Context: an optimization exercise on an open-source flow, tuned for small area, a short achievable clock period and few clock cycles per item. The choices shown serve that exercise and are no tape-out recipe.
Only simulation tests tie the RTL to the original design; equivalence was not proved.
Not every run is shown, and edits may drop behaviour that the tests do not exercise.

Figure 1. Routing congestion (run 1).
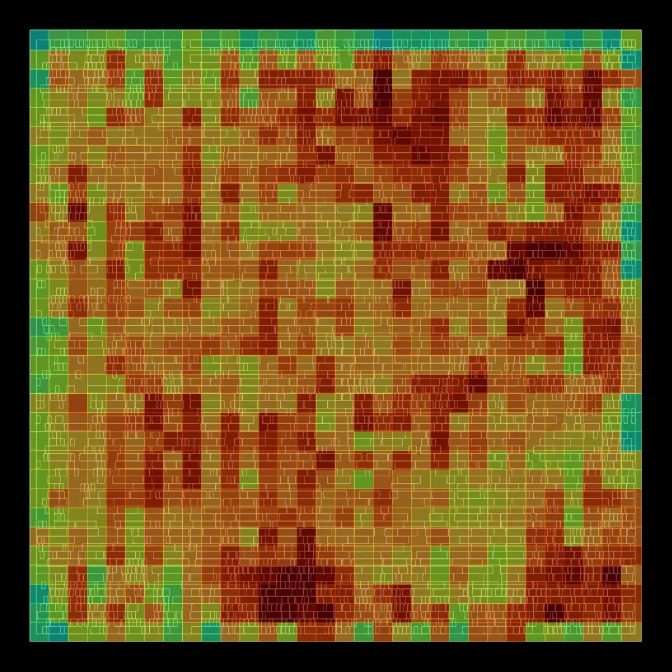
Figure 2. M4 wires (run 1).
(1.5 px per um)
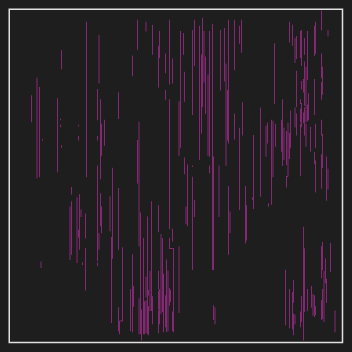
Figure 3. Sizing map (run 1).
(2 px per um)
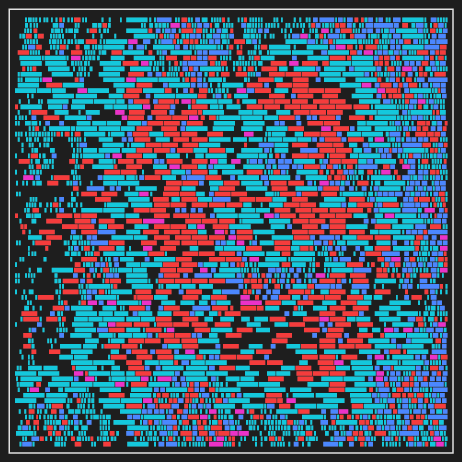
==> design/flow/design.v <==
module skid_buffer #(parameter WIDTH = 8)(
    input  logic clk, rstn, s_valid, m_ready,
    input  logic [WIDTH-1:0] s_data,
    output logic [WIDTH-1:0] m_data,
    output logic m_valid, s_ready
);
    assign s_ready = !m_valid || m_ready;
    wire load = s_valid && s_ready;
    always_ff @(posedge clk or negedge rstn)
        if (!rstn) m_valid <= 1'b0;
        else if (s_ready) m_valid <= s_valid;
    always_ff @(posedge clk)
        if (load) m_data <= s_data;
endmodule
module averaging_filter (
    input  logic [199:0] img,
    output logic [279:0] sums
);
    wire s1;
    wire c2;
    wire s3;
    wire c4;
    wire s5;
    wire c6;
    wire s7;
    wire c8;
    wire s9;
    wire c10;
    wire s11;
    wire c12;
    wire s13;
    wire c14;
    wire s15;
    wire c16;
    wire s17;
    wire c18;
    wire s19;
    wire c20;
    wire s21;
    wire c22;
    wire s23;
    wire c24;
    wire s25;
    wire c26;
    wire s27;
    wire c28;
    wire s29;
    wire c30;
    wire s31;
    wire c32;
    wire s33;
    wire c34;
    wire s35;
    wire c36;
    wire s37;
    wire c38;
    wire s39;
    wire c40;
    wire s41;
    wire c42;
    wire s43;
    wire c44;
    wire s45;
    wire c46;
    wire s47;
    wire c48;
    wire s49;
    wire c50;
    wire s51;
    wire c52;
    wire s53;
    wire c54;
    wire s55;
    wire c56;
    wire s57;
    wire c58;
    wire s59;
    wire c60;
    wire s61;
    wire c62;
    wire s63;
    wire c64;
    wire s65;
    wire c66;
    wire s67;
    wire c68;
    wire s69;
    wire c70;
    wire s71;
    wire c72;
    wire s73;
    wire c74;
    wire s75;
    wire c76;
    wire s77;
    wire c78;
    wire s79;
    wire c80;
    wire s81;
    wire c82;
    wire s83;
    wire c84;
    wire s85;
    wire c86;
    wire s87;
    wire c88;
    wire s89;
    wire c90;
    wire s91;
    wire c92;
    wire s93;
    wire c94;
    wire s95;
    wire c96;
    wire s97;
    wire c98;
    wire s99;
    wire c100;
    wire s101;
    wire c102;
    wire s103;
    wire c104;
    wire s105;
    wire c106;
    wire s107;
    wire c108;
    wire s109;
    wire c110;
    wire s111;
    wire c112;
    wire s113;
    wire c114;
    wire s115;
    wire c116;
    wire s117;
    wire c118;
    wire s119;
    wire c120;
    wire s121;
    wire c122;
    wire s123;
    wire c124;
    wire s125;
    wire c126;
    wire s127;
    wire c128;
    wire s129;
    wire c130;
    wire s131;
    wire c132;
    wire s133;
    wire c134;
    wire s135;
    wire c136;
    wire s137;
    wire c138;
    wire s139;
    wire c140;
    wire s141;
    wire c142;
    wire s143;
    wire c144;
    wire s145;
    wire c146;
    wire s147;
    wire c148;
    wire s149;
    wire c150;
    wire s151;
    wire c152;
    wire s153;
    wire c154;
    wire s155;
    wire c156;
    wire s157;
    wire c158;
    wire s159;
    wire c160;
    wire s161;
    wire c162;
    wire s163;
    wire c164;
    wire s165;
    wire c166;
    wire s167;
    wire c168;
    wire s169;
    wire c170;
    wire s171;
    wire c172;
    wire s173;
    wire c174;
    wire s175;
    wire c176;
    wire s177;
    wire c178;
    wire s179;
    wire c180;
    wire s181;
    wire c182;
    wire s183;
    wire c184;
    wire s185;
    wire c186;
    wire s187;
    wire c188;
    wire s189;
    wire c190;
    wire s191;
    wire c192;
    wire s193;
    wire c194;
    wire s195;
    wire c196;
    wire s197;
    wire c198;
    wire s199;
    wire c200;
    wire s201;
    wire c202;
    wire s203;
    wire c204;
    wire s205;
    wire c206;
    wire s207;
    wire c208;
    wire s209;
    wire c210;
    wire s211;
    wire c212;
    wire s213;
    wire c214;
    wire s215;
    wire c216;
    wire s217;
    wire c218;
    wire s219;
    wire c220;
    wire s221;
    wire c222;
    wire s223;
    wire c224;
    wire s225;
    wire c226;
    wire s227;
    wire c228;
    wire s229;
    wire c230;
    wire s231;
    wire c232;
    wire s233;
    wire c234;
    wire s235;
    wire c236;
    wire s237;
    wire c238;
    wire s239;
    wire c240;
    wire s241;
    wire c242;
    wire s243;
    wire c244;
    wire s245;
    wire c246;
    wire s247;
    wire c248;
    wire s249;
    wire c250;
    wire s251;
    wire c252;
    wire s253;
    wire c254;
    wire s255;
    wire c256;
    wire s257;
    wire c258;
    wire s259;
    wire c260;
    wire s261;
    wire c262;
    wire s263;
    wire c264;
    wire s265;
    wire c266;
    wire s267;
    wire c268;
    wire s269;
    wire c270;
    wire s271;
    wire c272;
    wire s273;
    wire c274;
    wire s275;
    wire c276;
    wire s277;
    wire c278;
    wire s279;
    wire c280;
    wire s281;
    wire c282;
    wire s283;
    wire c284;
    wire s285;
    wire c286;
    wire s287;
    wire c288;
    wire s289;
    wire c290;
    wire s291;
    wire c292;
    wire s293;
    wire c294;
    wire s295;
    wire c296;
    wire s297;
    wire c298;
    wire s299;
    wire c300;
    wire s301;
    wire c302;
    wire s303;
    wire c304;
    wire s305;
    wire c306;
    wire s307;
    wire c308;
    wire s309;
    wire c310;
    wire s311;
    wire c312;
    wire s313;
    wire c314;
    wire s315;
    wire c316;
    wire s317;
    wire c318;
    wire s319;
    wire c320;
    wire s321;
    wire c322;
    wire s323;
    wire c324;
    wire s325;
    wire c326;
    wire s327;
    wire c328;
    wire s329;
    wire c330;
    wire s331;
    wire c332;
    wire s333;
    wire c334;
    wire s335;
    wire c336;
    wire s337;
    wire c338;
    wire s339;
    wire c340;
    wire s341;
    wire c342;
    wire s343;
    wire c344;
    wire s345;
    wire c346;
    wire s347;
    wire c348;
    wire s349;
    wire c350;
    wire s351;
    wire c352;
    wire s353;
    wire c354;
    wire s355;
    wire c356;
    wire s357;
    wire c358;
    wire s359;
    wire c360;
    wire s361;
    wire c362;
    wire s363;
    wire c364;
    wire s365;
    wire c366;
    wire s367;
    wire c368;
    wire s369;
    wire c370;
    wire s371;
    wire c372;
    wire s373;
    wire c374;
    wire s375;
    wire c376;
    wire s377;
    wire c378;
    wire s379;
    wire c380;
    wire s381;
    wire c382;
    wire s383;
    wire c384;
    wire s385;
    wire c386;
    wire s387;
    wire c388;
    wire s389;
    wire c390;
    wire s391;
    wire c392;
    wire s393;
    wire c394;
    wire s395;
    wire c396;
    wire s397;
    wire c398;
    wire s399;
    wire c400;
    wire s401;
    wire c402;
    wire s403;
    wire c404;
    wire s405;
    wire c406;
    wire s407;
    wire c408;
    wire s409;
    wire c410;
    wire s411;
    wire c412;
    wire s413;
    wire c414;
    wire s415;
    wire c416;
    wire s417;
    wire c418;
    wire s419;
    wire c420;
    wire s421;
    wire c422;
    wire s423;
    wire c424;
    wire s425;
    wire c426;
    wire s427;
    wire c428;
    wire s429;
    wire c430;
    wire s431;
    wire c432;
    wire s433;
    wire c434;
    wire s435;
    wire c436;
    wire s437;
    wire c438;
    wire s439;
    wire c440;
    wire s441;
    wire c442;
    wire s443;
    wire c444;
    wire s445;
    wire c446;
    wire s447;
    wire c448;
    wire s449;
    wire c450;
    wire s451;
    wire c452;
    wire s453;
    wire c454;
    wire s455;
    wire c456;
    wire s457;
    wire c458;
    wire s459;
    wire c460;
    wire s461;
    wire c462;
    wire s463;
    wire c464;
    wire s465;
    wire c466;
    wire s467;
    wire c468;
    wire s469;
    wire c470;
    wire s471;
    wire c472;
    wire s473;
    wire c474;
    wire s475;
    wire c476;
    wire s477;
    wire c478;
    wire s479;
    wire c480;
    wire s481;
    wire c482;
    wire s483;
    wire c484;
    wire s485;
    wire c486;
    wire s487;
    wire c488;
    wire s489;
    wire c490;
    wire s491;
    wire c492;
    wire s493;
    wire c494;
    wire s495;
    wire c496;
    wire s497;
    wire c498;
    wire s499;
    wire c500;
    wire s501;
    wire c502;
    wire s503;
    wire c504;
    wire s505;
    wire c506;
    wire s507;
    wire c508;
    wire s509;
    wire c510;
    wire s511;
    wire c512;
    wire s513;
    wire c514;
    wire s515;
    wire c516;
    wire s517;
    wire c518;
    wire s519;
    wire c520;
    wire s521;
    wire c522;
    wire s523;
    wire c524;
    wire s525;
    wire c526;
    wire s527;
    wire c528;
    wire s529;
    wire c530;
    wire s531;
    wire c532;
    wire s533;
    wire c534;
    wire s535;
    wire c536;
    wire s537;
    wire c538;
    wire s539;
    wire c540;
    wire s541;
    wire c542;
    wire s543;
    wire c544;
    wire s545;
    wire c546;
    wire s547;
    wire c548;
    wire s549;
    wire c550;
    wire s551;
    wire c552;
    wire s553;
    wire c554;
    wire s555;
    wire c556;
    wire s557;
    wire c558;
    wire s559;
    wire c560;
    wire s561;
    wire c562;
    wire s563;
    wire c564;
    wire s565;
    wire c566;
    wire s567;
    wire c568;
    wire s569;
    wire c570;
    wire s571;
    wire c572;
    wire s573;
    wire c574;
    wire s575;
    wire c576;
    wire s577;
    wire c578;
    wire s579;
    wire c580;
    wire s581;
    wire c582;
    wire s583;
    wire c584;
    wire s585;
    wire c586;
    wire s587;
    wire c588;
    wire s589;
    wire c590;
    wire s591;
    wire c592;
    wire s593;
    wire c594;
    wire s595;
    wire c596;
    wire s597;
    wire c598;
    wire s599;
    wire c600;
    wire s601;
    wire c602;
    wire s603;
    wire c604;
    wire s605;
    wire c606;
    wire s607;
    wire c608;
    wire s609;
    wire c610;
    wire s611;
    wire c612;
    wire s613;
    wire c614;
    wire s615;
    wire c616;
    wire s617;
    wire c618;
    wire s619;
    wire c620;
    wire s621;
    wire c622;
    wire s623;
    wire c624;
    wire s625;
    wire c626;
    wire s627;
    wire c628;
    wire s629;
    wire c630;
    wire s631;
    wire c632;
    wire s633;
    wire c634;
    wire s635;
    wire c636;
    wire s637;
    wire c638;
    wire s639;
    wire c640;
    wire s641;
    wire c642;
    wire s643;
    wire c644;
    wire s645;
    wire c646;
    wire s647;
    wire c648;
    wire s649;
    wire c650;
    wire s651;
    wire c652;
    wire s653;
    wire c654;
    wire s655;
    wire c656;
    wire s657;
    wire c658;
    wire s659;
    wire c660;
    wire s661;
    wire c662;
    wire s663;
    wire c664;
    wire s665;
    wire c666;
    wire s667;
    wire c668;
    wire s669;
    wire c670;
    wire s671;
    wire c672;
    wire s673;
    wire c674;
    wire s675;
    wire c676;
    wire s677;
    wire c678;
    wire s679;
    wire c680;
    wire s681;
    wire c682;
    wire s683;
    wire c684;
    wire s685;
    wire c686;
    wire s687;
    wire c688;
    wire s689;
    wire c690;
    wire s691;
    wire c692;
    wire s693;
    wire c694;
    wire s695;
    wire c696;
    wire s697;
    wire c698;
    wire s699;
    wire c700;
    wire s701;
    wire c702;
    wire s703;
    wire c704;
    wire s705;
    wire c706;
    wire s707;
    wire c708;
    wire s709;
    wire c710;
    wire s711;
    wire c712;
    wire s713;
    wire c714;
    wire s715;
    wire c716;
    wire s717;
    wire c718;
    wire s719;
    wire c720;
    wire s721;
    wire c722;
    wire s723;
    wire c724;
    wire s725;
    wire c726;
    wire s727;
    wire c728;
    wire s729;
    wire c730;
    wire s731;
    wire c732;
    wire s733;
    wire c734;
    wire s735;
    wire c736;
    wire s737;
    wire c738;
    wire s739;
    wire c740;
    wire s741;
    wire c742;
    wire s743;
    wire c744;
    wire s745;
    wire c746;
    wire s747;
    wire c748;
    wire s749;
    wire c750;
    wire s751;
    wire c752;
    wire s753;
    wire c754;
    wire s755;
    wire c756;
    wire s757;
    wire c758;
    wire s759;
    wire c760;
    wire s761;
    wire c762;
    wire s763;
    wire c764;
    wire s765;
    wire c766;
    wire s767;
    wire c768;
    wire s769;
    wire c770;
    wire s771;
    wire c772;
    wire s773;
    wire c774;
    wire s775;
    wire c776;
    wire s777;
    wire c778;
    wire s779;
    wire c780;
    wire s781;
    wire c782;
    wire s783;
    wire c784;
    wire s785;
    wire c786;
    wire s787;
    wire c788;
    wire s789;
    wire c790;
    wire s791;
    wire c792;
    wire s793;
    wire c794;
    wire s795;
    wire c796;
    wire s797;
    wire c798;
    wire s799;
    wire c800;
    wire s801;
    wire c802;
    wire s803;
    wire c804;
    wire s805;
    wire c806;
    wire s807;
    wire c808;
    wire s809;
    wire c810;
    wire s811;
    wire c812;
    wire s813;
    wire c814;
    wire s815;
    wire c816;
    wire s817;
    wire c818;
    wire s819;
    wire c820;
    wire s821;
    wire c822;
    wire s823;
    wire c824;
    wire s825;
    wire c826;
    wire s827;
    wire c828;
    wire s829;
    wire c830;
    wire s831;
    wire c832;
    wire s833;
    wire c834;
    wire s835;
    wire c836;
    wire s837;
    wire c838;
    wire s839;
    wire c840;
    wire s841;
    wire c842;
    wire s843;
    wire c844;
    wire s845;
    wire c846;
    wire s847;
    wire c848;
    wire s849;
    wire c850;
    wire s851;
    wire c852;
    wire s853;
    wire c854;
    wire s855;
    wire c856;
    wire s857;
    wire c858;
    wire s859;
    wire c860;
    wire s861;
    wire c862;
    wire s863;
    wire c864;
    wire s865;
    wire c866;
    wire s867;
    wire c868;
    wire s869;
    wire c870;
    wire s871;
    wire c872;
    wire s873;
    wire c874;
    wire s875;
    wire c876;
    wire s877;
    wire c878;
    wire s879;
    wire c880;
    wire s881;
    wire c882;
    wire s883;
    wire c884;
    wire s885;
    wire c886;
    wire s887;
    wire c888;
    wire s889;
    wire c890;
    wire s891;
    wire c892;
    wire s893;
    wire c894;
    wire s895;
    wire c896;
    wire s897;
    wire c898;
    wire s899;
    wire c900;
    wire s901;
    wire c902;
    wire s903;
    wire c904;
    wire s905;
    wire c906;
    wire s907;
    wire c908;
    wire s909;
    wire c910;
    wire s911;
    wire c912;
    wire s913;
    wire c914;
    wire s915;
    wire c916;
    wire s917;
    wire c918;
    wire s919;
    wire c920;
    wire s921;
    wire c922;
    wire s923;
    wire c924;
    wire s925;
    wire c926;
    wire s927;
    wire c928;
    wire s929;
    wire c930;
    wire s931;
    wire c932;
    wire s933;
    wire c934;
    wire s935;
    wire c936;
    wire s937;
    wire c938;
    wire s939;
    wire c940;
    wire s941;
    wire c942;
    wire s943;
    wire c944;
    wire s945;
    wire c946;
    wire s947;
    wire c948;
    wire s949;
    wire c950;
    wire s951;
    wire c952;
    wire s953;
    wire c954;
    wire s955;
    wire c956;
    wire s957;
    wire c958;
    wire s959;
    wire c960;
    wire s961;
    wire c962;
    wire s963;
    wire c964;
    wire s965;
    wire c966;
    wire s967;
    wire c968;
    wire s969;
    wire c970;
    wire s971;
    wire c972;
    wire s973;
    wire c974;
    wire s975;
    wire c976;
    wire s977;
    wire c978;
    wire s979;
    wire c980;
    wire s981;
    wire c982;
    wire s983;
    wire c984;
    wire s985;
    wire c986;
    wire s987;
    wire c988;
    wire s989;
    wire c990;
    wire s991;
    wire c992;
    wire s993;
    wire c994;
    wire s995;
    wire c996;
    wire s997;
    wire c998;
    wire s999;
    wire c1000;
    wire s1001;
    wire c1002;
    wire s1003;
    wire c1004;
    wire s1005;
    wire c1006;
    wire s1007;
    wire c1008;
    wire s1009;
    wire c1010;
    wire s1011;
    wire c1012;
    wire s1013;
    wire c1014;
    wire s1015;
    wire c1016;
    wire s1017;
    wire c1018;
    wire s1019;
    wire c1020;
    wire s1021;
    wire c1022;
    wire s1023;
    wire c1024;
    wire s1025;
    wire c1026;
    wire s1027;
    wire c1028;
    wire s1029;
    wire c1030;
    wire s1031;
    wire c1032;
    wire s1033;
    wire c1034;
    wire s1035;
    wire c1036;
    wire s1037;
    wire c1038;
    wire s1039;
    wire c1040;
    wire s1041;
    wire c1042;
    wire s1043;
    wire c1044;
    wire s1045;
    wire c1046;
    wire s1047;
    wire c1048;
    wire s1049;
    wire c1050;
    wire s1051;
    wire c1052;
    wire s1053;
    wire c1054;
    wire s1055;
    wire c1056;
    wire s1057;
    wire c1058;
    wire s1059;
    wire c1060;
    wire s1061;
    wire c1062;
    wire s1063;
    wire c1064;
    wire s1065;
    wire c1066;
    wire s1067;
    wire c1068;
    wire s1069;
    wire c1070;
    wire s1071;
    wire c1072;
    wire s1073;
    wire c1074;
    wire s1075;
    wire c1076;
    wire s1077;
    wire c1078;
    wire s1079;
    wire c1080;
    wire s1081;
    wire c1082;
    wire s1083;
    wire c1084;
    wire s1085;
    wire c1086;
    ha u_s1 (.a(img[0]), .b(img[8]), .s(s1), .co(c2));
    fa u_s3 (.a(img[1]), .b(img[9]), .c(c2), .s(s3), .co(c4));
    fa u_s5 (.a(img[2]), .b(img[10]), .c(c4), .s(s5), .co(c6));
    fa u_s7 (.a(img[3]), .b(img[11]), .c(c6), .s(s7), .co(c8));
    fa u_s9 (.a(img[4]), .b(img[12]), .c(c8), .s(s9), .co(c10));
    fa u_s11 (.a(img[5]), .b(img[13]), .c(c10), .s(s11), .co(c12));
    fa u_s13 (.a(img[6]), .b(img[14]), .c(c12), .s(s13), .co(c14));
    fa u_s15 (.a(img[7]), .b(img[15]), .c(c14), .s(s15), .co(c16));
    ha u_s17 (.a(img[8]), .b(img[16]), .s(s17), .co(c18));
    fa u_s19 (.a(img[9]), .b(img[17]), .c(c18), .s(s19), .co(c20));
    fa u_s21 (.a(img[10]), .b(img[18]), .c(c20), .s(s21), .co(c22));
    fa u_s23 (.a(img[11]), .b(img[19]), .c(c22), .s(s23), .co(c24));
    fa u_s25 (.a(img[12]), .b(img[20]), .c(c24), .s(s25), .co(c26));
    fa u_s27 (.a(img[13]), .b(img[21]), .c(c26), .s(s27), .co(c28));
    fa u_s29 (.a(img[14]), .b(img[22]), .c(c28), .s(s29), .co(c30));
    fa u_s31 (.a(img[15]), .b(img[23]), .c(c30), .s(s31), .co(c32));
    ha u_s33 (.a(img[24]), .b(img[32]), .s(s33), .co(c34));
    fa u_s35 (.a(img[25]), .b(img[33]), .c(c34), .s(s35), .co(c36));
    fa u_s37 (.a(img[26]), .b(img[34]), .c(c36), .s(s37), .co(c38));
    fa u_s39 (.a(img[27]), .b(img[35]), .c(c38), .s(s39), .co(c40));
    fa u_s41 (.a(img[28]), .b(img[36]), .c(c40), .s(s41), .co(c42));
    fa u_s43 (.a(img[29]), .b(img[37]), .c(c42), .s(s43), .co(c44));
    fa u_s45 (.a(img[30]), .b(img[38]), .c(c44), .s(s45), .co(c46));
    fa u_s47 (.a(img[31]), .b(img[39]), .c(c46), .s(s47), .co(c48));
    ha u_s49 (.a(s1), .b(img[16]), .s(s49), .co(c50));
    fa u_s51 (.a(s3), .b(img[17]), .c(c50), .s(s51), .co(c52));
    fa u_s53 (.a(s5), .b(img[18]), .c(c52), .s(s53), .co(c54));
    fa u_s55 (.a(s7), .b(img[19]), .c(c54), .s(s55), .co(c56));
    fa u_s57 (.a(s9), .b(img[20]), .c(c56), .s(s57), .co(c58));
    fa u_s59 (.a(s11), .b(img[21]), .c(c58), .s(s59), .co(c60));
    fa u_s61 (.a(s13), .b(img[22]), .c(c60), .s(s61), .co(c62));
    fa u_s63 (.a(s15), .b(img[23]), .c(c62), .s(s63), .co(c64));
    ha u_s65 (.a(c16), .b(c64), .s(s65), .co(c66));
    ha u_s67 (.a(s17), .b(img[24]), .s(s67), .co(c68));
    fa u_s69 (.a(s19), .b(img[25]), .c(c68), .s(s69), .co(c70));
    fa u_s71 (.a(s21), .b(img[26]), .c(c70), .s(s71), .co(c72));
    fa u_s73 (.a(s23), .b(img[27]), .c(c72), .s(s73), .co(c74));
    fa u_s75 (.a(s25), .b(img[28]), .c(c74), .s(s75), .co(c76));
    fa u_s77 (.a(s27), .b(img[29]), .c(c76), .s(s77), .co(c78));
    fa u_s79 (.a(s29), .b(img[30]), .c(c78), .s(s79), .co(c80));
    fa u_s81 (.a(s31), .b(img[31]), .c(c80), .s(s81), .co(c82));
    ha u_s83 (.a(c32), .b(c82), .s(s83), .co(c84));
    ha u_s85 (.a(s33), .b(img[16]), .s(s85), .co(c86));
    fa u_s87 (.a(s35), .b(img[17]), .c(c86), .s(s87), .co(c88));
    fa u_s89 (.a(s37), .b(img[18]), .c(c88), .s(s89), .co(c90));
    fa u_s91 (.a(s39), .b(img[19]), .c(c90), .s(s91), .co(c92));
    fa u_s93 (.a(s41), .b(img[20]), .c(c92), .s(s93), .co(c94));
    fa u_s95 (.a(s43), .b(img[21]), .c(c94), .s(s95), .co(c96));
    fa u_s97 (.a(s45), .b(img[22]), .c(c96), .s(s97), .co(c98));
    fa u_s99 (.a(s47), .b(img[23]), .c(c98), .s(s99), .co(c100));
    ha u_s101 (.a(c48), .b(c100), .s(s101), .co(c102));
    ha u_s103 (.a(img[40]), .b(img[48]), .s(s103), .co(c104));
    fa u_s105 (.a(img[41]), .b(img[49]), .c(c104), .s(s105), .co(c106));
    fa u_s107 (.a(img[42]), .b(img[50]), .c(c106), .s(s107), .co(c108));
    fa u_s109 (.a(img[43]), .b(img[51]), .c(c108), .s(s109), .co(c110));
    fa u_s111 (.a(img[44]), .b(img[52]), .c(c110), .s(s111), .co(c112));
    fa u_s113 (.a(img[45]), .b(img[53]), .c(c112), .s(s113), .co(c114));
    fa u_s115 (.a(img[46]), .b(img[54]), .c(c114), .s(s115), .co(c116));
    fa u_s117 (.a(img[47]), .b(img[55]), .c(c116), .s(s117), .co(c118));
    ha u_s119 (.a(img[48]), .b(img[56]), .s(s119), .co(c120));
    fa u_s121 (.a(img[49]), .b(img[57]), .c(c120), .s(s121), .co(c122));
    fa u_s123 (.a(img[50]), .b(img[58]), .c(c122), .s(s123), .co(c124));
    fa u_s125 (.a(img[51]), .b(img[59]), .c(c124), .s(s125), .co(c126));
    fa u_s127 (.a(img[52]), .b(img[60]), .c(c126), .s(s127), .co(c128));
    fa u_s129 (.a(img[53]), .b(img[61]), .c(c128), .s(s129), .co(c130));
    fa u_s131 (.a(img[54]), .b(img[62]), .c(c130), .s(s131), .co(c132));
    fa u_s133 (.a(img[55]), .b(img[63]), .c(c132), .s(s133), .co(c134));
    ha u_s135 (.a(img[64]), .b(img[72]), .s(s135), .co(c136));
    fa u_s137 (.a(img[65]), .b(img[73]), .c(c136), .s(s137), .co(c138));
    fa u_s139 (.a(img[66]), .b(img[74]), .c(c138), .s(s139), .co(c140));
    fa u_s141 (.a(img[67]), .b(img[75]), .c(c140), .s(s141), .co(c142));
    fa u_s143 (.a(img[68]), .b(img[76]), .c(c142), .s(s143), .co(c144));
    fa u_s145 (.a(img[69]), .b(img[77]), .c(c144), .s(s145), .co(c146));
    fa u_s147 (.a(img[70]), .b(img[78]), .c(c146), .s(s147), .co(c148));
    fa u_s149 (.a(img[71]), .b(img[79]), .c(c148), .s(s149), .co(c150));
    ha u_s151 (.a(s103), .b(img[56]), .s(s151), .co(c152));
    fa u_s153 (.a(s105), .b(img[57]), .c(c152), .s(s153), .co(c154));
    fa u_s155 (.a(s107), .b(img[58]), .c(c154), .s(s155), .co(c156));
    fa u_s157 (.a(s109), .b(img[59]), .c(c156), .s(s157), .co(c158));
    fa u_s159 (.a(s111), .b(img[60]), .c(c158), .s(s159), .co(c160));
    fa u_s161 (.a(s113), .b(img[61]), .c(c160), .s(s161), .co(c162));
    fa u_s163 (.a(s115), .b(img[62]), .c(c162), .s(s163), .co(c164));
    fa u_s165 (.a(s117), .b(img[63]), .c(c164), .s(s165), .co(c166));
    ha u_s167 (.a(c118), .b(c166), .s(s167), .co(c168));
    ha u_s169 (.a(s119), .b(img[64]), .s(s169), .co(c170));
    fa u_s171 (.a(s121), .b(img[65]), .c(c170), .s(s171), .co(c172));
    fa u_s173 (.a(s123), .b(img[66]), .c(c172), .s(s173), .co(c174));
    fa u_s175 (.a(s125), .b(img[67]), .c(c174), .s(s175), .co(c176));
    fa u_s177 (.a(s127), .b(img[68]), .c(c176), .s(s177), .co(c178));
    fa u_s179 (.a(s129), .b(img[69]), .c(c178), .s(s179), .co(c180));
    fa u_s181 (.a(s131), .b(img[70]), .c(c180), .s(s181), .co(c182));
    fa u_s183 (.a(s133), .b(img[71]), .c(c182), .s(s183), .co(c184));
    ha u_s185 (.a(c134), .b(c184), .s(s185), .co(c186));
    ha u_s187 (.a(s135), .b(img[56]), .s(s187), .co(c188));
    fa u_s189 (.a(s137), .b(img[57]), .c(c188), .s(s189), .co(c190));
    fa u_s191 (.a(s139), .b(img[58]), .c(c190), .s(s191), .co(c192));
    fa u_s193 (.a(s141), .b(img[59]), .c(c192), .s(s193), .co(c194));
    fa u_s195 (.a(s143), .b(img[60]), .c(c194), .s(s195), .co(c196));
    fa u_s197 (.a(s145), .b(img[61]), .c(c196), .s(s197), .co(c198));
    fa u_s199 (.a(s147), .b(img[62]), .c(c198), .s(s199), .co(c200));
    fa u_s201 (.a(s149), .b(img[63]), .c(c200), .s(s201), .co(c202));
    ha u_s203 (.a(c150), .b(c202), .s(s203), .co(c204));
    ha u_s205 (.a(img[80]), .b(img[88]), .s(s205), .co(c206));
    fa u_s207 (.a(img[81]), .b(img[89]), .c(c206), .s(s207), .co(c208));
    fa u_s209 (.a(img[82]), .b(img[90]), .c(c208), .s(s209), .co(c210));
    fa u_s211 (.a(img[83]), .b(img[91]), .c(c210), .s(s211), .co(c212));
    fa u_s213 (.a(img[84]), .b(img[92]), .c(c212), .s(s213), .co(c214));
    fa u_s215 (.a(img[85]), .b(img[93]), .c(c214), .s(s215), .co(c216));
    fa u_s217 (.a(img[86]), .b(img[94]), .c(c216), .s(s217), .co(c218));
    fa u_s219 (.a(img[87]), .b(img[95]), .c(c218), .s(s219), .co(c220));
    ha u_s221 (.a(img[88]), .b(img[96]), .s(s221), .co(c222));
    fa u_s223 (.a(img[89]), .b(img[97]), .c(c222), .s(s223), .co(c224));
    fa u_s225 (.a(img[90]), .b(img[98]), .c(c224), .s(s225), .co(c226));
    fa u_s227 (.a(img[91]), .b(img[99]), .c(c226), .s(s227), .co(c228));
    fa u_s229 (.a(img[92]), .b(img[100]), .c(c228), .s(s229), .co(c230));
    fa u_s231 (.a(img[93]), .b(img[101]), .c(c230), .s(s231), .co(c232));
    fa u_s233 (.a(img[94]), .b(img[102]), .c(c232), .s(s233), .co(c234));
    fa u_s235 (.a(img[95]), .b(img[103]), .c(c234), .s(s235), .co(c236));
    ha u_s237 (.a(img[104]), .b(img[112]), .s(s237), .co(c238));
    fa u_s239 (.a(img[105]), .b(img[113]), .c(c238), .s(s239), .co(c240));
    fa u_s241 (.a(img[106]), .b(img[114]), .c(c240), .s(s241), .co(c242));
    fa u_s243 (.a(img[107]), .b(img[115]), .c(c242), .s(s243), .co(c244));
    fa u_s245 (.a(img[108]), .b(img[116]), .c(c244), .s(s245), .co(c246));
    fa u_s247 (.a(img[109]), .b(img[117]), .c(c246), .s(s247), .co(c248));
    fa u_s249 (.a(img[110]), .b(img[118]), .c(c248), .s(s249), .co(c250));
    fa u_s251 (.a(img[111]), .b(img[119]), .c(c250), .s(s251), .co(c252));
    ha u_s253 (.a(s205), .b(img[96]), .s(s253), .co(c254));
    fa u_s255 (.a(s207), .b(img[97]), .c(c254), .s(s255), .co(c256));
    fa u_s257 (.a(s209), .b(img[98]), .c(c256), .s(s257), .co(c258));
    fa u_s259 (.a(s211), .b(img[99]), .c(c258), .s(s259), .co(c260));
    fa u_s261 (.a(s213), .b(img[100]), .c(c260), .s(s261), .co(c262));
    fa u_s263 (.a(s215), .b(img[101]), .c(c262), .s(s263), .co(c264));
    fa u_s265 (.a(s217), .b(img[102]), .c(c264), .s(s265), .co(c266));
    fa u_s267 (.a(s219), .b(img[103]), .c(c266), .s(s267), .co(c268));
    ha u_s269 (.a(c220), .b(c268), .s(s269), .co(c270));
    ha u_s271 (.a(s221), .b(img[104]), .s(s271), .co(c272));
    fa u_s273 (.a(s223), .b(img[105]), .c(c272), .s(s273), .co(c274));
    fa u_s275 (.a(s225), .b(img[106]), .c(c274), .s(s275), .co(c276));
    fa u_s277 (.a(s227), .b(img[107]), .c(c276), .s(s277), .co(c278));
    fa u_s279 (.a(s229), .b(img[108]), .c(c278), .s(s279), .co(c280));
    fa u_s281 (.a(s231), .b(img[109]), .c(c280), .s(s281), .co(c282));
    fa u_s283 (.a(s233), .b(img[110]), .c(c282), .s(s283), .co(c284));
    fa u_s285 (.a(s235), .b(img[111]), .c(c284), .s(s285), .co(c286));
    ha u_s287 (.a(c236), .b(c286), .s(s287), .co(c288));
    ha u_s289 (.a(s237), .b(img[96]), .s(s289), .co(c290));
    fa u_s291 (.a(s239), .b(img[97]), .c(c290), .s(s291), .co(c292));
    fa u_s293 (.a(s241), .b(img[98]), .c(c292), .s(s293), .co(c294));
    fa u_s295 (.a(s243), .b(img[99]), .c(c294), .s(s295), .co(c296));
    fa u_s297 (.a(s245), .b(img[100]), .c(c296), .s(s297), .co(c298));
    fa u_s299 (.a(s247), .b(img[101]), .c(c298), .s(s299), .co(c300));
    fa u_s301 (.a(s249), .b(img[102]), .c(c300), .s(s301), .co(c302));
    fa u_s303 (.a(s251), .b(img[103]), .c(c302), .s(s303), .co(c304));
    ha u_s305 (.a(c252), .b(c304), .s(s305), .co(c306));
    ha u_s307 (.a(img[120]), .b(img[128]), .s(s307), .co(c308));
    fa u_s309 (.a(img[121]), .b(img[129]), .c(c308), .s(s309), .co(c310));
    fa u_s311 (.a(img[122]), .b(img[130]), .c(c310), .s(s311), .co(c312));
    fa u_s313 (.a(img[123]), .b(img[131]), .c(c312), .s(s313), .co(c314));
    fa u_s315 (.a(img[124]), .b(img[132]), .c(c314), .s(s315), .co(c316));
    fa u_s317 (.a(img[125]), .b(img[133]), .c(c316), .s(s317), .co(c318));
    fa u_s319 (.a(img[126]), .b(img[134]), .c(c318), .s(s319), .co(c320));
    fa u_s321 (.a(img[127]), .b(img[135]), .c(c320), .s(s321), .co(c322));
    ha u_s323 (.a(img[128]), .b(img[136]), .s(s323), .co(c324));
    fa u_s325 (.a(img[129]), .b(img[137]), .c(c324), .s(s325), .co(c326));
    fa u_s327 (.a(img[130]), .b(img[138]), .c(c326), .s(s327), .co(c328));
    fa u_s329 (.a(img[131]), .b(img[139]), .c(c328), .s(s329), .co(c330));
    fa u_s331 (.a(img[132]), .b(img[140]), .c(c330), .s(s331), .co(c332));
    fa u_s333 (.a(img[133]), .b(img[141]), .c(c332), .s(s333), .co(c334));
    fa u_s335 (.a(img[134]), .b(img[142]), .c(c334), .s(s335), .co(c336));
    fa u_s337 (.a(img[135]), .b(img[143]), .c(c336), .s(s337), .co(c338));
    ha u_s339 (.a(img[144]), .b(img[152]), .s(s339), .co(c340));
    fa u_s341 (.a(img[145]), .b(img[153]), .c(c340), .s(s341), .co(c342));
    fa u_s343 (.a(img[146]), .b(img[154]), .c(c342), .s(s343), .co(c344));
    fa u_s345 (.a(img[147]), .b(img[155]), .c(c344), .s(s345), .co(c346));
    fa u_s347 (.a(img[148]), .b(img[156]), .c(c346), .s(s347), .co(c348));
    fa u_s349 (.a(img[149]), .b(img[157]), .c(c348), .s(s349), .co(c350));
    fa u_s351 (.a(img[150]), .b(img[158]), .c(c350), .s(s351), .co(c352));
    fa u_s353 (.a(img[151]), .b(img[159]), .c(c352), .s(s353), .co(c354));
    ha u_s355 (.a(s307), .b(img[136]), .s(s355), .co(c356));
    fa u_s357 (.a(s309), .b(img[137]), .c(c356), .s(s357), .co(c358));
    fa u_s359 (.a(s311), .b(img[138]), .c(c358), .s(s359), .co(c360));
    fa u_s361 (.a(s313), .b(img[139]), .c(c360), .s(s361), .co(c362));
    fa u_s363 (.a(s315), .b(img[140]), .c(c362), .s(s363), .co(c364));
    fa u_s365 (.a(s317), .b(img[141]), .c(c364), .s(s365), .co(c366));
    fa u_s367 (.a(s319), .b(img[142]), .c(c366), .s(s367), .co(c368));
    fa u_s369 (.a(s321), .b(img[143]), .c(c368), .s(s369), .co(c370));
    ha u_s371 (.a(c322), .b(c370), .s(s371), .co(c372));
    ha u_s373 (.a(s323), .b(img[144]), .s(s373), .co(c374));
    fa u_s375 (.a(s325), .b(img[145]), .c(c374), .s(s375), .co(c376));
    fa u_s377 (.a(s327), .b(img[146]), .c(c376), .s(s377), .co(c378));
    fa u_s379 (.a(s329), .b(img[147]), .c(c378), .s(s379), .co(c380));
    fa u_s381 (.a(s331), .b(img[148]), .c(c380), .s(s381), .co(c382));
    fa u_s383 (.a(s333), .b(img[149]), .c(c382), .s(s383), .co(c384));
    fa u_s385 (.a(s335), .b(img[150]), .c(c384), .s(s385), .co(c386));
    fa u_s387 (.a(s337), .b(img[151]), .c(c386), .s(s387), .co(c388));
    ha u_s389 (.a(c338), .b(c388), .s(s389), .co(c390));
    ha u_s391 (.a(s339), .b(img[136]), .s(s391), .co(c392));
    fa u_s393 (.a(s341), .b(img[137]), .c(c392), .s(s393), .co(c394));
    fa u_s395 (.a(s343), .b(img[138]), .c(c394), .s(s395), .co(c396));
    fa u_s397 (.a(s345), .b(img[139]), .c(c396), .s(s397), .co(c398));
    fa u_s399 (.a(s347), .b(img[140]), .c(c398), .s(s399), .co(c400));
    fa u_s401 (.a(s349), .b(img[141]), .c(c400), .s(s401), .co(c402));
    fa u_s403 (.a(s351), .b(img[142]), .c(c402), .s(s403), .co(c404));
    fa u_s405 (.a(s353), .b(img[143]), .c(c404), .s(s405), .co(c406));
    ha u_s407 (.a(c354), .b(c406), .s(s407), .co(c408));
    ha u_s409 (.a(img[160]), .b(img[168]), .s(s409), .co(c410));
    fa u_s411 (.a(img[161]), .b(img[169]), .c(c410), .s(s411), .co(c412));
    fa u_s413 (.a(img[162]), .b(img[170]), .c(c412), .s(s413), .co(c414));
    fa u_s415 (.a(img[163]), .b(img[171]), .c(c414), .s(s415), .co(c416));
    fa u_s417 (.a(img[164]), .b(img[172]), .c(c416), .s(s417), .co(c418));
    fa u_s419 (.a(img[165]), .b(img[173]), .c(c418), .s(s419), .co(c420));
    fa u_s421 (.a(img[166]), .b(img[174]), .c(c420), .s(s421), .co(c422));
    fa u_s423 (.a(img[167]), .b(img[175]), .c(c422), .s(s423), .co(c424));
    ha u_s425 (.a(img[168]), .b(img[176]), .s(s425), .co(c426));
    fa u_s427 (.a(img[169]), .b(img[177]), .c(c426), .s(s427), .co(c428));
    fa u_s429 (.a(img[170]), .b(img[178]), .c(c428), .s(s429), .co(c430));
    fa u_s431 (.a(img[171]), .b(img[179]), .c(c430), .s(s431), .co(c432));
    fa u_s433 (.a(img[172]), .b(img[180]), .c(c432), .s(s433), .co(c434));
    fa u_s435 (.a(img[173]), .b(img[181]), .c(c434), .s(s435), .co(c436));
    fa u_s437 (.a(img[174]), .b(img[182]), .c(c436), .s(s437), .co(c438));
    fa u_s439 (.a(img[175]), .b(img[183]), .c(c438), .s(s439), .co(c440));
    ha u_s441 (.a(img[184]), .b(img[192]), .s(s441), .co(c442));
    fa u_s443 (.a(img[185]), .b(img[193]), .c(c442), .s(s443), .co(c444));
    fa u_s445 (.a(img[186]), .b(img[194]), .c(c444), .s(s445), .co(c446));
    fa u_s447 (.a(img[187]), .b(img[195]), .c(c446), .s(s447), .co(c448));
    fa u_s449 (.a(img[188]), .b(img[196]), .c(c448), .s(s449), .co(c450));
    fa u_s451 (.a(img[189]), .b(img[197]), .c(c450), .s(s451), .co(c452));
    fa u_s453 (.a(img[190]), .b(img[198]), .c(c452), .s(s453), .co(c454));
    fa u_s455 (.a(img[191]), .b(img[199]), .c(c454), .s(s455), .co(c456));
    ha u_s457 (.a(s409), .b(img[176]), .s(s457), .co(c458));
    fa u_s459 (.a(s411), .b(img[177]), .c(c458), .s(s459), .co(c460));
    fa u_s461 (.a(s413), .b(img[178]), .c(c460), .s(s461), .co(c462));
    fa u_s463 (.a(s415), .b(img[179]), .c(c462), .s(s463), .co(c464));
    fa u_s465 (.a(s417), .b(img[180]), .c(c464), .s(s465), .co(c466));
    fa u_s467 (.a(s419), .b(img[181]), .c(c466), .s(s467), .co(c468));
    fa u_s469 (.a(s421), .b(img[182]), .c(c468), .s(s469), .co(c470));
    fa u_s471 (.a(s423), .b(img[183]), .c(c470), .s(s471), .co(c472));
    ha u_s473 (.a(c424), .b(c472), .s(s473), .co(c474));
    ha u_s475 (.a(s425), .b(img[184]), .s(s475), .co(c476));
    fa u_s477 (.a(s427), .b(img[185]), .c(c476), .s(s477), .co(c478));
    fa u_s479 (.a(s429), .b(img[186]), .c(c478), .s(s479), .co(c480));
    fa u_s481 (.a(s431), .b(img[187]), .c(c480), .s(s481), .co(c482));
    fa u_s483 (.a(s433), .b(img[188]), .c(c482), .s(s483), .co(c484));
    fa u_s485 (.a(s435), .b(img[189]), .c(c484), .s(s485), .co(c486));
    fa u_s487 (.a(s437), .b(img[190]), .c(c486), .s(s487), .co(c488));
    fa u_s489 (.a(s439), .b(img[191]), .c(c488), .s(s489), .co(c490));
    ha u_s491 (.a(c440), .b(c490), .s(s491), .co(c492));
    ha u_s493 (.a(s441), .b(img[176]), .s(s493), .co(c494));
    fa u_s495 (.a(s443), .b(img[177]), .c(c494), .s(s495), .co(c496));
    fa u_s497 (.a(s445), .b(img[178]), .c(c496), .s(s497), .co(c498));
    fa u_s499 (.a(s447), .b(img[179]), .c(c498), .s(s499), .co(c500));
    fa u_s501 (.a(s449), .b(img[180]), .c(c500), .s(s501), .co(c502));
    fa u_s503 (.a(s451), .b(img[181]), .c(c502), .s(s503), .co(c504));
    fa u_s505 (.a(s453), .b(img[182]), .c(c504), .s(s505), .co(c506));
    fa u_s507 (.a(s455), .b(img[183]), .c(c506), .s(s507), .co(c508));
    ha u_s509 (.a(c456), .b(c508), .s(s509), .co(c510));
    ha u_s511 (.a(s1), .b(s103), .s(s511), .co(c512));
    fa u_s513 (.a(s3), .b(s105), .c(c512), .s(s513), .co(c514));
    fa u_s515 (.a(s5), .b(s107), .c(c514), .s(s515), .co(c516));
    fa u_s517 (.a(s7), .b(s109), .c(c516), .s(s517), .co(c518));
    fa u_s519 (.a(s9), .b(s111), .c(c518), .s(s519), .co(c520));
    fa u_s521 (.a(s11), .b(s113), .c(c520), .s(s521), .co(c522));
    fa u_s523 (.a(s13), .b(s115), .c(c522), .s(s523), .co(c524));
    fa u_s525 (.a(s15), .b(s117), .c(c524), .s(s525), .co(c526));
    fa u_s527 (.a(c16), .b(c118), .c(c526), .s(s527), .co(c528));
    ha u_s529 (.a(s103), .b(s205), .s(s529), .co(c530));
    fa u_s531 (.a(s105), .b(s207), .c(c530), .s(s531), .co(c532));
    fa u_s533 (.a(s107), .b(s209), .c(c532), .s(s533), .co(c534));
    fa u_s535 (.a(s109), .b(s211), .c(c534), .s(s535), .co(c536));
    fa u_s537 (.a(s111), .b(s213), .c(c536), .s(s537), .co(c538));
    fa u_s539 (.a(s113), .b(s215), .c(c538), .s(s539), .co(c540));
    fa u_s541 (.a(s115), .b(s217), .c(c540), .s(s541), .co(c542));
    fa u_s543 (.a(s117), .b(s219), .c(c542), .s(s543), .co(c544));
    fa u_s545 (.a(c118), .b(c220), .c(c544), .s(s545), .co(c546));
    ha u_s547 (.a(s307), .b(s409), .s(s547), .co(c548));
    fa u_s549 (.a(s309), .b(s411), .c(c548), .s(s549), .co(c550));
    fa u_s551 (.a(s311), .b(s413), .c(c550), .s(s551), .co(c552));
    fa u_s553 (.a(s313), .b(s415), .c(c552), .s(s553), .co(c554));
    fa u_s555 (.a(s315), .b(s417), .c(c554), .s(s555), .co(c556));
    fa u_s557 (.a(s317), .b(s419), .c(c556), .s(s557), .co(c558));
    fa u_s559 (.a(s319), .b(s421), .c(c558), .s(s559), .co(c560));
    fa u_s561 (.a(s321), .b(s423), .c(c560), .s(s561), .co(c562));
    fa u_s563 (.a(c322), .b(c424), .c(c562), .s(s563), .co(c564));
    ha u_s565 (.a(s511), .b(s205), .s(s565), .co(c566));
    fa u_s567 (.a(s513), .b(s207), .c(c566), .s(s567), .co(c568));
    fa u_s569 (.a(s515), .b(s209), .c(c568), .s(s569), .co(c570));
    fa u_s571 (.a(s517), .b(s211), .c(c570), .s(s571), .co(c572));
    fa u_s573 (.a(s519), .b(s213), .c(c572), .s(s573), .co(c574));
    fa u_s575 (.a(s521), .b(s215), .c(c574), .s(s575), .co(c576));
    fa u_s577 (.a(s523), .b(s217), .c(c576), .s(s577), .co(c578));
    fa u_s579 (.a(s525), .b(s219), .c(c578), .s(s579), .co(c580));
    fa u_s581 (.a(s527), .b(c220), .c(c580), .s(s581), .co(c582));
    ha u_s583 (.a(s529), .b(s307), .s(s583), .co(c584));
    fa u_s585 (.a(s531), .b(s309), .c(c584), .s(s585), .co(c586));
    fa u_s587 (.a(s533), .b(s311), .c(c586), .s(s587), .co(c588));
    fa u_s589 (.a(s535), .b(s313), .c(c588), .s(s589), .co(c590));
    fa u_s591 (.a(s537), .b(s315), .c(c590), .s(s591), .co(c592));
    fa u_s593 (.a(s539), .b(s317), .c(c592), .s(s593), .co(c594));
    fa u_s595 (.a(s541), .b(s319), .c(c594), .s(s595), .co(c596));
    fa u_s597 (.a(s543), .b(s321), .c(c596), .s(s597), .co(c598));
    fa u_s599 (.a(s545), .b(c322), .c(c598), .s(s599), .co(c600));
    ha u_s601 (.a(s547), .b(s205), .s(s601), .co(c602));
    fa u_s603 (.a(s549), .b(s207), .c(c602), .s(s603), .co(c604));
    fa u_s605 (.a(s551), .b(s209), .c(c604), .s(s605), .co(c606));
    fa u_s607 (.a(s553), .b(s211), .c(c606), .s(s607), .co(c608));
    fa u_s609 (.a(s555), .b(s213), .c(c608), .s(s609), .co(c610));
    fa u_s611 (.a(s557), .b(s215), .c(c610), .s(s611), .co(c612));
    fa u_s613 (.a(s559), .b(s217), .c(c612), .s(s613), .co(c614));
    fa u_s615 (.a(s561), .b(s219), .c(c614), .s(s615), .co(c616));
    fa u_s617 (.a(s563), .b(c220), .c(c616), .s(s617), .co(c618));
    ha u_s619 (.a(s49), .b(s151), .s(s619), .co(c620));
    fa u_s621 (.a(s51), .b(s153), .c(c620), .s(s621), .co(c622));
    fa u_s623 (.a(s53), .b(s155), .c(c622), .s(s623), .co(c624));
    fa u_s625 (.a(s55), .b(s157), .c(c624), .s(s625), .co(c626));
    fa u_s627 (.a(s57), .b(s159), .c(c626), .s(s627), .co(c628));
    fa u_s629 (.a(s59), .b(s161), .c(c628), .s(s629), .co(c630));
    fa u_s631 (.a(s61), .b(s163), .c(c630), .s(s631), .co(c632));
    fa u_s633 (.a(s63), .b(s165), .c(c632), .s(s633), .co(c634));
    fa u_s635 (.a(s65), .b(s167), .c(c634), .s(s635), .co(c636));
    fa u_s637 (.a(c66), .b(c168), .c(c636), .s(s637), .co(c638));
    ha u_s639 (.a(s151), .b(s253), .s(s639), .co(c640));
    fa u_s641 (.a(s153), .b(s255), .c(c640), .s(s641), .co(c642));
    fa u_s643 (.a(s155), .b(s257), .c(c642), .s(s643), .co(c644));
    fa u_s645 (.a(s157), .b(s259), .c(c644), .s(s645), .co(c646));
    fa u_s647 (.a(s159), .b(s261), .c(c646), .s(s647), .co(c648));
    fa u_s649 (.a(s161), .b(s263), .c(c648), .s(s649), .co(c650));
    fa u_s651 (.a(s163), .b(s265), .c(c650), .s(s651), .co(c652));
    fa u_s653 (.a(s165), .b(s267), .c(c652), .s(s653), .co(c654));
    fa u_s655 (.a(s167), .b(s269), .c(c654), .s(s655), .co(c656));
    fa u_s657 (.a(c168), .b(c270), .c(c656), .s(s657), .co(c658));
    ha u_s659 (.a(s355), .b(s457), .s(s659), .co(c660));
    fa u_s661 (.a(s357), .b(s459), .c(c660), .s(s661), .co(c662));
    fa u_s663 (.a(s359), .b(s461), .c(c662), .s(s663), .co(c664));
    fa u_s665 (.a(s361), .b(s463), .c(c664), .s(s665), .co(c666));
    fa u_s667 (.a(s363), .b(s465), .c(c666), .s(s667), .co(c668));
    fa u_s669 (.a(s365), .b(s467), .c(c668), .s(s669), .co(c670));
    fa u_s671 (.a(s367), .b(s469), .c(c670), .s(s671), .co(c672));
    fa u_s673 (.a(s369), .b(s471), .c(c672), .s(s673), .co(c674));
    fa u_s675 (.a(s371), .b(s473), .c(c674), .s(s675), .co(c676));
    fa u_s677 (.a(c372), .b(c474), .c(c676), .s(s677), .co(c678));
    ha u_s679 (.a(s619), .b(s253), .s(s679), .co(c680));
    fa u_s681 (.a(s621), .b(s255), .c(c680), .s(s681), .co(c682));
    fa u_s683 (.a(s623), .b(s257), .c(c682), .s(s683), .co(c684));
    fa u_s685 (.a(s625), .b(s259), .c(c684), .s(s685), .co(c686));
    fa u_s687 (.a(s627), .b(s261), .c(c686), .s(s687), .co(c688));
    fa u_s689 (.a(s629), .b(s263), .c(c688), .s(s689), .co(c690));
    fa u_s691 (.a(s631), .b(s265), .c(c690), .s(s691), .co(c692));
    fa u_s693 (.a(s633), .b(s267), .c(c692), .s(s693), .co(c694));
    fa u_s695 (.a(s635), .b(s269), .c(c694), .s(s695), .co(c696));
    fa u_s697 (.a(s637), .b(c270), .c(c696), .s(s697), .co(c698));
    ha u_s699 (.a(s639), .b(s355), .s(s699), .co(c700));
    fa u_s701 (.a(s641), .b(s357), .c(c700), .s(s701), .co(c702));
    fa u_s703 (.a(s643), .b(s359), .c(c702), .s(s703), .co(c704));
    fa u_s705 (.a(s645), .b(s361), .c(c704), .s(s705), .co(c706));
    fa u_s707 (.a(s647), .b(s363), .c(c706), .s(s707), .co(c708));
    fa u_s709 (.a(s649), .b(s365), .c(c708), .s(s709), .co(c710));
    fa u_s711 (.a(s651), .b(s367), .c(c710), .s(s711), .co(c712));
    fa u_s713 (.a(s653), .b(s369), .c(c712), .s(s713), .co(c714));
    fa u_s715 (.a(s655), .b(s371), .c(c714), .s(s715), .co(c716));
    fa u_s717 (.a(s657), .b(c372), .c(c716), .s(s717), .co(c718));
    ha u_s719 (.a(s659), .b(s253), .s(s719), .co(c720));
    fa u_s721 (.a(s661), .b(s255), .c(c720), .s(s721), .co(c722));
    fa u_s723 (.a(s663), .b(s257), .c(c722), .s(s723), .co(c724));
    fa u_s725 (.a(s665), .b(s259), .c(c724), .s(s725), .co(c726));
    fa u_s727 (.a(s667), .b(s261), .c(c726), .s(s727), .co(c728));
    fa u_s729 (.a(s669), .b(s263), .c(c728), .s(s729), .co(c730));
    fa u_s731 (.a(s671), .b(s265), .c(c730), .s(s731), .co(c732));
    fa u_s733 (.a(s673), .b(s267), .c(c732), .s(s733), .co(c734));
    fa u_s735 (.a(s675), .b(s269), .c(c734), .s(s735), .co(c736));
    fa u_s737 (.a(s677), .b(c270), .c(c736), .s(s737), .co(c738));
    ha u_s739 (.a(s67), .b(s169), .s(s739), .co(c740));
    fa u_s741 (.a(s69), .b(s171), .c(c740), .s(s741), .co(c742));
    fa u_s743 (.a(s71), .b(s173), .c(c742), .s(s743), .co(c744));
    fa u_s745 (.a(s73), .b(s175), .c(c744), .s(s745), .co(c746));
    fa u_s747 (.a(s75), .b(s177), .c(c746), .s(s747), .co(c748));
    fa u_s749 (.a(s77), .b(s179), .c(c748), .s(s749), .co(c750));
    fa u_s751 (.a(s79), .b(s181), .c(c750), .s(s751), .co(c752));
    fa u_s753 (.a(s81), .b(s183), .c(c752), .s(s753), .co(c754));
    fa u_s755 (.a(s83), .b(s185), .c(c754), .s(s755), .co(c756));
    fa u_s757 (.a(c84), .b(c186), .c(c756), .s(s757), .co(c758));
    ha u_s759 (.a(s169), .b(s271), .s(s759), .co(c760));
    fa u_s761 (.a(s171), .b(s273), .c(c760), .s(s761), .co(c762));
    fa u_s763 (.a(s173), .b(s275), .c(c762), .s(s763), .co(c764));
    fa u_s765 (.a(s175), .b(s277), .c(c764), .s(s765), .co(c766));
    fa u_s767 (.a(s177), .b(s279), .c(c766), .s(s767), .co(c768));
    fa u_s769 (.a(s179), .b(s281), .c(c768), .s(s769), .co(c770));
    fa u_s771 (.a(s181), .b(s283), .c(c770), .s(s771), .co(c772));
    fa u_s773 (.a(s183), .b(s285), .c(c772), .s(s773), .co(c774));
    fa u_s775 (.a(s185), .b(s287), .c(c774), .s(s775), .co(c776));
    fa u_s777 (.a(c186), .b(c288), .c(c776), .s(s777), .co(c778));
    ha u_s779 (.a(s373), .b(s475), .s(s779), .co(c780));
    fa u_s781 (.a(s375), .b(s477), .c(c780), .s(s781), .co(c782));
    fa u_s783 (.a(s377), .b(s479), .c(c782), .s(s783), .co(c784));
    fa u_s785 (.a(s379), .b(s481), .c(c784), .s(s785), .co(c786));
    fa u_s787 (.a(s381), .b(s483), .c(c786), .s(s787), .co(c788));
    fa u_s789 (.a(s383), .b(s485), .c(c788), .s(s789), .co(c790));
    fa u_s791 (.a(s385), .b(s487), .c(c790), .s(s791), .co(c792));
    fa u_s793 (.a(s387), .b(s489), .c(c792), .s(s793), .co(c794));
    fa u_s795 (.a(s389), .b(s491), .c(c794), .s(s795), .co(c796));
    fa u_s797 (.a(c390), .b(c492), .c(c796), .s(s797), .co(c798));
    ha u_s799 (.a(s739), .b(s271), .s(s799), .co(c800));
    fa u_s801 (.a(s741), .b(s273), .c(c800), .s(s801), .co(c802));
    fa u_s803 (.a(s743), .b(s275), .c(c802), .s(s803), .co(c804));
    fa u_s805 (.a(s745), .b(s277), .c(c804), .s(s805), .co(c806));
    fa u_s807 (.a(s747), .b(s279), .c(c806), .s(s807), .co(c808));
    fa u_s809 (.a(s749), .b(s281), .c(c808), .s(s809), .co(c810));
    fa u_s811 (.a(s751), .b(s283), .c(c810), .s(s811), .co(c812));
    fa u_s813 (.a(s753), .b(s285), .c(c812), .s(s813), .co(c814));
    fa u_s815 (.a(s755), .b(s287), .c(c814), .s(s815), .co(c816));
    fa u_s817 (.a(s757), .b(c288), .c(c816), .s(s817), .co(c818));
    ha u_s819 (.a(s759), .b(s373), .s(s819), .co(c820));
    fa u_s821 (.a(s761), .b(s375), .c(c820), .s(s821), .co(c822));
    fa u_s823 (.a(s763), .b(s377), .c(c822), .s(s823), .co(c824));
    fa u_s825 (.a(s765), .b(s379), .c(c824), .s(s825), .co(c826));
    fa u_s827 (.a(s767), .b(s381), .c(c826), .s(s827), .co(c828));
    fa u_s829 (.a(s769), .b(s383), .c(c828), .s(s829), .co(c830));
    fa u_s831 (.a(s771), .b(s385), .c(c830), .s(s831), .co(c832));
    fa u_s833 (.a(s773), .b(s387), .c(c832), .s(s833), .co(c834));
    fa u_s835 (.a(s775), .b(s389), .c(c834), .s(s835), .co(c836));
    fa u_s837 (.a(s777), .b(c390), .c(c836), .s(s837), .co(c838));
    ha u_s839 (.a(s779), .b(s271), .s(s839), .co(c840));
    fa u_s841 (.a(s781), .b(s273), .c(c840), .s(s841), .co(c842));
    fa u_s843 (.a(s783), .b(s275), .c(c842), .s(s843), .co(c844));
    fa u_s845 (.a(s785), .b(s277), .c(c844), .s(s845), .co(c846));
    fa u_s847 (.a(s787), .b(s279), .c(c846), .s(s847), .co(c848));
    fa u_s849 (.a(s789), .b(s281), .c(c848), .s(s849), .co(c850));
    fa u_s851 (.a(s791), .b(s283), .c(c850), .s(s851), .co(c852));
    fa u_s853 (.a(s793), .b(s285), .c(c852), .s(s853), .co(c854));
    fa u_s855 (.a(s795), .b(s287), .c(c854), .s(s855), .co(c856));
    fa u_s857 (.a(s797), .b(c288), .c(c856), .s(s857), .co(c858));
    ha u_s859 (.a(s85), .b(s187), .s(s859), .co(c860));
    fa u_s861 (.a(s87), .b(s189), .c(c860), .s(s861), .co(c862));
    fa u_s863 (.a(s89), .b(s191), .c(c862), .s(s863), .co(c864));
    fa u_s865 (.a(s91), .b(s193), .c(c864), .s(s865), .co(c866));
    fa u_s867 (.a(s93), .b(s195), .c(c866), .s(s867), .co(c868));
    fa u_s869 (.a(s95), .b(s197), .c(c868), .s(s869), .co(c870));
    fa u_s871 (.a(s97), .b(s199), .c(c870), .s(s871), .co(c872));
    fa u_s873 (.a(s99), .b(s201), .c(c872), .s(s873), .co(c874));
    fa u_s875 (.a(s101), .b(s203), .c(c874), .s(s875), .co(c876));
    fa u_s877 (.a(c102), .b(c204), .c(c876), .s(s877), .co(c878));
    ha u_s879 (.a(s187), .b(s289), .s(s879), .co(c880));
    fa u_s881 (.a(s189), .b(s291), .c(c880), .s(s881), .co(c882));
    fa u_s883 (.a(s191), .b(s293), .c(c882), .s(s883), .co(c884));
    fa u_s885 (.a(s193), .b(s295), .c(c884), .s(s885), .co(c886));
    fa u_s887 (.a(s195), .b(s297), .c(c886), .s(s887), .co(c888));
    fa u_s889 (.a(s197), .b(s299), .c(c888), .s(s889), .co(c890));
    fa u_s891 (.a(s199), .b(s301), .c(c890), .s(s891), .co(c892));
    fa u_s893 (.a(s201), .b(s303), .c(c892), .s(s893), .co(c894));
    fa u_s895 (.a(s203), .b(s305), .c(c894), .s(s895), .co(c896));
    fa u_s897 (.a(c204), .b(c306), .c(c896), .s(s897), .co(c898));
    ha u_s899 (.a(s391), .b(s493), .s(s899), .co(c900));
    fa u_s901 (.a(s393), .b(s495), .c(c900), .s(s901), .co(c902));
    fa u_s903 (.a(s395), .b(s497), .c(c902), .s(s903), .co(c904));
    fa u_s905 (.a(s397), .b(s499), .c(c904), .s(s905), .co(c906));
    fa u_s907 (.a(s399), .b(s501), .c(c906), .s(s907), .co(c908));
    fa u_s909 (.a(s401), .b(s503), .c(c908), .s(s909), .co(c910));
    fa u_s911 (.a(s403), .b(s505), .c(c910), .s(s911), .co(c912));
    fa u_s913 (.a(s405), .b(s507), .c(c912), .s(s913), .co(c914));
    fa u_s915 (.a(s407), .b(s509), .c(c914), .s(s915), .co(c916));
    fa u_s917 (.a(c408), .b(c510), .c(c916), .s(s917), .co(c918));
    ha u_s919 (.a(s859), .b(s289), .s(s919), .co(c920));
    fa u_s921 (.a(s861), .b(s291), .c(c920), .s(s921), .co(c922));
    fa u_s923 (.a(s863), .b(s293), .c(c922), .s(s923), .co(c924));
    fa u_s925 (.a(s865), .b(s295), .c(c924), .s(s925), .co(c926));
    fa u_s927 (.a(s867), .b(s297), .c(c926), .s(s927), .co(c928));
    fa u_s929 (.a(s869), .b(s299), .c(c928), .s(s929), .co(c930));
    fa u_s931 (.a(s871), .b(s301), .c(c930), .s(s931), .co(c932));
    fa u_s933 (.a(s873), .b(s303), .c(c932), .s(s933), .co(c934));
    fa u_s935 (.a(s875), .b(s305), .c(c934), .s(s935), .co(c936));
    fa u_s937 (.a(s877), .b(c306), .c(c936), .s(s937), .co(c938));
    ha u_s939 (.a(s879), .b(s391), .s(s939), .co(c940));
    fa u_s941 (.a(s881), .b(s393), .c(c940), .s(s941), .co(c942));
    fa u_s943 (.a(s883), .b(s395), .c(c942), .s(s943), .co(c944));
    fa u_s945 (.a(s885), .b(s397), .c(c944), .s(s945), .co(c946));
    fa u_s947 (.a(s887), .b(s399), .c(c946), .s(s947), .co(c948));
    fa u_s949 (.a(s889), .b(s401), .c(c948), .s(s949), .co(c950));
    fa u_s951 (.a(s891), .b(s403), .c(c950), .s(s951), .co(c952));
    fa u_s953 (.a(s893), .b(s405), .c(c952), .s(s953), .co(c954));
    fa u_s955 (.a(s895), .b(s407), .c(c954), .s(s955), .co(c956));
    fa u_s957 (.a(s897), .b(c408), .c(c956), .s(s957), .co(c958));
    ha u_s959 (.a(s899), .b(s289), .s(s959), .co(c960));
    fa u_s961 (.a(s901), .b(s291), .c(c960), .s(s961), .co(c962));
    fa u_s963 (.a(s903), .b(s293), .c(c962), .s(s963), .co(c964));
    fa u_s965 (.a(s905), .b(s295), .c(c964), .s(s965), .co(c966));
    fa u_s967 (.a(s907), .b(s297), .c(c966), .s(s967), .co(c968));
    fa u_s969 (.a(s909), .b(s299), .c(c968), .s(s969), .co(c970));
    fa u_s971 (.a(s911), .b(s301), .c(c970), .s(s971), .co(c972));
    fa u_s973 (.a(s913), .b(s303), .c(c972), .s(s973), .co(c974));
    fa u_s975 (.a(s915), .b(s305), .c(c974), .s(s975), .co(c976));
    fa u_s977 (.a(s917), .b(c306), .c(c976), .s(s977), .co(c978));
    ha u_s979 (.a(s33), .b(s135), .s(s979), .co(c980));
    fa u_s981 (.a(s35), .b(s137), .c(c980), .s(s981), .co(c982));
    fa u_s983 (.a(s37), .b(s139), .c(c982), .s(s983), .co(c984));
    fa u_s985 (.a(s39), .b(s141), .c(c984), .s(s985), .co(c986));
    fa u_s987 (.a(s41), .b(s143), .c(c986), .s(s987), .co(c988));
    fa u_s989 (.a(s43), .b(s145), .c(c988), .s(s989), .co(c990));
    fa u_s991 (.a(s45), .b(s147), .c(c990), .s(s991), .co(c992));
    fa u_s993 (.a(s47), .b(s149), .c(c992), .s(s993), .co(c994));
    fa u_s995 (.a(c48), .b(c150), .c(c994), .s(s995), .co(c996));
    ha u_s997 (.a(s135), .b(s237), .s(s997), .co(c998));
    fa u_s999 (.a(s137), .b(s239), .c(c998), .s(s999), .co(c1000));
    fa u_s1001 (.a(s139), .b(s241), .c(c1000), .s(s1001), .co(c1002));
    fa u_s1003 (.a(s141), .b(s243), .c(c1002), .s(s1003), .co(c1004));
    fa u_s1005 (.a(s143), .b(s245), .c(c1004), .s(s1005), .co(c1006));
    fa u_s1007 (.a(s145), .b(s247), .c(c1006), .s(s1007), .co(c1008));
    fa u_s1009 (.a(s147), .b(s249), .c(c1008), .s(s1009), .co(c1010));
    fa u_s1011 (.a(s149), .b(s251), .c(c1010), .s(s1011), .co(c1012));
    fa u_s1013 (.a(c150), .b(c252), .c(c1012), .s(s1013), .co(c1014));
    ha u_s1015 (.a(s339), .b(s441), .s(s1015), .co(c1016));
    fa u_s1017 (.a(s341), .b(s443), .c(c1016), .s(s1017), .co(c1018));
    fa u_s1019 (.a(s343), .b(s445), .c(c1018), .s(s1019), .co(c1020));
    fa u_s1021 (.a(s345), .b(s447), .c(c1020), .s(s1021), .co(c1022));
    fa u_s1023 (.a(s347), .b(s449), .c(c1022), .s(s1023), .co(c1024));
    fa u_s1025 (.a(s349), .b(s451), .c(c1024), .s(s1025), .co(c1026));
    fa u_s1027 (.a(s351), .b(s453), .c(c1026), .s(s1027), .co(c1028));
    fa u_s1029 (.a(s353), .b(s455), .c(c1028), .s(s1029), .co(c1030));
    fa u_s1031 (.a(c354), .b(c456), .c(c1030), .s(s1031), .co(c1032));
    ha u_s1033 (.a(s979), .b(s237), .s(s1033), .co(c1034));
    fa u_s1035 (.a(s981), .b(s239), .c(c1034), .s(s1035), .co(c1036));
    fa u_s1037 (.a(s983), .b(s241), .c(c1036), .s(s1037), .co(c1038));
    fa u_s1039 (.a(s985), .b(s243), .c(c1038), .s(s1039), .co(c1040));
    fa u_s1041 (.a(s987), .b(s245), .c(c1040), .s(s1041), .co(c1042));
    fa u_s1043 (.a(s989), .b(s247), .c(c1042), .s(s1043), .co(c1044));
    fa u_s1045 (.a(s991), .b(s249), .c(c1044), .s(s1045), .co(c1046));
    fa u_s1047 (.a(s993), .b(s251), .c(c1046), .s(s1047), .co(c1048));
    fa u_s1049 (.a(s995), .b(c252), .c(c1048), .s(s1049), .co(c1050));
    ha u_s1051 (.a(s997), .b(s339), .s(s1051), .co(c1052));
    fa u_s1053 (.a(s999), .b(s341), .c(c1052), .s(s1053), .co(c1054));
    fa u_s1055 (.a(s1001), .b(s343), .c(c1054), .s(s1055), .co(c1056));
    fa u_s1057 (.a(s1003), .b(s345), .c(c1056), .s(s1057), .co(c1058));
    fa u_s1059 (.a(s1005), .b(s347), .c(c1058), .s(s1059), .co(c1060));
    fa u_s1061 (.a(s1007), .b(s349), .c(c1060), .s(s1061), .co(c1062));
    fa u_s1063 (.a(s1009), .b(s351), .c(c1062), .s(s1063), .co(c1064));
    fa u_s1065 (.a(s1011), .b(s353), .c(c1064), .s(s1065), .co(c1066));
    fa u_s1067 (.a(s1013), .b(c354), .c(c1066), .s(s1067), .co(c1068));
    ha u_s1069 (.a(s1015), .b(s237), .s(s1069), .co(c1070));
    fa u_s1071 (.a(s1017), .b(s239), .c(c1070), .s(s1071), .co(c1072));
    fa u_s1073 (.a(s1019), .b(s241), .c(c1072), .s(s1073), .co(c1074));
    fa u_s1075 (.a(s1021), .b(s243), .c(c1074), .s(s1075), .co(c1076));
    fa u_s1077 (.a(s1023), .b(s245), .c(c1076), .s(s1077), .co(c1078));
    fa u_s1079 (.a(s1025), .b(s247), .c(c1078), .s(s1079), .co(c1080));
    fa u_s1081 (.a(s1027), .b(s249), .c(c1080), .s(s1081), .co(c1082));
    fa u_s1083 (.a(s1029), .b(s251), .c(c1082), .s(s1083), .co(c1084));
    fa u_s1085 (.a(s1031), .b(c252), .c(c1084), .s(s1085), .co(c1086));
    assign sums[9:0] = {c528, s527, s525, s523, s521, s519, s517, s515, s513, s511};    
    assign sums[20:10] = {c638, s637, s635, s633, s631, s629, s627, s625, s623, s621, s619};    
    assign sums[31:21] = {c758, s757, s755, s753, s751, s749, s747, s745, s743, s741, s739};    
    assign sums[42:32] = {c878, s877, s875, s873, s871, s869, s867, s865, s863, s861, s859};    
    assign sums[52:43] = {c996, s995, s993, s991, s989, s987, s985, s983, s981, s979};    
    assign sums[63:53] = {c582, c528, s581, s579, s577, s575, s573, s571, s569, s567, s565};    
    assign sums[75:64] = {c698, c638, s697, s695, s693, s691, s689, s687, s685, s683, s681, s679};    
    assign sums[87:76] = {c818, c758, s817, s815, s813, s811, s809, s807, s805, s803, s801, s799};    
    assign sums[99:88] = {c938, c878, s937, s935, s933, s931, s929, s927, s925, s923, s921, s919};    
    assign sums[110:100] = {c1050, c996, s1049, s1047, s1045, s1043, s1041, s1039, s1037, s1035, s1033};    
    assign sums[121:111] = {c600, c546, s599, s597, s595, s593, s591, s589, s587, s585, s583};    
    assign sums[133:122] = {c718, c658, s717, s715, s713, s711, s709, s707, s705, s703, s701, s699};    
    assign sums[145:134] = {c838, c778, s837, s835, s833, s831, s829, s827, s825, s823, s821, s819};    
    assign sums[157:146] = {c958, c898, s957, s955, s953, s951, s949, s947, s945, s943, s941, s939};    
    assign sums[168:158] = {c1068, c1014, s1067, s1065, s1063, s1061, s1059, s1057, s1055, s1053, s1051};    
    assign sums[179:169] = {c618, c564, s617, s615, s613, s611, s609, s607, s605, s603, s601};    
    assign sums[191:180] = {c738, c678, s737, s735, s733, s731, s729, s727, s725, s723, s721, s719};    
    assign sums[203:192] = {c858, c798, s857, s855, s853, s851, s849, s847, s845, s843, s841, s839};    
    assign sums[215:204] = {c978, c918, s977, s975, s973, s971, s969, s967, s965, s963, s961, s959};    
    assign sums[226:216] = {c1086, c1032, s1085, s1083, s1081, s1079, s1077, s1075, s1073, s1071, s1069};    
    assign sums[236:227] = {c564, s563, s561, s559, s557, s555, s553, s551, s549, s547};    
    assign sums[247:237] = {c678, s677, s675, s673, s671, s669, s667, s665, s663, s661, s659};    
    assign sums[258:248] = {c798, s797, s795, s793, s791, s789, s787, s785, s783, s781, s779};    
    assign sums[269:259] = {c918, s917, s915, s913, s911, s909, s907, s905, s903, s901, s899};    
    assign sums[279:270] = {c1032, s1031, s1029, s1027, s1025, s1023, s1021, s1019, s1017, s1015};    
endmodule
module divide_all (
    input  logic [279:0] sums,
    output logic [199:0] final_img
);
    div9_w10 u_div_0_0 (.s(sums[9:0]), .q(final_img[7:0]));
    div9_w11 u_div_0_1 (.s(sums[20:10]), .q(final_img[15:8]));
    div9_w11 u_div_0_2 (.s(sums[31:21]), .q(final_img[23:16]));
    div9_w11 u_div_0_3 (.s(sums[42:32]), .q(final_img[31:24]));
    div9_w10 u_div_0_4 (.s(sums[52:43]), .q(final_img[39:32]));
    div9_w11p u_div_1_0 (.s(sums[63:53]), .q(final_img[47:40]));
    div9_w12p u_div_1_1 (.s(sums[75:64]), .q(final_img[55:48]));
    div9_w12p u_div_1_2 (.s(sums[87:76]), .q(final_img[63:56]));
    div9_w12p u_div_1_3 (.s(sums[99:88]), .q(final_img[71:64]));
    div9_w11p u_div_1_4 (.s(sums[110:100]), .q(final_img[79:72]));
    div9_w11p u_div_2_0 (.s(sums[121:111]), .q(final_img[87:80]));
    div9_w12p u_div_2_1 (.s(sums[133:122]), .q(final_img[95:88]));
    div9_w12p u_div_2_2 (.s(sums[145:134]), .q(final_img[103:96]));
    div9_w12p u_div_2_3 (.s(sums[157:146]), .q(final_img[111:104]));
    div9_w11p u_div_2_4 (.s(sums[168:158]), .q(final_img[119:112]));
    div9_w11p u_div_3_0 (.s(sums[179:169]), .q(final_img[127:120]));
    div9_w12p u_div_3_1 (.s(sums[191:180]), .q(final_img[135:128]));
    div9_w12p u_div_3_2 (.s(sums[203:192]), .q(final_img[143:136]));
    div9_w12p u_div_3_3 (.s(sums[215:204]), .q(final_img[151:144]));
    div9_w11p u_div_3_4 (.s(sums[226:216]), .q(final_img[159:152]));
    div9_w10 u_div_4_0 (.s(sums[236:227]), .q(final_img[167:160]));
    div9_w11 u_div_4_1 (.s(sums[247:237]), .q(final_img[175:168]));
    div9_w11 u_div_4_2 (.s(sums[258:248]), .q(final_img[183:176]));
    div9_w11 u_div_4_3 (.s(sums[269:259]), .q(final_img[191:184]));
    div9_w10 u_div_4_4 (.s(sums[279:270]), .q(final_img[199:192]));
endmodule
module div9_w10 (
    input  logic [9:0] s,
    output logic [7:0] q
);
    assign q = 8'(s / 4'd9);
endmodule
module div9_w11 (
    input  logic [10:0] s,
    output logic [7:0] q
);
    wire [10:0] t = s[10] ? {2'b10, s[8:0]} : s;
    assign q = 8'(t / 4'd9);
endmodule
module div9_w11p (
    input  logic [10:0] s,
    output logic [7:0] q
);
    wire [10:0] sum = {s[10] & s[9], s[10] ^ s[9], s[8:0]};
    wire [10:0] t = sum[10] ? {2'b10, sum[8:0]} : sum;
    assign q = 8'(t / 4'd9);
endmodule
module div9_w12p (
    input  logic [11:0] s,
    output logic [7:0] q
);
    wire [11:0] sum = {s[11] & s[10], s[11] ^ s[10], s[9:0]};
    wire [11:0] t = sum[11] ? {4'b1000, sum[7:0]} : sum;
    assign q = 8'(t / 4'd9);
endmodule
module fa (
    input  logic a, b, c,
    output logic s, co
);
    assign s  = a ^ b ^ c;
    assign co = (a & b) | (a & c) | (b & c);
endmodule
module ha (
    input  logic a, b,
    output logic s, co
);
    assign s  = a ^ b;
    assign co = a & b;
endmodule
module axis_averaging_filter #(
    parameter R_I=5, C_I=5, W_I=8, R_K=3, C_K=3,
              DEPTH = $clog2(R_K*C_K),
              LATENCY = DEPTH + 1)(
    input                       clk, rstn,
    output                      s_axis_averaging_ready,
    input                       s_axis_averaging_valid,
    input  [R_I*C_I*W_I-1:0]    s_axis_averaging_data,
    input                       m_axis_averaging_ready,
    output                      m_axis_averaging_valid,
    output [R_I*C_I*W_I-1:0]    m_axis_averaging_data
);
    wire [279:0] sums, sums_q;
    averaging_filter AVERAGING_FILTER (
        .img(s_axis_averaging_data),
        .sums(sums)
    );
    skid_buffer #(.WIDTH(280)) SKID (
        .clk(clk), .rstn(rstn),
        .s_ready(s_axis_averaging_ready),
        .s_valid(s_axis_averaging_valid),
        .s_data (sums),
        .m_ready(m_axis_averaging_ready),
        .m_valid(m_axis_averaging_valid),
        .m_data (sums_q)
    );
    divide_all DIVIDE (
        .sums(sums_q),
        .final_img(m_axis_averaging_data)
    );
endmodule
==> design/flow/flow/run.sh <==
#!/bin/bash
# Layout flow: the standard ORFS flow (standard.sh), except that
#  - the combinational leaf modules listed in flow/premap.json are mapped to
#    cells first (premap.py) and handed to the standard synthesis as fixed
#    netlists; registers and all other logic go through standard synthesis;
#  - the port buffers are sky130_fd_sc_hd__buf_1 cells.
# Each tool's output goes to a log file in this folder.
set -uo pipefail
cd "$(dirname "$0")/.."
if ! python3 flow/premap.py > premap.log 2>&1; then
    echo "premap failed, using the design as is" >> premap.log
    cp design.v design_premapped.v
fi
bash standard.sh VERILOG_FILES=$PWD/design_premapped.v \
    BUFFER_PORTS_ARGS="-buffer_cell sky130_fd_sc_hd__buf_1" > standard.log 2>&1
==> design/flow/flow/div9_w10.v <==
module div9_w10 (s, q);
  input [9:0] s;
  wire [9:0] s;
  output [7:0] q;
  wire [7:0] q;
  wire _00_;
  wire _01_;
  wire _02_;
  wire _03_;
  wire _04_;
  wire _05_;
  wire _06_;
  wire _07_;
  wire _08_;
  wire _09_;
  wire _10_;
  wire _11_;
  wire _12_;
  wire _13_;
  wire _14_;
  wire _15_;
  wire _16_;
  wire _17_;
  wire _18_;
  wire _19_;
  wire _20_;
  wire _21_;
  wire _22_;
  wire _23_;
  wire _24_;
  wire _25_;
  wire _26_;
  wire _27_;
  wire _28_;
  wire _29_;
  wire _30_;
  wire _31_;
  wire _32_;
  wire _33_;
  wire _34_;
  wire _35_;
  wire _36_;
  wire _37_;
  wire _38_;
  wire _39_;
  sky130_fd_sc_hd__clkinv_1 _40_ (.A(s[8]), .Y(_00_));
  sky130_fd_sc_hd__clkinv_1 _41_ (.A(s[4]), .Y(_01_));
  sky130_fd_sc_hd__nand2_1 _42_ (.A(_01_), .B(s[7]), .Y(_02_));
  sky130_fd_sc_hd__o21ai_0 _43_ (.A1(_00_), .A2(s[5]), .B1(_02_), .Y(_03_));
  sky130_fd_sc_hd__nand2_1 _44_ (.A(_00_), .B(s[5]), .Y(_04_));
  sky130_fd_sc_hd__nand2_1 _45_ (.A(_03_), .B(_04_), .Y(_05_));
  sky130_fd_sc_hd__clkinv_1 _46_ (.A(s[9]), .Y(_06_));
  sky130_fd_sc_hd__or2_2 _47_ (.A(s[6]), .B(_06_), .X(_07_));
  sky130_fd_sc_hd__nand2_1 _48_ (.A(_05_), .B(_07_), .Y(_08_));
  sky130_fd_sc_hd__nand2_1 _49_ (.A(_06_), .B(s[6]), .Y(_09_));
  sky130_fd_sc_hd__nand2_1 _50_ (.A(_08_), .B(_09_), .Y(_10_));
  sky130_fd_sc_hd__nor2_1 _51_ (.A(s[7]), .B(_10_), .Y(_11_));
  sky130_fd_sc_hd__a21oi_1 _52_ (.A1(_11_), .A2(_00_), .B1(_06_), .Y(q[6]));
  sky130_fd_sc_hd__xor2_1 _53_ (.A(s[8]), .B(_11_), .X(q[5]));
  sky130_fd_sc_hd__clkinv_1 _54_ (.A(_11_), .Y(_12_));
  sky130_fd_sc_hd__nand2_1 _55_ (.A(_10_), .B(s[7]), .Y(_13_));
  sky130_fd_sc_hd__nand2_1 _56_ (.A(_12_), .B(_13_), .Y(q[4]));
  sky130_fd_sc_hd__nand2_1 _57_ (.A(_07_), .B(_09_), .Y(_14_));
  sky130_fd_sc_hd__xnor2_1 _58_ (.A(s[5]), .B(q[5]), .Y(_15_));
  sky130_fd_sc_hd__o21ai_0 _59_ (.A1(_03_), .A2(_14_), .B1(_15_), .Y(_16_));
  sky130_fd_sc_hd__nand2_1 _60_ (.A(q[4]), .B(_01_), .Y(_17_));
  sky130_fd_sc_hd__nand3_1 _61_ (.A(_12_), .B(s[4]), .C(_13_), .Y(_18_));
  sky130_fd_sc_hd__nand2_1 _62_ (.A(_17_), .B(_18_), .Y(_19_));
  sky130_fd_sc_hd__clkinv_1 _63_ (.A(_19_), .Y(_20_));
  sky130_fd_sc_hd__nand3b_1 _64_ (.A_N(_16_), .B(s[3]), .C(_20_), .Y(_21_));
  sky130_fd_sc_hd__a21oi_1 _65_ (.A1(_18_), .A2(_04_), .B1(_09_), .Y(_22_));
  sky130_fd_sc_hd__nand3_1 _66_ (.A(_14_), .B(_03_), .C(_04_), .Y(_23_));
  sky130_fd_sc_hd__o21ai_0 _67_ (.A1(_08_), .A2(_22_), .B1(_23_), .Y(_24_));
  sky130_fd_sc_hd__nand2_1 _68_ (.A(_21_), .B(_24_), .Y(q[3]));
  sky130_fd_sc_hd__nor2_1 _69_ (.A(s[3]), .B(_24_), .Y(_25_));
  sky130_fd_sc_hd__o21ai_0 _70_ (.A1(s[2]), .A2(_15_), .B1(_16_), .Y(_26_));
  sky130_fd_sc_hd__nand2_1 _71_ (.A(_24_), .B(s[3]), .Y(_27_));
  sky130_fd_sc_hd__o211ai_1 _72_ (.A1(_25_), .A2(_26_), .B1(_20_), .C1(_27_), .Y(_28_));
  sky130_fd_sc_hd__nand2_1 _73_ (.A(_28_), .B(_17_), .Y(_29_));
  sky130_fd_sc_hd__xnor2_1 _74_ (.A(_15_), .B(_29_), .Y(q[2]));
  sky130_fd_sc_hd__clkinv_1 _75_ (.A(s[2]), .Y(_30_));
  sky130_fd_sc_hd__nor2_1 _76_ (.A(_30_), .B(q[2]), .Y(_31_));
  sky130_fd_sc_hd__or3_2 _77_ (.A(s[1]), .B(_20_), .C(_31_), .X(_32_));
  sky130_fd_sc_hd__nand2_1 _78_ (.A(q[2]), .B(_30_), .Y(_33_));
  sky130_fd_sc_hd__clkinv_1 _79_ (.A(_25_), .Y(_34_));
  sky130_fd_sc_hd__nand2_1 _80_ (.A(_34_), .B(_27_), .Y(_35_));
  sky130_fd_sc_hd__a31oi_1 _81_ (.A1(_32_), .A2(_28_), .A3(_33_), .B1(_35_), .Y(_36_));
  sky130_fd_sc_hd__o31ai_1 _82_ (.A1(_20_), .A2(_25_), .A3(_36_), .B1(_28_), .Y(q[1]));
  sky130_fd_sc_hd__nor2_1 _83_ (.A(s[0]), .B(s[1]), .Y(_37_));
  sky130_fd_sc_hd__a21oi_1 _84_ (.A1(s[0]), .A2(s[1]), .B1(_31_), .Y(_38_));
  sky130_fd_sc_hd__o21ai_0 _85_ (.A1(_37_), .A2(q[1]), .B1(_38_), .Y(_39_));
  sky130_fd_sc_hd__a41o_2 _86_ (.A1(_21_), .A2(_39_), .A3(_35_), .A4(_33_), .B1(_36_), .X(q[0]));
  assign q[7] = 1'h0;
endmodule
==> design/flow/flow/div9_w11.v <==
module div9_w11 (s, q);
  input [10:0] s;
  wire [10:0] s;
  output [7:0] q;
  wire [7:0] q;
  wire _000_;
  wire _001_;
  wire _002_;
  wire _003_;
  wire _004_;
  wire _005_;
  wire _006_;
  wire _007_;
  wire _008_;
  wire _009_;
  wire _010_;
  wire _011_;
  wire _012_;
  wire _013_;
  wire _014_;
  wire _015_;
  wire _016_;
  wire _017_;
  wire _018_;
  wire _019_;
  wire _020_;
  wire _021_;
  wire _022_;
  wire _023_;
  wire _024_;
  wire _025_;
  wire _026_;
  wire _027_;
  wire _028_;
  wire _029_;
  wire _030_;
  wire _031_;
  wire _032_;
  wire _033_;
  wire _034_;
  wire _035_;
  wire _036_;
  wire _037_;
  wire _038_;
  wire _039_;
  wire _040_;
  wire _041_;
  wire _042_;
  wire _043_;
  wire _044_;
  wire _045_;
  wire _046_;
  wire _047_;
  wire _048_;
  wire _049_;
  wire _050_;
  wire _051_;
  wire _052_;
  wire _053_;
  wire _054_;
  wire _055_;
  sky130_fd_sc_hd__clkinv_1 _056_ (.A(s[10]), .Y(_000_));
  sky130_fd_sc_hd__nor2_1 _057_ (.A(s[8]), .B(s[7]), .Y(_001_));
  sky130_fd_sc_hd__nor2_1 _058_ (.A(_000_), .B(_001_), .Y(q[7]));
  sky130_fd_sc_hd__clkinv_1 _059_ (.A(s[6]), .Y(_002_));
  sky130_fd_sc_hd__nand2_1 _060_ (.A(_002_), .B(s[9]), .Y(_003_));
  sky130_fd_sc_hd__nand2_1 _061_ (.A(_003_), .B(_000_), .Y(_004_));
  sky130_fd_sc_hd__nand2_1 _062_ (.A(_004_), .B(_001_), .Y(_005_));
  sky130_fd_sc_hd__a21oi_1 _063_ (.A1(_005_), .A2(s[9]), .B1(s[10]), .Y(_006_));
  sky130_fd_sc_hd__nor2_1 _064_ (.A(q[7]), .B(_006_), .Y(q[6]));
  sky130_fd_sc_hd__xor2_1 _065_ (.A(s[6]), .B(q[6]), .X(_007_));
  sky130_fd_sc_hd__clkinv_1 _066_ (.A(s[7]), .Y(_008_));
  sky130_fd_sc_hd__nand2_1 _067_ (.A(_004_), .B(_008_), .Y(_009_));
  sky130_fd_sc_hd__clkinv_1 _068_ (.A(s[5]), .Y(_010_));
  sky130_fd_sc_hd__nand3_1 _069_ (.A(_009_), .B(s[8]), .C(_010_), .Y(_011_));
  sky130_fd_sc_hd__nand2_1 _070_ (.A(_011_), .B(_005_), .Y(_012_));
  sky130_fd_sc_hd__nor2_1 _071_ (.A(_012_), .B(_007_), .Y(_013_));
  sky130_fd_sc_hd__nor2_1 _072_ (.A(_007_), .B(_013_), .Y(_014_));
  sky130_fd_sc_hd__nand3_1 _073_ (.A(_003_), .B(_000_), .C(s[7]), .Y(_015_));
  sky130_fd_sc_hd__nand2_1 _074_ (.A(_014_), .B(_015_), .Y(_016_));
  sky130_fd_sc_hd__nand3_1 _075_ (.A(_016_), .B(s[8]), .C(_009_), .Y(_017_));
  sky130_fd_sc_hd__nand2_1 _076_ (.A(_017_), .B(_005_), .Y(q[5]));
  sky130_fd_sc_hd__nor2_1 _077_ (.A(_015_), .B(_014_), .Y(_018_));
  sky130_fd_sc_hd__nand2_1 _078_ (.A(_016_), .B(_009_), .Y(_019_));
  sky130_fd_sc_hd__nor2_1 _079_ (.A(_018_), .B(_019_), .Y(_020_));
  sky130_fd_sc_hd__nand2_1 _080_ (.A(q[5]), .B(_010_), .Y(_021_));
  sky130_fd_sc_hd__nand3_1 _081_ (.A(_017_), .B(s[5]), .C(_005_), .Y(_022_));
  sky130_fd_sc_hd__and2_2 _082_ (.A(_021_), .B(_022_), .X(_023_));
  sky130_fd_sc_hd__nand2_1 _083_ (.A(_023_), .B(_013_), .Y(_024_));
  sky130_fd_sc_hd__nor2_1 _084_ (.A(s[4]), .B(_024_), .Y(_025_));
  sky130_fd_sc_hd__nor2_1 _085_ (.A(_020_), .B(_025_), .Y(q[4]));
  sky130_fd_sc_hd__nor2_1 _086_ (.A(s[4]), .B(_020_), .Y(_026_));
  sky130_fd_sc_hd__nor2_1 _087_ (.A(_026_), .B(_024_), .Y(_027_));
  sky130_fd_sc_hd__nand3_1 _088_ (.A(_023_), .B(s[3]), .C(_007_), .Y(_028_));
  sky130_fd_sc_hd__clkinv_1 _089_ (.A(_028_), .Y(_029_));
  sky130_fd_sc_hd__clkinv_1 _090_ (.A(_026_), .Y(_030_));
  sky130_fd_sc_hd__nand2_1 _091_ (.A(_020_), .B(s[4]), .Y(_031_));
  sky130_fd_sc_hd__a21oi_1 _092_ (.A1(_030_), .A2(_031_), .B1(_025_), .Y(_032_));
  sky130_fd_sc_hd__nor3_1 _093_ (.A(_027_), .B(_029_), .C(_032_), .Y(_033_));
  sky130_fd_sc_hd__o21ai_0 _094_ (.A1(_026_), .A2(_033_), .B1(_023_), .Y(_034_));
  sky130_fd_sc_hd__nand2_1 _095_ (.A(_034_), .B(_021_), .Y(_035_));
  sky130_fd_sc_hd__xnor2_1 _096_ (.A(_007_), .B(_035_), .Y(_036_));
  sky130_fd_sc_hd__clkinv_1 _097_ (.A(_036_), .Y(q[3]));
  sky130_fd_sc_hd__nand2_1 _098_ (.A(_036_), .B(s[3]), .Y(_037_));
  sky130_fd_sc_hd__clkinv_1 _099_ (.A(s[2]), .Y(_038_));
  sky130_fd_sc_hd__nor2_1 _100_ (.A(s[3]), .B(_036_), .Y(_039_));
  sky130_fd_sc_hd__a211oi_1 _101_ (.A1(_037_), .A2(_038_), .B1(_023_), .C1(_039_), .Y(_040_));
  sky130_fd_sc_hd__nor4_1 _102_ (.A(_032_), .B(_027_), .C(_029_), .D(_040_), .Y(_041_));
  sky130_fd_sc_hd__o31ai_1 _103_ (.A1(_023_), .A2(_026_), .A3(_041_), .B1(_034_), .Y(q[2]));
  sky130_fd_sc_hd__or2_2 _104_ (.A(_038_), .B(q[2]), .X(_042_));
  sky130_fd_sc_hd__nand2_1 _105_ (.A(q[2]), .B(_038_), .Y(_043_));
  sky130_fd_sc_hd__nand2_1 _106_ (.A(_043_), .B(s[1]), .Y(_044_));
  sky130_fd_sc_hd__clkinv_1 _107_ (.A(_032_), .Y(_045_));
  sky130_fd_sc_hd__clkinv_1 _108_ (.A(_039_), .Y(_046_));
  sky130_fd_sc_hd__nand2_1 _109_ (.A(_046_), .B(_037_), .Y(_047_));
  sky130_fd_sc_hd__nor2_1 _110_ (.A(_045_), .B(_047_), .Y(_048_));
  sky130_fd_sc_hd__a21oi_1 _111_ (.A1(_032_), .A2(_046_), .B1(_041_), .Y(_049_));
  sky130_fd_sc_hd__a31oi_1 _112_ (.A1(_042_), .A2(_044_), .A3(_048_), .B1(_049_), .Y(q[1]));
  sky130_fd_sc_hd__nor2_1 _113_ (.A(s[1]), .B(s[0]), .Y(_050_));
  sky130_fd_sc_hd__a21oi_1 _114_ (.A1(s[1]), .A2(s[0]), .B1(_049_), .Y(_051_));
  sky130_fd_sc_hd__o21ai_0 _115_ (.A1(_050_), .A2(_051_), .B1(_042_), .Y(_052_));
  sky130_fd_sc_hd__nand3_1 _116_ (.A(_052_), .B(_043_), .C(_047_), .Y(_053_));
  sky130_fd_sc_hd__nand3_1 _117_ (.A(_042_), .B(_044_), .C(_048_), .Y(_054_));
  sky130_fd_sc_hd__nand2_1 _118_ (.A(_041_), .B(_046_), .Y(_055_));
  sky130_fd_sc_hd__nand3_1 _119_ (.A(_053_), .B(_054_), .C(_055_), .Y(q[0]));
endmodule
==> design/flow/flow/div9_w11p.v <==
module div9_w11p (s, q);
  input [10:0] s;
  wire [10:0] s;
  output [7:0] q;
  wire [7:0] q;
  wire _000_;
  wire _001_;
  wire _002_;
  wire _003_;
  wire _004_;
  wire _005_;
  wire _006_;
  wire _007_;
  wire _008_;
  wire _009_;
  wire _010_;
  wire _011_;
  wire _012_;
  wire _013_;
  wire _014_;
  wire _015_;
  wire _016_;
  wire _017_;
  wire _018_;
  wire _019_;
  wire _020_;
  wire _021_;
  wire _022_;
  wire _023_;
  wire _024_;
  wire _025_;
  wire _026_;
  wire _027_;
  wire _028_;
  wire _029_;
  wire _030_;
  wire _031_;
  wire _032_;
  wire _033_;
  wire _034_;
  wire _035_;
  wire _036_;
  wire _037_;
  wire _038_;
  wire _039_;
  wire _040_;
  wire _041_;
  wire _042_;
  wire _043_;
  wire _044_;
  wire _045_;
  wire _046_;
  wire _047_;
  wire _048_;
  wire _049_;
  wire _050_;
  wire _051_;
  wire _052_;
  wire _053_;
  wire _054_;
  wire _055_;
  wire _056_;
  sky130_fd_sc_hd__nor2_1 _057_ (.A(s[8]), .B(s[7]), .Y(_000_));
  sky130_fd_sc_hd__and2_2 _058_ (.A(s[9]), .B(s[10]), .X(_001_));
  sky130_fd_sc_hd__clkinv_1 _059_ (.A(_001_), .Y(_002_));
  sky130_fd_sc_hd__nor2_1 _060_ (.A(_000_), .B(_002_), .Y(q[7]));
  sky130_fd_sc_hd__clkinv_1 _061_ (.A(s[6]), .Y(_003_));
  sky130_fd_sc_hd__nor2_1 _062_ (.A(s[9]), .B(s[10]), .Y(_004_));
  sky130_fd_sc_hd__nor2_1 _063_ (.A(_004_), .B(q[7]), .Y(_005_));
  sky130_fd_sc_hd__clkinv_1 _064_ (.A(_005_), .Y(_006_));
  sky130_fd_sc_hd__a31oi_1 _065_ (.A1(_003_), .A2(_000_), .A3(_002_), .B1(_006_), .Y(q[6]));
  sky130_fd_sc_hd__clkinv_1 _066_ (.A(s[7]), .Y(_007_));
  sky130_fd_sc_hd__o21ai_0 _067_ (.A1(s[6]), .A2(_004_), .B1(_002_), .Y(_008_));
  sky130_fd_sc_hd__nor2_1 _068_ (.A(_007_), .B(_008_), .Y(_009_));
  sky130_fd_sc_hd__nand2_1 _069_ (.A(_008_), .B(_007_), .Y(_010_));
  sky130_fd_sc_hd__clkinv_1 _070_ (.A(_010_), .Y(_011_));
  sky130_fd_sc_hd__nor2_1 _071_ (.A(_009_), .B(_011_), .Y(_012_));
  sky130_fd_sc_hd__clkinv_1 _072_ (.A(_012_), .Y(_013_));
  sky130_fd_sc_hd__nand2_1 _073_ (.A(q[6]), .B(_003_), .Y(_014_));
  sky130_fd_sc_hd__nand2_1 _074_ (.A(_006_), .B(s[6]), .Y(_015_));
  sky130_fd_sc_hd__nand2_1 _075_ (.A(_014_), .B(_015_), .Y(_016_));
  sky130_fd_sc_hd__nor2_1 _076_ (.A(_013_), .B(_016_), .Y(_017_));
  sky130_fd_sc_hd__clkinv_1 _077_ (.A(s[5]), .Y(_018_));
  sky130_fd_sc_hd__xor2_1 _078_ (.A(s[8]), .B(_010_), .X(_019_));
  sky130_fd_sc_hd__a21oi_1 _079_ (.A1(_017_), .A2(_018_), .B1(_019_), .Y(q[5]));
  sky130_fd_sc_hd__nand2_1 _080_ (.A(_019_), .B(s[5]), .Y(_020_));
  sky130_fd_sc_hd__nor2_1 _081_ (.A(s[4]), .B(_012_), .Y(_021_));
  sky130_fd_sc_hd__nor2_1 _082_ (.A(s[5]), .B(_019_), .Y(_022_));
  sky130_fd_sc_hd__a21oi_1 _083_ (.A1(_020_), .A2(_021_), .B1(_022_), .Y(_023_));
  sky130_fd_sc_hd__clkinv_1 _084_ (.A(_023_), .Y(_024_));
  sky130_fd_sc_hd__a21oi_1 _085_ (.A1(_000_), .A2(_008_), .B1(_024_), .Y(_025_));
  sky130_fd_sc_hd__nor2_1 _086_ (.A(_016_), .B(_025_), .Y(_026_));
  sky130_fd_sc_hd__o21ai_0 _087_ (.A1(_000_), .A2(_012_), .B1(_026_), .Y(_027_));
  sky130_fd_sc_hd__o21ai_0 _088_ (.A1(_012_), .A2(_026_), .B1(_027_), .Y(q[4]));
  sky130_fd_sc_hd__clkinv_1 _089_ (.A(_020_), .Y(_028_));
  sky130_fd_sc_hd__nand2_1 _090_ (.A(_017_), .B(_018_), .Y(_029_));
  sky130_fd_sc_hd__o21ai_0 _091_ (.A1(_028_), .A2(_022_), .B1(_029_), .Y(_030_));
  sky130_fd_sc_hd__clkinv_1 _092_ (.A(_030_), .Y(_031_));
  sky130_fd_sc_hd__clkinv_1 _093_ (.A(s[4]), .Y(_032_));
  sky130_fd_sc_hd__xor2_1 _094_ (.A(_032_), .B(q[4]), .X(_033_));
  sky130_fd_sc_hd__clkinv_1 _095_ (.A(_026_), .Y(_034_));
  sky130_fd_sc_hd__clkinv_1 _096_ (.A(s[3]), .Y(_035_));
  sky130_fd_sc_hd__nand2_1 _097_ (.A(_016_), .B(_035_), .Y(_036_));
  sky130_fd_sc_hd__nand3_1 _098_ (.A(_034_), .B(_030_), .C(_036_), .Y(_037_));
  sky130_fd_sc_hd__nand2_1 _099_ (.A(_033_), .B(_037_), .Y(_038_));
  sky130_fd_sc_hd__o211ai_1 _100_ (.A1(_031_), .A2(_038_), .B1(_016_), .C1(_023_), .Y(_039_));
  sky130_fd_sc_hd__nand2_1 _101_ (.A(_039_), .B(_034_), .Y(q[3]));
  sky130_fd_sc_hd__nand3_1 _102_ (.A(_039_), .B(s[3]), .C(_034_), .Y(_040_));
  sky130_fd_sc_hd__clkinv_1 _103_ (.A(s[2]), .Y(_041_));
  sky130_fd_sc_hd__nand2_1 _104_ (.A(_040_), .B(_041_), .Y(_042_));
  sky130_fd_sc_hd__nand2_1 _105_ (.A(q[3]), .B(_035_), .Y(_043_));
  sky130_fd_sc_hd__a31o_2 _106_ (.A1(_042_), .A2(_043_), .A3(_031_), .B1(_038_), .X(_044_));
  sky130_fd_sc_hd__clkinv_1 _107_ (.A(_044_), .Y(_045_));
  sky130_fd_sc_hd__a21oi_1 _108_ (.A1(_032_), .A2(q[4]), .B1(_045_), .Y(_046_));
  sky130_fd_sc_hd__xor2_1 _109_ (.A(_030_), .B(_046_), .X(q[2]));
  sky130_fd_sc_hd__nand2_1 _110_ (.A(_043_), .B(_040_), .Y(_047_));
  sky130_fd_sc_hd__nor2_1 _111_ (.A(_041_), .B(q[2]), .Y(_048_));
  sky130_fd_sc_hd__nor3_1 _112_ (.A(_033_), .B(_047_), .C(_048_), .Y(_049_));
  sky130_fd_sc_hd__nand2_1 _113_ (.A(q[2]), .B(_041_), .Y(_050_));
  sky130_fd_sc_hd__nand2_1 _114_ (.A(_050_), .B(s[1]), .Y(_051_));
  sky130_fd_sc_hd__a21oi_1 _115_ (.A1(q[3]), .A2(_035_), .B1(_033_), .Y(_052_));
  sky130_fd_sc_hd__nor2_1 _116_ (.A(_052_), .B(_045_), .Y(_053_));
  sky130_fd_sc_hd__a21oi_1 _117_ (.A1(_049_), .A2(_051_), .B1(_053_), .Y(q[1]));
  sky130_fd_sc_hd__maj3_1 _118_ (.A(s[0]), .B(_053_), .C(s[1]), .X(_054_));
  sky130_fd_sc_hd__o211ai_1 _119_ (.A1(_054_), .A2(_048_), .B1(_050_), .C1(_047_), .Y(_055_));
  sky130_fd_sc_hd__nand2_1 _120_ (.A(_049_), .B(_051_), .Y(_056_));
  sky130_fd_sc_hd__o211ai_1 _121_ (.A1(_044_), .A2(_047_), .B1(_055_), .C1(_056_), .Y(q[0]));
endmodule
==> design/flow/flow/div9_w12p.v <==
module div9_w12p (s, q);
  input [11:0] s;
  wire [11:0] s;
  output [7:0] q;
  wire [7:0] q;
  wire _000_;
  wire _001_;
  wire _002_;
  wire _003_;
  wire _004_;
  wire _005_;
  wire _006_;
  wire _007_;
  wire _008_;
  wire _009_;
  wire _010_;
  wire _011_;
  wire _012_;
  wire _013_;
  wire _014_;
  wire _015_;
  wire _016_;
  wire _017_;
  wire _018_;
  wire _019_;
  wire _020_;
  wire _021_;
  wire _022_;
  wire _023_;
  wire _024_;
  wire _025_;
  wire _026_;
  wire _027_;
  wire _028_;
  wire _029_;
  wire _030_;
  wire _031_;
  wire _032_;
  wire _033_;
  wire _034_;
  wire _035_;
  wire _036_;
  wire _037_;
  wire _038_;
  wire _039_;
  wire _040_;
  wire _041_;
  wire _042_;
  wire _043_;
  wire _044_;
  wire _045_;
  wire _046_;
  wire _047_;
  wire _048_;
  wire _049_;
  wire _050_;
  wire _051_;
  wire _052_;
  wire _053_;
  wire _054_;
  wire _055_;
  wire _056_;
  wire _057_;
  wire _058_;
  sky130_fd_sc_hd__nor2_1 _059_ (.A(s[10]), .B(s[11]), .Y(_000_));
  sky130_fd_sc_hd__nor2_1 _060_ (.A(s[7]), .B(_000_), .Y(_001_));
  sky130_fd_sc_hd__clkinv_1 _061_ (.A(s[9]), .Y(_002_));
  sky130_fd_sc_hd__clkinv_1 _062_ (.A(s[8]), .Y(_003_));
  sky130_fd_sc_hd__nand2_1 _063_ (.A(s[10]), .B(s[11]), .Y(_004_));
  sky130_fd_sc_hd__nand4_1 _064_ (.A(_001_), .B(_002_), .C(_003_), .D(_004_), .Y(_005_));
  sky130_fd_sc_hd__clkinv_1 _065_ (.A(_005_), .Y(_006_));
  sky130_fd_sc_hd__nor2_1 _066_ (.A(_000_), .B(_006_), .Y(q[7]));
  sky130_fd_sc_hd__nand2_1 _067_ (.A(_000_), .B(s[7]), .Y(_007_));
  sky130_fd_sc_hd__clkinv_1 _068_ (.A(s[6]), .Y(_008_));
  sky130_fd_sc_hd__a31oi_1 _069_ (.A1(_007_), .A2(_008_), .A3(s[9]), .B1(_001_), .Y(_009_));
  sky130_fd_sc_hd__or2_2 _070_ (.A(s[8]), .B(_009_), .X(_010_));
  sky130_fd_sc_hd__nand2_1 _071_ (.A(_010_), .B(s[9]), .Y(_011_));
  sky130_fd_sc_hd__nand3_1 _072_ (.A(_001_), .B(_002_), .C(_003_), .Y(_012_));
  sky130_fd_sc_hd__nand3_1 _073_ (.A(_011_), .B(_004_), .C(_012_), .Y(q[6]));
  sky130_fd_sc_hd__nand2_1 _074_ (.A(_010_), .B(_004_), .Y(_013_));
  sky130_fd_sc_hd__a21oi_1 _075_ (.A1(s[8]), .A2(_009_), .B1(_013_), .Y(_014_));
  sky130_fd_sc_hd__nand2_1 _076_ (.A(_005_), .B(_001_), .Y(_015_));
  sky130_fd_sc_hd__nand2_1 _077_ (.A(_015_), .B(_007_), .Y(_016_));
  sky130_fd_sc_hd__nand2_1 _078_ (.A(q[6]), .B(_008_), .Y(_017_));
  sky130_fd_sc_hd__nand4_1 _079_ (.A(_011_), .B(s[6]), .C(_004_), .D(_012_), .Y(_018_));
  sky130_fd_sc_hd__and2_2 _080_ (.A(_017_), .B(_018_), .X(_019_));
  sky130_fd_sc_hd__nand2_1 _081_ (.A(_013_), .B(_015_), .Y(_020_));
  sky130_fd_sc_hd__nand2_1 _082_ (.A(_019_), .B(_020_), .Y(_021_));
  sky130_fd_sc_hd__nor3_1 _083_ (.A(s[5]), .B(_016_), .C(_021_), .Y(_022_));
  sky130_fd_sc_hd__nor2_1 _084_ (.A(_014_), .B(_022_), .Y(q[5]));
  sky130_fd_sc_hd__or2_2 _085_ (.A(s[5]), .B(_014_), .X(_023_));
  sky130_fd_sc_hd__nand2_1 _086_ (.A(_014_), .B(s[5]), .Y(_024_));
  sky130_fd_sc_hd__clkinv_1 _087_ (.A(s[4]), .Y(_025_));
  sky130_fd_sc_hd__nand3_1 _088_ (.A(_024_), .B(_025_), .C(_016_), .Y(_026_));
  sky130_fd_sc_hd__nand2_1 _089_ (.A(_023_), .B(_026_), .Y(_027_));
  sky130_fd_sc_hd__o21ai_0 _090_ (.A1(_027_), .A2(_021_), .B1(_018_), .Y(_028_));
  sky130_fd_sc_hd__xnor2_1 _091_ (.A(_016_), .B(_028_), .Y(q[4]));
  sky130_fd_sc_hd__nand2_1 _092_ (.A(q[4]), .B(_025_), .Y(_029_));
  sky130_fd_sc_hd__clkinv_1 _093_ (.A(_019_), .Y(_030_));
  sky130_fd_sc_hd__nand4_1 _094_ (.A(_029_), .B(_030_), .C(_023_), .D(_024_), .Y(_031_));
  sky130_fd_sc_hd__nor2_1 _095_ (.A(_025_), .B(q[4]), .Y(_032_));
  sky130_fd_sc_hd__nor2_1 _096_ (.A(s[3]), .B(_032_), .Y(_033_));
  sky130_fd_sc_hd__nand2_1 _097_ (.A(_030_), .B(_024_), .Y(_034_));
  sky130_fd_sc_hd__o21ai_0 _098_ (.A1(_021_), .A2(_027_), .B1(_034_), .Y(_035_));
  sky130_fd_sc_hd__o21ai_0 _099_ (.A1(_031_), .A2(_033_), .B1(_035_), .Y(q[3]));
  sky130_fd_sc_hd__a21o_2 _100_ (.A1(_023_), .A2(_024_), .B1(_022_), .X(_036_));
  sky130_fd_sc_hd__clkinv_1 _101_ (.A(_032_), .Y(_037_));
  sky130_fd_sc_hd__nand2_1 _102_ (.A(_037_), .B(_029_), .Y(_038_));
  sky130_fd_sc_hd__clkinv_1 _103_ (.A(s[3]), .Y(_039_));
  sky130_fd_sc_hd__xor2_1 _104_ (.A(_039_), .B(q[3]), .X(_040_));
  sky130_fd_sc_hd__clkinv_1 _105_ (.A(s[2]), .Y(_041_));
  sky130_fd_sc_hd__nor2_1 _106_ (.A(_039_), .B(_019_), .Y(_042_));
  sky130_fd_sc_hd__nor2_1 _107_ (.A(s[3]), .B(_030_), .Y(_043_));
  sky130_fd_sc_hd__o21ai_0 _108_ (.A1(_042_), .A2(_043_), .B1(_036_), .Y(_044_));
  sky130_fd_sc_hd__o2111ai_1 _109_ (.A1(_041_), .A2(_036_), .B1(_029_), .C1(_044_), .D1(_037_), .Y(_045_));
  sky130_fd_sc_hd__or2_2 _110_ (.A(_039_), .B(q[3]), .X(_046_));
  sky130_fd_sc_hd__clkinv_1 _111_ (.A(_046_), .Y(_047_));
  sky130_fd_sc_hd__a21oi_1 _112_ (.A1(_040_), .A2(_045_), .B1(_047_), .Y(_048_));
  sky130_fd_sc_hd__or2_2 _113_ (.A(_038_), .B(_048_), .X(_049_));
  sky130_fd_sc_hd__nand2_1 _114_ (.A(_049_), .B(_037_), .Y(_050_));
  sky130_fd_sc_hd__xor2_1 _115_ (.A(_036_), .B(_050_), .X(q[2]));
  sky130_fd_sc_hd__nor2_1 _116_ (.A(_041_), .B(q[2]), .Y(_051_));
  sky130_fd_sc_hd__nand2_1 _117_ (.A(q[2]), .B(_041_), .Y(_052_));
  sky130_fd_sc_hd__o211ai_1 _118_ (.A1(s[1]), .A2(_051_), .B1(_040_), .C1(_052_), .Y(_053_));
  sky130_fd_sc_hd__nand2_1 _119_ (.A(_053_), .B(_038_), .Y(_054_));
  sky130_fd_sc_hd__o21a_1 _120_ (.A1(_047_), .A2(_054_), .B1(_049_), .X(q[1]));
  sky130_fd_sc_hd__nand2_1 _121_ (.A(s[0]), .B(s[1]), .Y(_055_));
  sky130_fd_sc_hd__nand2_1 _122_ (.A(q[1]), .B(_055_), .Y(_056_));
  sky130_fd_sc_hd__o211ai_1 _123_ (.A1(s[0]), .A2(s[1]), .B1(_052_), .C1(_056_), .Y(_057_));
  sky130_fd_sc_hd__nor2_1 _124_ (.A(_040_), .B(_051_), .Y(_058_));
  sky130_fd_sc_hd__a32oi_1 _125_ (.A1(_040_), .A2(_045_), .A3(_054_), .B1(_057_), .B2(_058_), .Y(q[0]));
endmodule
==> design/flow/flow/premap.json <==
{
  "fa": {"ports": "input a, input b, input c, output s, output co",
         "cell": "sky130_fd_sc_hd__fa_1", "pins": {"A": "a", "B": "b", "CIN": "c", "SUM": "s", "COUT": "co"}},
  "ha": {"ports": "input a, input b, output s, output co",
         "cell": "sky130_fd_sc_hd__ha_1", "pins": {"A": "a", "B": "b", "SUM": "s", "COUT": "co"}},
  "div9_w10": {"netlist": "div9_w10.v"},
  "div9_w11": {"netlist": "div9_w11.v"},
  "div9_w11p": {"netlist": "div9_w11p.v"},
  "div9_w12p": {"netlist": "div9_w12p.v"},
  "div9_*": {"abc": ["strash", "&get -n", "&deepsyn -T 60 -S 1", "&put", "dch -f", "map -D 3200", "topo"]}
}
==> design/flow/flow/premap.py <==
#!/usr/bin/env python3
"""Map leaf modules of design.v to sky130hd cells before the standard flow.

flow/premap.json maps module-name patterns to one of:
  {"cell": ..., "ports": ..., "pins": {...}}  a module that is one library cell;
  {"netlist": FILE}  a cell netlist of the module kept in flow/ (made offline
                     by gen/optdiv.py); used only if yosys proves it equal to
                     the module in design.v, else the "abc" entry is used;
  {"abc": [script lines]}  map the combinational module with this ABC script.
Writes design_premapped.v: design.v with those modules replaced.
"""
import fnmatch, json, os, re, subprocess, sys

lib = os.path.join(os.environ['FLOW_HOME'], 'platforms', os.environ.get('FLOW_PLATFORM', 'sky130hd'),
                   'lib', 'sky130_fd_sc_hd__tt_025C_1v80.lib')
# the platform's don't-use cells (sky130hd config.mk: probe and lpflow cells)
dont_use = '-dont_use *probe* -dont_use *lpflow*'
cfg = json.load(open('flow/premap.json'))
src = open('design.v').read()
os.makedirs('premap', exist_ok=True)

def module_text(name):
    return re.search(r'^\s*module\s+' + re.escape(name) + r'\b.*?^\s*endmodule\b', src, re.S | re.M)

def yosys(tag, script):
    open(f'premap/{tag}.ys', 'w').write(script)
    with open(f'premap/{tag}.log', 'w') as log:
        return subprocess.Popen(['yosys', '-s', f'premap/{tag}.ys'], stdout=log, stderr=subprocess.STDOUT)

def abc_job(name, spec):
    open(f'premap/{name}.abc', 'w').write('\n'.join(spec['abc']) + '\n')
    return yosys(name, f'''read_liberty -lib {lib}
read_verilog -sv premap/{name}.v
synth -top {name} -flatten -nofsm -noshare
abc -liberty {lib} {dont_use} -script premap/{name}.abc
opt_clean -purge
stat -liberty {lib}
write_verilog -noattr -noexpr premap/{name}_mapped.v
''')

def check_job(name, netlist):
    return yosys(name + '_check', f'''read_verilog -sv premap/{name}.v
rename {name} gold
read_liberty -ignore_miss_func {lib}
read_verilog {netlist}
rename {name} gate
proc
flatten
opt_clean
miter -equiv -flatten -make_assert gold gate miter
hierarchy -top miter
flatten
opt -fast
sat -verify -prove-asserts miter
''')

names = re.findall(r'^\s*module\s+(\w+)', src, re.M)
items = []
for n in names:
    specs = [spec for pat, spec in cfg.items() if fnmatch.fnmatchcase(n, pat)]
    if specs:
        spec = dict(specs[0])
        for other in specs[1:]:          # e.g. the ABC fallback of a netlist entry
            for k, v in other.items():
                spec.setdefault(k, v)
        items.append((n, spec))

mapped, out, jobs = [], src, []
for name, spec in items:
    m = module_text(name)
    open(f'premap/{name}.v', 'w').write(m.group(0) + '\n')
    if 'cell' in spec:
        conns = ', '.join(f'.{p}({s})' for p, s in spec['pins'].items())
        mapped.append(f'module {name} ({spec["ports"]});\n  {spec["cell"]} u_cell ({conns});\nendmodule\n')
    elif 'netlist' in spec and os.path.exists('flow/' + spec['netlist']):
        jobs.append((name, spec, 'check', check_job(name, 'flow/' + spec['netlist'])))
    else:
        jobs.append((name, spec, 'abc', abc_job(name, spec)))
    out = out.replace(m.group(0), f'// module {name}: premapped below\n')
for name, spec, kind, p in jobs:
    ok = p.wait() == 0
    if kind == 'check':
        if ok:
            print(f'{name}: netlist {spec["netlist"]} proven equal')
            mapped.append(open('flow/' + spec['netlist']).read())
            continue
        print(f'{name}: netlist {spec["netlist"]} NOT proven equal, mapping with ABC')
        if 'abc' not in spec:
            sys.exit(f'no ABC script for {name}')
        ok = abc_job(name, spec).wait() == 0
    if not ok:
        sys.exit(f'yosys failed on {name}')
    mapped.append(open(f'premap/{name}_mapped.v').read())
open('design_premapped.v', 'w').write(out + '\n' + '\n'.join(mapped))
print('ok')
==> design/flow/standard.sh <==
#!/bin/bash
# synth_recipe.tcl (not shown) runs the flow's synth.tcl, then flattens the netlist and writes it again
# the make line also repeats each setting of config.mk as NAME=value (left out here)
make -C /OpenROAD-flow-scripts/flow DESIGN_CONFIG=/design/flow/config.mk WORK_HOME=/design/flow/orfs CLKGATE_MAP_FILE= SYNTH_SCRIPT=/design/flow/synth_recipe.tcl "${@:-finish}"
==> design/flow/config.mk <==
export PLATFORM = sky130hd
export DESIGN_NAME = axis_averaging_filter
export DESIGN_NICKNAME = axis_averaging_filter
export VERILOG_FILES = /design/flow/design.v
export SDC_FILE = /design/flow/constraint.sdc
export NUM_CORES = 8
export LEC_CHECK = 0
export CAP_MARGIN = 20
export CORE_MARGIN = 2
export CORE_UTILIZATION = 55
export CTS_BUF_LIST = sky130_fd_sc_hd__clkbuf_4 sky130_fd_sc_hd__clkbuf_8
export SETUP_SLACK_MARGIN = 2.0
export SLEW_MARGIN = 20
==> design/flow/constraint.sdc <==
create_clock -name core_clock -period 8.5 [get_ports {clk}]
set_input_delay 1.7000 -clock core_clock [delete_from_list [all_inputs] [get_ports {clk}]]
set_output_delay 1.7000 -clock core_clock [all_outputs]
set_load 0.01 [all_outputs]
==> metrics.cfg, run 1 <==
[run_status]
status=timing/DRC/antenna clean

[clocking]
tritoncts=yes
cts_root_buf=clkbuf_8
htree_levels=2
clk-insertion-delay-late_ps=660
cts_max_path_buffers=3
postCtsHoldBufs=0
cts_buffers=48
clock-sinks=271
clk_pin_slew_ps=70

[floorplan]
design.core.area_mm2=0.0466
die-height_um=221
initial_core_util_pct=55.7
chipWidth_um=221
io_pins=406
die-area_mm2=0.0489
rows=79

[synthesis]
synth-seq-cells=271
seq_area_frac_synth_pct=31.4
synth_cells=2387
syn_area_mm2=0.0259
syn_avg_cell_area_um2=10.9
synth_top_cell_area_share_pct=36.1
synth_cell_types=35
synth_top_area_cell=fa_1
yosys_warnings=1
yosys-top-cells-area=fa_1, edfxtp_1, nand2_1

[timing]
grt_setup_unrepaired=true
finClkSkew_ps=35.1
setup-violations-final=0
slew_viol_final=0
max_slew_margin_pct=37.6
finalSetupTns_ps=0
hold_viol=0
max_freq_mhz=144
tightest_slew_ps=936
fin_crit_sh_pct=81.7
fin_crit_ps=6940

[final_layout]
final_cells=3963
n_fill_cell=2783
final_common_cell=buf_4
nNetsFinal=4049
layout_common_cells=buf_4, buf_1, fa_2
drive_above_1_share_pct=43.5

[drt]
route.detailed.drc=0
routedWlPerCell_um=24.7
ant_nets=0
drt-vias-per-instance=5.92
drtPass1Iterations=8
drt_iter0_drc=2383

[worst_setup_path]
crit_path_frequent_cell=nand2_2
critPathLaunchType=flip-flop
crit_type=reg2out
cp_top_family=simple AND/OR/NAND/NOR gates
critical-path-slowest-cell=edfxtp_1
critPathCaptureType=output port
critPathMaxStageDelay_ps=390
crit_buf_inv=3
critPathArrivalTime_ps=5240
worst_ep_required_time_ps=6800
worst-path-max-fanout=4

[global_routing]
grt_pass1_vias=22300
grt_overflow=0
grt_max_degree=162
grt_antenna_before_repair=26
grt_usage_pct=36.6
grt_first_pass_wirelength_mm=131

[min_path]
hp-class=reg2reg

[place]
gp_routability_congestion=0.999
dp_hpwl_mm=71.6
io_buffer_count=401
dpl.cell_count=3398

[job]
drv_cap=0

Testbench counts for the RTL of run 1, summed over its fixed seeds: cycles 2,056, items 2,048.
Back to the opening pictures, Figure 1:
met1 GRT Util: 50.7%
met2 Use GR: 56.1%
Top Usage Layer GRT: met2
Core Util, Final: 77.9%

Back to the opening pictures, Figure 2:
wire length on this layer: 5790 um
main direction: vertical
longest straight run: 164 um
routed vias: 23500
Routed Wire Length: 97.8 mm

Back to the opening pictures, Figure 3:
legend:
  drive 1 or less:
    colour: cyan
    cells: 1887
    share: 56%
  drive 3 to 4:
    colour: blue
    cells: 629
    share: 19%
  drive 6 and up:
    colour: magenta
    cells: 85
    share: 2.5%
  drive 2:
    colour: red
    cells: 740
    share: 22%
worst setup margin: 1560 ps
Final Cell Area: 0.0363 mm2
Area Growth Syn to Fin: 39.7%

==> run 1: flip-flops by register name, indices dropped and copies added, names as in the netlist <==
name	cells
SKID.m_data	270
SKID.m_valid	1
==> run 1: tightest hold or removal path, stage by stage (launching register included) <==
cell and delay (ps):
dfrtp_1 380, nand2b_4 60, nand2b_1 60
==> run 1: cell type report <==
class | instances | area, um2 | area share [%]
multi-input combinational | 1847 | 20100 | 55.5
sequential | 271 | 8130 | 22.4
timing repair buffer | 866 | 5260 | 14.5
inverter | 268 | 1010 | 2.80
tap | 607 | 759 | 2.09
clock buffer | 56 | 721 | 1.99
clock inverter | 33 | 205 | 0.566
antenna | 15 | 37.5 | 0.104
==> run 1: cell usage after synthesis <==
cell type,number
nand2b_4,1
nand3b_1,4
nor3_1,21
a21oi_1,90
conb_1,1
ha_1,75
o211ai_1,40
xor2_1,46
nor2_1,262
a211oi_1,6
nand2_1,427
o31ai_1,10
nand3_1,95
o21a_1,9
a32oi_1,9
or2_2,46
edfxtp_1,270
maj3_1,6
a21o_2,9
a31oi_1,25
a31o_2,6
nand2b_1,1
buf_4,4
xnor2_1,23
nor4_1,6
clkinv_1,268
and2_4,1
or3_2,4
o21ai_0,92
a41o_2,4
and2_2,21
dfrtp_1,1
nand4_1,27
fa_1,468
o2111ai_1,9
==> run 1: stage by stage <==
stage / worst slack, ps / instance area, um2 / hold WS [ps]
3_5_place_dp: 801 / 29000 / 531
5_1_grt: 1370 / 36200 / 564
2_1_floorplan: 1340 / 26700 / 593
4_1_cts: 1690 / 32900 / 546
6_report: 1560 / 36300 / 537
3_3_place_gp: 884 / 29000 / 520
==> run 1: per-layer routing <==
metal | vias up | track usage (%) | wire length (um)
li1 | 9827 | - | -
met4 | 22 | 14.5 | 5790
met2 | 1524 | 56.1 | 44800
met5 | - | 0 | 157
met3 | 439 | 9.20 | 10600
met1 | 11700 | 50.7 | 36500
==> run 1: timing repair <==
item | CTS | global route
buffers inserted | 252 | 209
setup endpoints to repair | 70 | 77
gates resized for setup | 339 | 492
pin swaps | 232 | 395
==> run 1: cells by family after synthesis <==
kind of cell | share of synthesized area (%)
flip-flops | 31.4
AND/OR/NAND/NOR | 15.1
adder cells (fa/ha/maj) | 40.0
buffers and inverters | 3.99
XOR/XNOR | 2.33
other | 0.0145
AO/OA/AOI/OAI | 7.28
==> run 1: worst paths after layout <==
kind	slack [ps]	depth (start not counted)	endpoint	startpoint
max	1560	30	m_axis_averaging_data[8]	SKID.m_data[74]
min	540	2	SKID.m_valid	SKID.m_valid
max reg2reg	6190	3	SKID.m_data[91]	SKID.m_valid
min reg2reg	540	2	SKID.m_valid	SKID.m_valid
max in group asynchronous	7570	1	SKID.m_valid	rstn
min in group asynchronous	830	1	SKID.m_valid	rstn
Figure 4. Signal wires by layer (run 1).
(1.5 px per um)
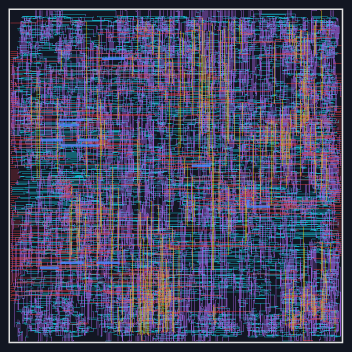

==> inputs of run 2 (changes only) <==
--- a/design/flow/config.mk
+++ b/design/flow/config.mk
@@ -7,7 +7,7 @@
 export LEC_CHECK = 0
 export CAP_MARGIN = 20
 export CORE_MARGIN = 2
-export CORE_UTILIZATION = 55
+export CORE_UTILIZATION = 65
 export CTS_BUF_LIST = sky130_fd_sc_hd__clkbuf_4 sky130_fd_sc_hd__clkbuf_8
-export SETUP_SLACK_MARGIN = 2.0
+export SETUP_SLACK_MARGIN = 1.3
 export SLEW_MARGIN = 20
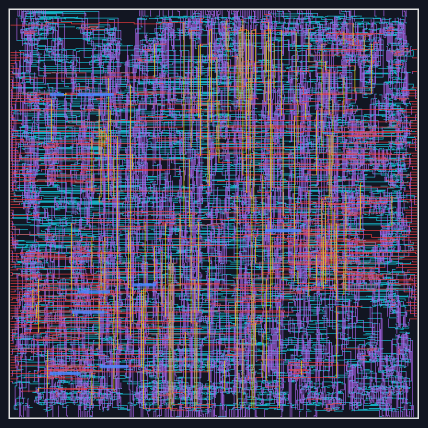
Figure 5: run 2, signal wires by layer.
(2 px per um)
legend:
  met2:
    colour: purple
    wire_length: 37.9 mm
  met1:
    colour: cyan
    wire_length: 30.1 mm
  met3:
    colour: red
    wire_length: 9820 um
  met4:
    colour: yellow
    wire_length: 4520 um
  met5:
    colour: blue
    wire_length: 105 um
routed len/inst: 24.1 um
gr usage total: 40.5%

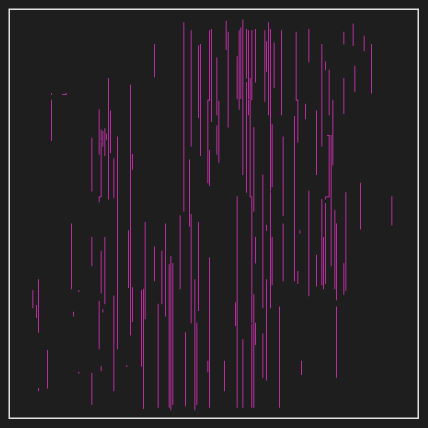
Figure 6: run 2, M4 wires.
(2 px per um)
wire length on this layer: 4520 um
nets with wire on the layer: 104
longest straight run: 125 um
routed vias: 21000
Routed Wire Length: 82.5 mm

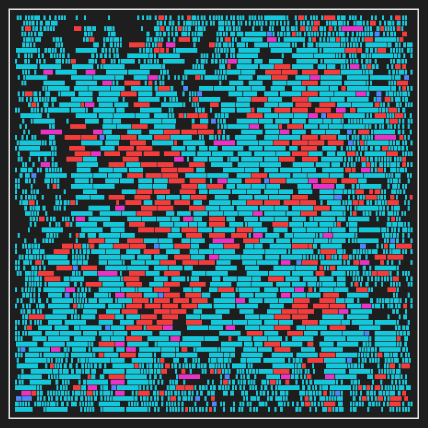
Figure 7: run 2, sizing map.
(2 px per um)
legend:
  drive 6 and up:
    colour: magenta
    cells: 58
    share: 2.0%
  drive 1 or less:
    colour: cyan
    cells: 2456
    share: 85%
  drive 3 to 4:
    colour: blue
    cells: 33
    share: 1.1%
  drive 2:
    colour: red
    cells: 350
    share: 12%
Final Cell Area: 0.0302 mm2
Area Growth Syn to Fin: 16.2%
worst setup margin: 1410 ps
Repair and plain buffers: 422

==> run 2 against run 1 <==
Effect of this change:
- via count shrank 11%
- die area is 15% lower
- register-to-register slack better by 250 ps
- synthesized area stayed put
- sequential share of layout area increased by 4.5 points
- largest cell class unchanged
- highest routed layer unchanged
==> metrics.cfg, run 2 <==
[synthesis]
async_flop_share_pct=0.369
synth_cells=2387
synth_cell_types=35
yosys-top-cells-area=fa_1, edfxtp_1, nand2_1
synth_top_flop_cell=edfxtp_1
syn_avg_cell_area_um2=10.9
synth_common_cells=fa_1, nand2_1, edfxtp_1
synth_top_cell_area_share_pct=36.1
synth_top_area_cell=fa_1
yosys_warnings=1
syn_area_mm2=0.0259
synth-seq-cells=271

[clocking]
cts_buffers=48
clk-insertion-delay-late_ps=650
htree_levels=2
tritoncts=yes
clock-sinks=271
cts_max_path_buffers=3

[timing]
hold_viol=0
finClkSkew_ps=26.0
fin_crit_sh_pct=83.4
max_slew_margin_pct=34.2
setup-violations-final=0
max_freq_mhz=141
slew_viol_final=0
finalSetupTns_ps=0
grt_setup_unrepaired=true
tightest_slew_ps=987

[worst_setup_path]
r2r-start=SKID.m_valid
reg2reg_depth=3
worst-path-max-fanout=4
critPathArrivalTime_ps=7480
worstSetupEndpoint=SKID.m_data[131]
critPathCaptureType=flip-flop
crit_type=in2reg
worst_ep_required_time_ps=8890

[final_layout]
drive_above_1_share_pct=15.2
largest_reg_flops=270
nNetsFinal=3605
layout_common_cells=nand2_1, buf_1, fa_1
final_cells=3428
largestRegisters=SKID.m_data x270, SKID.m_valid x1
regMostFlops=SKID.m_data

[place]
gp_routability_congestion=1.01
dp_hpwl_mm=70.5
post-place-ws_ps=718
placed_area_mm2=0.0286
io_buffer_count=401

[drt]
drt-vias-per-instance=6.12
route.detailed.drc=0
highest_layer=met5
ant_nets=0
drtPass1Iterations=8
wl_met1_mm=30.1
drt_iter0_drc=2164
wl_met3_mm=9.82

[run_status]
status=timing/DRC/antenna clean

[floorplan]
chipWidth_um=204
io_pins=406
initial_core_util_pct=65.6
design.core.area_mm2=0.0395
die-height_um=204
rows=73

[global_routing]
grt_max_degree=172
grt_overflow=0
grt_antenna_before_repair=11
grt_first_pass_wirelength_mm=121
grt_pass1_vias=20900

[job]
drv_cap=0

## run 2: metal layers
| metal | global-route usage (%) | up-vias |
|---|---|---|
| met2 | 62.5 | 1358 |
| met1 | 54.6 | 10400 |
| li1 | - | 8966 |
| met4 | 19.7 | 16 |
| met5 | 0 | - |
| met3 | 10.1 | 293 |
## run 2: area by class of cell
type | count | area (um2)
multi-input combinational | 1847 | 17600
fill | 2622 | 9390
sequential | 271 | 8130
timing repair buffer | 422 | 1700
inverter | 268 | 1010
clock buffer | 54 | 712
tap | 525 | 657
clock inverter | 35 | 352
antenna | 6 | 15.0
## run 2: worst min path at each step
stage	startpoint	slack, ps	cells past startpoint	end
2_1_floorplan	SKID.m_valid	590	2	SKID.m_valid
3_3_place_gp	SKID.m_valid	520	2	SKID.m_valid
3_5_place_dp	SKID.m_valid	530	2	SKID.m_valid
4_1_cts	SKID.m_valid	540	2	SKID.m_valid
5_1_grt	SKID.m_valid	560	2	SKID.m_valid
6_report	SKID.m_valid	540	2	SKID.m_valid
## run 2: logic make-up (layout without fill, tap and decap cells)
logic type | after synthesis | count (layout) | share of synthesized area [%]
AO/OA/AOI/OAI | 309 | 309 | 7.28
XOR/XNOR | 69 | 69 | 2.33
adder cells (fa/ha/maj) | 549 | 549 | 40.0
buffers and inverters | 272 | 779 | 3.99
flip-flops | 271 | 271 | 31.4
other | 1 | 10 | 0.0145
AND/OR/NAND/NOR | 916 | 916 | 15.1
## run 2: repair_timing
item | in CTS | in global routing
gates resized for setup | 1 | 93
pin swaps | 0 | 12
setup buffers | 0 | 16
endpoints found under the setup margin | 1 | 35
## run 2: per-stage QoR
step	util [%]	hold WS (ps)
3_3_place_gp	72.2	521
4_1_cts	74.9	543
2_1_floorplan	-	593
5_1_grt	76.2	558
6_report	76.2	541
3_5_place_dp	72.2	531
## run 2: worst max-delay path: stages
cell and delay (ps):
buf_1 160, ha_1 240, fa_2 370, fa_2 380, fa_2 380, fa_2 580, fa_2 740, fa_2 500
fa_2 390, fa_1 380, fa_1 390, fa_1 410, fa_1 400, fa_1 430
Figure 8. Routing congestion (run 2).
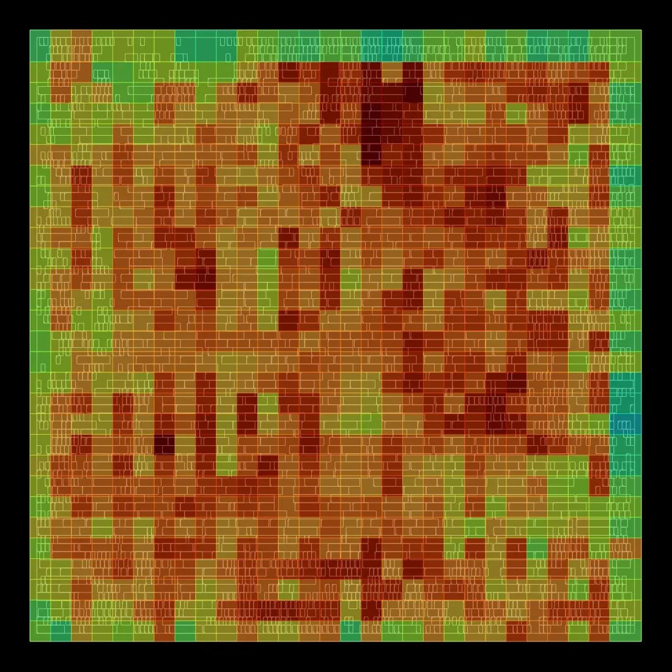

==> inputs of run 3 (changes only) <==
--- a/design/flow/config.mk
+++ b/design/flow/config.mk
@@ -9,5 +9,6 @@
 export CORE_MARGIN = 2
 export CORE_UTILIZATION = 65
 export CTS_BUF_LIST = sky130_fd_sc_hd__clkbuf_4 sky130_fd_sc_hd__clkbuf_8
+export PLACE_DENSITY = 0.8
 export SETUP_SLACK_MARGIN = 1.3
 export SLEW_MARGIN = 20
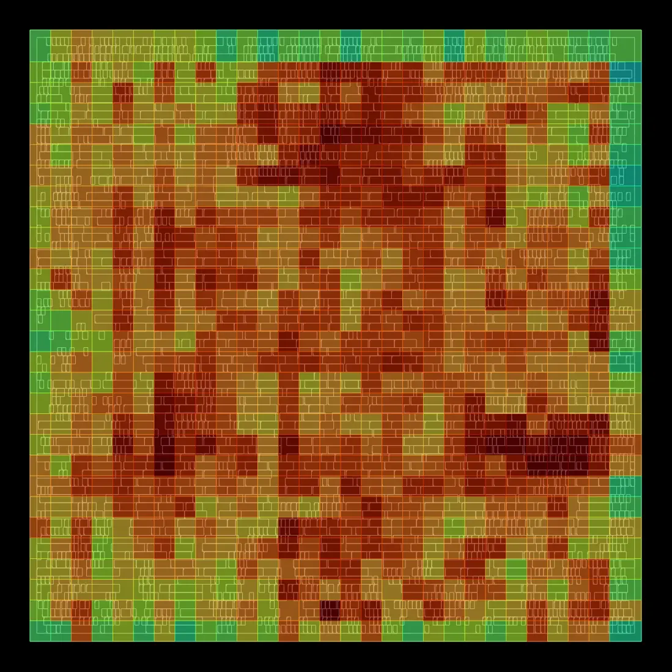
Figure 9: run 3, routing congestion.
met3 layer usage reported by global route: 12.8%
Core Util, Final: 77.1%
routed len/inst: 24.8 um
gr usage total: 41.6%
met2 Use GR: 62.3%

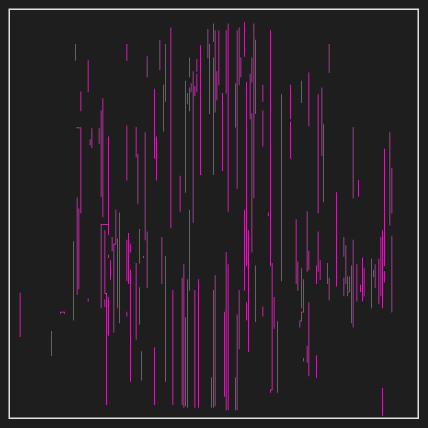
Figure 10: run 3, M4 wires.
(2 px per um)
longest straight run: 118 um
main direction: vertical
wire length on this layer: 4980 um
share of all routed wire: 5.8%
nets with wire on the layer: 132
routed vias: 21300
Routed Wire Length: 85.9 mm

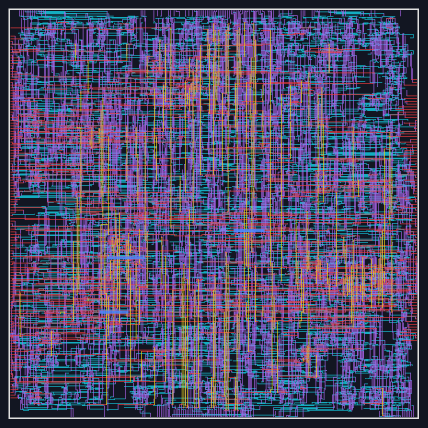
Figure 11: run 3, signal wires by layer.
(2 px per um)
legend:
  met3:
    colour: red
    wire_length: 11000 um
  met2:
    colour: purple
    wire_length: 38.5 mm
  met1:
    colour: cyan
    wire_length: 31.4 mm
  met4:
    colour: yellow
    wire_length: 4980 um
  met5:
    colour: blue
    wire_length: 44.2 um

==> run 3 against run 2 <==
Effect of this change:
- critical path depth is 15 higher
- critical path type is now reg2out
- setup slack worse by 190 ps
- core utilization is 0.84 points higher
- still clean on timing, DRC and antenna
- die area stayed put
==> metrics.cfg, run 3 <==
[run_status]
status=timing/DRC/antenna clean

[final_layout]
nNetsFinal=3635
largestRegisters=SKID.m_data x270, SKID.m_valid x1
final_cells=3456
drive_above_1_share_pct=17.2
final_common_cell=nand2_1
largest_reg_flops=270
layout_common_cells=nand2_1, buf_1, fa_1
area_growth_pct=17.5
n_fill_cell=2529
finish.instance_area_mm2=0.0305
regMostFlops=SKID.m_data

[floorplan]
io_pins=406
rows=73
initial_core_util_pct=65.6
design.core.area_mm2=0.0395
chipWidth_um=204
die-area_mm2=0.0415
die-height_um=204

[synthesis]
synth_top_cell_area_share_pct=36.1
yosys-top-cells-area=fa_1, edfxtp_1, nand2_1
synth_cell_types=35
seq_area_frac_synth_pct=31.4
synth-seq-cells=271
yosys_warnings=1
synth-simple-area-share_pct=15.1
synth_common_cells=fa_1, nand2_1, edfxtp_1
synthXorXnorAreaFrac_pct=2.33
synthMuxAreaShare_pct=0
synth_cells=2387
syn_area_mm2=0.0259
async_flop_share_pct=0.369
synthMostInstantiatedCell=fa_1
synth_top_family_by_area=adder cells
synth_top_area_cell=fa_1
synth_top_flop_cell=edfxtp_1
syn_avg_cell_area_um2=10.9
synth-edff-count=270
synth_compound_area_share_pct=7.28
synth_fa_ha_area_share_pct=40.0

[timing]
fin_crit_ps=7280
max_freq_mhz=137
max_slew_margin_pct=26.6
setup-violations-final=0
grt_setup_unrepaired=true
finClkSkew_ps=25.2
tightest_slew_ps=1100
fin_crit_sh_pct=85.6
fin_ws_ps=1220
finalSetupTns_ps=0
slew_viol_final=0
hold_viol=0
whs_ps=550

[place]
post-place-ws_ps=636
dpl.cell_count=3316
placed_area_mm2=0.0286
gp_routability_congestion=1.04
io_buffer_count=401
dp_hpwl_mm=71.8

[worst_setup_path]
crit_type=reg2out
critPathCaptureType=output port
critical-path-slowest-cell=edfxtp_1
worst_ep_required_time_ps=6800
critPathMaxStageDelay_ps=500
crit_buf_inv=2
crit_path_frequent_cell=nand2_1
critPathLaunchType=flip-flop
critPathArrivalTime_ps=5580
cp_top_family=simple AND/OR/NAND/NOR gates
worst-path-max-fanout=5

[drt]
ant_nets=0
drt_iter0_drc=2561
drtPass1Iterations=6
route.detailed.drc=0
drt-vias-per-instance=6.16

[global_routing]
grt_first_pass_wirelength_mm=124
grt_max_degree=177
grt_pass1_vias=21100
grt_antenna_before_repair=11
grt_overflow=0

[clocking]
tritoncts=yes
cts_max_path_buffers=3
clock-sinks=271
clk-insertion-delay-late_ps=650
clk_pin_slew_ps=70
cts_root_buf=clkbuf_8
htree_levels=2
cts_buffers=49

[job]
drv_cap=0

[min_path]
hp-class=reg2reg

-- run 3: final timing paths --
| kind | endpoint | depth (start not counted) | slack [ps] | startpoint |
|---|---|---|---|---|
| worst max-delay path | m_axis_averaging_data[16] | 29 | 1220 | SKID.m_data[86] |
| worst min-delay path | SKID.m_valid | 2 | 550 | SKID.m_valid |
| worst max register to register | SKID.m_data[238] | 3 | 6370 | SKID.m_valid |
| worst min register to register | SKID.m_valid | 2 | 550 | SKID.m_valid |
| max in group asynchronous | SKID.m_valid | 1 | 7600 | rstn |
| min in group asynchronous | SKID.m_valid | 1 | 800 | rstn |
-- run 3: cell families after synthesis --
group                    after synthesis
AND/OR/NAND/NOR                      916
XOR/XNOR                              69
adder cells (fa/ha/maj)              549
AO/OA/AOI/OAI                        309
other                                  1
buffers and inverters                272
flip-flops                           271
-- run 3: final cells by class --
class,instances,area (um2),share of cell area [%]
Clock inverter,24,241,0.792
Inverter,268,1010,3.30
Tap cell,525,657,2.15
Timing Repair Buffer,451,1900,6.22
Clock buffer,63,798,2.62
Multi-Input combinational cell,1847,17700,58.2
Sequential cell,271,8130,26.7
Antenna cell,7,17.5,0.0575
-- run 3: metal layers --
metal | wire [um] | vias to the layer above | part of all wire [%] | GRT usage (%)
met2 | 38500 | 1463 | 45 | 62.3
met4 | 4980 | 6 | 5.8 | 19.6
met1 | 31400 | 10500 | 37 | 56.4
li1 | - | 9003 | - | -
met3 | 11000 | 357 | 13 | 12.8
met5 | 44 | - | 0.051 | 0
-- run 3: timing repair --
| item | 4_1_cts | 5_1_grt |
|---|---|---|
| setup endpoints to repair | 4 | 39 |
| pin swaps | 0 | 35 |
| hold buffers | 0 | 0 |
| setup buffers | 0 | 46 |
| gates resized for setup | 7 | 124 |
-- run 3: tightest hold or removal path, cell delays in order (launching register included) --
cell,delay (ps)
dfrtp_1,390
nand2b_4,70
nand2b_1,60
Figure 12. Sizing map (run 3).
(2 px per um)
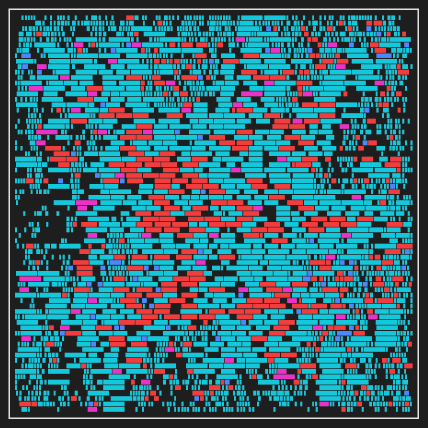

==> inputs of run 4 (changes only) <==
--- a/design/flow/config.mk
+++ b/design/flow/config.mk
@@ -7,8 +7,7 @@
 export LEC_CHECK = 0
 export CAP_MARGIN = 20
 export CORE_MARGIN = 2
-export CORE_UTILIZATION = 65
+export CORE_UTILIZATION = 55
 export CTS_BUF_LIST = sky130_fd_sc_hd__clkbuf_4 sky130_fd_sc_hd__clkbuf_8
-export PLACE_DENSITY = 0.8
 export SETUP_SLACK_MARGIN = 1.3
 export SLEW_MARGIN = 20
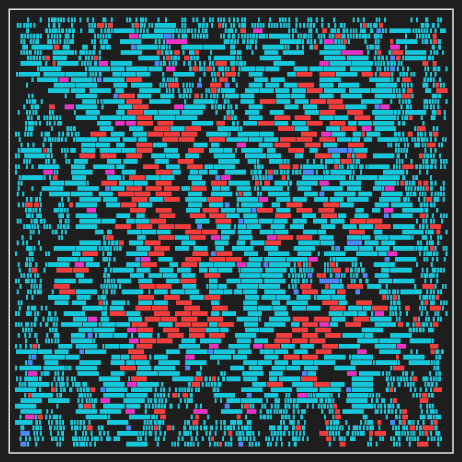
Figure 13: run 4, sizing map.
(2 px per um)
legend:
  drive 3 to 4:
    colour: blue
    cells: 51
    share: 1.8%
  drive 2:
    colour: red
    cells: 338
    share: 12%
  drive 1 or less:
    colour: cyan
    cells: 2458
    share: 85%
  drive 6 and up:
    colour: magenta
    cells: 52
    share: 1.8%
Repair and plain buffers: 425
worst setup margin: 1400 ps
Final Cell Area: 0.0302 mm2
Area Growth Syn to Fin: 16.4%

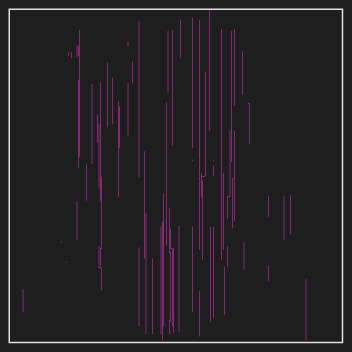
Figure 14: run 4, M4 wires.
(1.5 px per um)
longest straight run: 154 um
share of all routed wire: 4.0%
wire length on this layer: 3250 um
main direction: vertical
routed vias: 20100
Routed Wire Length: 82.3 mm

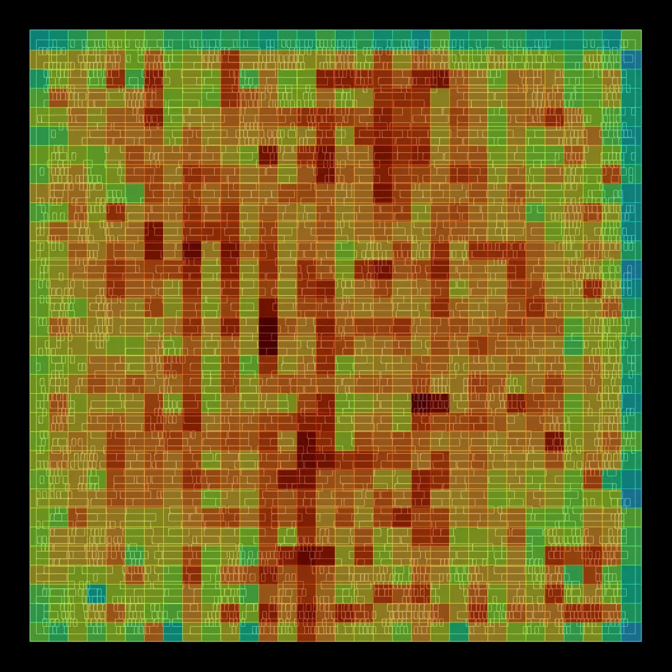
Figure 15: run 4, routing congestion.
met2 Use GR: 51.5%
met3 layer usage reported by global route: 7.60%
routed len/inst: 23.4 um
gr usage total: 33.9%

==> run 4 against run 3 <==
Effect of this change:
- cell area fell by 0.98%
- register-to-register slack got worse by 270 ps
- core utilization fell by 12 points
- critical endpoint is now SKID.m_data[143]
- highest routed layer unchanged
==> metrics.cfg, run 4 <==
[run_status]
status=timing/DRC/antenna clean

[place]
dpl.cell_count=3399
io_buffer_count=401
dp_hpwl_mm=71.8
gp_routability_congestion=0.974
post-place-ws_ps=516

[synthesis]
synth-simple-area-share_pct=15.1
synth_cells=2387
async_flop_share_pct=0.369
synth_compound_area_share_pct=7.28
synth_top_family_by_area=adder cells
synthMostInstantiatedCell=fa_1
seq_area_frac_synth_pct=31.4
syn_avg_cell_area_um2=10.9
synth_top_cell_area_share_pct=36.1
syn_area_mm2=0.0259
synthMuxAreaShare_pct=0
synth-seq-cells=271
synth_top_area_cell=fa_1
synth_top_flop_cell=edfxtp_1
yosys_warnings=1
synth_fa_ha_area_share_pct=40.0
synth_cell_types=35
yosys-top-cells-area=fa_1, edfxtp_1, nand2_1
synth-edff-count=270
synthXorXnorAreaFrac_pct=2.33
synth_common_cells=fa_1, nand2_1, edfxtp_1

[clocking]
cts_max_path_buffers=3
cts_root_buf=clkbuf_8
clock-sinks=271
tritoncts=yes
cts_buffers=48
clk_pin_slew_ps=70
htree_levels=2
clk-insertion-delay-late_ps=640

[floorplan]
initial_core_util_pct=55.7
die-area_mm2=0.0489
die-height_um=221
design.core.area_mm2=0.0466
chipWidth_um=221
io_pins=406
rows=79

[final_layout]
final_common_cell=nand2_1
drive_above_1_share_pct=15.2
largestRegisters=SKID.m_data x270, SKID.m_valid x1
n_fill_cell=3700
regMostFlops=SKID.m_data
multiInputGateArea_mm2=0.0176
nNetsFinal=3608
final_cells=3510
utilization_pct=64.8
seqCellArea_mm2=0.00813
largest_reg_flops=270
layout_common_cells=nand2_1, buf_1, fa_1

[worst_setup_path]
reg2reg_depth=3
r2r_end=SKID.m_data[93]
worst-path-max-fanout=3
critPathCaptureType=flip-flop
worstSetupEndpoint=SKID.m_data[143]
worst_ep_required_time_ps=8880
r2r_slack_ps=6100
crit_type=in2reg
r2r-start=SKID.m_valid
critPathArrivalTime_ps=7480
critPathLaunchType=input pin
crit_start=s_axis_averaging_data[96]

[global_routing]
grt_antenna_before_repair=7
grt_overflow=0
grt_max_degree=151
grt_pass1_vias=19900
grt_first_pass_wirelength_mm=121

[drt]
drtPass1Iterations=6
route.detailed.drc=0
drt_iter0_drc=1646
ant_nets=0
drt-vias-per-instance=5.74

[min_path]
hp-class=reg2reg

[timing]
hold_viol=0
fin_crit_sh_pct=83.6
tightest_slew_ps=1080
finClkSkew_ps=23.5
finalSetupTns_ps=0
grt_setup_unrepaired=true
fin_crit_ps=7100
setup-violations-final=0
max_slew_margin_pct=27.8
max_freq_mhz=141
slew_viol_final=0

[job]
drv_cap=0

==> run 4: cell count changes in the layout (fill, tap and decap cells not counted), moves of 7 or more <==
cell,delta
xor2_1,+7
nor2_1,+12
xor2_2,-8
buf_4,-26
nor2_2,-12
==> run 4: worst min-delay path by stage <==
stage / cells after the start / from / end
after detailed placement: 2 / SKID.m_valid / SKID.m_valid
after floorplan: 2 / SKID.m_valid / SKID.m_valid
after CTS: 2 / SKID.m_valid / SKID.m_valid
after global routing: 2 / SKID.m_valid / SKID.m_valid
final: 2 / SKID.m_valid / SKID.m_valid
after global placement: 2 / SKID.m_valid / SKID.m_valid
==> run 4: cell type report <==
cell class | count | area share (%)
diodes | 4 | 0.0332
clock buffers | 66 | 2.66
clock inverters | 22 | 0.526
inverters | 268 | 3.33
multi-input cells | 1847 | 58.4
flip-flops and latches | 271 | 26.9
well taps | 607 | 2.52
repair buffers | 425 | 5.64
==> run 4: cell families (layout without fill, tap and decap cells) <==
kind of cell,count (synthesis),count (layout)
AOI/OAI and AO/OA,309,309
DFF,271,271
buffers and inverters,272,781
adders and majority gates,549,549
xor gates and xnor gates,69,69
other,1,8
and+or+nand+nor,916,916
==> run 4: worst max-delay path: stages <==
cell and delay (ps):
buf_2 180, ha_1 240, fa_1 400, fa_1 390, fa_1 470, fa_2 680, fa_2 520, fa_1 460
fa_1 400, fa_1 390, fa_1 380, fa_1 410, fa_1 410, fa_1 450
==> run 4: through the flow <==
stage	hold slack [ps]	instance area, um2
final	546	30200
after global routing	582	30200
after CTS	552	29700
after detailed placement	540	28700
after global placement	524	28700
after floorplan	593	26400
==> run 4: timing repair <==
action	CTS	global route
buffers inserted	1	18
endpoints found under the setup margin	5	29
pin swaps	1	21
gates resized for setup	7	85
hold buffers	0	0
==> run 4: routing by layer <==
layer | share of wire, % | wire [um] | vias up | track usage, %
met5 | 0.080 | 66 | - | 0
met4 | 4.0 | 3250 | 10 | 11.9
met3 | 9.2 | 7590 | 163 | 7.60
met2 | 46 | 37600 | 988 | 51.5
met1 | 41 | 33800 | 10000 | 48.5
li1 | - | - | 8947 | -
Figure 16. Gate families picked out (run 4).
(2 px per um)
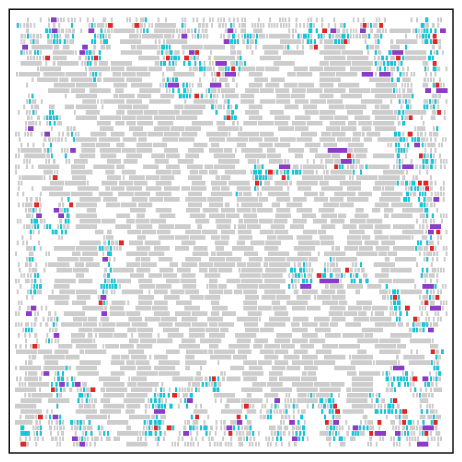

==> inputs of run 5 (changes only) <==
--- a/design/flow/config.mk
+++ b/design/flow/config.mk
@@ -8,6 +8,7 @@
 export CAP_MARGIN = 20
 export CORE_MARGIN = 2
 export CORE_UTILIZATION = 55
-export CTS_BUF_LIST = sky130_fd_sc_hd__clkbuf_4 sky130_fd_sc_hd__clkbuf_8
+export CTS_BUF_LIST = sky130_fd_sc_hd__clkbuf_4
+export CTS_CLUSTER_SIZE = 40
 export SETUP_SLACK_MARGIN = 1.3
 export SLEW_MARGIN = 20
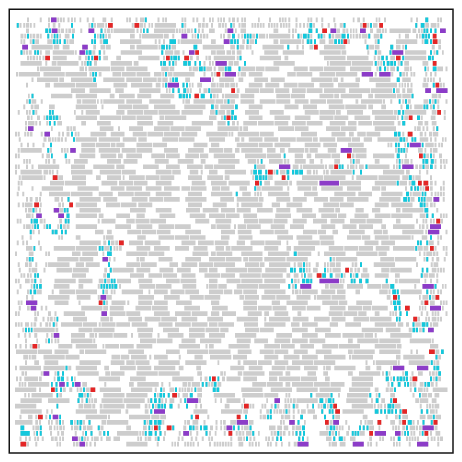
Figure 17: run 5, gate families picked out.
(2 px per um)
legend:
  NAND gates:
    colour: cyan
    cells: 555
    where: all over the die
  AND and OR gates:
    colour: red
    cells: 72
    where: all over the die
  XOR/XNOR gates:
    colour: purple
    cells: 69
    where: all over the die
fraction of area in multi-input gates: 58.3%
commonest non-fill, non-tap cell in the layout: nand2_1

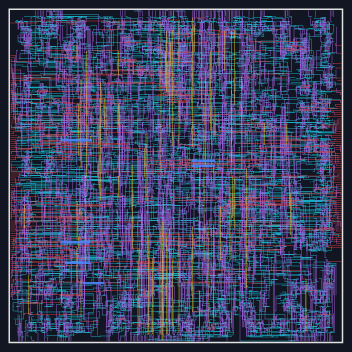
Figure 18: run 5, signal wires by layer.
(1.5 px per um)
legend:
  met5:
    colour: blue
    wire_length: 93.8 um
  met3:
    colour: red
    wire_length: 7770 um
  met1:
    colour: cyan
    wire_length: 34.0 mm
  met4:
    colour: yellow
    wire_length: 3210 um
  met2:
    colour: purple
    wire_length: 38.8 mm
Routed Wire Length: 83.9 mm
routed len/inst: 23.4 um

==> run 5 against run 4 <==
Effect of this change:
- clock-buffer cell count grew 28
- fmax is 1.1% lower
- hold slack improved by 3.6 ps
- non-clock buffer count is 35 higher
- core utilization is 1.2 points higher
- critical path depth grew 15
- highest routed layer unchanged
- register-to-register slack hardly changed
- sequential share of layout area shrank 0.50 points
- synthesized cell count is the same
- synthesized area unchanged
- global-route usage grew 0.24 points
==> metrics.cfg, run 5 <==
[final_layout]
n_fill_cell=3725
layout_common_cells=nand2_1, buf_1, fa_1
largestRegisters=SKID.m_data x270, SKID.m_valid x1
regMostFlops=SKID.m_data
drive_above_1_share_pct=19.4
multiInputGateArea_mm2=0.0179
seqCellArea_mm2=0.00813
area_growth_pct=18.6
nNetsFinal=3670
largest_reg_flops=270

[place]
gp_routability_congestion=0.974
dp_hpwl_mm=71.8
post-place-ws_ps=516
io_buffer_count=401

[timing]
max_slew_margin_pct=29.5
fin_crit_ps=7180
grt_setup_unrepaired=true
max_freq_mhz=139
finalSetupTns_ps=0
setup-violations-final=0
fin_ws_ps=1320
fin_crit_sh_pct=84.5
hold_viol=0
tightest_slew_ps=1060

[synthesis]
synthMostInstantiatedCell=fa_1
synth_common_cells=fa_1, nand2_1, edfxtp_1
syn_area_mm2=0.0259
yosys-top-cells-area=fa_1, edfxtp_1, nand2_1
synth_cells=2387
seq_area_frac_synth_pct=31.4
syn_avg_cell_area_um2=10.9
async_flop_share_pct=0.369
synth_top_cell_area_share_pct=36.1
synth-edff-count=270
synth_cell_types=35
yosys_warnings=1

[drt]
highest_layer=met5
route.detailed.drc=0
wl_met3_mm=7.77
drtPass1Iterations=5
ant_nets=0
num_vias=20700
drt-vias-per-instance=5.77
wl_met1_mm=34.0
routed-wl-met2_mm=38.8

[floorplan]
die-height_um=221
design.core.area_mm2=0.0466
initial_core_util_pct=55.7
io_pins=406
chipWidth_um=221
rows=79
die-area_mm2=0.0489

[clocking]
tritoncts=yes
cts_root_buf=clkbuf_4
cts_buffers=75
cts_max_path_buffers=3
clk-insertion-delay-late_ps=810
clk_pin_slew_ps=70

[global_routing]
grt_max_degree=151
grt_first_pass_wirelength_mm=122
grt_overflow=0
grt_antenna_before_repair=8

[worst_setup_path]
crit_path_frequent_cell=nand2_1
critPathCaptureType=output port
worst-path-max-fanout=5
critical-path-slowest-cell=edfxtp_1
crit_type=reg2out
critPathArrivalTime_ps=5480
critPathMaxStageDelay_ps=410
worst_ep_required_time_ps=6800
critPathLaunchType=flip-flop

[job]
drv_cap=0

[run_status]
status=timing/DRC/antenna clean

[min_path]
hp-class=reg2reg

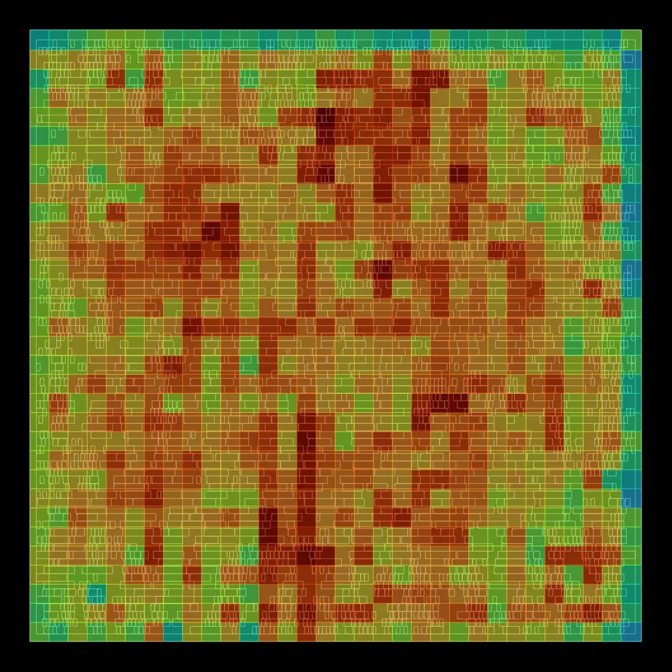
Figure 19: run 5, routing congestion.
Core Util, Final: 66.1%
met2 Use GR: 51.9%
gr usage total: 34.1%

-- run 5: repair_timing --
action,4_1_cts,5_1_grt
endpoints found under the setup margin,7,41
endpoints found under the hold margin,0,0
pin swaps,2,53
buffers inserted,2,52
resized for setup,19,162
-- run 5: cell type report --
type | instances | share of cell area [%]
Inverter | 268 | 3.27
Timing Repair Buffer | 460 | 6.40
Multi-Input combinational cell | 1847 | 58.3
Sequential cell | 271 | 26.4
Tap cell | 607 | 2.47
Clock inverter | 39 | 0.789
Antenna cell | 4 | 0.0325
Clock buffer | 94 | 2.29
-- run 5: per-layer routing --
layer,GRT usage [%],up-vias
met5,0,-
li1,-,9111
met4,13.4,12
met2,51.9,1068
met3,7.25,172
met1,48.5,10300
-- run 5: kinds of logic (layout without fill, tap and decap cells) --
group           Yosys count  count (layout)  share of synthesized area, %
fa+ha+maj               549             549                          40.0
simple gates            916             916                          15.1
xor+xnor                 69              69                          2.33
compound gates          309             309                          7.28
other cells               1               8                        0.0145
flops                   271             271                          31.4
buf+inv                 272             861                          3.99
-- run 5: per-stage QoR --
stage | util [%] | hold slack [ps] | std cells | instance area, um2
6_report | 66.1 | 549 | 3590 | 30800
3_5_place_dp | 61.6 | 540 | 3399 | 28700
4_1_cts | 63.9 | 557 | 3534 | 29700
5_1_grt | 66.1 | 587 | 3588 | 30800
2_1_floorplan | - | 593 | 2390 | 26400
3_3_place_gp | 61.6 | 524 | 3399 | 28700
-- run 5: path summary, 6_finish.rpt --
check / end / slack, ps / cells past startpoint / startpoint
setup / recovery: m_axis_averaging_data[16] / 1320 / 29 / SKID.m_data[86]
hold / removal: SKID.m_valid / 550 / 2 / SKID.m_valid
setup reg to reg: SKID.m_data[163] / 6100 / 3 / SKID.m_valid
hold reg to reg: SKID.m_valid / 550 / 2 / SKID.m_valid
max in group asynchronous: SKID.m_valid / 7760 / 1 / rstn
min in group asynchronous: SKID.m_valid / 640 / 1 / rstn
-- run 5: critical path, delay by kind of cell, from the launching register on --
kind                   cells  cell delay (ps)
AO/OA/AOI/OAI              6              910
XOR/XNOR                   2              350
buffers and inverters      2              320
flip-flops                 1              410
AND/OR/NAND/NOR           19             2660
Figure 20. Sizing map (run 5).
(2 px per um)
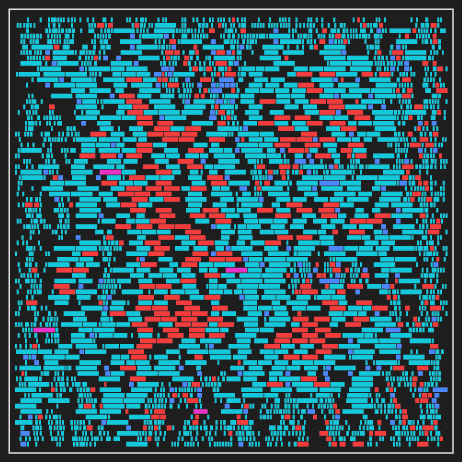

==> inputs of run 6 (changes only) <==
==> design/flow/flow/div9_w10.v (replaced) <==
module div9_w10 (s, q);
  input [9:0] s;
  wire [9:0] s;
  output [7:0] q;
  wire [7:0] q;
  wire _00_;
  wire _01_;
  wire _02_;
  wire _03_;
  wire _04_;
  wire _05_;
  wire _06_;
  wire _07_;
  wire _08_;
  wire _09_;
  wire _10_;
  wire _11_;
  wire _12_;
  wire _13_;
  wire _14_;
  wire _15_;
  wire _16_;
  wire _17_;
  wire _18_;
  wire _19_;
  wire _20_;
  wire _21_;
  wire _22_;
  wire _23_;
  wire _24_;
  wire _25_;
  wire _26_;
  wire _27_;
  wire _28_;
  wire _29_;
  wire _30_;
  wire _31_;
  wire _32_;
  sky130_fd_sc_hd__clkinv_1 _33_ (.A(s[8]), .Y(_00_));
  sky130_fd_sc_hd__nand2b_1 _34_ (.A_N(s[4]), .B(s[7]), .Y(_01_));
  sky130_fd_sc_hd__maj3_1 _35_ (.A(_00_), .B(s[5]), .C(_01_), .X(_02_));
  sky130_fd_sc_hd__nand2_1 _36_ (.A(s[6]), .B(_02_), .Y(_03_));
  sky130_fd_sc_hd__nor2_1 _37_ (.A(s[6]), .B(_02_), .Y(_04_));
  sky130_fd_sc_hd__a21oi_1 _38_ (.A1(s[9]), .A2(_03_), .B1(_04_), .Y(_05_));
  sky130_fd_sc_hd__nor2_1 _39_ (.A(s[7]), .B(_05_), .Y(_06_));
  sky130_fd_sc_hd__a21boi_0 _40_ (.A1(_00_), .A2(_06_), .B1_N(s[9]), .Y(q[6]));
  sky130_fd_sc_hd__xnor2_1 _41_ (.A(_00_), .B(_06_), .Y(q[5]));
  sky130_fd_sc_hd__nand2_1 _42_ (.A(s[7]), .B(_05_), .Y(_07_));
  sky130_fd_sc_hd__nand2b_1 _43_ (.A_N(_06_), .B(_07_), .Y(q[4]));
  sky130_fd_sc_hd__and2_0 _44_ (.A(s[9]), .B(_04_), .X(_08_));
  sky130_fd_sc_hd__xor2_1 _45_ (.A(s[4]), .B(q[4]), .X(_09_));
  sky130_fd_sc_hd__xor2_1 _46_ (.A(s[8]), .B(s[5]), .X(_10_));
  sky130_fd_sc_hd__a21oi_1 _47_ (.A1(s[4]), .A2(_07_), .B1(_06_), .Y(_11_));
  sky130_fd_sc_hd__xnor2_1 _48_ (.A(_10_), .B(_11_), .Y(_12_));
  sky130_fd_sc_hd__nor2_1 _49_ (.A(_09_), .B(_12_), .Y(_13_));
  sky130_fd_sc_hd__o21ai_0 _50_ (.A1(_05_), .A2(_08_), .B1(_13_), .Y(_14_));
  sky130_fd_sc_hd__nor2_1 _51_ (.A(s[3]), .B(_14_), .Y(_15_));
  sky130_fd_sc_hd__o21ai_0 _52_ (.A1(_09_), .A2(_12_), .B1(_08_), .Y(_16_));
  sky130_fd_sc_hd__o21ai_0 _53_ (.A1(s[9]), .A2(_03_), .B1(_05_), .Y(_17_));
  sky130_fd_sc_hd__nand2_1 _54_ (.A(_16_), .B(_17_), .Y(_18_));
  sky130_fd_sc_hd__nor2_1 _55_ (.A(_15_), .B(_18_), .Y(q[3]));
  sky130_fd_sc_hd__nand2_1 _56_ (.A(s[3]), .B(_18_), .Y(_19_));
  sky130_fd_sc_hd__nor2_1 _57_ (.A(s[2]), .B(_12_), .Y(_20_));
  sky130_fd_sc_hd__a22oi_1 _58_ (.A1(s[1]), .A2(_09_), .B1(_12_), .B2(s[2]), .Y(_21_));
  sky130_fd_sc_hd__o21ai_0 _59_ (.A1(_20_), .A2(_21_), .B1(_14_), .Y(_22_));
  sky130_fd_sc_hd__o21ai_0 _60_ (.A1(s[3]), .A2(_18_), .B1(_22_), .Y(_23_));
  sky130_fd_sc_hd__a21oi_1 _61_ (.A1(_19_), .A2(_23_), .B1(_09_), .Y(_24_));
  sky130_fd_sc_hd__xor2_1 _62_ (.A(_12_), .B(_24_), .X(_25_));
  sky130_fd_sc_hd__clkinv_1 _63_ (.A(_25_), .Y(q[2]));
  sky130_fd_sc_hd__and3_1 _64_ (.A(_09_), .B(_19_), .C(_23_), .X(_26_));
  sky130_fd_sc_hd__nor2_1 _65_ (.A(_24_), .B(_26_), .Y(q[1]));
  sky130_fd_sc_hd__nand2_1 _66_ (.A(s[0]), .B(s[1]), .Y(_27_));
  sky130_fd_sc_hd__nand2_1 _67_ (.A(q[1]), .B(_27_), .Y(_28_));
  sky130_fd_sc_hd__o221ai_1 _68_ (.A1(s[0]), .A2(s[1]), .B1(_25_), .B2(s[2]), .C1(_28_), .Y(_29_));
  sky130_fd_sc_hd__or3_1 _69_ (.A(s[3]), .B(_18_), .C(_22_), .X(_30_));
  sky130_fd_sc_hd__a22oi_1 _70_ (.A1(s[2]), .A2(_25_), .B1(_30_), .B2(_19_), .Y(_31_));
  sky130_fd_sc_hd__a21oi_1 _71_ (.A1(s[3]), .A2(_18_), .B1(_23_), .Y(_32_));
  sky130_fd_sc_hd__a21oi_1 _72_ (.A1(_29_), .A2(_31_), .B1(_32_), .Y(q[0]));
  assign q[7] = 1'h0;
endmodule
==> design/flow/flow/div9_w11.v (replaced) <==
module div9_w11 (s, q);
  input [10:0] s;
  wire [10:0] s;
  output [7:0] q;
  wire [7:0] q;
  wire _00_;
  wire _01_;
  wire _02_;
  wire _03_;
  wire _04_;
  wire _05_;
  wire _06_;
  wire _07_;
  wire _08_;
  wire _09_;
  wire _10_;
  wire _11_;
  wire _12_;
  wire _13_;
  wire _14_;
  wire _15_;
  wire _16_;
  wire _17_;
  wire _18_;
  wire _19_;
  wire _20_;
  wire _21_;
  wire _22_;
  wire _23_;
  wire _24_;
  wire _25_;
  wire _26_;
  wire _27_;
  wire _28_;
  wire _29_;
  wire _30_;
  wire _31_;
  wire _32_;
  wire _33_;
  wire _34_;
  wire _35_;
  wire _36_;
  wire _37_;
  sky130_fd_sc_hd__clkinv_1 _38_ (.A(s[6]), .Y(_00_));
  sky130_fd_sc_hd__a21oi_1 _39_ (.A1(_00_), .A2(s[9]), .B1(s[10]), .Y(_01_));
  sky130_fd_sc_hd__or3_1 _40_ (.A(s[8]), .B(s[7]), .C(_01_), .X(_02_));
  sky130_fd_sc_hd__and2_0 _41_ (.A(s[10]), .B(_02_), .X(q[7]));
  sky130_fd_sc_hd__a21oi_1 _42_ (.A1(s[9]), .A2(_02_), .B1(s[10]), .Y(_03_));
  sky130_fd_sc_hd__nor2_1 _43_ (.A(q[7]), .B(_03_), .Y(q[6]));
  sky130_fd_sc_hd__clkinv_1 _44_ (.A(s[5]), .Y(_04_));
  sky130_fd_sc_hd__nand2b_1 _45_ (.A_N(s[9]), .B(s[6]), .Y(_05_));
  sky130_fd_sc_hd__nand3_1 _46_ (.A(s[8]), .B(_04_), .C(_05_), .Y(_06_));
  sky130_fd_sc_hd__and3_1 _47_ (.A(s[10]), .B(_00_), .C(_04_), .X(_07_));
  sky130_fd_sc_hd__a21oi_1 _48_ (.A1(s[7]), .A2(_05_), .B1(_07_), .Y(_08_));
  sky130_fd_sc_hd__a21oi_1 _49_ (.A1(s[7]), .A2(_07_), .B1(_08_), .Y(_09_));
  sky130_fd_sc_hd__o22ai_1 _50_ (.A1(s[7]), .A2(_01_), .B1(_06_), .B2(_09_), .Y(_10_));
  sky130_fd_sc_hd__xor2_1 _51_ (.A(s[8]), .B(_10_), .X(q[5]));
  sky130_fd_sc_hd__xnor2_1 _52_ (.A(_04_), .B(q[5]), .Y(_11_));
  sky130_fd_sc_hd__nor3b_1 _53_ (.A(_11_), .B(s[4]), .C_N(_09_), .Y(_12_));
  sky130_fd_sc_hd__a31oi_1 _54_ (.A1(s[7]), .A2(_01_), .A3(_06_), .B1(_10_), .Y(_13_));
  sky130_fd_sc_hd__nor2_1 _55_ (.A(_12_), .B(_13_), .Y(q[4]));
  sky130_fd_sc_hd__xnor2_1 _56_ (.A(s[6]), .B(q[6]), .Y(_14_));
  sky130_fd_sc_hd__clkinv_1 _57_ (.A(s[3]), .Y(_15_));
  sky130_fd_sc_hd__o22ai_1 _58_ (.A1(_09_), .A2(_13_), .B1(_14_), .B2(s[4]), .Y(_16_));
  sky130_fd_sc_hd__o21ai_0 _59_ (.A1(_15_), .A2(_14_), .B1(_16_), .Y(_17_));
  sky130_fd_sc_hd__or2_0 _60_ (.A(s[4]), .B(_13_), .X(_18_));
  sky130_fd_sc_hd__a21oi_1 _61_ (.A1(_17_), .A2(_18_), .B1(_11_), .Y(_19_));
  sky130_fd_sc_hd__a21oi_1 _62_ (.A1(_04_), .A2(q[5]), .B1(_19_), .Y(_20_));
  sky130_fd_sc_hd__xnor2_1 _63_ (.A(_14_), .B(_20_), .Y(_21_));
  sky130_fd_sc_hd__clkinv_1 _64_ (.A(_21_), .Y(q[3]));
  sky130_fd_sc_hd__nor2_1 _65_ (.A(s[3]), .B(_21_), .Y(_22_));
  sky130_fd_sc_hd__nand2_1 _66_ (.A(s[4]), .B(_13_), .Y(_23_));
  sky130_fd_sc_hd__nand2_1 _67_ (.A(_18_), .B(_23_), .Y(_24_));
  sky130_fd_sc_hd__nand2b_1 _68_ (.A_N(_12_), .B(_24_), .Y(_25_));
  sky130_fd_sc_hd__nand2_1 _69_ (.A(_22_), .B(_25_), .Y(_26_));
  sky130_fd_sc_hd__a31oi_1 _70_ (.A1(_11_), .A2(_18_), .A3(_26_), .B1(_19_), .Y(_27_));
  sky130_fd_sc_hd__xnor2_1 _71_ (.A(s[3]), .B(_21_), .Y(_28_));
  sky130_fd_sc_hd__nor4b_1 _72_ (.A(s[2]), .B(_24_), .C(_28_), .D_N(_11_), .Y(_29_));
  sky130_fd_sc_hd__nor2_1 _73_ (.A(_27_), .B(_29_), .Y(q[2]));
  sky130_fd_sc_hd__clkinv_1 _74_ (.A(_25_), .Y(_30_));
  sky130_fd_sc_hd__xnor2_1 _75_ (.A(_22_), .B(_30_), .Y(_31_));
  sky130_fd_sc_hd__nand2_1 _76_ (.A(_19_), .B(_31_), .Y(_32_));
  sky130_fd_sc_hd__nor2_1 _77_ (.A(s[2]), .B(_27_), .Y(_33_));
  sky130_fd_sc_hd__a211oi_1 _78_ (.A1(s[2]), .A2(_27_), .B1(_31_), .C1(s[1]), .Y(_34_));
  sky130_fd_sc_hd__nor2_1 _79_ (.A(_33_), .B(_34_), .Y(_35_));
  sky130_fd_sc_hd__a21oi_1 _80_ (.A1(_32_), .A2(_35_), .B1(_28_), .Y(_36_));
  sky130_fd_sc_hd__mux2i_1 _81_ (.A0(_31_), .A1(_30_), .S(_36_), .Y(q[1]));
  sky130_fd_sc_hd__a221o_1 _82_ (.A1(s[2]), .A2(_27_), .B1(_31_), .B2(s[1]), .C1(s[0]), .X(_37_));
  sky130_fd_sc_hd__a31o_1 _83_ (.A1(_28_), .A2(_35_), .A3(_37_), .B1(_36_), .X(q[0]));
endmodule
==> design/flow/flow/div9_w11p.v (replaced) <==
module div9_w11p (s, q);
  input [10:0] s;
  wire [10:0] s;
  output [7:0] q;
  wire [7:0] q;
  wire _000_;
  wire _001_;
  wire _002_;
  wire _003_;
  wire _004_;
  wire _005_;
  wire _006_;
  wire _007_;
  wire _008_;
  wire _009_;
  wire _010_;
  wire _011_;
  wire _012_;
  wire _013_;
  wire _014_;
  wire _015_;
  wire _016_;
  wire _017_;
  wire _018_;
  wire _019_;
  wire _020_;
  wire _021_;
  wire _022_;
  wire _023_;
  wire _024_;
  wire _025_;
  wire _026_;
  wire _027_;
  wire _028_;
  wire _029_;
  wire _030_;
  wire _031_;
  wire _032_;
  wire _033_;
  wire _034_;
  wire _035_;
  wire _036_;
  wire _037_;
  wire _038_;
  wire _039_;
  wire _040_;
  wire _041_;
  wire _042_;
  wire _043_;
  wire _044_;
  wire _045_;
  wire _046_;
  wire _047_;
  wire _048_;
  sky130_fd_sc_hd__nor2_1 _049_ (.A(s[8]), .B(s[7]), .Y(_000_));
  sky130_fd_sc_hd__nand2_1 _050_ (.A(s[9]), .B(s[10]), .Y(_001_));
  sky130_fd_sc_hd__nor2_1 _051_ (.A(_000_), .B(_001_), .Y(q[7]));
  sky130_fd_sc_hd__clkinv_1 _052_ (.A(s[6]), .Y(_002_));
  sky130_fd_sc_hd__o22ai_1 _053_ (.A1(_000_), .A2(_001_), .B1(s[9]), .B2(s[10]), .Y(_003_));
  sky130_fd_sc_hd__a31oi_1 _054_ (.A1(_002_), .A2(_000_), .A3(_001_), .B1(_003_), .Y(q[6]));
  sky130_fd_sc_hd__clkinv_1 _055_ (.A(s[7]), .Y(_004_));
  sky130_fd_sc_hd__nor2_1 _056_ (.A(s[9]), .B(s[10]), .Y(_005_));
  sky130_fd_sc_hd__o21ai_0 _057_ (.A1(s[6]), .A2(_005_), .B1(_001_), .Y(_006_));
  sky130_fd_sc_hd__nand2_1 _058_ (.A(_004_), .B(_006_), .Y(_007_));
  sky130_fd_sc_hd__nor2_1 _059_ (.A(s[8]), .B(_007_), .Y(_008_));
  sky130_fd_sc_hd__a21oi_1 _060_ (.A1(s[8]), .A2(_007_), .B1(_008_), .Y(_009_));
  sky130_fd_sc_hd__o22ai_1 _061_ (.A1(s[6]), .A2(q[6]), .B1(_002_), .B2(_003_), .Y(_010_));
  sky130_fd_sc_hd__o21ai_0 _062_ (.A1(_004_), .A2(_006_), .B1(_007_), .Y(_011_));
  sky130_fd_sc_hd__clkinv_1 _063_ (.A(_011_), .Y(_012_));
  sky130_fd_sc_hd__nand2_1 _064_ (.A(_010_), .B(_012_), .Y(_013_));
  sky130_fd_sc_hd__nor2_1 _065_ (.A(s[5]), .B(_013_), .Y(_014_));
  sky130_fd_sc_hd__nor2_1 _066_ (.A(_009_), .B(_014_), .Y(q[5]));
  sky130_fd_sc_hd__and2_0 _067_ (.A(s[5]), .B(_009_), .X(_015_));
  sky130_fd_sc_hd__clkinv_1 _068_ (.A(s[4]), .Y(_016_));
  sky130_fd_sc_hd__nor2_1 _069_ (.A(s[5]), .B(_009_), .Y(_017_));
  sky130_fd_sc_hd__a21oi_1 _070_ (.A1(_016_), .A2(_011_), .B1(_017_), .Y(_018_));
  sky130_fd_sc_hd__nor2_1 _071_ (.A(_015_), .B(_018_), .Y(_019_));
  sky130_fd_sc_hd__o21a_1 _072_ (.A1(_008_), .A2(_019_), .B1(_010_), .X(_020_));
  sky130_fd_sc_hd__o21ai_0 _073_ (.A1(_000_), .A2(_012_), .B1(_020_), .Y(_021_));
  sky130_fd_sc_hd__o21ai_0 _074_ (.A1(_012_), .A2(_020_), .B1(_021_), .Y(q[4]));
  sky130_fd_sc_hd__nor2_1 _075_ (.A(_010_), .B(_019_), .Y(_022_));
  sky130_fd_sc_hd__nor2_1 _076_ (.A(_020_), .B(_022_), .Y(_023_));
  sky130_fd_sc_hd__nor2_1 _077_ (.A(_016_), .B(q[4]), .Y(_024_));
  sky130_fd_sc_hd__nor2_1 _078_ (.A(s[3]), .B(_023_), .Y(_025_));
  sky130_fd_sc_hd__a21o_1 _079_ (.A1(_016_), .A2(q[4]), .B1(_024_), .X(_026_));
  sky130_fd_sc_hd__nor2_1 _080_ (.A(_025_), .B(_026_), .Y(_027_));
  sky130_fd_sc_hd__nor2_1 _081_ (.A(_024_), .B(_027_), .Y(_028_));
  sky130_fd_sc_hd__a21oi_1 _082_ (.A1(_013_), .A2(_017_), .B1(_015_), .Y(_029_));
  sky130_fd_sc_hd__nand2_1 _083_ (.A(_028_), .B(_029_), .Y(_030_));
  sky130_fd_sc_hd__nor3_1 _084_ (.A(_010_), .B(_019_), .C(_030_), .Y(_031_));
  sky130_fd_sc_hd__nor2_1 _085_ (.A(_023_), .B(_031_), .Y(q[3]));
  sky130_fd_sc_hd__o21a_1 _086_ (.A1(_028_), .A2(_029_), .B1(_030_), .X(_032_));
  sky130_fd_sc_hd__nand2_1 _087_ (.A(_020_), .B(_029_), .Y(_033_));
  sky130_fd_sc_hd__clkinv_1 _088_ (.A(_033_), .Y(_034_));
  sky130_fd_sc_hd__nor2_1 _089_ (.A(s[2]), .B(_029_), .Y(_035_));
  sky130_fd_sc_hd__a21oi_1 _090_ (.A1(s[3]), .A2(_023_), .B1(_025_), .Y(_036_));
  sky130_fd_sc_hd__o21ai_0 _091_ (.A1(_034_), .A2(_035_), .B1(_036_), .Y(_037_));
  sky130_fd_sc_hd__nor2_1 _092_ (.A(_026_), .B(_037_), .Y(_038_));
  sky130_fd_sc_hd__o21ai_0 _093_ (.A1(_032_), .A2(_038_), .B1(_033_), .Y(q[2]));
  sky130_fd_sc_hd__clkinv_1 _094_ (.A(_037_), .Y(_039_));
  sky130_fd_sc_hd__a21oi_1 _095_ (.A1(_025_), .A2(_026_), .B1(_027_), .Y(_040_));
  sky130_fd_sc_hd__clkinv_1 _096_ (.A(s[1]), .Y(_041_));
  sky130_fd_sc_hd__nor2_1 _097_ (.A(s[2]), .B(_032_), .Y(_042_));
  sky130_fd_sc_hd__nand2_1 _098_ (.A(s[2]), .B(_032_), .Y(_043_));
  sky130_fd_sc_hd__o2111ai_1 _099_ (.A1(_041_), .A2(_042_), .B1(_026_), .C1(_036_), .D1(_043_), .Y(_044_));
  sky130_fd_sc_hd__o21a_1 _100_ (.A1(_039_), .A2(_040_), .B1(_044_), .X(q[1]));
  sky130_fd_sc_hd__nor2_1 _101_ (.A(s[0]), .B(s[1]), .Y(_045_));
  sky130_fd_sc_hd__a21boi_0 _102_ (.A1(s[0]), .A2(s[1]), .B1_N(q[1]), .Y(_046_));
  sky130_fd_sc_hd__o31a_1 _103_ (.A1(_042_), .A2(_045_), .A3(_046_), .B1(_043_), .X(_047_));
  sky130_fd_sc_hd__nor2_1 _104_ (.A(_031_), .B(_038_), .Y(_048_));
  sky130_fd_sc_hd__o211ai_1 _105_ (.A1(_036_), .A2(_047_), .B1(_044_), .C1(_048_), .Y(q[0]));
endmodule
==> design/flow/flow/div9_w12p.v (replaced) <==
module div9_w12p (s, q);
  input [11:0] s;
  wire [11:0] s;
  output [7:0] q;
  wire [7:0] q;
  wire _000_;
  wire _001_;
  wire _002_;
  wire _003_;
  wire _004_;
  wire _005_;
  wire _006_;
  wire _007_;
  wire _008_;
  wire _009_;
  wire _010_;
  wire _011_;
  wire _012_;
  wire _013_;
  wire _014_;
  wire _015_;
  wire _016_;
  wire _017_;
  wire _018_;
  wire _019_;
  wire _020_;
  wire _021_;
  wire _022_;
  wire _023_;
  wire _024_;
  wire _025_;
  wire _026_;
  wire _027_;
  wire _028_;
  wire _029_;
  wire _030_;
  wire _031_;
  wire _032_;
  wire _033_;
  wire _034_;
  wire _035_;
  wire _036_;
  wire _037_;
  wire _038_;
  wire _039_;
  wire _040_;
  wire _041_;
  wire _042_;
  wire _043_;
  wire _044_;
  wire _045_;
  wire _046_;
  wire _047_;
  sky130_fd_sc_hd__nand2_1 _048_ (.A(s[10]), .B(s[11]), .Y(_000_));
  sky130_fd_sc_hd__nor2_1 _049_ (.A(s[10]), .B(s[11]), .Y(_001_));
  sky130_fd_sc_hd__or2_0 _050_ (.A(s[7]), .B(_001_), .X(_002_));
  sky130_fd_sc_hd__nor3_1 _051_ (.A(s[9]), .B(s[8]), .C(_002_), .Y(_003_));
  sky130_fd_sc_hd__a21oi_1 _052_ (.A1(_000_), .A2(_003_), .B1(_001_), .Y(q[7]));
  sky130_fd_sc_hd__clkinv_1 _053_ (.A(s[9]), .Y(_004_));
  sky130_fd_sc_hd__nand2_1 _054_ (.A(s[7]), .B(_001_), .Y(_005_));
  sky130_fd_sc_hd__nand3b_1 _055_ (.A_N(s[6]), .B(s[9]), .C(_005_), .Y(_006_));
  sky130_fd_sc_hd__a21oi_1 _056_ (.A1(_002_), .A2(_006_), .B1(s[8]), .Y(_007_));
  sky130_fd_sc_hd__a21oi_1 _057_ (.A1(s[10]), .A2(s[11]), .B1(_003_), .Y(_008_));
  sky130_fd_sc_hd__o21ai_0 _058_ (.A1(_004_), .A2(_007_), .B1(_008_), .Y(q[6]));
  sky130_fd_sc_hd__o2111ai_1 _059_ (.A1(s[6]), .A2(_004_), .B1(_000_), .C1(_002_), .D1(_005_), .Y(_009_));
  sky130_fd_sc_hd__a21oi_1 _060_ (.A1(s[6]), .A2(_004_), .B1(_009_), .Y(_010_));
  sky130_fd_sc_hd__nor2b_1 _061_ (.A(s[5]), .B_N(_010_), .Y(_011_));
  sky130_fd_sc_hd__and3_1 _062_ (.A(s[8]), .B(_002_), .C(_006_), .X(_012_));
  sky130_fd_sc_hd__a211oi_1 _063_ (.A1(s[10]), .A2(s[11]), .B1(_007_), .C1(_012_), .Y(_013_));
  sky130_fd_sc_hd__nor2_1 _064_ (.A(_011_), .B(_013_), .Y(q[5]));
  sky130_fd_sc_hd__a21oi_1 _065_ (.A1(s[8]), .A2(_011_), .B1(_009_), .Y(_014_));
  sky130_fd_sc_hd__clkinv_1 _066_ (.A(q[6]), .Y(_015_));
  sky130_fd_sc_hd__a222oi_1 _067_ (.A1(_000_), .A2(_003_), .B1(_005_), .B2(_002_), .C1(_015_), .C2(s[6]), .Y(_016_));
  sky130_fd_sc_hd__nor2_1 _068_ (.A(_014_), .B(_016_), .Y(_017_));
  sky130_fd_sc_hd__and2_0 _069_ (.A(s[5]), .B(_013_), .X(_018_));
  sky130_fd_sc_hd__nor2_1 _070_ (.A(s[4]), .B(_018_), .Y(_019_));
  sky130_fd_sc_hd__xor2_1 _071_ (.A(s[6]), .B(q[6]), .X(_020_));
  sky130_fd_sc_hd__nor2_1 _072_ (.A(s[5]), .B(_013_), .Y(_021_));
  sky130_fd_sc_hd__nor4_1 _073_ (.A(_010_), .B(_019_), .C(_020_), .D(_021_), .Y(_022_));
  sky130_fd_sc_hd__nor2_1 _074_ (.A(_017_), .B(_022_), .Y(_023_));
  sky130_fd_sc_hd__clkinv_1 _075_ (.A(_023_), .Y(q[4]));
  sky130_fd_sc_hd__nor2_1 _076_ (.A(s[4]), .B(_010_), .Y(_024_));
  sky130_fd_sc_hd__nor2_1 _077_ (.A(s[4]), .B(_023_), .Y(_025_));
  sky130_fd_sc_hd__nand2_1 _078_ (.A(s[3]), .B(_020_), .Y(_026_));
  sky130_fd_sc_hd__o22ai_1 _079_ (.A1(_017_), .A2(_024_), .B1(_025_), .B2(_026_), .Y(_027_));
  sky130_fd_sc_hd__o21bai_1 _080_ (.A1(_018_), .A2(_021_), .B1_N(_011_), .Y(_028_));
  sky130_fd_sc_hd__nand2b_1 _081_ (.A_N(_027_), .B(_028_), .Y(_029_));
  sky130_fd_sc_hd__nor2b_1 _082_ (.A(_021_), .B_N(_029_), .Y(_030_));
  sky130_fd_sc_hd__xnor2_1 _083_ (.A(_020_), .B(_030_), .Y(q[3]));
  sky130_fd_sc_hd__xnor2_1 _084_ (.A(_027_), .B(_028_), .Y(_031_));
  sky130_fd_sc_hd__clkinv_1 _085_ (.A(s[2]), .Y(_032_));
  sky130_fd_sc_hd__xnor2_1 _086_ (.A(s[4]), .B(_023_), .Y(_033_));
  sky130_fd_sc_hd__xnor2_1 _087_ (.A(s[3]), .B(q[3]), .Y(_034_));
  sky130_fd_sc_hd__nand2b_1 _088_ (.A_N(_033_), .B(_034_), .Y(_035_));
  sky130_fd_sc_hd__nor2_1 _089_ (.A(_028_), .B(_035_), .Y(_036_));
  sky130_fd_sc_hd__mux2i_1 _090_ (.A0(_031_), .A1(_032_), .S(_036_), .Y(q[2]));
  sky130_fd_sc_hd__o21ai_0 _091_ (.A1(s[2]), .A2(_031_), .B1(s[1]), .Y(_037_));
  sky130_fd_sc_hd__nand2_1 _092_ (.A(s[2]), .B(_031_), .Y(_038_));
  sky130_fd_sc_hd__and4_1 _093_ (.A(_033_), .B(_034_), .C(_037_), .D(_038_), .X(_039_));
  sky130_fd_sc_hd__nor2b_1 _094_ (.A(s[3]), .B_N(q[3]), .Y(_040_));
  sky130_fd_sc_hd__xnor2_1 _095_ (.A(_033_), .B(_040_), .Y(_041_));
  sky130_fd_sc_hd__nor2_1 _096_ (.A(_029_), .B(_035_), .Y(_042_));
  sky130_fd_sc_hd__a21oi_1 _097_ (.A1(_032_), .A2(_036_), .B1(_042_), .Y(_043_));
  sky130_fd_sc_hd__o21ai_0 _098_ (.A1(_039_), .A2(_041_), .B1(_043_), .Y(q[1]));
  sky130_fd_sc_hd__o21ai_0 _099_ (.A1(s[0]), .A2(s[1]), .B1(_041_), .Y(_044_));
  sky130_fd_sc_hd__nand2_1 _100_ (.A(s[0]), .B(s[1]), .Y(_045_));
  sky130_fd_sc_hd__nor2_1 _101_ (.A(s[2]), .B(_031_), .Y(_046_));
  sky130_fd_sc_hd__a311o_1 _102_ (.A1(_038_), .A2(_044_), .A3(_045_), .B1(_046_), .C1(_034_), .X(_047_));
  sky130_fd_sc_hd__nand3b_1 _103_ (.A_N(_039_), .B(_047_), .C(_043_), .Y(q[0]));
endmodule
--- a/design/flow/config.mk
+++ b/design/flow/config.mk
@@ -8,7 +8,6 @@
 export CAP_MARGIN = 20
 export CORE_MARGIN = 2
 export CORE_UTILIZATION = 55
-export CTS_BUF_LIST = sky130_fd_sc_hd__clkbuf_4
-export CTS_CLUSTER_SIZE = 40
+export CTS_BUF_LIST = sky130_fd_sc_hd__clkbuf_4 sky130_fd_sc_hd__clkbuf_8
 export SETUP_SLACK_MARGIN = 1.3
 export SLEW_MARGIN = 20
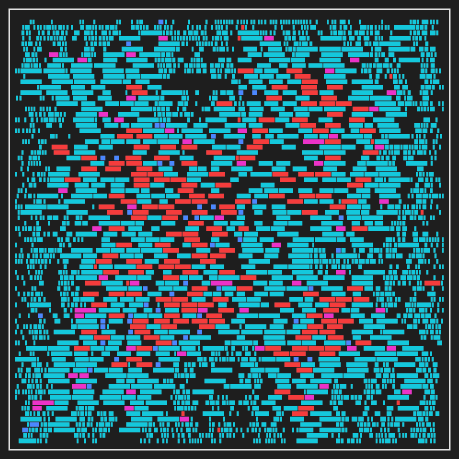
Figure 21: run 6, sizing map.
(2 px per um)
legend:
  drive 1 or less:
    colour: cyan
    cells: 2320
    share: 88%
  drive 2:
    colour: red
    cells: 203
    share: 7.7%
  drive 6 and up:
    colour: magenta
    cells: 54
    share: 2.1%
  drive 3 to 4:
    colour: blue
    cells: 52
    share: 2.0%
worst setup margin: 1370 ps
Final Cell Area: 0.0295 mm2

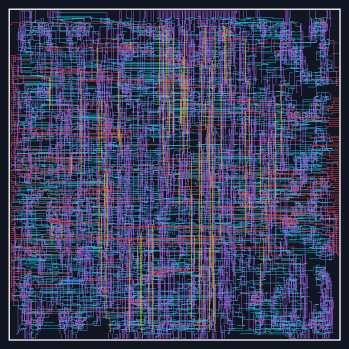
Figure 22: run 6, signal wires by layer.
(1.5 px per um)
legend:
  met2:
    colour: purple
    wire_length: 37.3 mm
  met4:
    colour: yellow
    wire_length: 3310 um
  met1:
    colour: cyan
    wire_length: 32.5 mm
  met5:
    colour: blue
    wire_length: 13.8 um
  met3:
    colour: red
    wire_length: 7890 um
Routed Wire Length: 81.1 mm
routed vias: 19300

==> run 6 against run 5 <==
Effect of this change:
- still clean on timing, DRC and antenna
- clock-buffer cell count decreased by 40
- clock skew shrank 7.7 ps
- register-to-register slack better by 200 ps
- setup slack improved by 53 ps
- sequential cell count unchanged
- cell area shrank 3.9%
- core utilization decreased by 1.2 points
- first-iteration DRC count decreased by 4.1%
- hold slack worse by 1.9 ps
- synthesized cell count down 12%
- critical path type is now in2reg
- critical endpoint is now SKID.m_data[131]
==> metrics.cfg, run 6 <==
[synthesis]
synth_top_area_cell=fa_1
synth-seq-cells=271
yosys-top-cells-area=fa_1, edfxtp_1, nor2_1
synthMostInstantiatedCell=fa_1
synth_top_cell_area_share_pct=36.7
synth_common_cells=fa_1, nor2_1, edfxtp_1
synth-edff-count=270
synth_cells=2104
synth_cell_types=46
yosys_warnings=1
seq_area_frac_synth_pct=31.8
synth_top_flop_cell=edfxtp_1
syn_area_mm2=0.0255
async_flop_share_pct=0.369
syn_avg_cell_area_um2=12.1

[worst_setup_path]
cp_top_family=adder cells
worst-path-max-fanout=4
crit_buf_inv=1
worst_ep_required_time_ps=8850
crit_type=in2reg
crit_path_frequent_cell=fa_2
critPathMaxStageDelay_ps=690
path_cells=clkbuf_2 > ha_2 > fa_2 > fa_2 > fa_2 > fa_2 > fa_2 > fa_2 > fa_2 > fa_2 > fa_1 > fa_2 > fa_1 > fa_1
critical-path-slowest-cell=fa_2
critPathCaptureType=flip-flop
critPathLaunchType=input pin
critPathArrivalTime_ps=7480

[final_layout]
area_growth_pct=15.7
final_common_cell=buf_1
regMostFlops=SKID.m_data
n_fill_cell=3582
final_cells=3231
layout_common_cells=buf_1, nor2_1, fa_1
largestRegisters=SKID.m_data x270, SKID.m_valid x1
drive_above_1_share_pct=11.8
largest_reg_flops=270
nNetsFinal=3346

[floorplan]
die-height_um=220
die-area_mm2=0.0482
chipWidth_um=220
design.core.area_mm2=0.0456
io_pins=406
rows=78
initial_core_util_pct=56.0

[global_routing]
grt_usage_pct=34.5
grt_pass1_vias=19100
grt_overflow=0
grt_antenna_before_repair=3
grt_max_degree=168
grt_first_pass_wirelength_mm=118

[timing]
hold_viol=0
max_slew_margin_pct=28.8
finClkSkew_ps=16.5
fin_crit_ps=7130
finalSetupTns_ps=0
slew_viol_final=0
max_freq_mhz=140
grt_setup_unrepaired=true
fin_crit_sh_pct=83.8
tightest_slew_ps=1070
setup-violations-final=0

[run_status]
status=timing/DRC/antenna clean

[drt]
drtPass1Iterations=9
drt-vias-per-instance=5.97
route.detailed.drc=0
ant_nets=0
drt_iter0_drc=1730

[clocking]
clk-insertion-delay-late_ps=630
tritoncts=yes
cts_root_buf=clkbuf_8
cts_buffers=49
htree_levels=2
cts_max_path_buffers=3
postCtsHoldBufs=0
clock-sinks=271
clk_pin_slew_ps=60

[place]
post-place-ws_ps=608
placed_area_mm2=0.0283
dp_hpwl_mm=70.1
gp_routability_congestion=1.02
dpl.cell_count=3107
io_buffer_count=401

[job]
drv_cap=0

[min_path]
hp-class=reg2reg

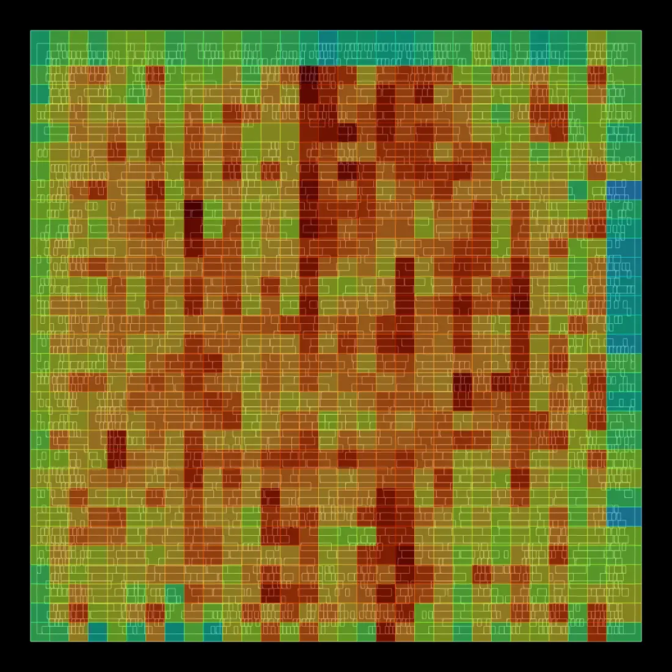
Figure 23: run 6, routing congestion.
routed len/inst: 25.1 um
met2 Use GR: 53.4%
Core Util, Final: 64.8%
met1 GRT Util: 48.9%
met3 layer usage reported by global route: 6.83%

-- run 6: cell count changes in the layout (fill, tap and decap cells not counted), moves of 32 or more --
| cell | before | now |
|---|---|---|
| a21oi_1 | 73 | 146 |
| o21ai_0 | 66 | 98 |
| nand2b_1 | 1 | 39 |
| clkinv_1 | 288 | 129 |
| nand3_1 | 94 | 6 |
| nand2_1 | 419 | 129 |
| o22ai_1 | 0 | 33 |
| clkbuf_4 | 94 | 5 |
| o211ai_1 | 40 | 6 |
| nor2_1 | 225 | 283 |
| xnor2_1 | 16 | 83 |
| clkbuf_8 | 0 | 49 |
| or2_2 | 45 | 0 |
-- run 6: stage by stage --
stage	hold slack [ps]	utilization [%]
floorplan	593	-
global placement	519	62.0
detailed placement	537	62.0
CTS	553	64.1
global route	589	64.8
finish	547	64.8
-- run 6: worst paths after layout --
path / start / end / slack (ps) / cells after the start
setup reg to reg: SKID.m_valid / SKID.m_data[91] / 6300 / 3
max in group asynchronous: rstn / SKID.m_valid / 7570 / 1
min in group asynchronous: rstn / SKID.m_valid / 840 / 1
hold / removal: SKID.m_valid / SKID.m_valid / 550 / 2
setup / recovery: s_axis_averaging_data[88] / SKID.m_data[131] / 1370 / 14
hold reg to reg: SKID.m_valid / SKID.m_valid / 550 / 2
-- run 6: cells by family after synthesis --
logic type,Yosys count,share of synthesized area [%]
AND/OR/NAND/NOR,618,11.3
adder cells (fa/ha/maj),547,40.5
AO/OA/AOI/OAI,422,10.1
flip-flops,271,31.8
buffers and inverters,120,1.82
XOR/XNOR,110,3.77
multiplexers,15,0.588
other,1,0.0147
-- run 6: layer usage --
layer / GRT usage [%] / share of wire [%] / vias up
met2: 53.4 / 46 / 1007
met5: 0 / 0.016 / -
met1: 48.9 / 40 / 9720
li1: - / - / 8409
met4: 12.9 / 4.1 / 2
met3: 6.83 / 9.7 / 161
-- run 6: final cells by class --
type / instances / area, um2 / area share [%]
Antenna cell: 2 / 5.00 / 0.0169
Clock buffer: 54 / 712 / 2.41
Clock inverter: 27 / 224 / 0.758
Inverter: 116 / 435 / 1.47
Multi-Input combinational cell: 1716 / 17400 / 59.0
Sequential cell: 271 / 8130 / 27.5
Tap cell: 600 / 751 / 2.54
Timing Repair Buffer: 445 / 1850 / 6.27
-- run 6: tightest hold or removal path, stage by stage, from the launching register on --
cell and delay (ps):
dfrtp_1 390, nand2b_4 70, nand2b_1 60
-- run 6: what timing repair did --
item	in CTS	in global routing
pin swaps	1	28
setup buffers	0	41
cloned	0	0
hold endpoints to repair	0	0
gates resized for setup	1	16
endpoints found under the setup margin	1	9
Figure 24. M4 wires (run 6).
(1.5 px per um)
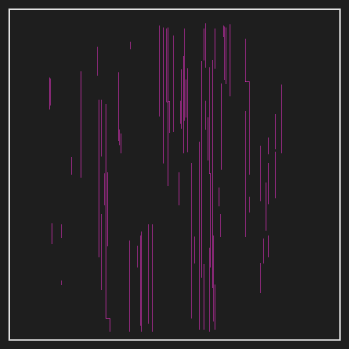

==> inputs of run 7 (changes only) <==
--- a/design/flow/config.mk
+++ b/design/flow/config.mk
@@ -8,6 +8,8 @@
 export CAP_MARGIN = 20
 export CORE_MARGIN = 2
 export CORE_UTILIZATION = 55
-export CTS_BUF_LIST = sky130_fd_sc_hd__clkbuf_4 sky130_fd_sc_hd__clkbuf_8
+export CTS_BUF_LIST = sky130_fd_sc_hd__clkbuf_8
+export CTS_CLUSTER_DIAMETER = 60
+export CTS_CLUSTER_SIZE = 15
 export SETUP_SLACK_MARGIN = 1.3
 export SLEW_MARGIN = 20
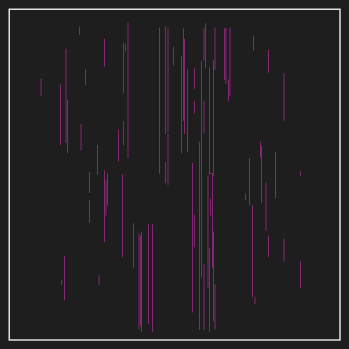
Figure 25: run 7, M4 wires.
(1.5 px per um)
nets with wire on the layer: 54
wire length on this layer: 2940 um
share of all routed wire: 3.7%
main direction: vertical
routed vias: 19100
Routed Wire Length: 80.4 mm

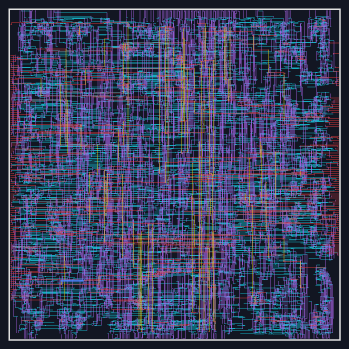
Figure 26: run 7, signal wires by layer.
(1.5 px per um)
legend:
  met2:
    colour: purple
    wire_length: 37.2 mm
  met4:
    colour: yellow
    wire_length: 2940 um
  met1:
    colour: cyan
    wire_length: 33.0 mm
  met5:
    colour: blue
    wire_length: 13.8 um
  met3:
    colour: red
    wire_length: 7180 um
routed len/inst: 25.2 um
gr usage total: 34.2%

==> run 7 against run 6 <==
Effect of this change:
- first-iteration DRC count down 0.69%
- sequential cell count unchanged
==> metrics.cfg, run 7 <==
[run_status]
status=timing/DRC/antenna clean

[floorplan]
io_pins=406
rows=78
die-area_mm2=0.0482
die-height_um=220
design.core.area_mm2=0.0456
chipWidth_um=220
initial_core_util_pct=56.0

[final_layout]
largestRegisters=SKID.m_data x270, SKID.m_valid x1
seqCellArea_mm2=0.00813
nNetsFinal=3310
area_growth_pct=13.9
regMostFlops=SKID.m_data
n_fill_cell=3618
drive_above_1_share_pct=10.2
multiInputGateArea_mm2=0.0174
largest_reg_flops=270
layout_common_cells=buf_1, fa_1, nor2_1

[timing]
finClkSkew_ps=29.0
hold_viol=0
finalSetupTns_ps=0
max_slew_margin_pct=27.2
fin_ws_ps=1360
max_freq_mhz=140
grt_setup_unrepaired=true
slew_viol_final=0
setup-violations-final=0
fin_crit_sh_pct=84.0
fin_crit_ps=7140
tightest_slew_ps=1090

[clocking]
htree_levels=1
cts_root_buf=clkbuf_8
cts_max_path_buffers=3
clk-insertion-delay-late_ps=650
postCtsHoldBufs=0
clk_pin_slew_ps=90
clock-sinks=271
tritoncts=yes
cts_buffers=29

[synthesis]
synth-edff-count=270
synth_top_flop_cell=edfxtp_1
synth_cells=2104
syn_area_mm2=0.0255
synth_cell_types=46
synth_top_cell_area_share_pct=36.7
synth_top_family_by_area=adder cells
synth-simple-area-share_pct=11.3
seq_area_frac_synth_pct=31.8
synth_compound_area_share_pct=10.1
async_flop_share_pct=0.369
syn_avg_cell_area_um2=12.1
synth_top_area_cell=fa_1
synthXorXnorAreaFrac_pct=3.77
yosys-top-cells-area=fa_1, edfxtp_1, nor2_1
synth-seq-cells=271
synthMostInstantiatedCell=fa_1
synthMuxAreaShare_pct=0.588
yosys_warnings=1
synth_common_cells=fa_1, nor2_1, edfxtp_1
synth_fa_ha_area_share_pct=40.5

[worst_setup_path]
worst-path-max-fanout=3
reg2reg_depth=3
r2r_slack_ps=6300
critPathMaxStageDelay_ps=680
path_cells=clkbuf_2 > ha_1 > fa_1 > fa_1 > fa_1 > fa_1 > fa_2 > fa_1 > fa_1 > fa_1 > fa_1 > fa_1 > fa_1 > fa_1
crit_path_frequent_cell=fa_1
critical-path-slowest-cell=fa_2
r2r_end=SKID.m_data[163]
critPathArrivalTime_ps=7540
r2r-start=SKID.m_valid
worst_ep_required_time_ps=8900
crit_type=in2reg
critPathCaptureType=flip-flop
critPathLaunchType=input pin

[drt]
drtPass1Iterations=6
ant_nets=0
route.detailed.drc=0
drt-vias-per-instance=6.01
drt_iter0_drc=1718

[min_path]
hp-class=reg2reg
hold_end=SKID.m_valid
min-delay-start=SKID.m_valid
holdPathStages=2

[global_routing]
grt_first_pass_wirelength_mm=117
grt_pass1_vias=18900
grt_max_degree=168
grt_antenna_before_repair=3
grt_overflow=0

[place]
dp_hpwl_mm=70.1
post-place-ws_ps=608
io_buffer_count=401
gp_routability_congestion=1.02

[job]
drv_cap=0

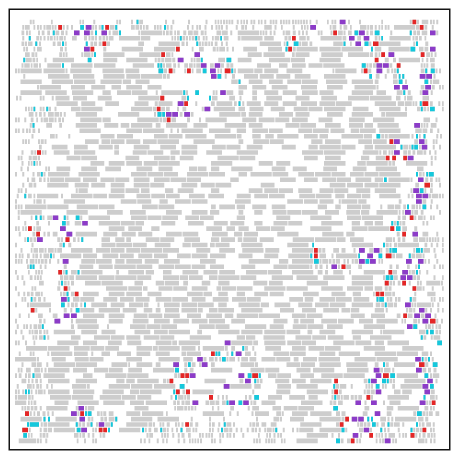
Figure 27: run 7, gate families picked out.
(2 px per um)
legend:
  XOR/XNOR gates:
    colour: purple
    cells: 110
    where: all over the die
  AND and OR gates:
    colour: red
    cells: 79
    where: all over the die
  NAND gates:
    colour: cyan
    cells: 193
    where: all over the die
fraction of area in multi-input gates: 59.8%
Final Instance Count excl. Fillers: 3184
commonest non-fill, non-tap cell in the layout: buf_1

[run 7: worst max-delay path: cells and delay by family]
kind	cells	cell delay (ps)
adder cells (fa/ha/maj)	13	5660
buffers and inverters	1	160
[run 7: repair_timing]
item                       CTS  global route
resized for setup            0             9
buffers inserted             0            25
setup endpoints to repair    0             5
[run 7: metal layers]
metal  share of wire [%]  global-route usage [%]
met1                  41                    48.7
met4                 3.7                    10.7
met5               0.016                       0
met2                  46                    53.7
met3                 8.9                    6.60
[run 7: worst max-delay path by stage]
stage,startpoint,endpoint,slack [ps],cells past startpoint
floorplan,s_axis_averaging_data[80],SKID.m_data[131],1260,13
global route,s_axis_averaging_data[104],SKID.m_data[155],1290,14
global placement,s_axis_averaging_data[96],SKID.m_data[143],570,14
detailed placement,s_axis_averaging_data[96],SKID.m_data[143],610,14
CTS,s_axis_averaging_data[96],SKID.m_data[143],1310,14
finish,s_axis_averaging_data[96],SKID.m_data[143],1360,14
[run 7: stage by stage]
stage | hold slack (ps) | utilization (%) | instances | area [um2]
after floorplan | 593 | - | 2107 | 26000
after global placement | 519 | 62.0 | 3107 | 28300
after detailed placement | 537 | 62.0 | 3107 | 28300
after CTS | 556 | 63.4 | 3157 | 28900
after global routing | 592 | 63.8 | 3182 | 29100
final | 547 | 63.8 | 3184 | 29100
[run 7: kinds of logic after synthesis]
kind of cell,Yosys count
and+or+nand+nor,618
adders and majority gates,547
AOI/OAI and AO/OA,422
DFF,271
buffers and inverters,120
xor gates and xnor gates,110
muxes,15
other,1
[run 7: final cells by class]
type / count / share of cell area (%)
clock inverter: 21 / 0.778
antenna: 2 / 0.0172
tap: 600 / 2.58
clock buffer: 29 / 1.37
multi-input combinational: 1716 / 59.8
timing repair buffer: 429 / 5.96
sequential: 271 / 28.0
inverter: 116 / 1.50
Figure 28. Sizing map (run 7).
(2 px per um)
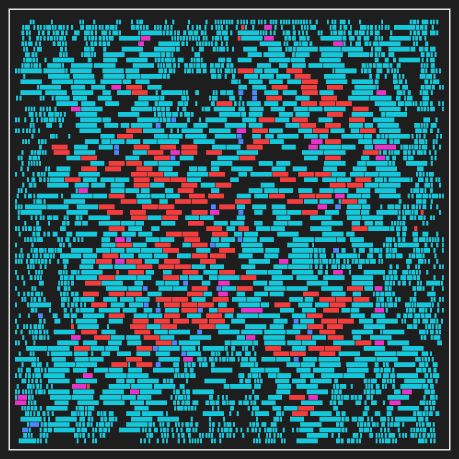

==> inputs of run 8 (changes only) <==
--- a/design/flow/config.mk
+++ b/design/flow/config.mk
@@ -8,8 +8,8 @@
 export CAP_MARGIN = 20
 export CORE_MARGIN = 2
 export CORE_UTILIZATION = 55
-export CTS_BUF_LIST = sky130_fd_sc_hd__clkbuf_8
+export CTS_BUF_LIST = sky130_fd_sc_hd__clkbuf_8 sky130_fd_sc_hd__clkbuf_16
 export CTS_CLUSTER_DIAMETER = 60
-export CTS_CLUSTER_SIZE = 15
+export CTS_CLUSTER_SIZE = 20
 export SETUP_SLACK_MARGIN = 1.3
 export SLEW_MARGIN = 20
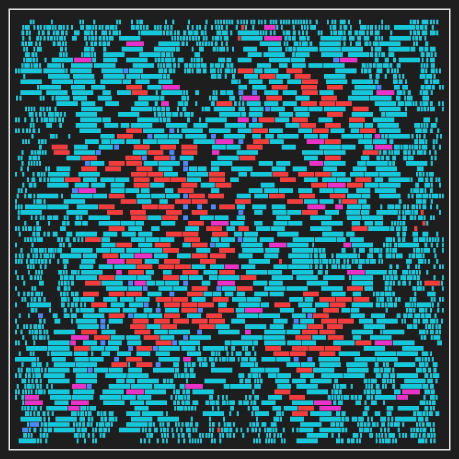
Figure 29: run 8, sizing map.
(2 px per um)
legend:
  drive 6 and up:
    colour: magenta
    cells: 47
    share: 1.8%
  drive 3 to 4:
    colour: blue
    cells: 56
    share: 2.1%
  drive 2:
    colour: red
    cells: 197
    share: 7.6%
  drive 1 or less:
    colour: cyan
    cells: 2306
    share: 88%
Area Growth Syn to Fin: 16.1%
worst setup margin: 1320 ps
Repair and plain buffers: 452
Final Cell Area: 0.0297 mm2

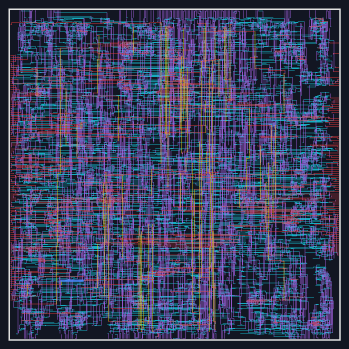
Figure 30: run 8, signal wires by layer.
(1.5 px per um)
legend:
  met4:
    colour: yellow
    wire_length: 3150 um
  met3:
    colour: red
    wire_length: 7820 um
  met2:
    colour: purple
    wire_length: 37.3 mm
  met1:
    colour: cyan
    wire_length: 32.7 mm
  met5:
    colour: blue
    wire_length: 13.8 um
routed len/inst: 25.2 um
Routed Wire Length: 81.0 mm
gr usage total: 34.2%
routed vias: 19200

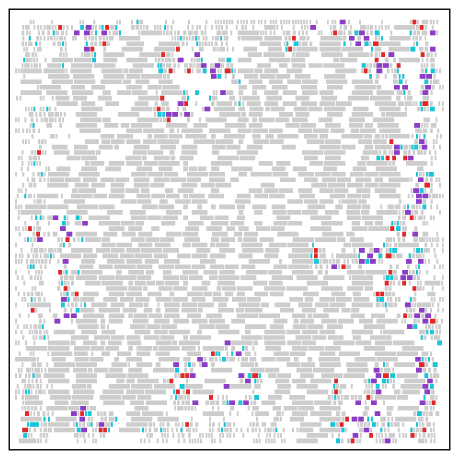
Figure 31: run 8, gate families picked out.
(2 px per um)
legend:
  XOR/XNOR gates:
    colour: purple
    cells: 110
    where: all over the die
  NAND gates:
    colour: cyan
    cells: 193
    where: all over the die
  AND and OR gates:
    colour: red
    cells: 79
    where: all over the die
Final Instance Count excl. Fillers: 3208
fraction of area in multi-input gates: 58.8%

==> run 8 against run 7 <==
Effect of this change:
- sequential cell count unchanged
- clock skew shrank 12 ps
- wire length rose by 0.72%
- fmax shrank 0.50%
- setup slack worse by 36 ps
- first-iteration DRC count decreased by 6.7%
- cell area rose by 2.0%
==> metrics.cfg, run 8 <==
[run_status]
status=timing/DRC/antenna clean

[timing]
finClkSkew_ps=17.4
max_slew_margin_pct=29.5
fin_crit_ps=7180
slew_viol_final=0
hold_viol=0
setup-violations-final=0
grt_setup_unrepaired=true
fin_crit_sh_pct=84.4
max_freq_mhz=139
tightest_slew_ps=1060
finalSetupTns_ps=0

[clocking]
tritoncts=yes
clk_pin_slew_ps=80
clk-insertion-delay-late_ps=600
cts_buffers=28
htree_levels=1
cts_max_path_buffers=3
cts_root_buf=clkbuf_16
clock-sinks=271

[worst_setup_path]
critPathLaunchType=input pin
r2r_end=SKID.m_data[160]
critPathMaxStageDelay_ps=710
worst-path-max-fanout=3
crit_path_frequent_cell=fa_1
worstSetupEndpoint=SKID.m_data[143]
crit_start=s_axis_averaging_data[88]
r2r-start=SKID.m_valid
path_cells=clkbuf_2 > ha_1 > fa_1 > fa_1 > fa_1 > fa_1 > fa_1 > fa_2 > fa_2 > fa_1 > fa_1 > fa_1 > fa_1 > fa_1
crit_type=in2reg
reg2reg_depth=3
critPathArrivalTime_ps=7520
critical-path-slowest-cell=fa_2
critPathCaptureType=flip-flop
r2r_slack_ps=6330
worst_ep_required_time_ps=8850

[synthesis]
synth_top_area_cell=fa_1
syn_area_mm2=0.0255
yosys_warnings=1
seq_area_frac_synth_pct=31.8
synth_cells=2104
syn_avg_cell_area_um2=12.1
synth_top_flop_cell=edfxtp_1
synth_top_cell_area_share_pct=36.7
yosys-top-cells-area=fa_1, edfxtp_1, nor2_1
synth-edff-count=270
synth-seq-cells=271
synthMostInstantiatedCell=fa_1
synth_cell_types=46
synth_common_cells=fa_1, nor2_1, edfxtp_1
async_flop_share_pct=0.369

[final_layout]
layout_common_cells=buf_1, nor2_1, fa_1
largestRegisters=SKID.m_data x270, SKID.m_valid x1
seqCellArea_mm2=0.00813
multiInputGateArea_mm2=0.0174
nNetsFinal=3332
drive_above_1_share_pct=11.5
regMostFlops=SKID.m_data
largest_reg_flops=270
n_fill_cell=3552
final_common_cell=buf_1

[floorplan]
io_pins=406
die-height_um=220
initial_core_util_pct=56.0
rows=78
design.core.area_mm2=0.0456
chipWidth_um=220
die-area_mm2=0.0482

[global_routing]
grt_first_pass_wirelength_mm=117
grt_antenna_before_repair=2
grt_overflow=0
grt_max_degree=168
grt_pass1_vias=18900

[min_path]
hp-class=reg2reg
holdPathStages=2
min-delay-start=SKID.m_valid

[place]
dp_hpwl_mm=70.1
io_buffer_count=401
gp_routability_congestion=1.02

[job]
drv_cap=0

[drt]
route.detailed.drc=0
drtPass1Iterations=8
drt_iter0_drc=1603
ant_nets=0
drt-vias-per-instance=5.99

-- run 8: cell types whose count changed in the layout (fill, tap and decap cells not counted), moves of 3 or more --
cell,before,now
inv_16,0,3
inv_8,2,5
clkbuf_8,29,0
fa_1,286,279
clkbuf_16,0,28
fa_2,182,189
buf_4,27,50
inv_6,1,4
-- run 8: worst min path at each step --
stage,endpoint,slack [ps]
final,SKID.m_valid,550
after global routing,SKID.m_valid,590
after CTS,SKID.m_valid,550
after detailed placement,SKID.m_valid,540
after global placement,SKID.m_valid,520
after floorplan,SKID.m_valid,590
-- run 8: routing by layer --
metal | vias to the layer above | wire, um | track usage [%]
met3 | 155 | 7820 | 6.36
met1 | 9636 | 32700 | 48.9
li1 | 8381 | - | -
met4 | 2 | 3150 | 11.1
met5 | - | 13 | 0
met2 | 1052 | 37300 | 53.6
-- run 8: cell families (layout without fill, tap and decap cells) --
logic type                 count (synthesis)  after routing  share of synthesized area [%]
muxes                                     15             15                          0.588
adders and majority gates                547            547                           40.5
DFF                                      271            271                           31.8
xor gates and xnor gates                 110            110                           3.77
other                                      1              6                         0.0147
buffers and inverters                    120            619                           1.82
AOI/OAI and AO/OA                        422            422                           10.1
and+or+nand+nor                          618            618                           11.3
-- run 8: worst max-delay path: cells and delay by family --
family     cells  cell delay (ps)
buf+inv        1              150
fa+ha+maj     13             5680
-- run 8: what timing repair did --
action                     in CTS  in global routing
pin swaps                       5                 27
gates resized for setup         4                 14
setup buffers                   2                 46
setup endpoints to repair       3                 10
hold buffers                    0                  0
gates cloned                    0                  0
-- run 8: area by class of cell --
type	instances	share of cell area, %
Sequential cell	271	27.4
Clock buffer	28	2.36
Multi-Input combinational cell	1716	58.8
Timing Repair Buffer	452	6.43
Antenna cell	2	0.0169
Clock inverter	23	1.01
Tap cell	600	2.53
Inverter	116	1.47
-- run 8: stage by stage --
stage                     instance area, um2  util (%)  instances  hold slack, ps  worst slack, ps
after floorplan                        26000         -       2107             593             1260
after global placement                 28300      62.0       3107             519              571
after detailed placement               28300      62.0       3107             537              608
after CTS                              29300      64.3       3160             555             1300
after global routing                   29700      65.1       3206             590             1260
final                                  29700      65.1       3208             548             1320
Figure 32. Routing congestion (run 8).
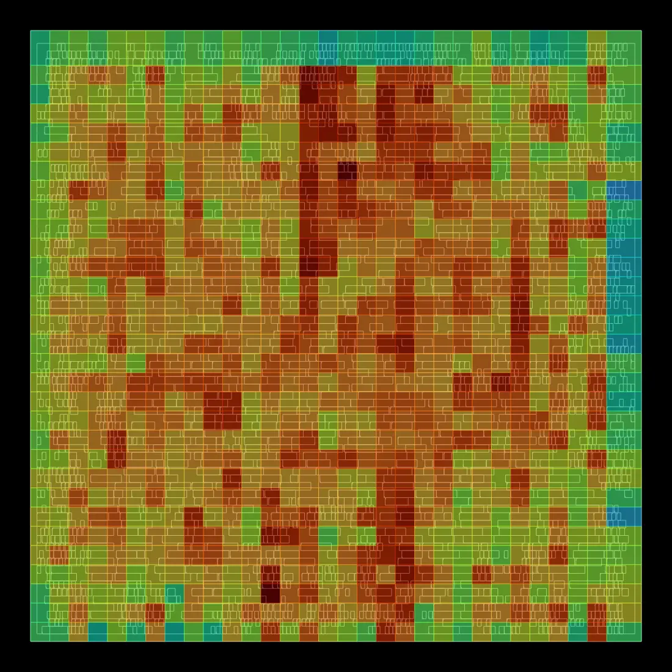

==> run 9: too many edits to list; what changed since run 8 <==
design/flow/design.v: 1777 -> 1762 lines; modules unchanged: 7
  averaging_filter: edited, 1659 -> 1614 lines
  divide_all: edited, 30 -> 60 lines
  axis_averaging_filter: edited, 31 -> 31 lines
==> module axis_averaging_filter as of run 9 <==
module axis_averaging_filter #(
    parameter R_I=5, C_I=5, W_I=8, R_K=3, C_K=3,
              DEPTH = $clog2(R_K*C_K),
              LATENCY = DEPTH + 1)(
    input                       clk, rstn,
    output                      s_axis_averaging_ready,
    input                       s_axis_averaging_valid,
    input  [R_I*C_I*W_I-1:0]    s_axis_averaging_data,
    input                       m_axis_averaging_ready,
    output                      m_axis_averaging_valid,
    output [R_I*C_I*W_I-1:0]    m_axis_averaging_data
);
    wire [294:0] sums, sums_q;
    averaging_filter AVERAGING_FILTER (
        .img(s_axis_averaging_data),
        .sums(sums)
    );
    skid_buffer #(.WIDTH(295)) SKID (
        .clk(clk), .rstn(rstn),
        .s_ready(s_axis_averaging_ready),
        .s_valid(s_axis_averaging_valid),
        .s_data (sums),
        .m_ready(m_axis_averaging_ready),
        .m_valid(m_axis_averaging_valid),
        .m_data (sums_q)
    );
    divide_all DIVIDE (
        .sums(sums_q),
        .final_img(m_axis_averaging_data)
    );
endmodule
==> module divide_all as of run 9 <==
module divide_all (
    input  logic [294:0] sums,
    output logic [199:0] final_img
);
    div9_w10 u_div_0_0 (.s(sums[9:0]), .q(final_img[7:0]));
    div9_w11 u_div_0_1 (.s(sums[20:10]), .q(final_img[15:8]));
    div9_w11 u_div_0_2 (.s(sums[31:21]), .q(final_img[23:16]));
    div9_w11 u_div_0_3 (.s(sums[42:32]), .q(final_img[31:24]));
    div9_w10 u_div_0_4 (.s(sums[52:43]), .q(final_img[39:32]));
    wire w10_s0, w10_c0;
    fa u_fa_1_0_0 (.a(sums[61]), .b(sums[63]), .c(sums[64]), .s(w10_s0), .co(w10_c0));
    div9_w11p u_div_1_0 (.s({w10_c0, sums[62], w10_s0, sums[60:53]}), .q(final_img[47:40]));
    wire w11_s0, w11_c0;
    fa u_fa_1_1_0 (.a(sums[74]), .b(sums[76]), .c(sums[77]), .s(w11_s0), .co(w11_c0));
    div9_w12p u_div_1_1 (.s({w11_c0, sums[75], w11_s0, sums[73:65]}), .q(final_img[55:48]));
    wire w12_s0, w12_c0;
    fa u_fa_1_2_0 (.a(sums[87]), .b(sums[89]), .c(sums[90]), .s(w12_s0), .co(w12_c0));
    div9_w12p u_div_1_2 (.s({w12_c0, sums[88], w12_s0, sums[86:78]}), .q(final_img[63:56]));
    wire w13_s0, w13_c0;
    fa u_fa_1_3_0 (.a(sums[100]), .b(sums[102]), .c(sums[103]), .s(w13_s0), .co(w13_c0));
    div9_w12p u_div_1_3 (.s({w13_c0, sums[101], w13_s0, sums[99:91]}), .q(final_img[71:64]));
    wire w14_s0, w14_c0;
    fa u_fa_1_4_0 (.a(sums[112]), .b(sums[114]), .c(sums[115]), .s(w14_s0), .co(w14_c0));
    div9_w11p u_div_1_4 (.s({w14_c0, sums[113], w14_s0, sums[111:104]}), .q(final_img[79:72]));
    wire w20_s0, w20_c0;
    fa u_fa_2_0_0 (.a(sums[124]), .b(sums[126]), .c(sums[127]), .s(w20_s0), .co(w20_c0));
    div9_w11p u_div_2_0 (.s({w20_c0, sums[125], w20_s0, sums[123:116]}), .q(final_img[87:80]));
    wire w21_s0, w21_c0;
    fa u_fa_2_1_0 (.a(sums[137]), .b(sums[139]), .c(sums[140]), .s(w21_s0), .co(w21_c0));
    div9_w12p u_div_2_1 (.s({w21_c0, sums[138], w21_s0, sums[136:128]}), .q(final_img[95:88]));
    wire w22_s0, w22_c0;
    fa u_fa_2_2_0 (.a(sums[150]), .b(sums[152]), .c(sums[153]), .s(w22_s0), .co(w22_c0));
    div9_w12p u_div_2_2 (.s({w22_c0, sums[151], w22_s0, sums[149:141]}), .q(final_img[103:96]));
    wire w23_s0, w23_c0;
    fa u_fa_2_3_0 (.a(sums[163]), .b(sums[165]), .c(sums[166]), .s(w23_s0), .co(w23_c0));
    div9_w12p u_div_2_3 (.s({w23_c0, sums[164], w23_s0, sums[162:154]}), .q(final_img[111:104]));
    wire w24_s0, w24_c0;
    fa u_fa_2_4_0 (.a(sums[175]), .b(sums[177]), .c(sums[178]), .s(w24_s0), .co(w24_c0));
    div9_w11p u_div_2_4 (.s({w24_c0, sums[176], w24_s0, sums[174:167]}), .q(final_img[119:112]));
    wire w30_s0, w30_c0;
    fa u_fa_3_0_0 (.a(sums[187]), .b(sums[189]), .c(sums[190]), .s(w30_s0), .co(w30_c0));
    div9_w11p u_div_3_0 (.s({w30_c0, sums[188], w30_s0, sums[186:179]}), .q(final_img[127:120]));
    wire w31_s0, w31_c0;
    fa u_fa_3_1_0 (.a(sums[200]), .b(sums[202]), .c(sums[203]), .s(w31_s0), .co(w31_c0));
    div9_w12p u_div_3_1 (.s({w31_c0, sums[201], w31_s0, sums[199:191]}), .q(final_img[135:128]));
    wire w32_s0, w32_c0;
    fa u_fa_3_2_0 (.a(sums[213]), .b(sums[215]), .c(sums[216]), .s(w32_s0), .co(w32_c0));
    div9_w12p u_div_3_2 (.s({w32_c0, sums[214], w32_s0, sums[212:204]}), .q(final_img[143:136]));
    wire w33_s0, w33_c0;
    fa u_fa_3_3_0 (.a(sums[226]), .b(sums[228]), .c(sums[229]), .s(w33_s0), .co(w33_c0));
    div9_w12p u_div_3_3 (.s({w33_c0, sums[227], w33_s0, sums[225:217]}), .q(final_img[151:144]));
    wire w34_s0, w34_c0;
    fa u_fa_3_4_0 (.a(sums[238]), .b(sums[240]), .c(sums[241]), .s(w34_s0), .co(w34_c0));
    div9_w11p u_div_3_4 (.s({w34_c0, sums[239], w34_s0, sums[237:230]}), .q(final_img[159:152]));
    div9_w10 u_div_4_0 (.s(sums[251:242]), .q(final_img[167:160]));
    div9_w11 u_div_4_1 (.s(sums[262:252]), .q(final_img[175:168]));
    div9_w11 u_div_4_2 (.s(sums[273:263]), .q(final_img[183:176]));
    div9_w11 u_div_4_3 (.s(sums[284:274]), .q(final_img[191:184]));
    div9_w10 u_div_4_4 (.s(sums[294:285]), .q(final_img[199:192]));
endmodule
--- a/design/flow/config.mk
+++ b/design/flow/config.mk
@@ -9,7 +9,7 @@
 export CORE_MARGIN = 2
 export CORE_UTILIZATION = 55
-export CTS_BUF_LIST = sky130_fd_sc_hd__clkbuf_8 sky130_fd_sc_hd__clkbuf_16
+export CTS_BUF_LIST = sky130_fd_sc_hd__clkbuf_8
 export CTS_CLUSTER_DIAMETER = 60
-export CTS_CLUSTER_SIZE = 20
+export CTS_CLUSTER_SIZE = 15
 export SETUP_SLACK_MARGIN = 1.3
 export SLEW_MARGIN = 20
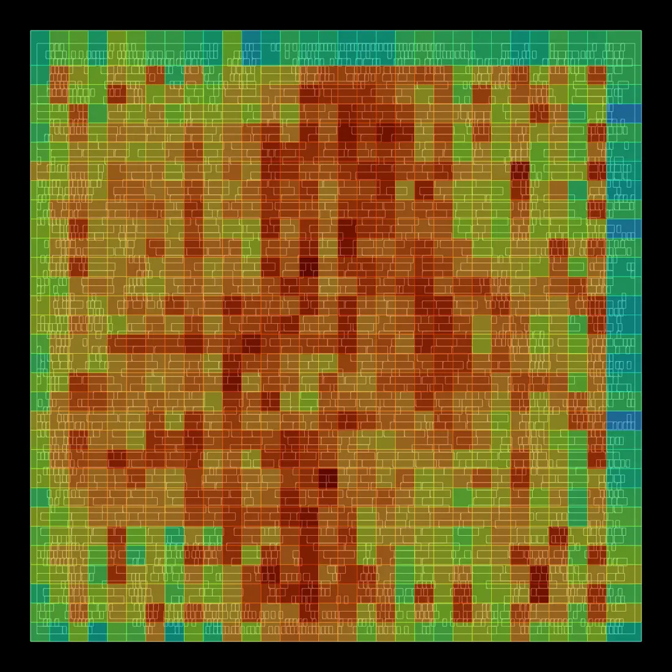
Figure 33: run 9, routing congestion.
met2 Use GR: 53.6%
met3 layer usage reported by global route: 7.58%
Core Util, Final: 62.5%
gr usage total: 35.0%

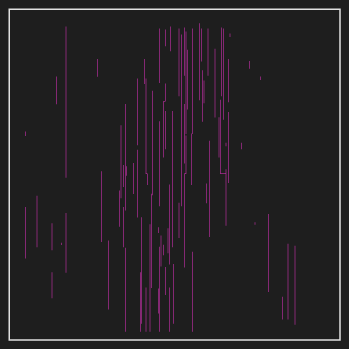
Figure 34: run 9, M4 wires.
(1.5 px per um)
wire length on this layer: 3070 um
main direction: vertical
share of all routed wire: 3.7%
longest straight run: 114 um
Routed Wire Length: 83.0 mm
routed vias: 19400

==> run 9 against run 8 <==
Effect of this change:
- clock-buffer cell count increased by 1
- cell count decreased by 1.5%
- sequential cell count unchanged
- sequential share of layout area increased by 1.1 points
- cell area decreased by 3.9%
- register-to-register slack got worse by 100 ps
- largest cell class unchanged
- highest routed layer unchanged
==> metrics.cfg, run 9 <==
[timing]
grt_setup_unrepaired=true
max_freq_mhz=141
tightest_slew_ps=1080
slew_viol_final=0
whs_ps=554
fin_crit_sh_pct=83.4
fin_ws_ps=1410
max_slew_margin_pct=28.3
finalSetupTns_ps=0
fin_crit_ps=7090
setup-violations-final=0

[synthesis]
synth-edff-count=270
synthMuxAreaShare_pct=0.588
async_flop_share_pct=0.369
synth_top_cell_area_share_pct=36.7
synthMostInstantiatedCell=fa_1
synth-simple-area-share_pct=11.3
yosys_warnings=1
synth_top_family_by_area=adder cells
synth_cell_types=46
synthXorXnorAreaFrac_pct=3.77
synth_top_flop_cell=edfxtp_1
seq_area_frac_synth_pct=31.8
synth-seq-cells=271
syn_area_mm2=0.0255
synth_cells=2104
synth_common_cells=fa_1, nor2_1, edfxtp_1
yosys-top-cells-area=fa_1, edfxtp_1, nor2_1

[drt]
route.detailed.drc=0
drtPass1Iterations=7
drt-vias-per-instance=6.13
drt_iter0_drc=1827

[clocking]
clk_pin_slew_ps=90
clock-sinks=271
cts_root_buf=clkbuf_8
clk-insertion-delay-late_ps=650
postCtsHoldBufs=0

[worst_setup_path]
r2r_end=SKID.m_data[81]
critPathLaunchType=input pin
crit_path_frequent_cell=fa_1
worst_ep_required_time_ps=8850
reg2reg_depth=4
critPathCaptureType=flip-flop
worst-path-max-fanout=4
r2r_slack_ps=6230
crit_buf_inv=1
path_cells=buf_1 > ha_1 > fa_1 > fa_1 > fa_1 > fa_1 > fa_1 > fa_1 > fa_2 > fa_1 > fa_1 > fa_1 > fa_1
critical-path-slowest-cell=fa_1
critPathMaxStageDelay_ps=860
cp_top_family=adder cells
r2r-start=SKID.m_valid
crit_type=in2reg

[place]
io_buffer_count=401
gp_routability_congestion=0.977
placed_area_mm2=0.0278
post-place-ws_ps=784
dp_hpwl_mm=72.6

[run_status]
status=timing/DRC/antenna clean

[global_routing]
grt_antenna_before_repair=8
grt_overflow=0
grt_first_pass_wirelength_mm=119
grt_pass1_vias=18900

[min_path]
holdPathStages=2
hold_end=SKID.m_valid
min-delay-start=SKID.m_valid
hp-class=reg2reg

[final_layout]
regMostFlops=SKID.m_data
largest_reg_flops=270
drive_above_1_share_pct=2.38
nNetsFinal=3286
finish.instance_area_mm2=0.0285
area_growth_pct=11.6
multiInputGateArea_mm2=0.0170
layout_common_cells=fa_1, buf_1, nor2_1
final_common_cell=fa_1

[floorplan]
die-area_mm2=0.0482
rows=78
io_pins=406
die-height_um=220
chipWidth_um=220
initial_core_util_pct=56.0

[job]
drv_cap=0

Testbench counts for the RTL of run 9, summed over its fixed seeds: cycles 2,056, items 2,048.
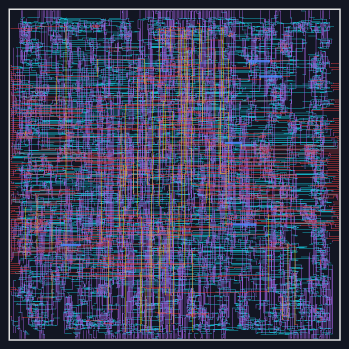
Figure 35: run 9, signal wires by layer.
(1.5 px per um)
legend:
  met4:
    colour: yellow
    wire_length: 3070 um
  met1:
    colour: cyan
    wire_length: 32.9 mm
  met5:
    colour: blue
    wire_length: 62.6 um
  met3:
    colour: red
    wire_length: 9340 um
  met2:
    colour: purple
    wire_length: 37.6 mm
routed len/inst: 26.2 um

==> run 9: worst max path at each step <==
stage                                    start                   endpoint  cells after the start
floorplan            s_axis_averaging_data[80]           SKID.m_data[136]                     12
global placement    s_axis_averaging_data[104]           SKID.m_data[162]                     13
detailed placement  s_axis_averaging_data[104]           SKID.m_data[162]                     13
CTS                  s_axis_averaging_data[88]           SKID.m_data[136]                     13
global route                  SKID.m_data[150]  m_axis_averaging_data[96]                     19
finish               s_axis_averaging_data[88]           SKID.m_data[136]                     13
==> run 9: cell families after synthesis <==
kind of cell	count (synthesis)
multiplexers	15
other	1
adder cells (fa/ha/maj)	547
AND/OR/NAND/NOR	618
flip-flops	271
XOR/XNOR	110
buffers and inverters	120
AO/OA/AOI/OAI	422
==> run 9: through the flow <==
step	instances
floorplan	2107
finish	3161
detailed placement	3108
global route	3159
global placement	3108
CTS	3158
==> run 9: worst min-delay path: stages (launching register included) <==
cell,delay [ps]
dfrtp_1,400
nand2b_4,70
nand2b_1,60
==> run 9: final cells by class <==
class | count | share of cell area (%)
timing repair buffer | 406 | 5.50
tap | 600 | 2.63
multi-input combinational | 1716 | 59.6
clock buffer | 29 | 1.40
antenna | 2 | 0.0176
clock inverter | 21 | 0.777
inverter | 116 | 1.53
sequential | 271 | 28.5
==> run 9: what timing repair did <==
action,4_1_cts,5_1_grt
endpoints found under the setup margin,0,12
setup buffers,0,0
resized for setup,0,18
==> run 9: routing by layer <==
metal	global-route usage [%]	share of wire [%]	wire [um]	vias to the layer above
met3	7.58	11	9340	172
met4	11.6	3.7	3070	10
met5	0	0.075	62	-
met1	50.3	40	32900	9740
li1	-	-	-	8284
met2	53.6	45	37600	1161
Figure 36. Sizing map (run 9).
(2 px per um)
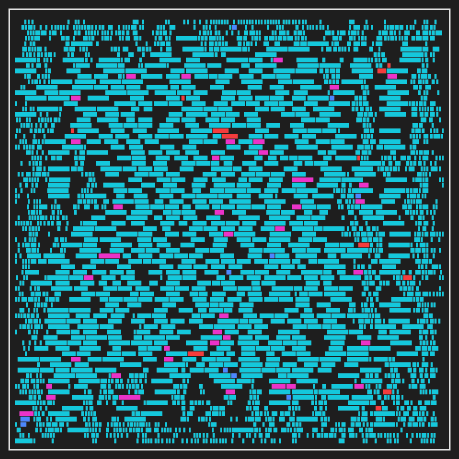

==> inputs of run 10 (changes only) <==
--- a/design/flow/config.mk
+++ b/design/flow/config.mk
@@ -11,5 +11,5 @@
 export CTS_BUF_LIST = sky130_fd_sc_hd__clkbuf_8
 export CTS_CLUSTER_DIAMETER = 60
 export CTS_CLUSTER_SIZE = 15
-export SETUP_SLACK_MARGIN = 1.3
+export SETUP_SLACK_MARGIN = 1.5
 export SLEW_MARGIN = 20
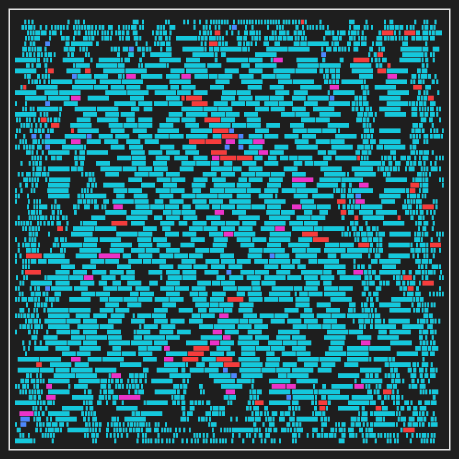
Figure 37: run 10, sizing map.
(2 px per um)
legend:
  drive 2:
    colour: red
    cells: 60
    share: 2.3%
  drive 3 to 4:
    colour: blue
    cells: 24
    share: 0.93%
  drive 6 and up:
    colour: magenta
    cells: 39
    share: 1.5%
  drive 1 or less:
    colour: cyan
    cells: 2450
    share: 95%
Final Cell Area: 0.0288 mm2
Repair and plain buffers: 420

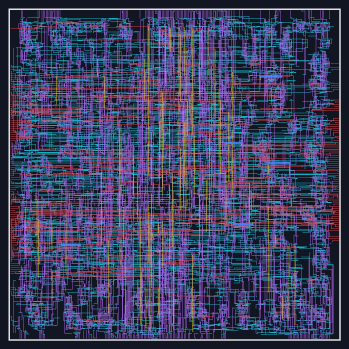
Figure 38: run 10, signal wires by layer.
(1.5 px per um)
legend:
  met2:
    colour: purple
    wire_length: 37.8 mm
  met3:
    colour: red
    wire_length: 9040 um
  met1:
    colour: cyan
    wire_length: 33.5 mm
  met5:
    colour: blue
    wire_length: 61.6 um
  met4:
    colour: yellow
    wire_length: 3110 um
routed len/inst: 26.3 um
Routed Wire Length: 83.6 mm

==> run 10 against run 9 <==
Effect of this change:
- non-clock buffer count increased by 14
- clock skew increased by 0.52 ps
- via count increased by 0.45%
- largest cell class unchanged
- first-iteration DRC count decreased by 1.4%
- critical path depth decreased by 1
- setup slack improved by 200 ps
- critical path type unchanged
- global-route usage about the same
- highest routed layer unchanged
- hold slack about the same
- still clean
==> metrics.cfg, run 10 <==
[worst_setup_path]
crit_type=in2reg
crit_start=s_axis_averaging_data[137]
worst-path-max-fanout=3
r2r-start=SKID.m_valid
critPathCaptureType=flip-flop
critical-path-slowest-cell=fa_1
critPathArrivalTime_ps=7280
worst_ep_required_time_ps=8890
r2r_slack_ps=6220
path_cells=buf_1 > fa_1 > fa_1 > fa_1 > fa_1 > fa_1 > fa_1 > fa_1 > fa_1 > fa_1 > fa_1 > fa_1
crit_path_frequent_cell=fa_1
critPathLaunchType=input pin
critPathMaxStageDelay_ps=580

[run_status]
status=timing/DRC/antenna clean

[clocking]
cts_buffers=28
clk-insertion-delay-late_ps=660
htree_levels=1
clock-sinks=271
postCtsHoldBufs=0
clk_pin_slew_ps=90
cts_root_buf=clkbuf_8
tritoncts=yes
cts_max_path_buffers=3

[timing]
max_slew_margin_pct=25.1
finalSetupTns_ps=0
slew_viol_final=0
tightest_slew_ps=1120
fin_crit_ps=6890
max_freq_mhz=145
hold_viol=0
grt_setup_unrepaired=true
fin_crit_sh_pct=81.0
finClkSkew_ps=44.4
setup-violations-final=0

[floorplan]
die-area_mm2=0.0482
initial_core_util_pct=56.0
die-height_um=220
chipWidth_um=220
rows=78
io_pins=406
design.core.area_mm2=0.0456

[synthesis]
synth_top_area_cell=fa_1
syn_avg_cell_area_um2=12.1
synth_cell_types=46
seq_area_frac_synth_pct=31.8
synth_top_cell_area_share_pct=36.7
syn_area_mm2=0.0255
yosys_warnings=1
synth_cells=2104
synth-edff-count=270
yosys-top-cells-area=fa_1, edfxtp_1, nor2_1
synthMostInstantiatedCell=fa_1
synth_common_cells=fa_1, nor2_1, edfxtp_1
async_flop_share_pct=0.369
synth-seq-cells=271
synth_top_flop_cell=edfxtp_1

[final_layout]
drive_above_1_share_pct=4.78
final_cells=3176
largest_reg_flops=270
nNetsFinal=3300
final_common_cell=fa_1
regMostFlops=SKID.m_data
largestRegisters=SKID.m_data x270, SKID.m_valid x1
area_growth_pct=12.7
layout_common_cells=fa_1, buf_1, nor2_1
n_fill_cell=3664

[global_routing]
grt_pass1_vias=18800
grt_antenna_before_repair=8
grt_overflow=0
grt_max_degree=152
grt_first_pass_wirelength_mm=119
grt_usage_pct=35.0

[drt]
drt-vias-per-instance=6.13
ant_nets=0
drt_iter0_drc=1802
drtPass1Iterations=6
route.detailed.drc=0

[place]
dpl.cell_count=3108
io_buffer_count=401
placed_area_mm2=0.0278
gp_routability_congestion=0.977
dp_hpwl_mm=72.6

[min_path]
min-delay-start=SKID.m_valid
hp-class=reg2reg

[job]
drv_cap=0

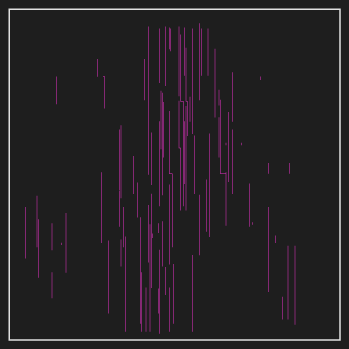
Figure 39: run 10, M4 wires.
(1.5 px per um)
longest straight run: 98.6 um
main direction: vertical
share of all routed wire: 3.7%
wire length on this layer: 3110 um
routed vias: 19500

[run 10: changes by cell type in the layout (fill, tap and decap cells not counted), sizes merged]
cell / previous run / this run
clkbuf: 29 / 32
buf: 406 / 417
diode: 2 / 3
[run 10: cell type report]
type / instances / area, um2 / area share [%]
clock inverter: 21 / 221 / 0.769
inverter: 116 / 435 / 1.51
clock buffer: 29 / 399 / 1.39
multi-input combinational: 1716 / 17200 / 59.6
sequential: 271 / 8130 / 28.2
antenna: 3 / 7.51 / 0.0261
timing repair buffer: 420 / 1680 / 5.82
tap: 600 / 751 / 2.61
[run 10: cells by family after synthesis]
family / synth area share [%]
AND/OR/NAND/NOR: 11.3
adder cells (fa/ha/maj): 40.5
AO/OA/AOI/OAI: 10.1
flip-flops: 31.8
buffers and inverters: 1.82
XOR/XNOR: 3.77
multiplexers: 0.588
other: 0.0147
[run 10: final timing paths]
check                                   end  depth (start not counted)
min reg2reg                    SKID.m_valid                          2
max                        SKID.m_data[212]                         12
max reg2reg                SKID.m_data[139]                          4
min                            SKID.m_valid                          2
max in group asynchronous      SKID.m_valid                          1
min in group asynchronous      SKID.m_valid                          1
[run 10: worst max-delay path, delay by kind of cell]
family                     cells  cell delay [ps]
adders and majority gates     11             5190
buffers and inverters          1              390
[run 10: routing by layer]
metal  vias to the layer above  global-route usage (%)  routed length (um)
li1                       8324                       -                   -
met3                       172                    7.92                9040
met5                         -                       0                  61
met2                      1123                    54.0               37800
met4                        10                    10.7                3110
met1                      9826                    50.2               33500
[run 10: stage by stage]
step	setup WS (ps)	util, %	hold slack, ps
after floorplan	1500	-	593
after global placement	764	61.0	523
after detailed placement	784	61.0	542
after CTS	1480	62.4	565
after global routing	1400	63.1	589
final	1610	63.2	554
[run 10: repair_timing]
| item | CTS | global route |
|---|---|---|
| buffers inserted | 0 | 14 |
| endpoints found under the setup margin | 3 | 39 |
| hold endpoints to repair | 0 | 0 |
| pin swaps | 0 | 6 |
| gates resized for setup | 6 | 71 |
Figure 40. Gate families picked out (run 10).
(2 px per um)
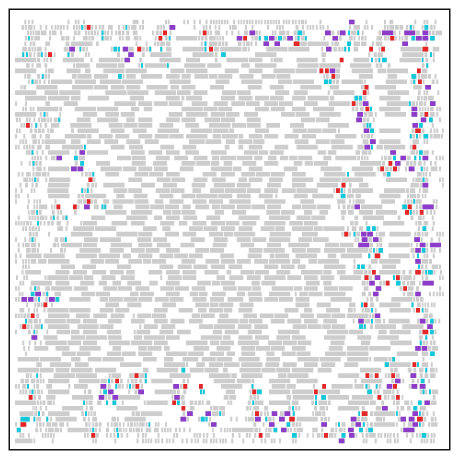

==> inputs of run 11 (changes only) <==
--- a/design/flow/config.mk
+++ b/design/flow/config.mk
@@ -11,5 +11,5 @@
 export CTS_BUF_LIST = sky130_fd_sc_hd__clkbuf_8
 export CTS_CLUSTER_DIAMETER = 60
 export CTS_CLUSTER_SIZE = 15
-export SETUP_SLACK_MARGIN = 1.5
+export SETUP_SLACK_MARGIN = 1.9
 export SLEW_MARGIN = 20
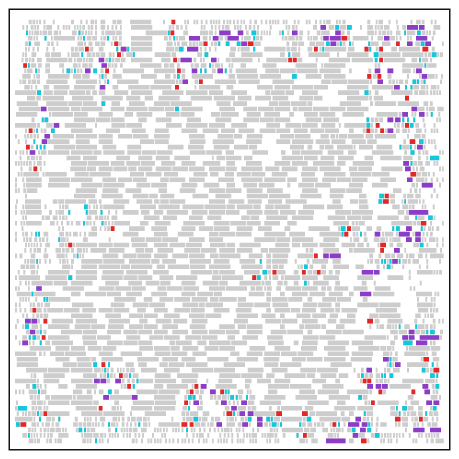
Figure 41: run 11, gate families picked out.
(2 px per um)
legend:
  AND and OR gates:
    colour: red
    cells: 79
    where: all over the die
  XOR/XNOR gates:
    colour: purple
    cells: 110
    where: all over the die
  NAND gates:
    colour: cyan
    cells: 193
    where: all over the die
Final Instance Count excl. Fillers: 3273
fraction of area in multi-input gates: 59.9%

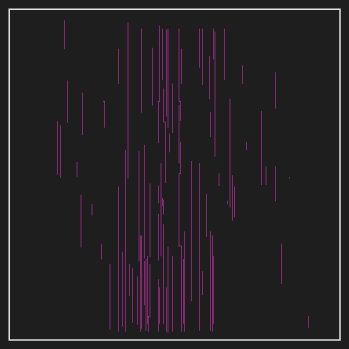
Figure 42: run 11, M4 wires.
(1.5 px per um)
wire length on this layer: 3390 um
share of all routed wire: 4.0%
longest straight run: 121 um
main direction: vertical
Routed Wire Length: 84.5 mm
routed vias: 19800

==> run 11 against run 10 <==
Effect of this change:
- clock-buffer cell count is 1 higher
- synthesized area unchanged
- synthesized cell count did not move
- highest routed layer unchanged
==> metrics.cfg, run 11 <==
[worst_setup_path]
critPathMaxStageDelay_ps=440
worst-path-max-fanout=4
r2r_slack_ps=6290
crit_type=reg2out
critical-path-slowest-cell=fa_2
critPathCaptureType=output port
crit_path_frequent_cell=nor2_2
worst_ep_required_time_ps=6800
critPathLaunchType=flip-flop
critPathArrivalTime_ps=4860

[synthesis]
synthMostInstantiatedCell=fa_1
synth_cell_types=46
synth_top_area_cell=fa_1
async_flop_share_pct=0.369
yosys_warnings=1
seq_area_frac_synth_pct=31.8
synth_top_cell_area_share_pct=36.7
yosys-top-cells-area=fa_1, edfxtp_1, nor2_1
syn_avg_cell_area_um2=12.1
synth_top_flop_cell=edfxtp_1

[final_layout]
drive_above_1_share_pct=25.2
regMostFlops=SKID.m_data
finish.instance_area_mm2=0.0311
final_common_cell=buf_1
largestRegisters=SKID.m_data x270, SKID.m_valid x1
layout_common_cells=buf_1, fa_2, edfxtp_1
nNetsFinal=3399
area_growth_pct=21.7

[timing]
finClkSkew_ps=11.8
finalSetupTns_ps=0
setup-violations-final=0
max_freq_mhz=152
max_slew_margin_pct=32.5
fin_crit_sh_pct=77.2
slew_viol_final=0
tightest_slew_ps=1010
grt_setup_unrepaired=true
hold_viol=0

[drt]
drt_iter0_drc=1730
route.detailed.drc=0

[floorplan]
chipWidth_um=220
io_pins=406
die-height_um=220
initial_core_util_pct=56.0
design.core.area_mm2=0.0456
rows=78

[min_path]
hp-class=reg2reg

[place]
gp_routability_congestion=0.962
dpl.cell_count=3106
dp_hpwl_mm=71.5

[clocking]
clk-insertion-delay-late_ps=650
tritoncts=yes
clk_pin_slew_ps=90
cts_root_buf=clkbuf_8
cts_max_path_buffers=3
clock-sinks=271
htree_levels=1

[job]
drv_cap=0

[global_routing]
grt_pass1_vias=19100
grt_antenna_before_repair=2
grt_overflow=0
grt_first_pass_wirelength_mm=118

[run_status]
status=timing/DRC/antenna clean

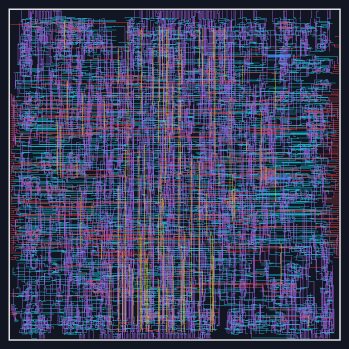
Figure 43: run 11, signal wires by layer.
(1.5 px per um)
legend:
  met3:
    colour: red
    wire_length: 8010 um
  met1:
    colour: cyan
    wire_length: 33.7 mm
  met5:
    colour: blue
    wire_length: 27.6 um
  met2:
    colour: purple
    wire_length: 39.4 mm
  met4:
    colour: yellow
    wire_length: 3390 um
routed len/inst: 25.8 um
gr usage total: 34.7%

## run 11: cell counts after synthesis
No cell type changed its count.
## run 11: final timing paths
kind / startpoint / endpoint / cells after the start
max: SKID.m_data[112] / m_axis_averaging_data[72] / 25
min: SKID.m_valid / SKID.m_valid / 2
max reg2reg: SKID.m_valid / SKID.m_data[223] / 3
min reg2reg: SKID.m_valid / SKID.m_valid / 2
max in group asynchronous: rstn / SKID.m_valid / 1
min in group asynchronous: rstn / SKID.m_valid / 1
## run 11: layer usage
| metal | part of all wire, % | track usage (%) |
|---|---|---|
| met1 | 40 | 49.7 |
| met5 | 0.032 | 0 |
| met2 | 47 | 53.8 |
| met4 | 4.0 | 12.7 |
| met3 | 9.5 | 6.35 |
## run 11: stage by stage
stage	hold slack (ps)	util (%)	setup slack, ps
2_1_floorplan	593	-	1710
3_3_place_gp	529	62.5	1100
3_5_place_dp	534	62.5	1080
4_1_cts	558	64.7	1860
5_1_grt	579	68.2	1690
6_report	553	68.2	1940
## run 11: worst max-delay path: cells and delay by family, from the launching register on
kind / cells / cell delay [ps]
flip-flops: 1 / 430
AO/OA/AOI/OAI: 13 / 2070
adder cells (fa/ha/maj): 1 / 440
buffers and inverters: 1 / 180
AND/OR/NAND/NOR: 10 / 1060
## run 11: cells by family after synthesis
kind of cell	Yosys count	share of synthesized area [%]
AO/OA/AOI/OAI	422	10.1
adder cells (fa/ha/maj)	547	40.5
flip-flops	271	31.8
AND/OR/NAND/NOR	618	11.3
multiplexers	15	0.588
other	1	0.0147
XOR/XNOR	110	3.77
buffers and inverters	120	1.82
## run 11: timing repair
action,4_1_cts,5_1_grt
setup endpoints to repair,34,42
setup buffers,17,97
pin swaps,7,125
resized for setup,65,252
hold buffers,0,0
## run 11: layout make-up
cell class / count / area (um2) / area share (%)
Clock buffer: 30 / 413 / 1.33
Tap cell: 600 / 751 / 2.42
Inverter: 116 / 435 / 1.40
Timing Repair Buffer: 517 / 2430 / 7.84
Sequential cell: 271 / 8130 / 26.2
Multi-Input combinational cell: 1716 / 18600 / 59.9
Antenna cell: 2 / 5.00 / 0.0161
Clock inverter: 21 / 279 / 0.898
Figure 44. Routing congestion (run 11).
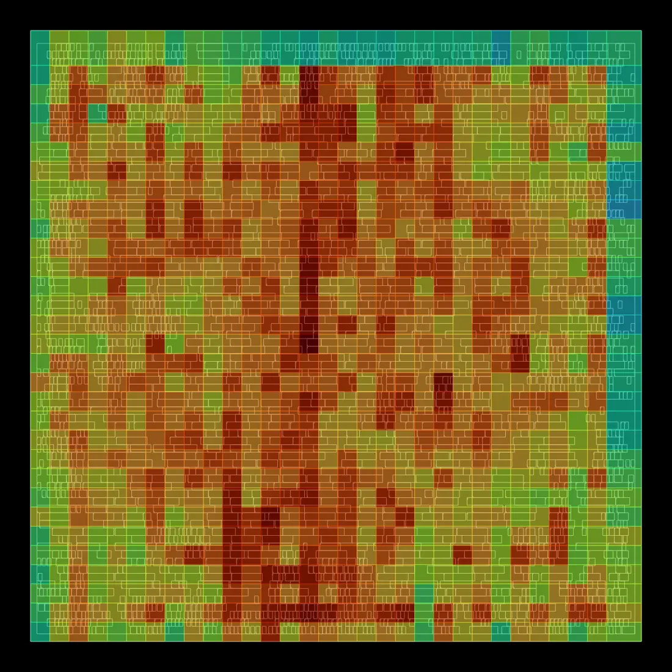

==> inputs of run 12 (changes only) <==
--- a/design/flow/config.mk
+++ b/design/flow/config.mk
@@ -11,5 +11,5 @@
 export CTS_BUF_LIST = sky130_fd_sc_hd__clkbuf_8
 export CTS_CLUSTER_DIAMETER = 60
 export CTS_CLUSTER_SIZE = 15
-export SETUP_SLACK_MARGIN = 1.9
+export SETUP_SLACK_MARGIN = 2.1
 export SLEW_MARGIN = 20
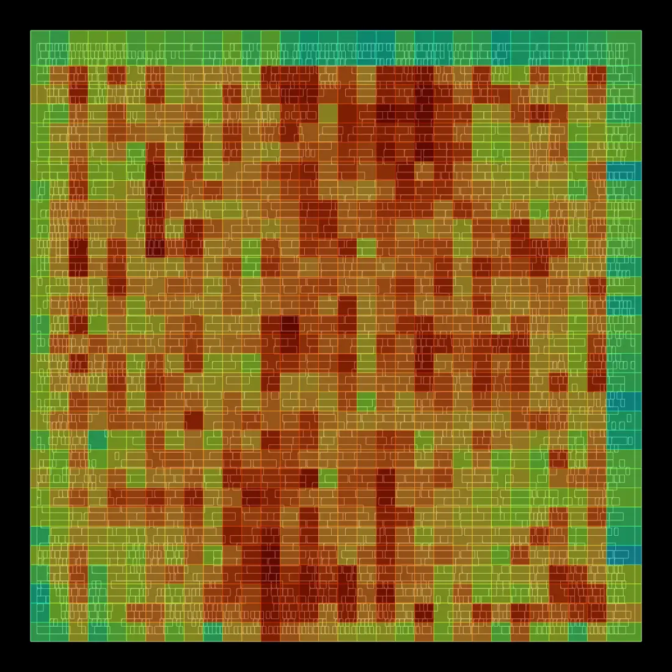
Figure 45: run 12, routing congestion.
gr usage total: 35.5%
routed len/inst: 25.8 um
met3 layer usage reported by global route: 5.94%

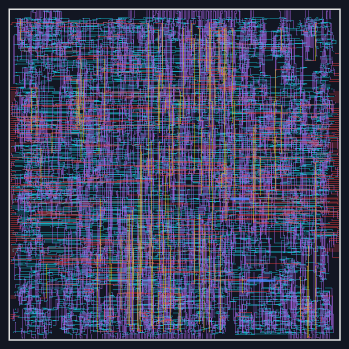
Figure 46: run 12, signal wires by layer.
(1.5 px per um)
legend:
  met5:
    colour: blue
    wire_length: 28.5 um
  met2:
    colour: purple
    wire_length: 41.7 mm
  met3:
    colour: red
    wire_length: 8040 um
  met1:
    colour: cyan
    wire_length: 34.0 mm
  met4:
    colour: yellow
    wire_length: 4030 um
routed vias: 20600
Routed Wire Length: 87.8 mm

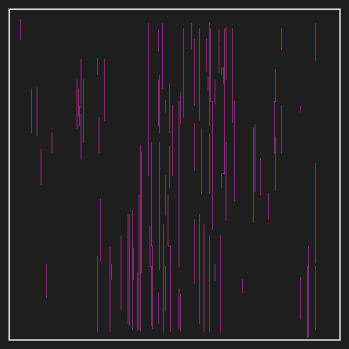
Figure 47: run 12, M4 wires.
(1.5 px per um)
wire length on this layer: 4030 um
share of all routed wire: 4.6%
longest straight run: 124 um
nets with wire on the layer: 77
main direction: vertical

==> run 12 against run 11 <==
Effect of this change:
- wire length rose by 3.8%
- global-route usage grew 0.73 points
- still clean
- clock skew up 30 ps
- via count is 4.2% higher
- synthesized cell count is the same
- non-clock buffer count up 133
- hold slack improved by 2.6 ps
==> metrics.cfg, run 12 <==
[synthesis]
synth-simple-area-share_pct=11.3
synth_cells=2104
seq_area_frac_synth_pct=31.8
async_flop_share_pct=0.369
yosys_warnings=1
syn_avg_cell_area_um2=12.1
synthMuxAreaShare_pct=0.588
synthXorXnorAreaFrac_pct=3.77
synth_top_family_by_area=adder cells
synth-seq-cells=271
yosys-top-cells-area=fa_1, edfxtp_1, nor2_1
synth_common_cells=fa_1, nor2_1, edfxtp_1
syn_area_mm2=0.0255
synth_compound_area_share_pct=10.1

[min_path]
holdPathStages=2
hold_end=SKID.m_valid

[clocking]
cts_max_path_buffers=3
cts_root_buf=clkbuf_8
clk_pin_slew_ps=100
clock-sinks=271
cts_buffers=29

[place]
dp_hpwl_mm=71.0
placed_area_mm2=0.0286
io_buffer_count=401

[drt]
drt_iter0_drc=2012
ant_nets=0

[final_layout]
utilization_pct=72.5
nNetsFinal=3531
regMostFlops=SKID.m_data
largest_reg_flops=270
largestRegisters=SKID.m_data x270, SKID.m_valid x1
drive_above_1_share_pct=35.9

[worst_setup_path]
worst-path-max-fanout=4
crit_buf_inv=1
critPathCaptureType=output port
crit_path_frequent_cell=nor2_2
r2r_end=SKID.m_data[11]
worst_ep_required_time_ps=6800
cp_top_family=compound AO/OA/AOI/OAI gates
crit_start=SKID.m_data[178]
critPathArrivalTime_ps=4850
critPathLaunchType=flip-flop
r2r-start=SKID.m_valid
path_cells=fa_2 > nor2_4 > o22ai_2 > a31oi_2 > o22ai_2 > o21a_2 > o21ai_2 > o21ai_2 > nor2_2 > a21o_1 > nor2_2 > nor2_1 > o21a_1 > nor2_2 > o2111ai_2 > o21a_1 > a21boi_1 > o31a_1 > o211ai_1 > buf_2
r2r_slack_ps=5950

[global_routing]
grt_overflow=0
grt_antenna_before_repair=3
grt_pass1_vias=19800

[job]
drv_cap=0

[floorplan]
design.core.area_mm2=0.0456
io_pins=406

[timing]
finalSetupTns_ps=0
fin_crit_ps=6550
fin_crit_sh_pct=77.1
setup-violations-final=0
slew_viol_final=0

[run_status]
status=timing/DRC/antenna clean

==> run 12: cell counts after synthesis <==
Identical to the previous run, type by type.
==> run 12: per-layer routing <==
layer	vias to the layer above	global-route usage (%)	wire, um
met5	-	0	28
met4	4	12.7	4030
met3	211	5.94	8040
met2	1187	56.1	41700
met1	10400	50.1	34000
li1	8766	-	-
==> run 12: kinds of logic (layout without fill, tap and decap cells) <==
group           after synthesis  in the layout
simple gates                618            618
fa+ha+maj                   547            547
compound gates              422            422
flops                       271            271
buf+inv                     120            815
xor+xnor                    110            110
mux                          15             15
other cells                   1              6
==> run 12: what timing repair did <==
action,CTS,global route
setup endpoints to repair,49,60
resized for setup,191,384
buffers inserted,97,150
pin swaps,89,236
==> run 12: worst max-delay path by stage <==
stage	to	slack, ps	cells past startpoint
4_1_cts	m_axis_averaging_data[112]	2010	25
3_3_place_gp	SKID.m_data[99]	1120	13
2_1_floorplan	SKID.m_data[73]	1710	12
3_5_place_dp	SKID.m_data[99]	1050	13
5_1_grt	m_axis_averaging_data[120]	1780	26
6_report	m_axis_averaging_data[112]	1950	20
==> run 12: tightest hold or removal path: stages, from the launching register on <==
cell and delay [ps]:
dfrtp_1 390, nand2b_4 70, nand2b_1 60
==> run 12: per-stage QoR <==
stage | std cells | setup WS, ps
after floorplan | 2107 | 1710
after global placement | 3106 | 1120
after detailed placement | 3106 | 1050
after CTS | 3252 | 2010
after global routing | 3402 | 1780
final | 3404 | 1950
==> run 12: cell type report <==
cell class / count / area (um2)
Antenna cell: 2 / 5.00
Clock buffer: 29 / 399
Clock inverter: 20 / 196
Fill cell: 3097 / 12500
Inverter: 116 / 439
Multi-Input combinational cell: 1716 / 19600
Sequential cell: 271 / 8130
Tap cell: 600 / 751
Timing Repair Buffer: 650 / 3530
Figure 48. Sizing map (run 12).
(2 px per um)
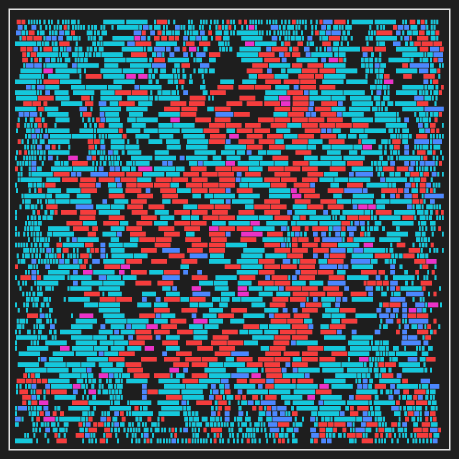

==> inputs of run 13 (changes only) <==
--- a/design/flow/config.mk
+++ b/design/flow/config.mk
@@ -11,5 +11,5 @@
 export CTS_BUF_LIST = sky130_fd_sc_hd__clkbuf_8
 export CTS_CLUSTER_DIAMETER = 60
 export CTS_CLUSTER_SIZE = 15
-export SETUP_SLACK_MARGIN = 2.1
+export SETUP_SLACK_MARGIN = 1.6
 export SLEW_MARGIN = 20
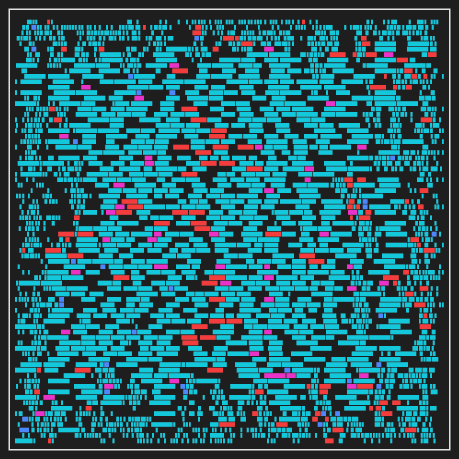
Figure 49: run 13, sizing map.
(2 px per um)
legend:
  drive 6 and up:
    colour: magenta
    cells: 44
    share: 1.7%
  drive 3 to 4:
    colour: blue
    cells: 31
    share: 1.2%
  drive 2:
    colour: red
    cells: 117
    share: 4.5%
  drive 1 or less:
    colour: cyan
    cells: 2392
    share: 93%
Repair and plain buffers: 424
Area Growth Syn to Fin: 13.8%

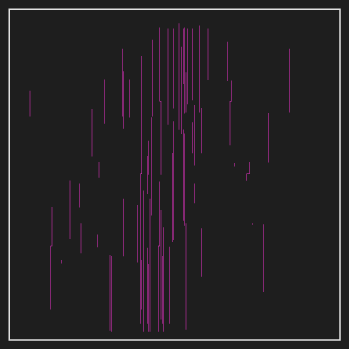
Figure 50: run 13, M4 wires.
(1.5 px per um)
longest straight run: 99.9 um
main direction: vertical
nets with wire on the layer: 48
share of all routed wire: 3.5%
wire length on this layer: 2840 um
Routed Wire Length: 81.5 mm
routed vias: 19200

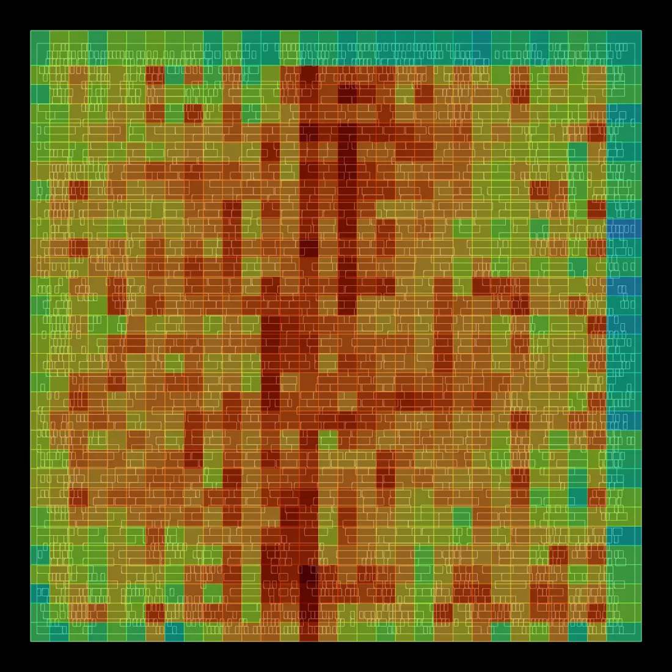
Figure 51: run 13, routing congestion.
met2 Use GR: 52.9%
gr usage total: 34.2%
Core Util, Final: 63.8%
routed len/inst: 25.6 um

==> run 13 against run 12 <==
Effect of this change:
- still clean on timing, DRC and antenna
- hold slack about the same
- fmax down 4.0%
- register-to-register slack improved by 290 ps
- clock-buffer cell count grew 2
==> metrics.cfg, run 13 <==
[run_status]
status=timing/DRC/antenna clean

[clocking]
cts_root_buf=clkbuf_8
clk-insertion-delay-late_ps=680
cts_max_path_buffers=3
tritoncts=yes
clk_pin_slew_ps=90
clock-sinks=271
htree_levels=1
cts_buffers=31

[synthesis]
synth-edff-count=270
synth_top_flop_cell=edfxtp_1
synthMostInstantiatedCell=fa_1
seq_area_frac_synth_pct=31.8
synth_common_cells=fa_1, nor2_1, edfxtp_1
syn_avg_cell_area_um2=12.1
syn_area_mm2=0.0255
synth-seq-cells=271
synth_top_area_cell=fa_1
synth_top_cell_area_share_pct=36.7

[final_layout]
n_fill_cell=3642
regMostFlops=SKID.m_data
largest_reg_flops=270
seqCellArea_mm2=0.00813
largestRegisters=SKID.m_data x270, SKID.m_valid x1
multiInputGateArea_mm2=0.0174
finish.instance_area_mm2=0.0291
nNetsFinal=3307
drive_above_1_share_pct=7.43

[global_routing]
grt_max_degree=167
grt_overflow=0
grt.busiest_layer=met2
grt_pass1_vias=18900
met1_usage_pct=48.7

[worst_setup_path]
reg2reg_depth=3
critPathArrivalTime_ps=7250
crit_type=in2reg
critPathCaptureType=flip-flop
worst_ep_required_time_ps=8920
r2r-start=SKID.m_valid
critPathLaunchType=input pin
worst-path-max-fanout=3

[floorplan]
rows=78
io_pins=406
design.core.area_mm2=0.0456
die-height_um=220

[place]
placed_area_mm2=0.0279
dp_hpwl_mm=70.6
io_buffer_count=401

[drt]
drt_iter0_drc=1484
drtPass1Iterations=6
route.detailed.drc=0
ant_nets=0

[min_path]
hold_end=SKID.m_valid
hp-class=reg2reg
holdPathStages=2
min-delay-start=SKID.m_valid

[timing]
finalSetupTns_ps=0
whs_ps=556
hold_viol=0
setup-violations-final=0
fin_crit_ps=6830
tightest_slew_ps=954
max_freq_mhz=146

[job]
drv_cap=0

run 13: cell count changes in the layout (fill, tap and decap cells not counted), moves of 29 or more:
cell and change:
buf_2 -40, a21oi_1 +30, a21oi_2 -29, nor2_2 -53, nor2_1 +70, buf_1 +52
fa_2 -273, fa_1 +273, buf_4 -221
run 13: routing by layer:
layer  up-vias  routed length (um)
met2       972               37900
met4         6                2840
met5         -                  39
met1      9830               32700
met3       134                8030
li1       8306                   -
run 13: logic make-up (layout without fill, tap and decap cells):
logic type | after synthesis | in the layout | share of synthesized area, %
AND/OR/NAND/NOR | 618 | 618 | 11.3
AO/OA/AOI/OAI | 422 | 422 | 10.1
flip-flops | 271 | 271 | 31.8
XOR/XNOR | 110 | 110 | 3.77
adder cells (fa/ha/maj) | 547 | 547 | 40.5
other | 1 | 9 | 0.0147
multiplexers | 15 | 15 | 0.588
buffers and inverters | 120 | 597 | 1.82
run 13: repair_timing:
action	CTS	global route
pin swaps	0	11
resized for setup	3	111
endpoints found under the setup margin	2	39
setup buffers	0	21
hold buffers	0	0
run 13: layout make-up:
cell class,count,area share (%)
multi-input cells,1716,59.8
well taps,600,2.58
repair buffers,424,5.84
clock buffers,31,1.47
diodes,5,0.0430
flip-flops and latches,271,28.0
clock inverters,26,0.848
inverters,116,1.50
run 13: through the flow:
| stage | instances | worst slack [ps] |
|---|---|---|
| finish | 3189 | 1670 |
| global route | 3184 | 1500 |
| CTS | 3163 | 1620 |
| detailed placement | 3106 | 867 |
| global placement | 3106 | 925 |
| floorplan | 2107 | 1600 |
run 13: worst max path at each step:
stage,start,endpoint,cells after the start
floorplan,s_axis_averaging_data[80],SKID.m_data[136],12
global placement,s_axis_averaging_data[128],SKID.m_data[199],13
detailed placement,s_axis_averaging_data[128],SKID.m_data[199],13
CTS,s_axis_averaging_data[128],SKID.m_data[199],13
global route,SKID.m_data[150],m_axis_averaging_data[96],21
finish,s_axis_averaging_data[96],SKID.m_data[149],13
run 13: critical path, cell delays in order:
cell and delay [ps]:
buf_1 200, ha_1 260, fa_1 490, fa_1 470, fa_1 410, fa_1 390, fa_1 390, fa_1 390
fa_1 480, fa_2 710, fa_1 480, fa_1 450, fa_1 430
Figure 52. Gate families picked out (run 13).
(2 px per um)
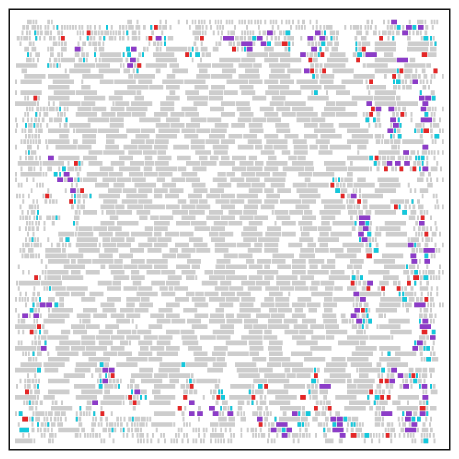

==> inputs of run 14 (changes only) <==
--- a/design/flow/config.mk
+++ b/design/flow/config.mk
@@ -11,5 +11,5 @@
 export CTS_BUF_LIST = sky130_fd_sc_hd__clkbuf_8
 export CTS_CLUSTER_DIAMETER = 60
 export CTS_CLUSTER_SIZE = 15
-export SETUP_SLACK_MARGIN = 1.6
+export SETUP_SLACK_MARGIN = 1.8
 export SLEW_MARGIN = 20
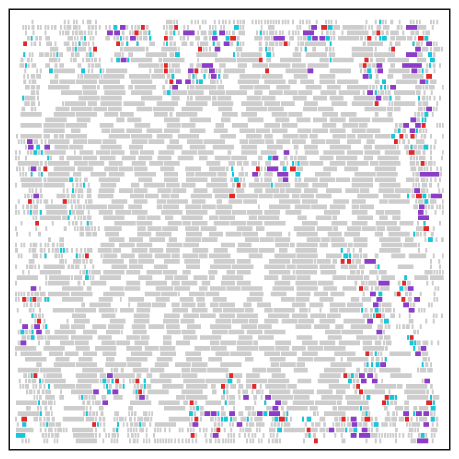
Figure 53: run 14, gate families picked out.
(2 px per um)
legend:
  XOR/XNOR gates:
    colour: purple
    cells: 110
    where: all over the die
  NAND gates:
    colour: cyan
    cells: 193
    where: all over the die
  AND and OR gates:
    colour: red
    cells: 79
    where: all over the die
Final Instance Count excl. Fillers: 3226
fraction of area in multi-input gates: 60.2%

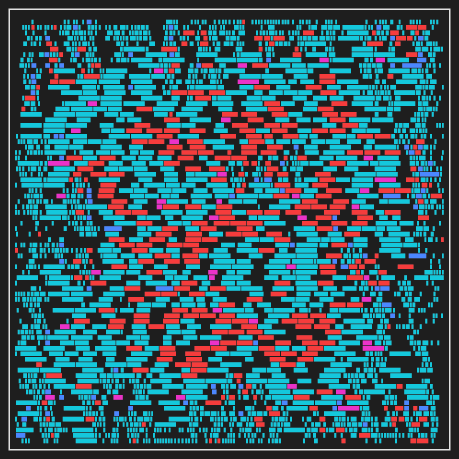
Figure 54: run 14, sizing map.
(2 px per um)
legend:
  drive 6 and up:
    colour: magenta
    cells: 40
    share: 1.5%
  drive 3 to 4:
    colour: blue
    cells: 90
    share: 3.4%
  drive 1 or less:
    colour: cyan
    cells: 2130
    share: 81%
  drive 2:
    colour: red
    cells: 361
    share: 14%
Final Cell Area: 0.0302 mm2
worst setup margin: 1890 ps
Area Growth Syn to Fin: 18.3%
Repair and plain buffers: 469

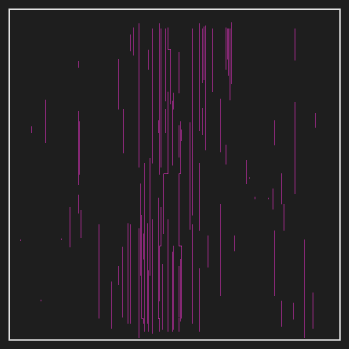
Figure 55: run 14, M4 wires.
(1.5 px per um)
wire length on this layer: 3760 um
share of all routed wire: 4.6%
routed vias: 19500
Routed Wire Length: 82.7 mm

==> run 14 against run 13 <==
Effect of this change:
- die area stayed put
- non-clock buffer count rose by 45
- wire length is 1.4% higher
- global-route usage increased by 0.25 points
- register-to-register slack lost 290 ps
- synthesized area unchanged
- cell area is 3.9% higher
- critical path type unchanged
- clock-buffer cell count fell by 2
- sequential share of layout area decreased by 1.0 points
==> metrics.cfg, run 14 <==
[final_layout]
largest_reg_flops=270
nNetsFinal=3349
utilization_pct=66.3
layout_common_cells=buf_1, edfxtp_1, nor2_1
regMostFlops=SKID.m_data
largestRegisters=SKID.m_data x270, SKID.m_valid x1
n_fill_cell=3492

[worst_setup_path]
r2r-start=SKID.m_valid
critical-path-slowest-cell=fa_1
worst-path-max-fanout=3
cp_top_family=adder cells
critPathCaptureType=flip-flop
critPathLaunchType=input pin
crit_buf_inv=1
path_cells=buf_1 > ha_4 > fa_2 > fa_2 > fa_2 > fa_1 > fa_1 > fa_1 > fa_2 > fa_1 > fa_2 > fa_1 > fa_2
critPathArrivalTime_ps=6990

[timing]
hold_viol=0
setup-violations-final=0
fin_crit_ps=6610
finalSetupTns_ps=0
whs_ps=548
grt_setup_unrepaired=true
max_slew_margin_pct=28.2

[floorplan]
die-area_mm2=0.0482
die-height_um=220
rows=78
design.core.area_mm2=0.0456
io_pins=406

[drt]
drtPass1Iterations=6
drt_iter0_drc=1945

[synthesis]
synth_common_cells=fa_1, nor2_1, edfxtp_1
async_flop_share_pct=0.369
synth_top_flop_cell=edfxtp_1
synth_top_area_cell=fa_1
synth_cells=2104
synth-edff-count=270

[place]
post-place-ws_ps=1120
io_buffer_count=401
dpl.cell_count=3107
gp_routability_congestion=1.01
dp_hpwl_mm=70.3

[global_routing]
grt_overflow=0
grt_pass1_vias=19000
grt_max_degree=81
grt_usage_pct=34.4
grt_antenna_before_repair=10

[clocking]
htree_levels=1
tritoncts=yes
clk_pin_slew_ps=90
cts_root_buf=clkbuf_8

[min_path]
hp-class=reg2reg
min-delay-start=SKID.m_valid

[job]
drv_cap=0

[run_status]
status=timing/DRC/antenna clean

==> run 14: changes by cell type in the layout (fill, tap and decap cells not counted), moves of 7 or more <==
cell	previous run	this run
buf_4	22	68
nor2_2	12	26
o22ai_2	2	10
o22ai_1	31	23
fa_1	423	236
buf_1	396	389
fa_2	45	232
nor2b_2	2	10
nor2b_1	25	13
nor2_1	271	255
==> run 14: layer usage <==
layer / share of wire [%] / global-route usage (%) / up-vias
li1: - / - / 8402
met2: 46 / 53.7 / 1009
met4: 4.5 / 12.9 / 10
met1: 40 / 49.5 / 9926
met3: 9.1 / 5.15 / 201
met5: 0.062 / 0 / -
==> run 14: what timing repair did <==
item	4_1_cts	5_1_grt
buffers inserted	7	58
resized for setup	40	159
setup endpoints to repair	19	38
hold buffers	0	0
pin swaps	3	53
==> run 14: worst min-delay path: stages, from the launching register on <==
cell and delay, ps:
dfrtp_1 390, nand2b_4 70, nand2b_1 60
==> run 14: stage by stage <==
stage | area [um2]
after floorplan | 26100
after detailed placement | 28400
after global routing | 30200
final | 30200
after CTS | 29200
after global placement | 28400
==> run 14: kinds of logic (layout without fill, tap and decap cells) <==
family / after synthesis / count (layout) / synth area share, %
compound gates: 422 / 422 / 10.1
xor+xnor: 110 / 110 / 3.77
fa+ha+maj: 547 / 547 / 40.5
buf+inv: 120 / 634 / 1.82
flops: 271 / 271 / 31.8
mux: 15 / 15 / 0.588
other cells: 1 / 9 / 0.0147
simple gates: 618 / 618 / 11.3
==> run 14: final cells by class <==
cell class	instances	share of cell area (%)
antenna	5	0.0414
timing repair buffer	469	6.72
multi-input combinational	1716	60.2
inverter	116	1.44
clock buffer	29	1.32
tap	600	2.49
clock inverter	20	0.870
sequential	271	26.9
==> run 14: final timing paths <==
kind / cells after the start / end / slack [ps]
min: 2 / SKID.m_valid / 550
min in group asynchronous: 1 / SKID.m_valid / 820
max reg2reg: 3 / SKID.m_data[207] / 5950
min reg2reg: 2 / SKID.m_valid / 550
max in group asynchronous: 1 / SKID.m_valid / 7580
max: 13 / SKID.m_data[225] / 1890

==> re-timing with driven ports <==
Ports are ideal in the flow. The routed layouts listed here were re-timed in OpenROAD.
Step 1, drivers: a clkbuf_16 drives clk and a buf_2 each remaining input, both assumed.
Step 2, shift: input delay + t, output delay - t, t = (earliest + latest rising clock arrival at the registers) / 2. This alone moves slack from input paths to output paths.
a / b / c = ideal / step 1 / step 2; a / b = the first two.
run	t (ns)	setup slack, ns	latest minus earliest clock arrival (ns)	cell pins on the clock port's net
run 1	0.694	1.558 / 1.500 / 1.050	0.043 / 0.044	1
run 2	0.682	1.414 / 1.419 / 0.746	0.036 / 0.035	1
run 3	0.698	1.223 / 1.167 / 0.708	0.043 / 0.042	1
run 4	0.684	1.396 / 1.433 / 0.749	0.029 / 0.029	1
run 5	0.861	1.320 / 1.262 / 0.679	0.034 / 0.034	1
run 6	0.669	1.373 / 1.402 / 0.733	0.030 / 0.029	1
run 7	0.691	1.360 / 1.385 / 0.695	0.029 / 0.029	1
run 8	0.651	1.324 / 1.359 / 0.707	0.021 / 0.021	1
run 9	0.684	1.413 / 1.437 / 0.765	0.051 / 0.051	1
run 10	0.688	1.613 / 1.622 / 0.959	0.051 / 0.052	1
run 11	0.709	1.936 / 1.878 / 1.271	0.021 / 0.022	1
run 12	0.701	1.945 / 1.886 / 1.395	0.042 / 0.042	1
run 13	0.714	1.670 / 1.706 / 0.992	0.048 / 0.047	1
run 14	0.685	1.885 / 1.849 / 1.227	0.016 / 0.016	1
After both steps setup and hold are still met in every run listed. For run 13, which loses most, drivers alone change the setup slack by +0.036 ns; drivers and shift together by -0.678 ns.
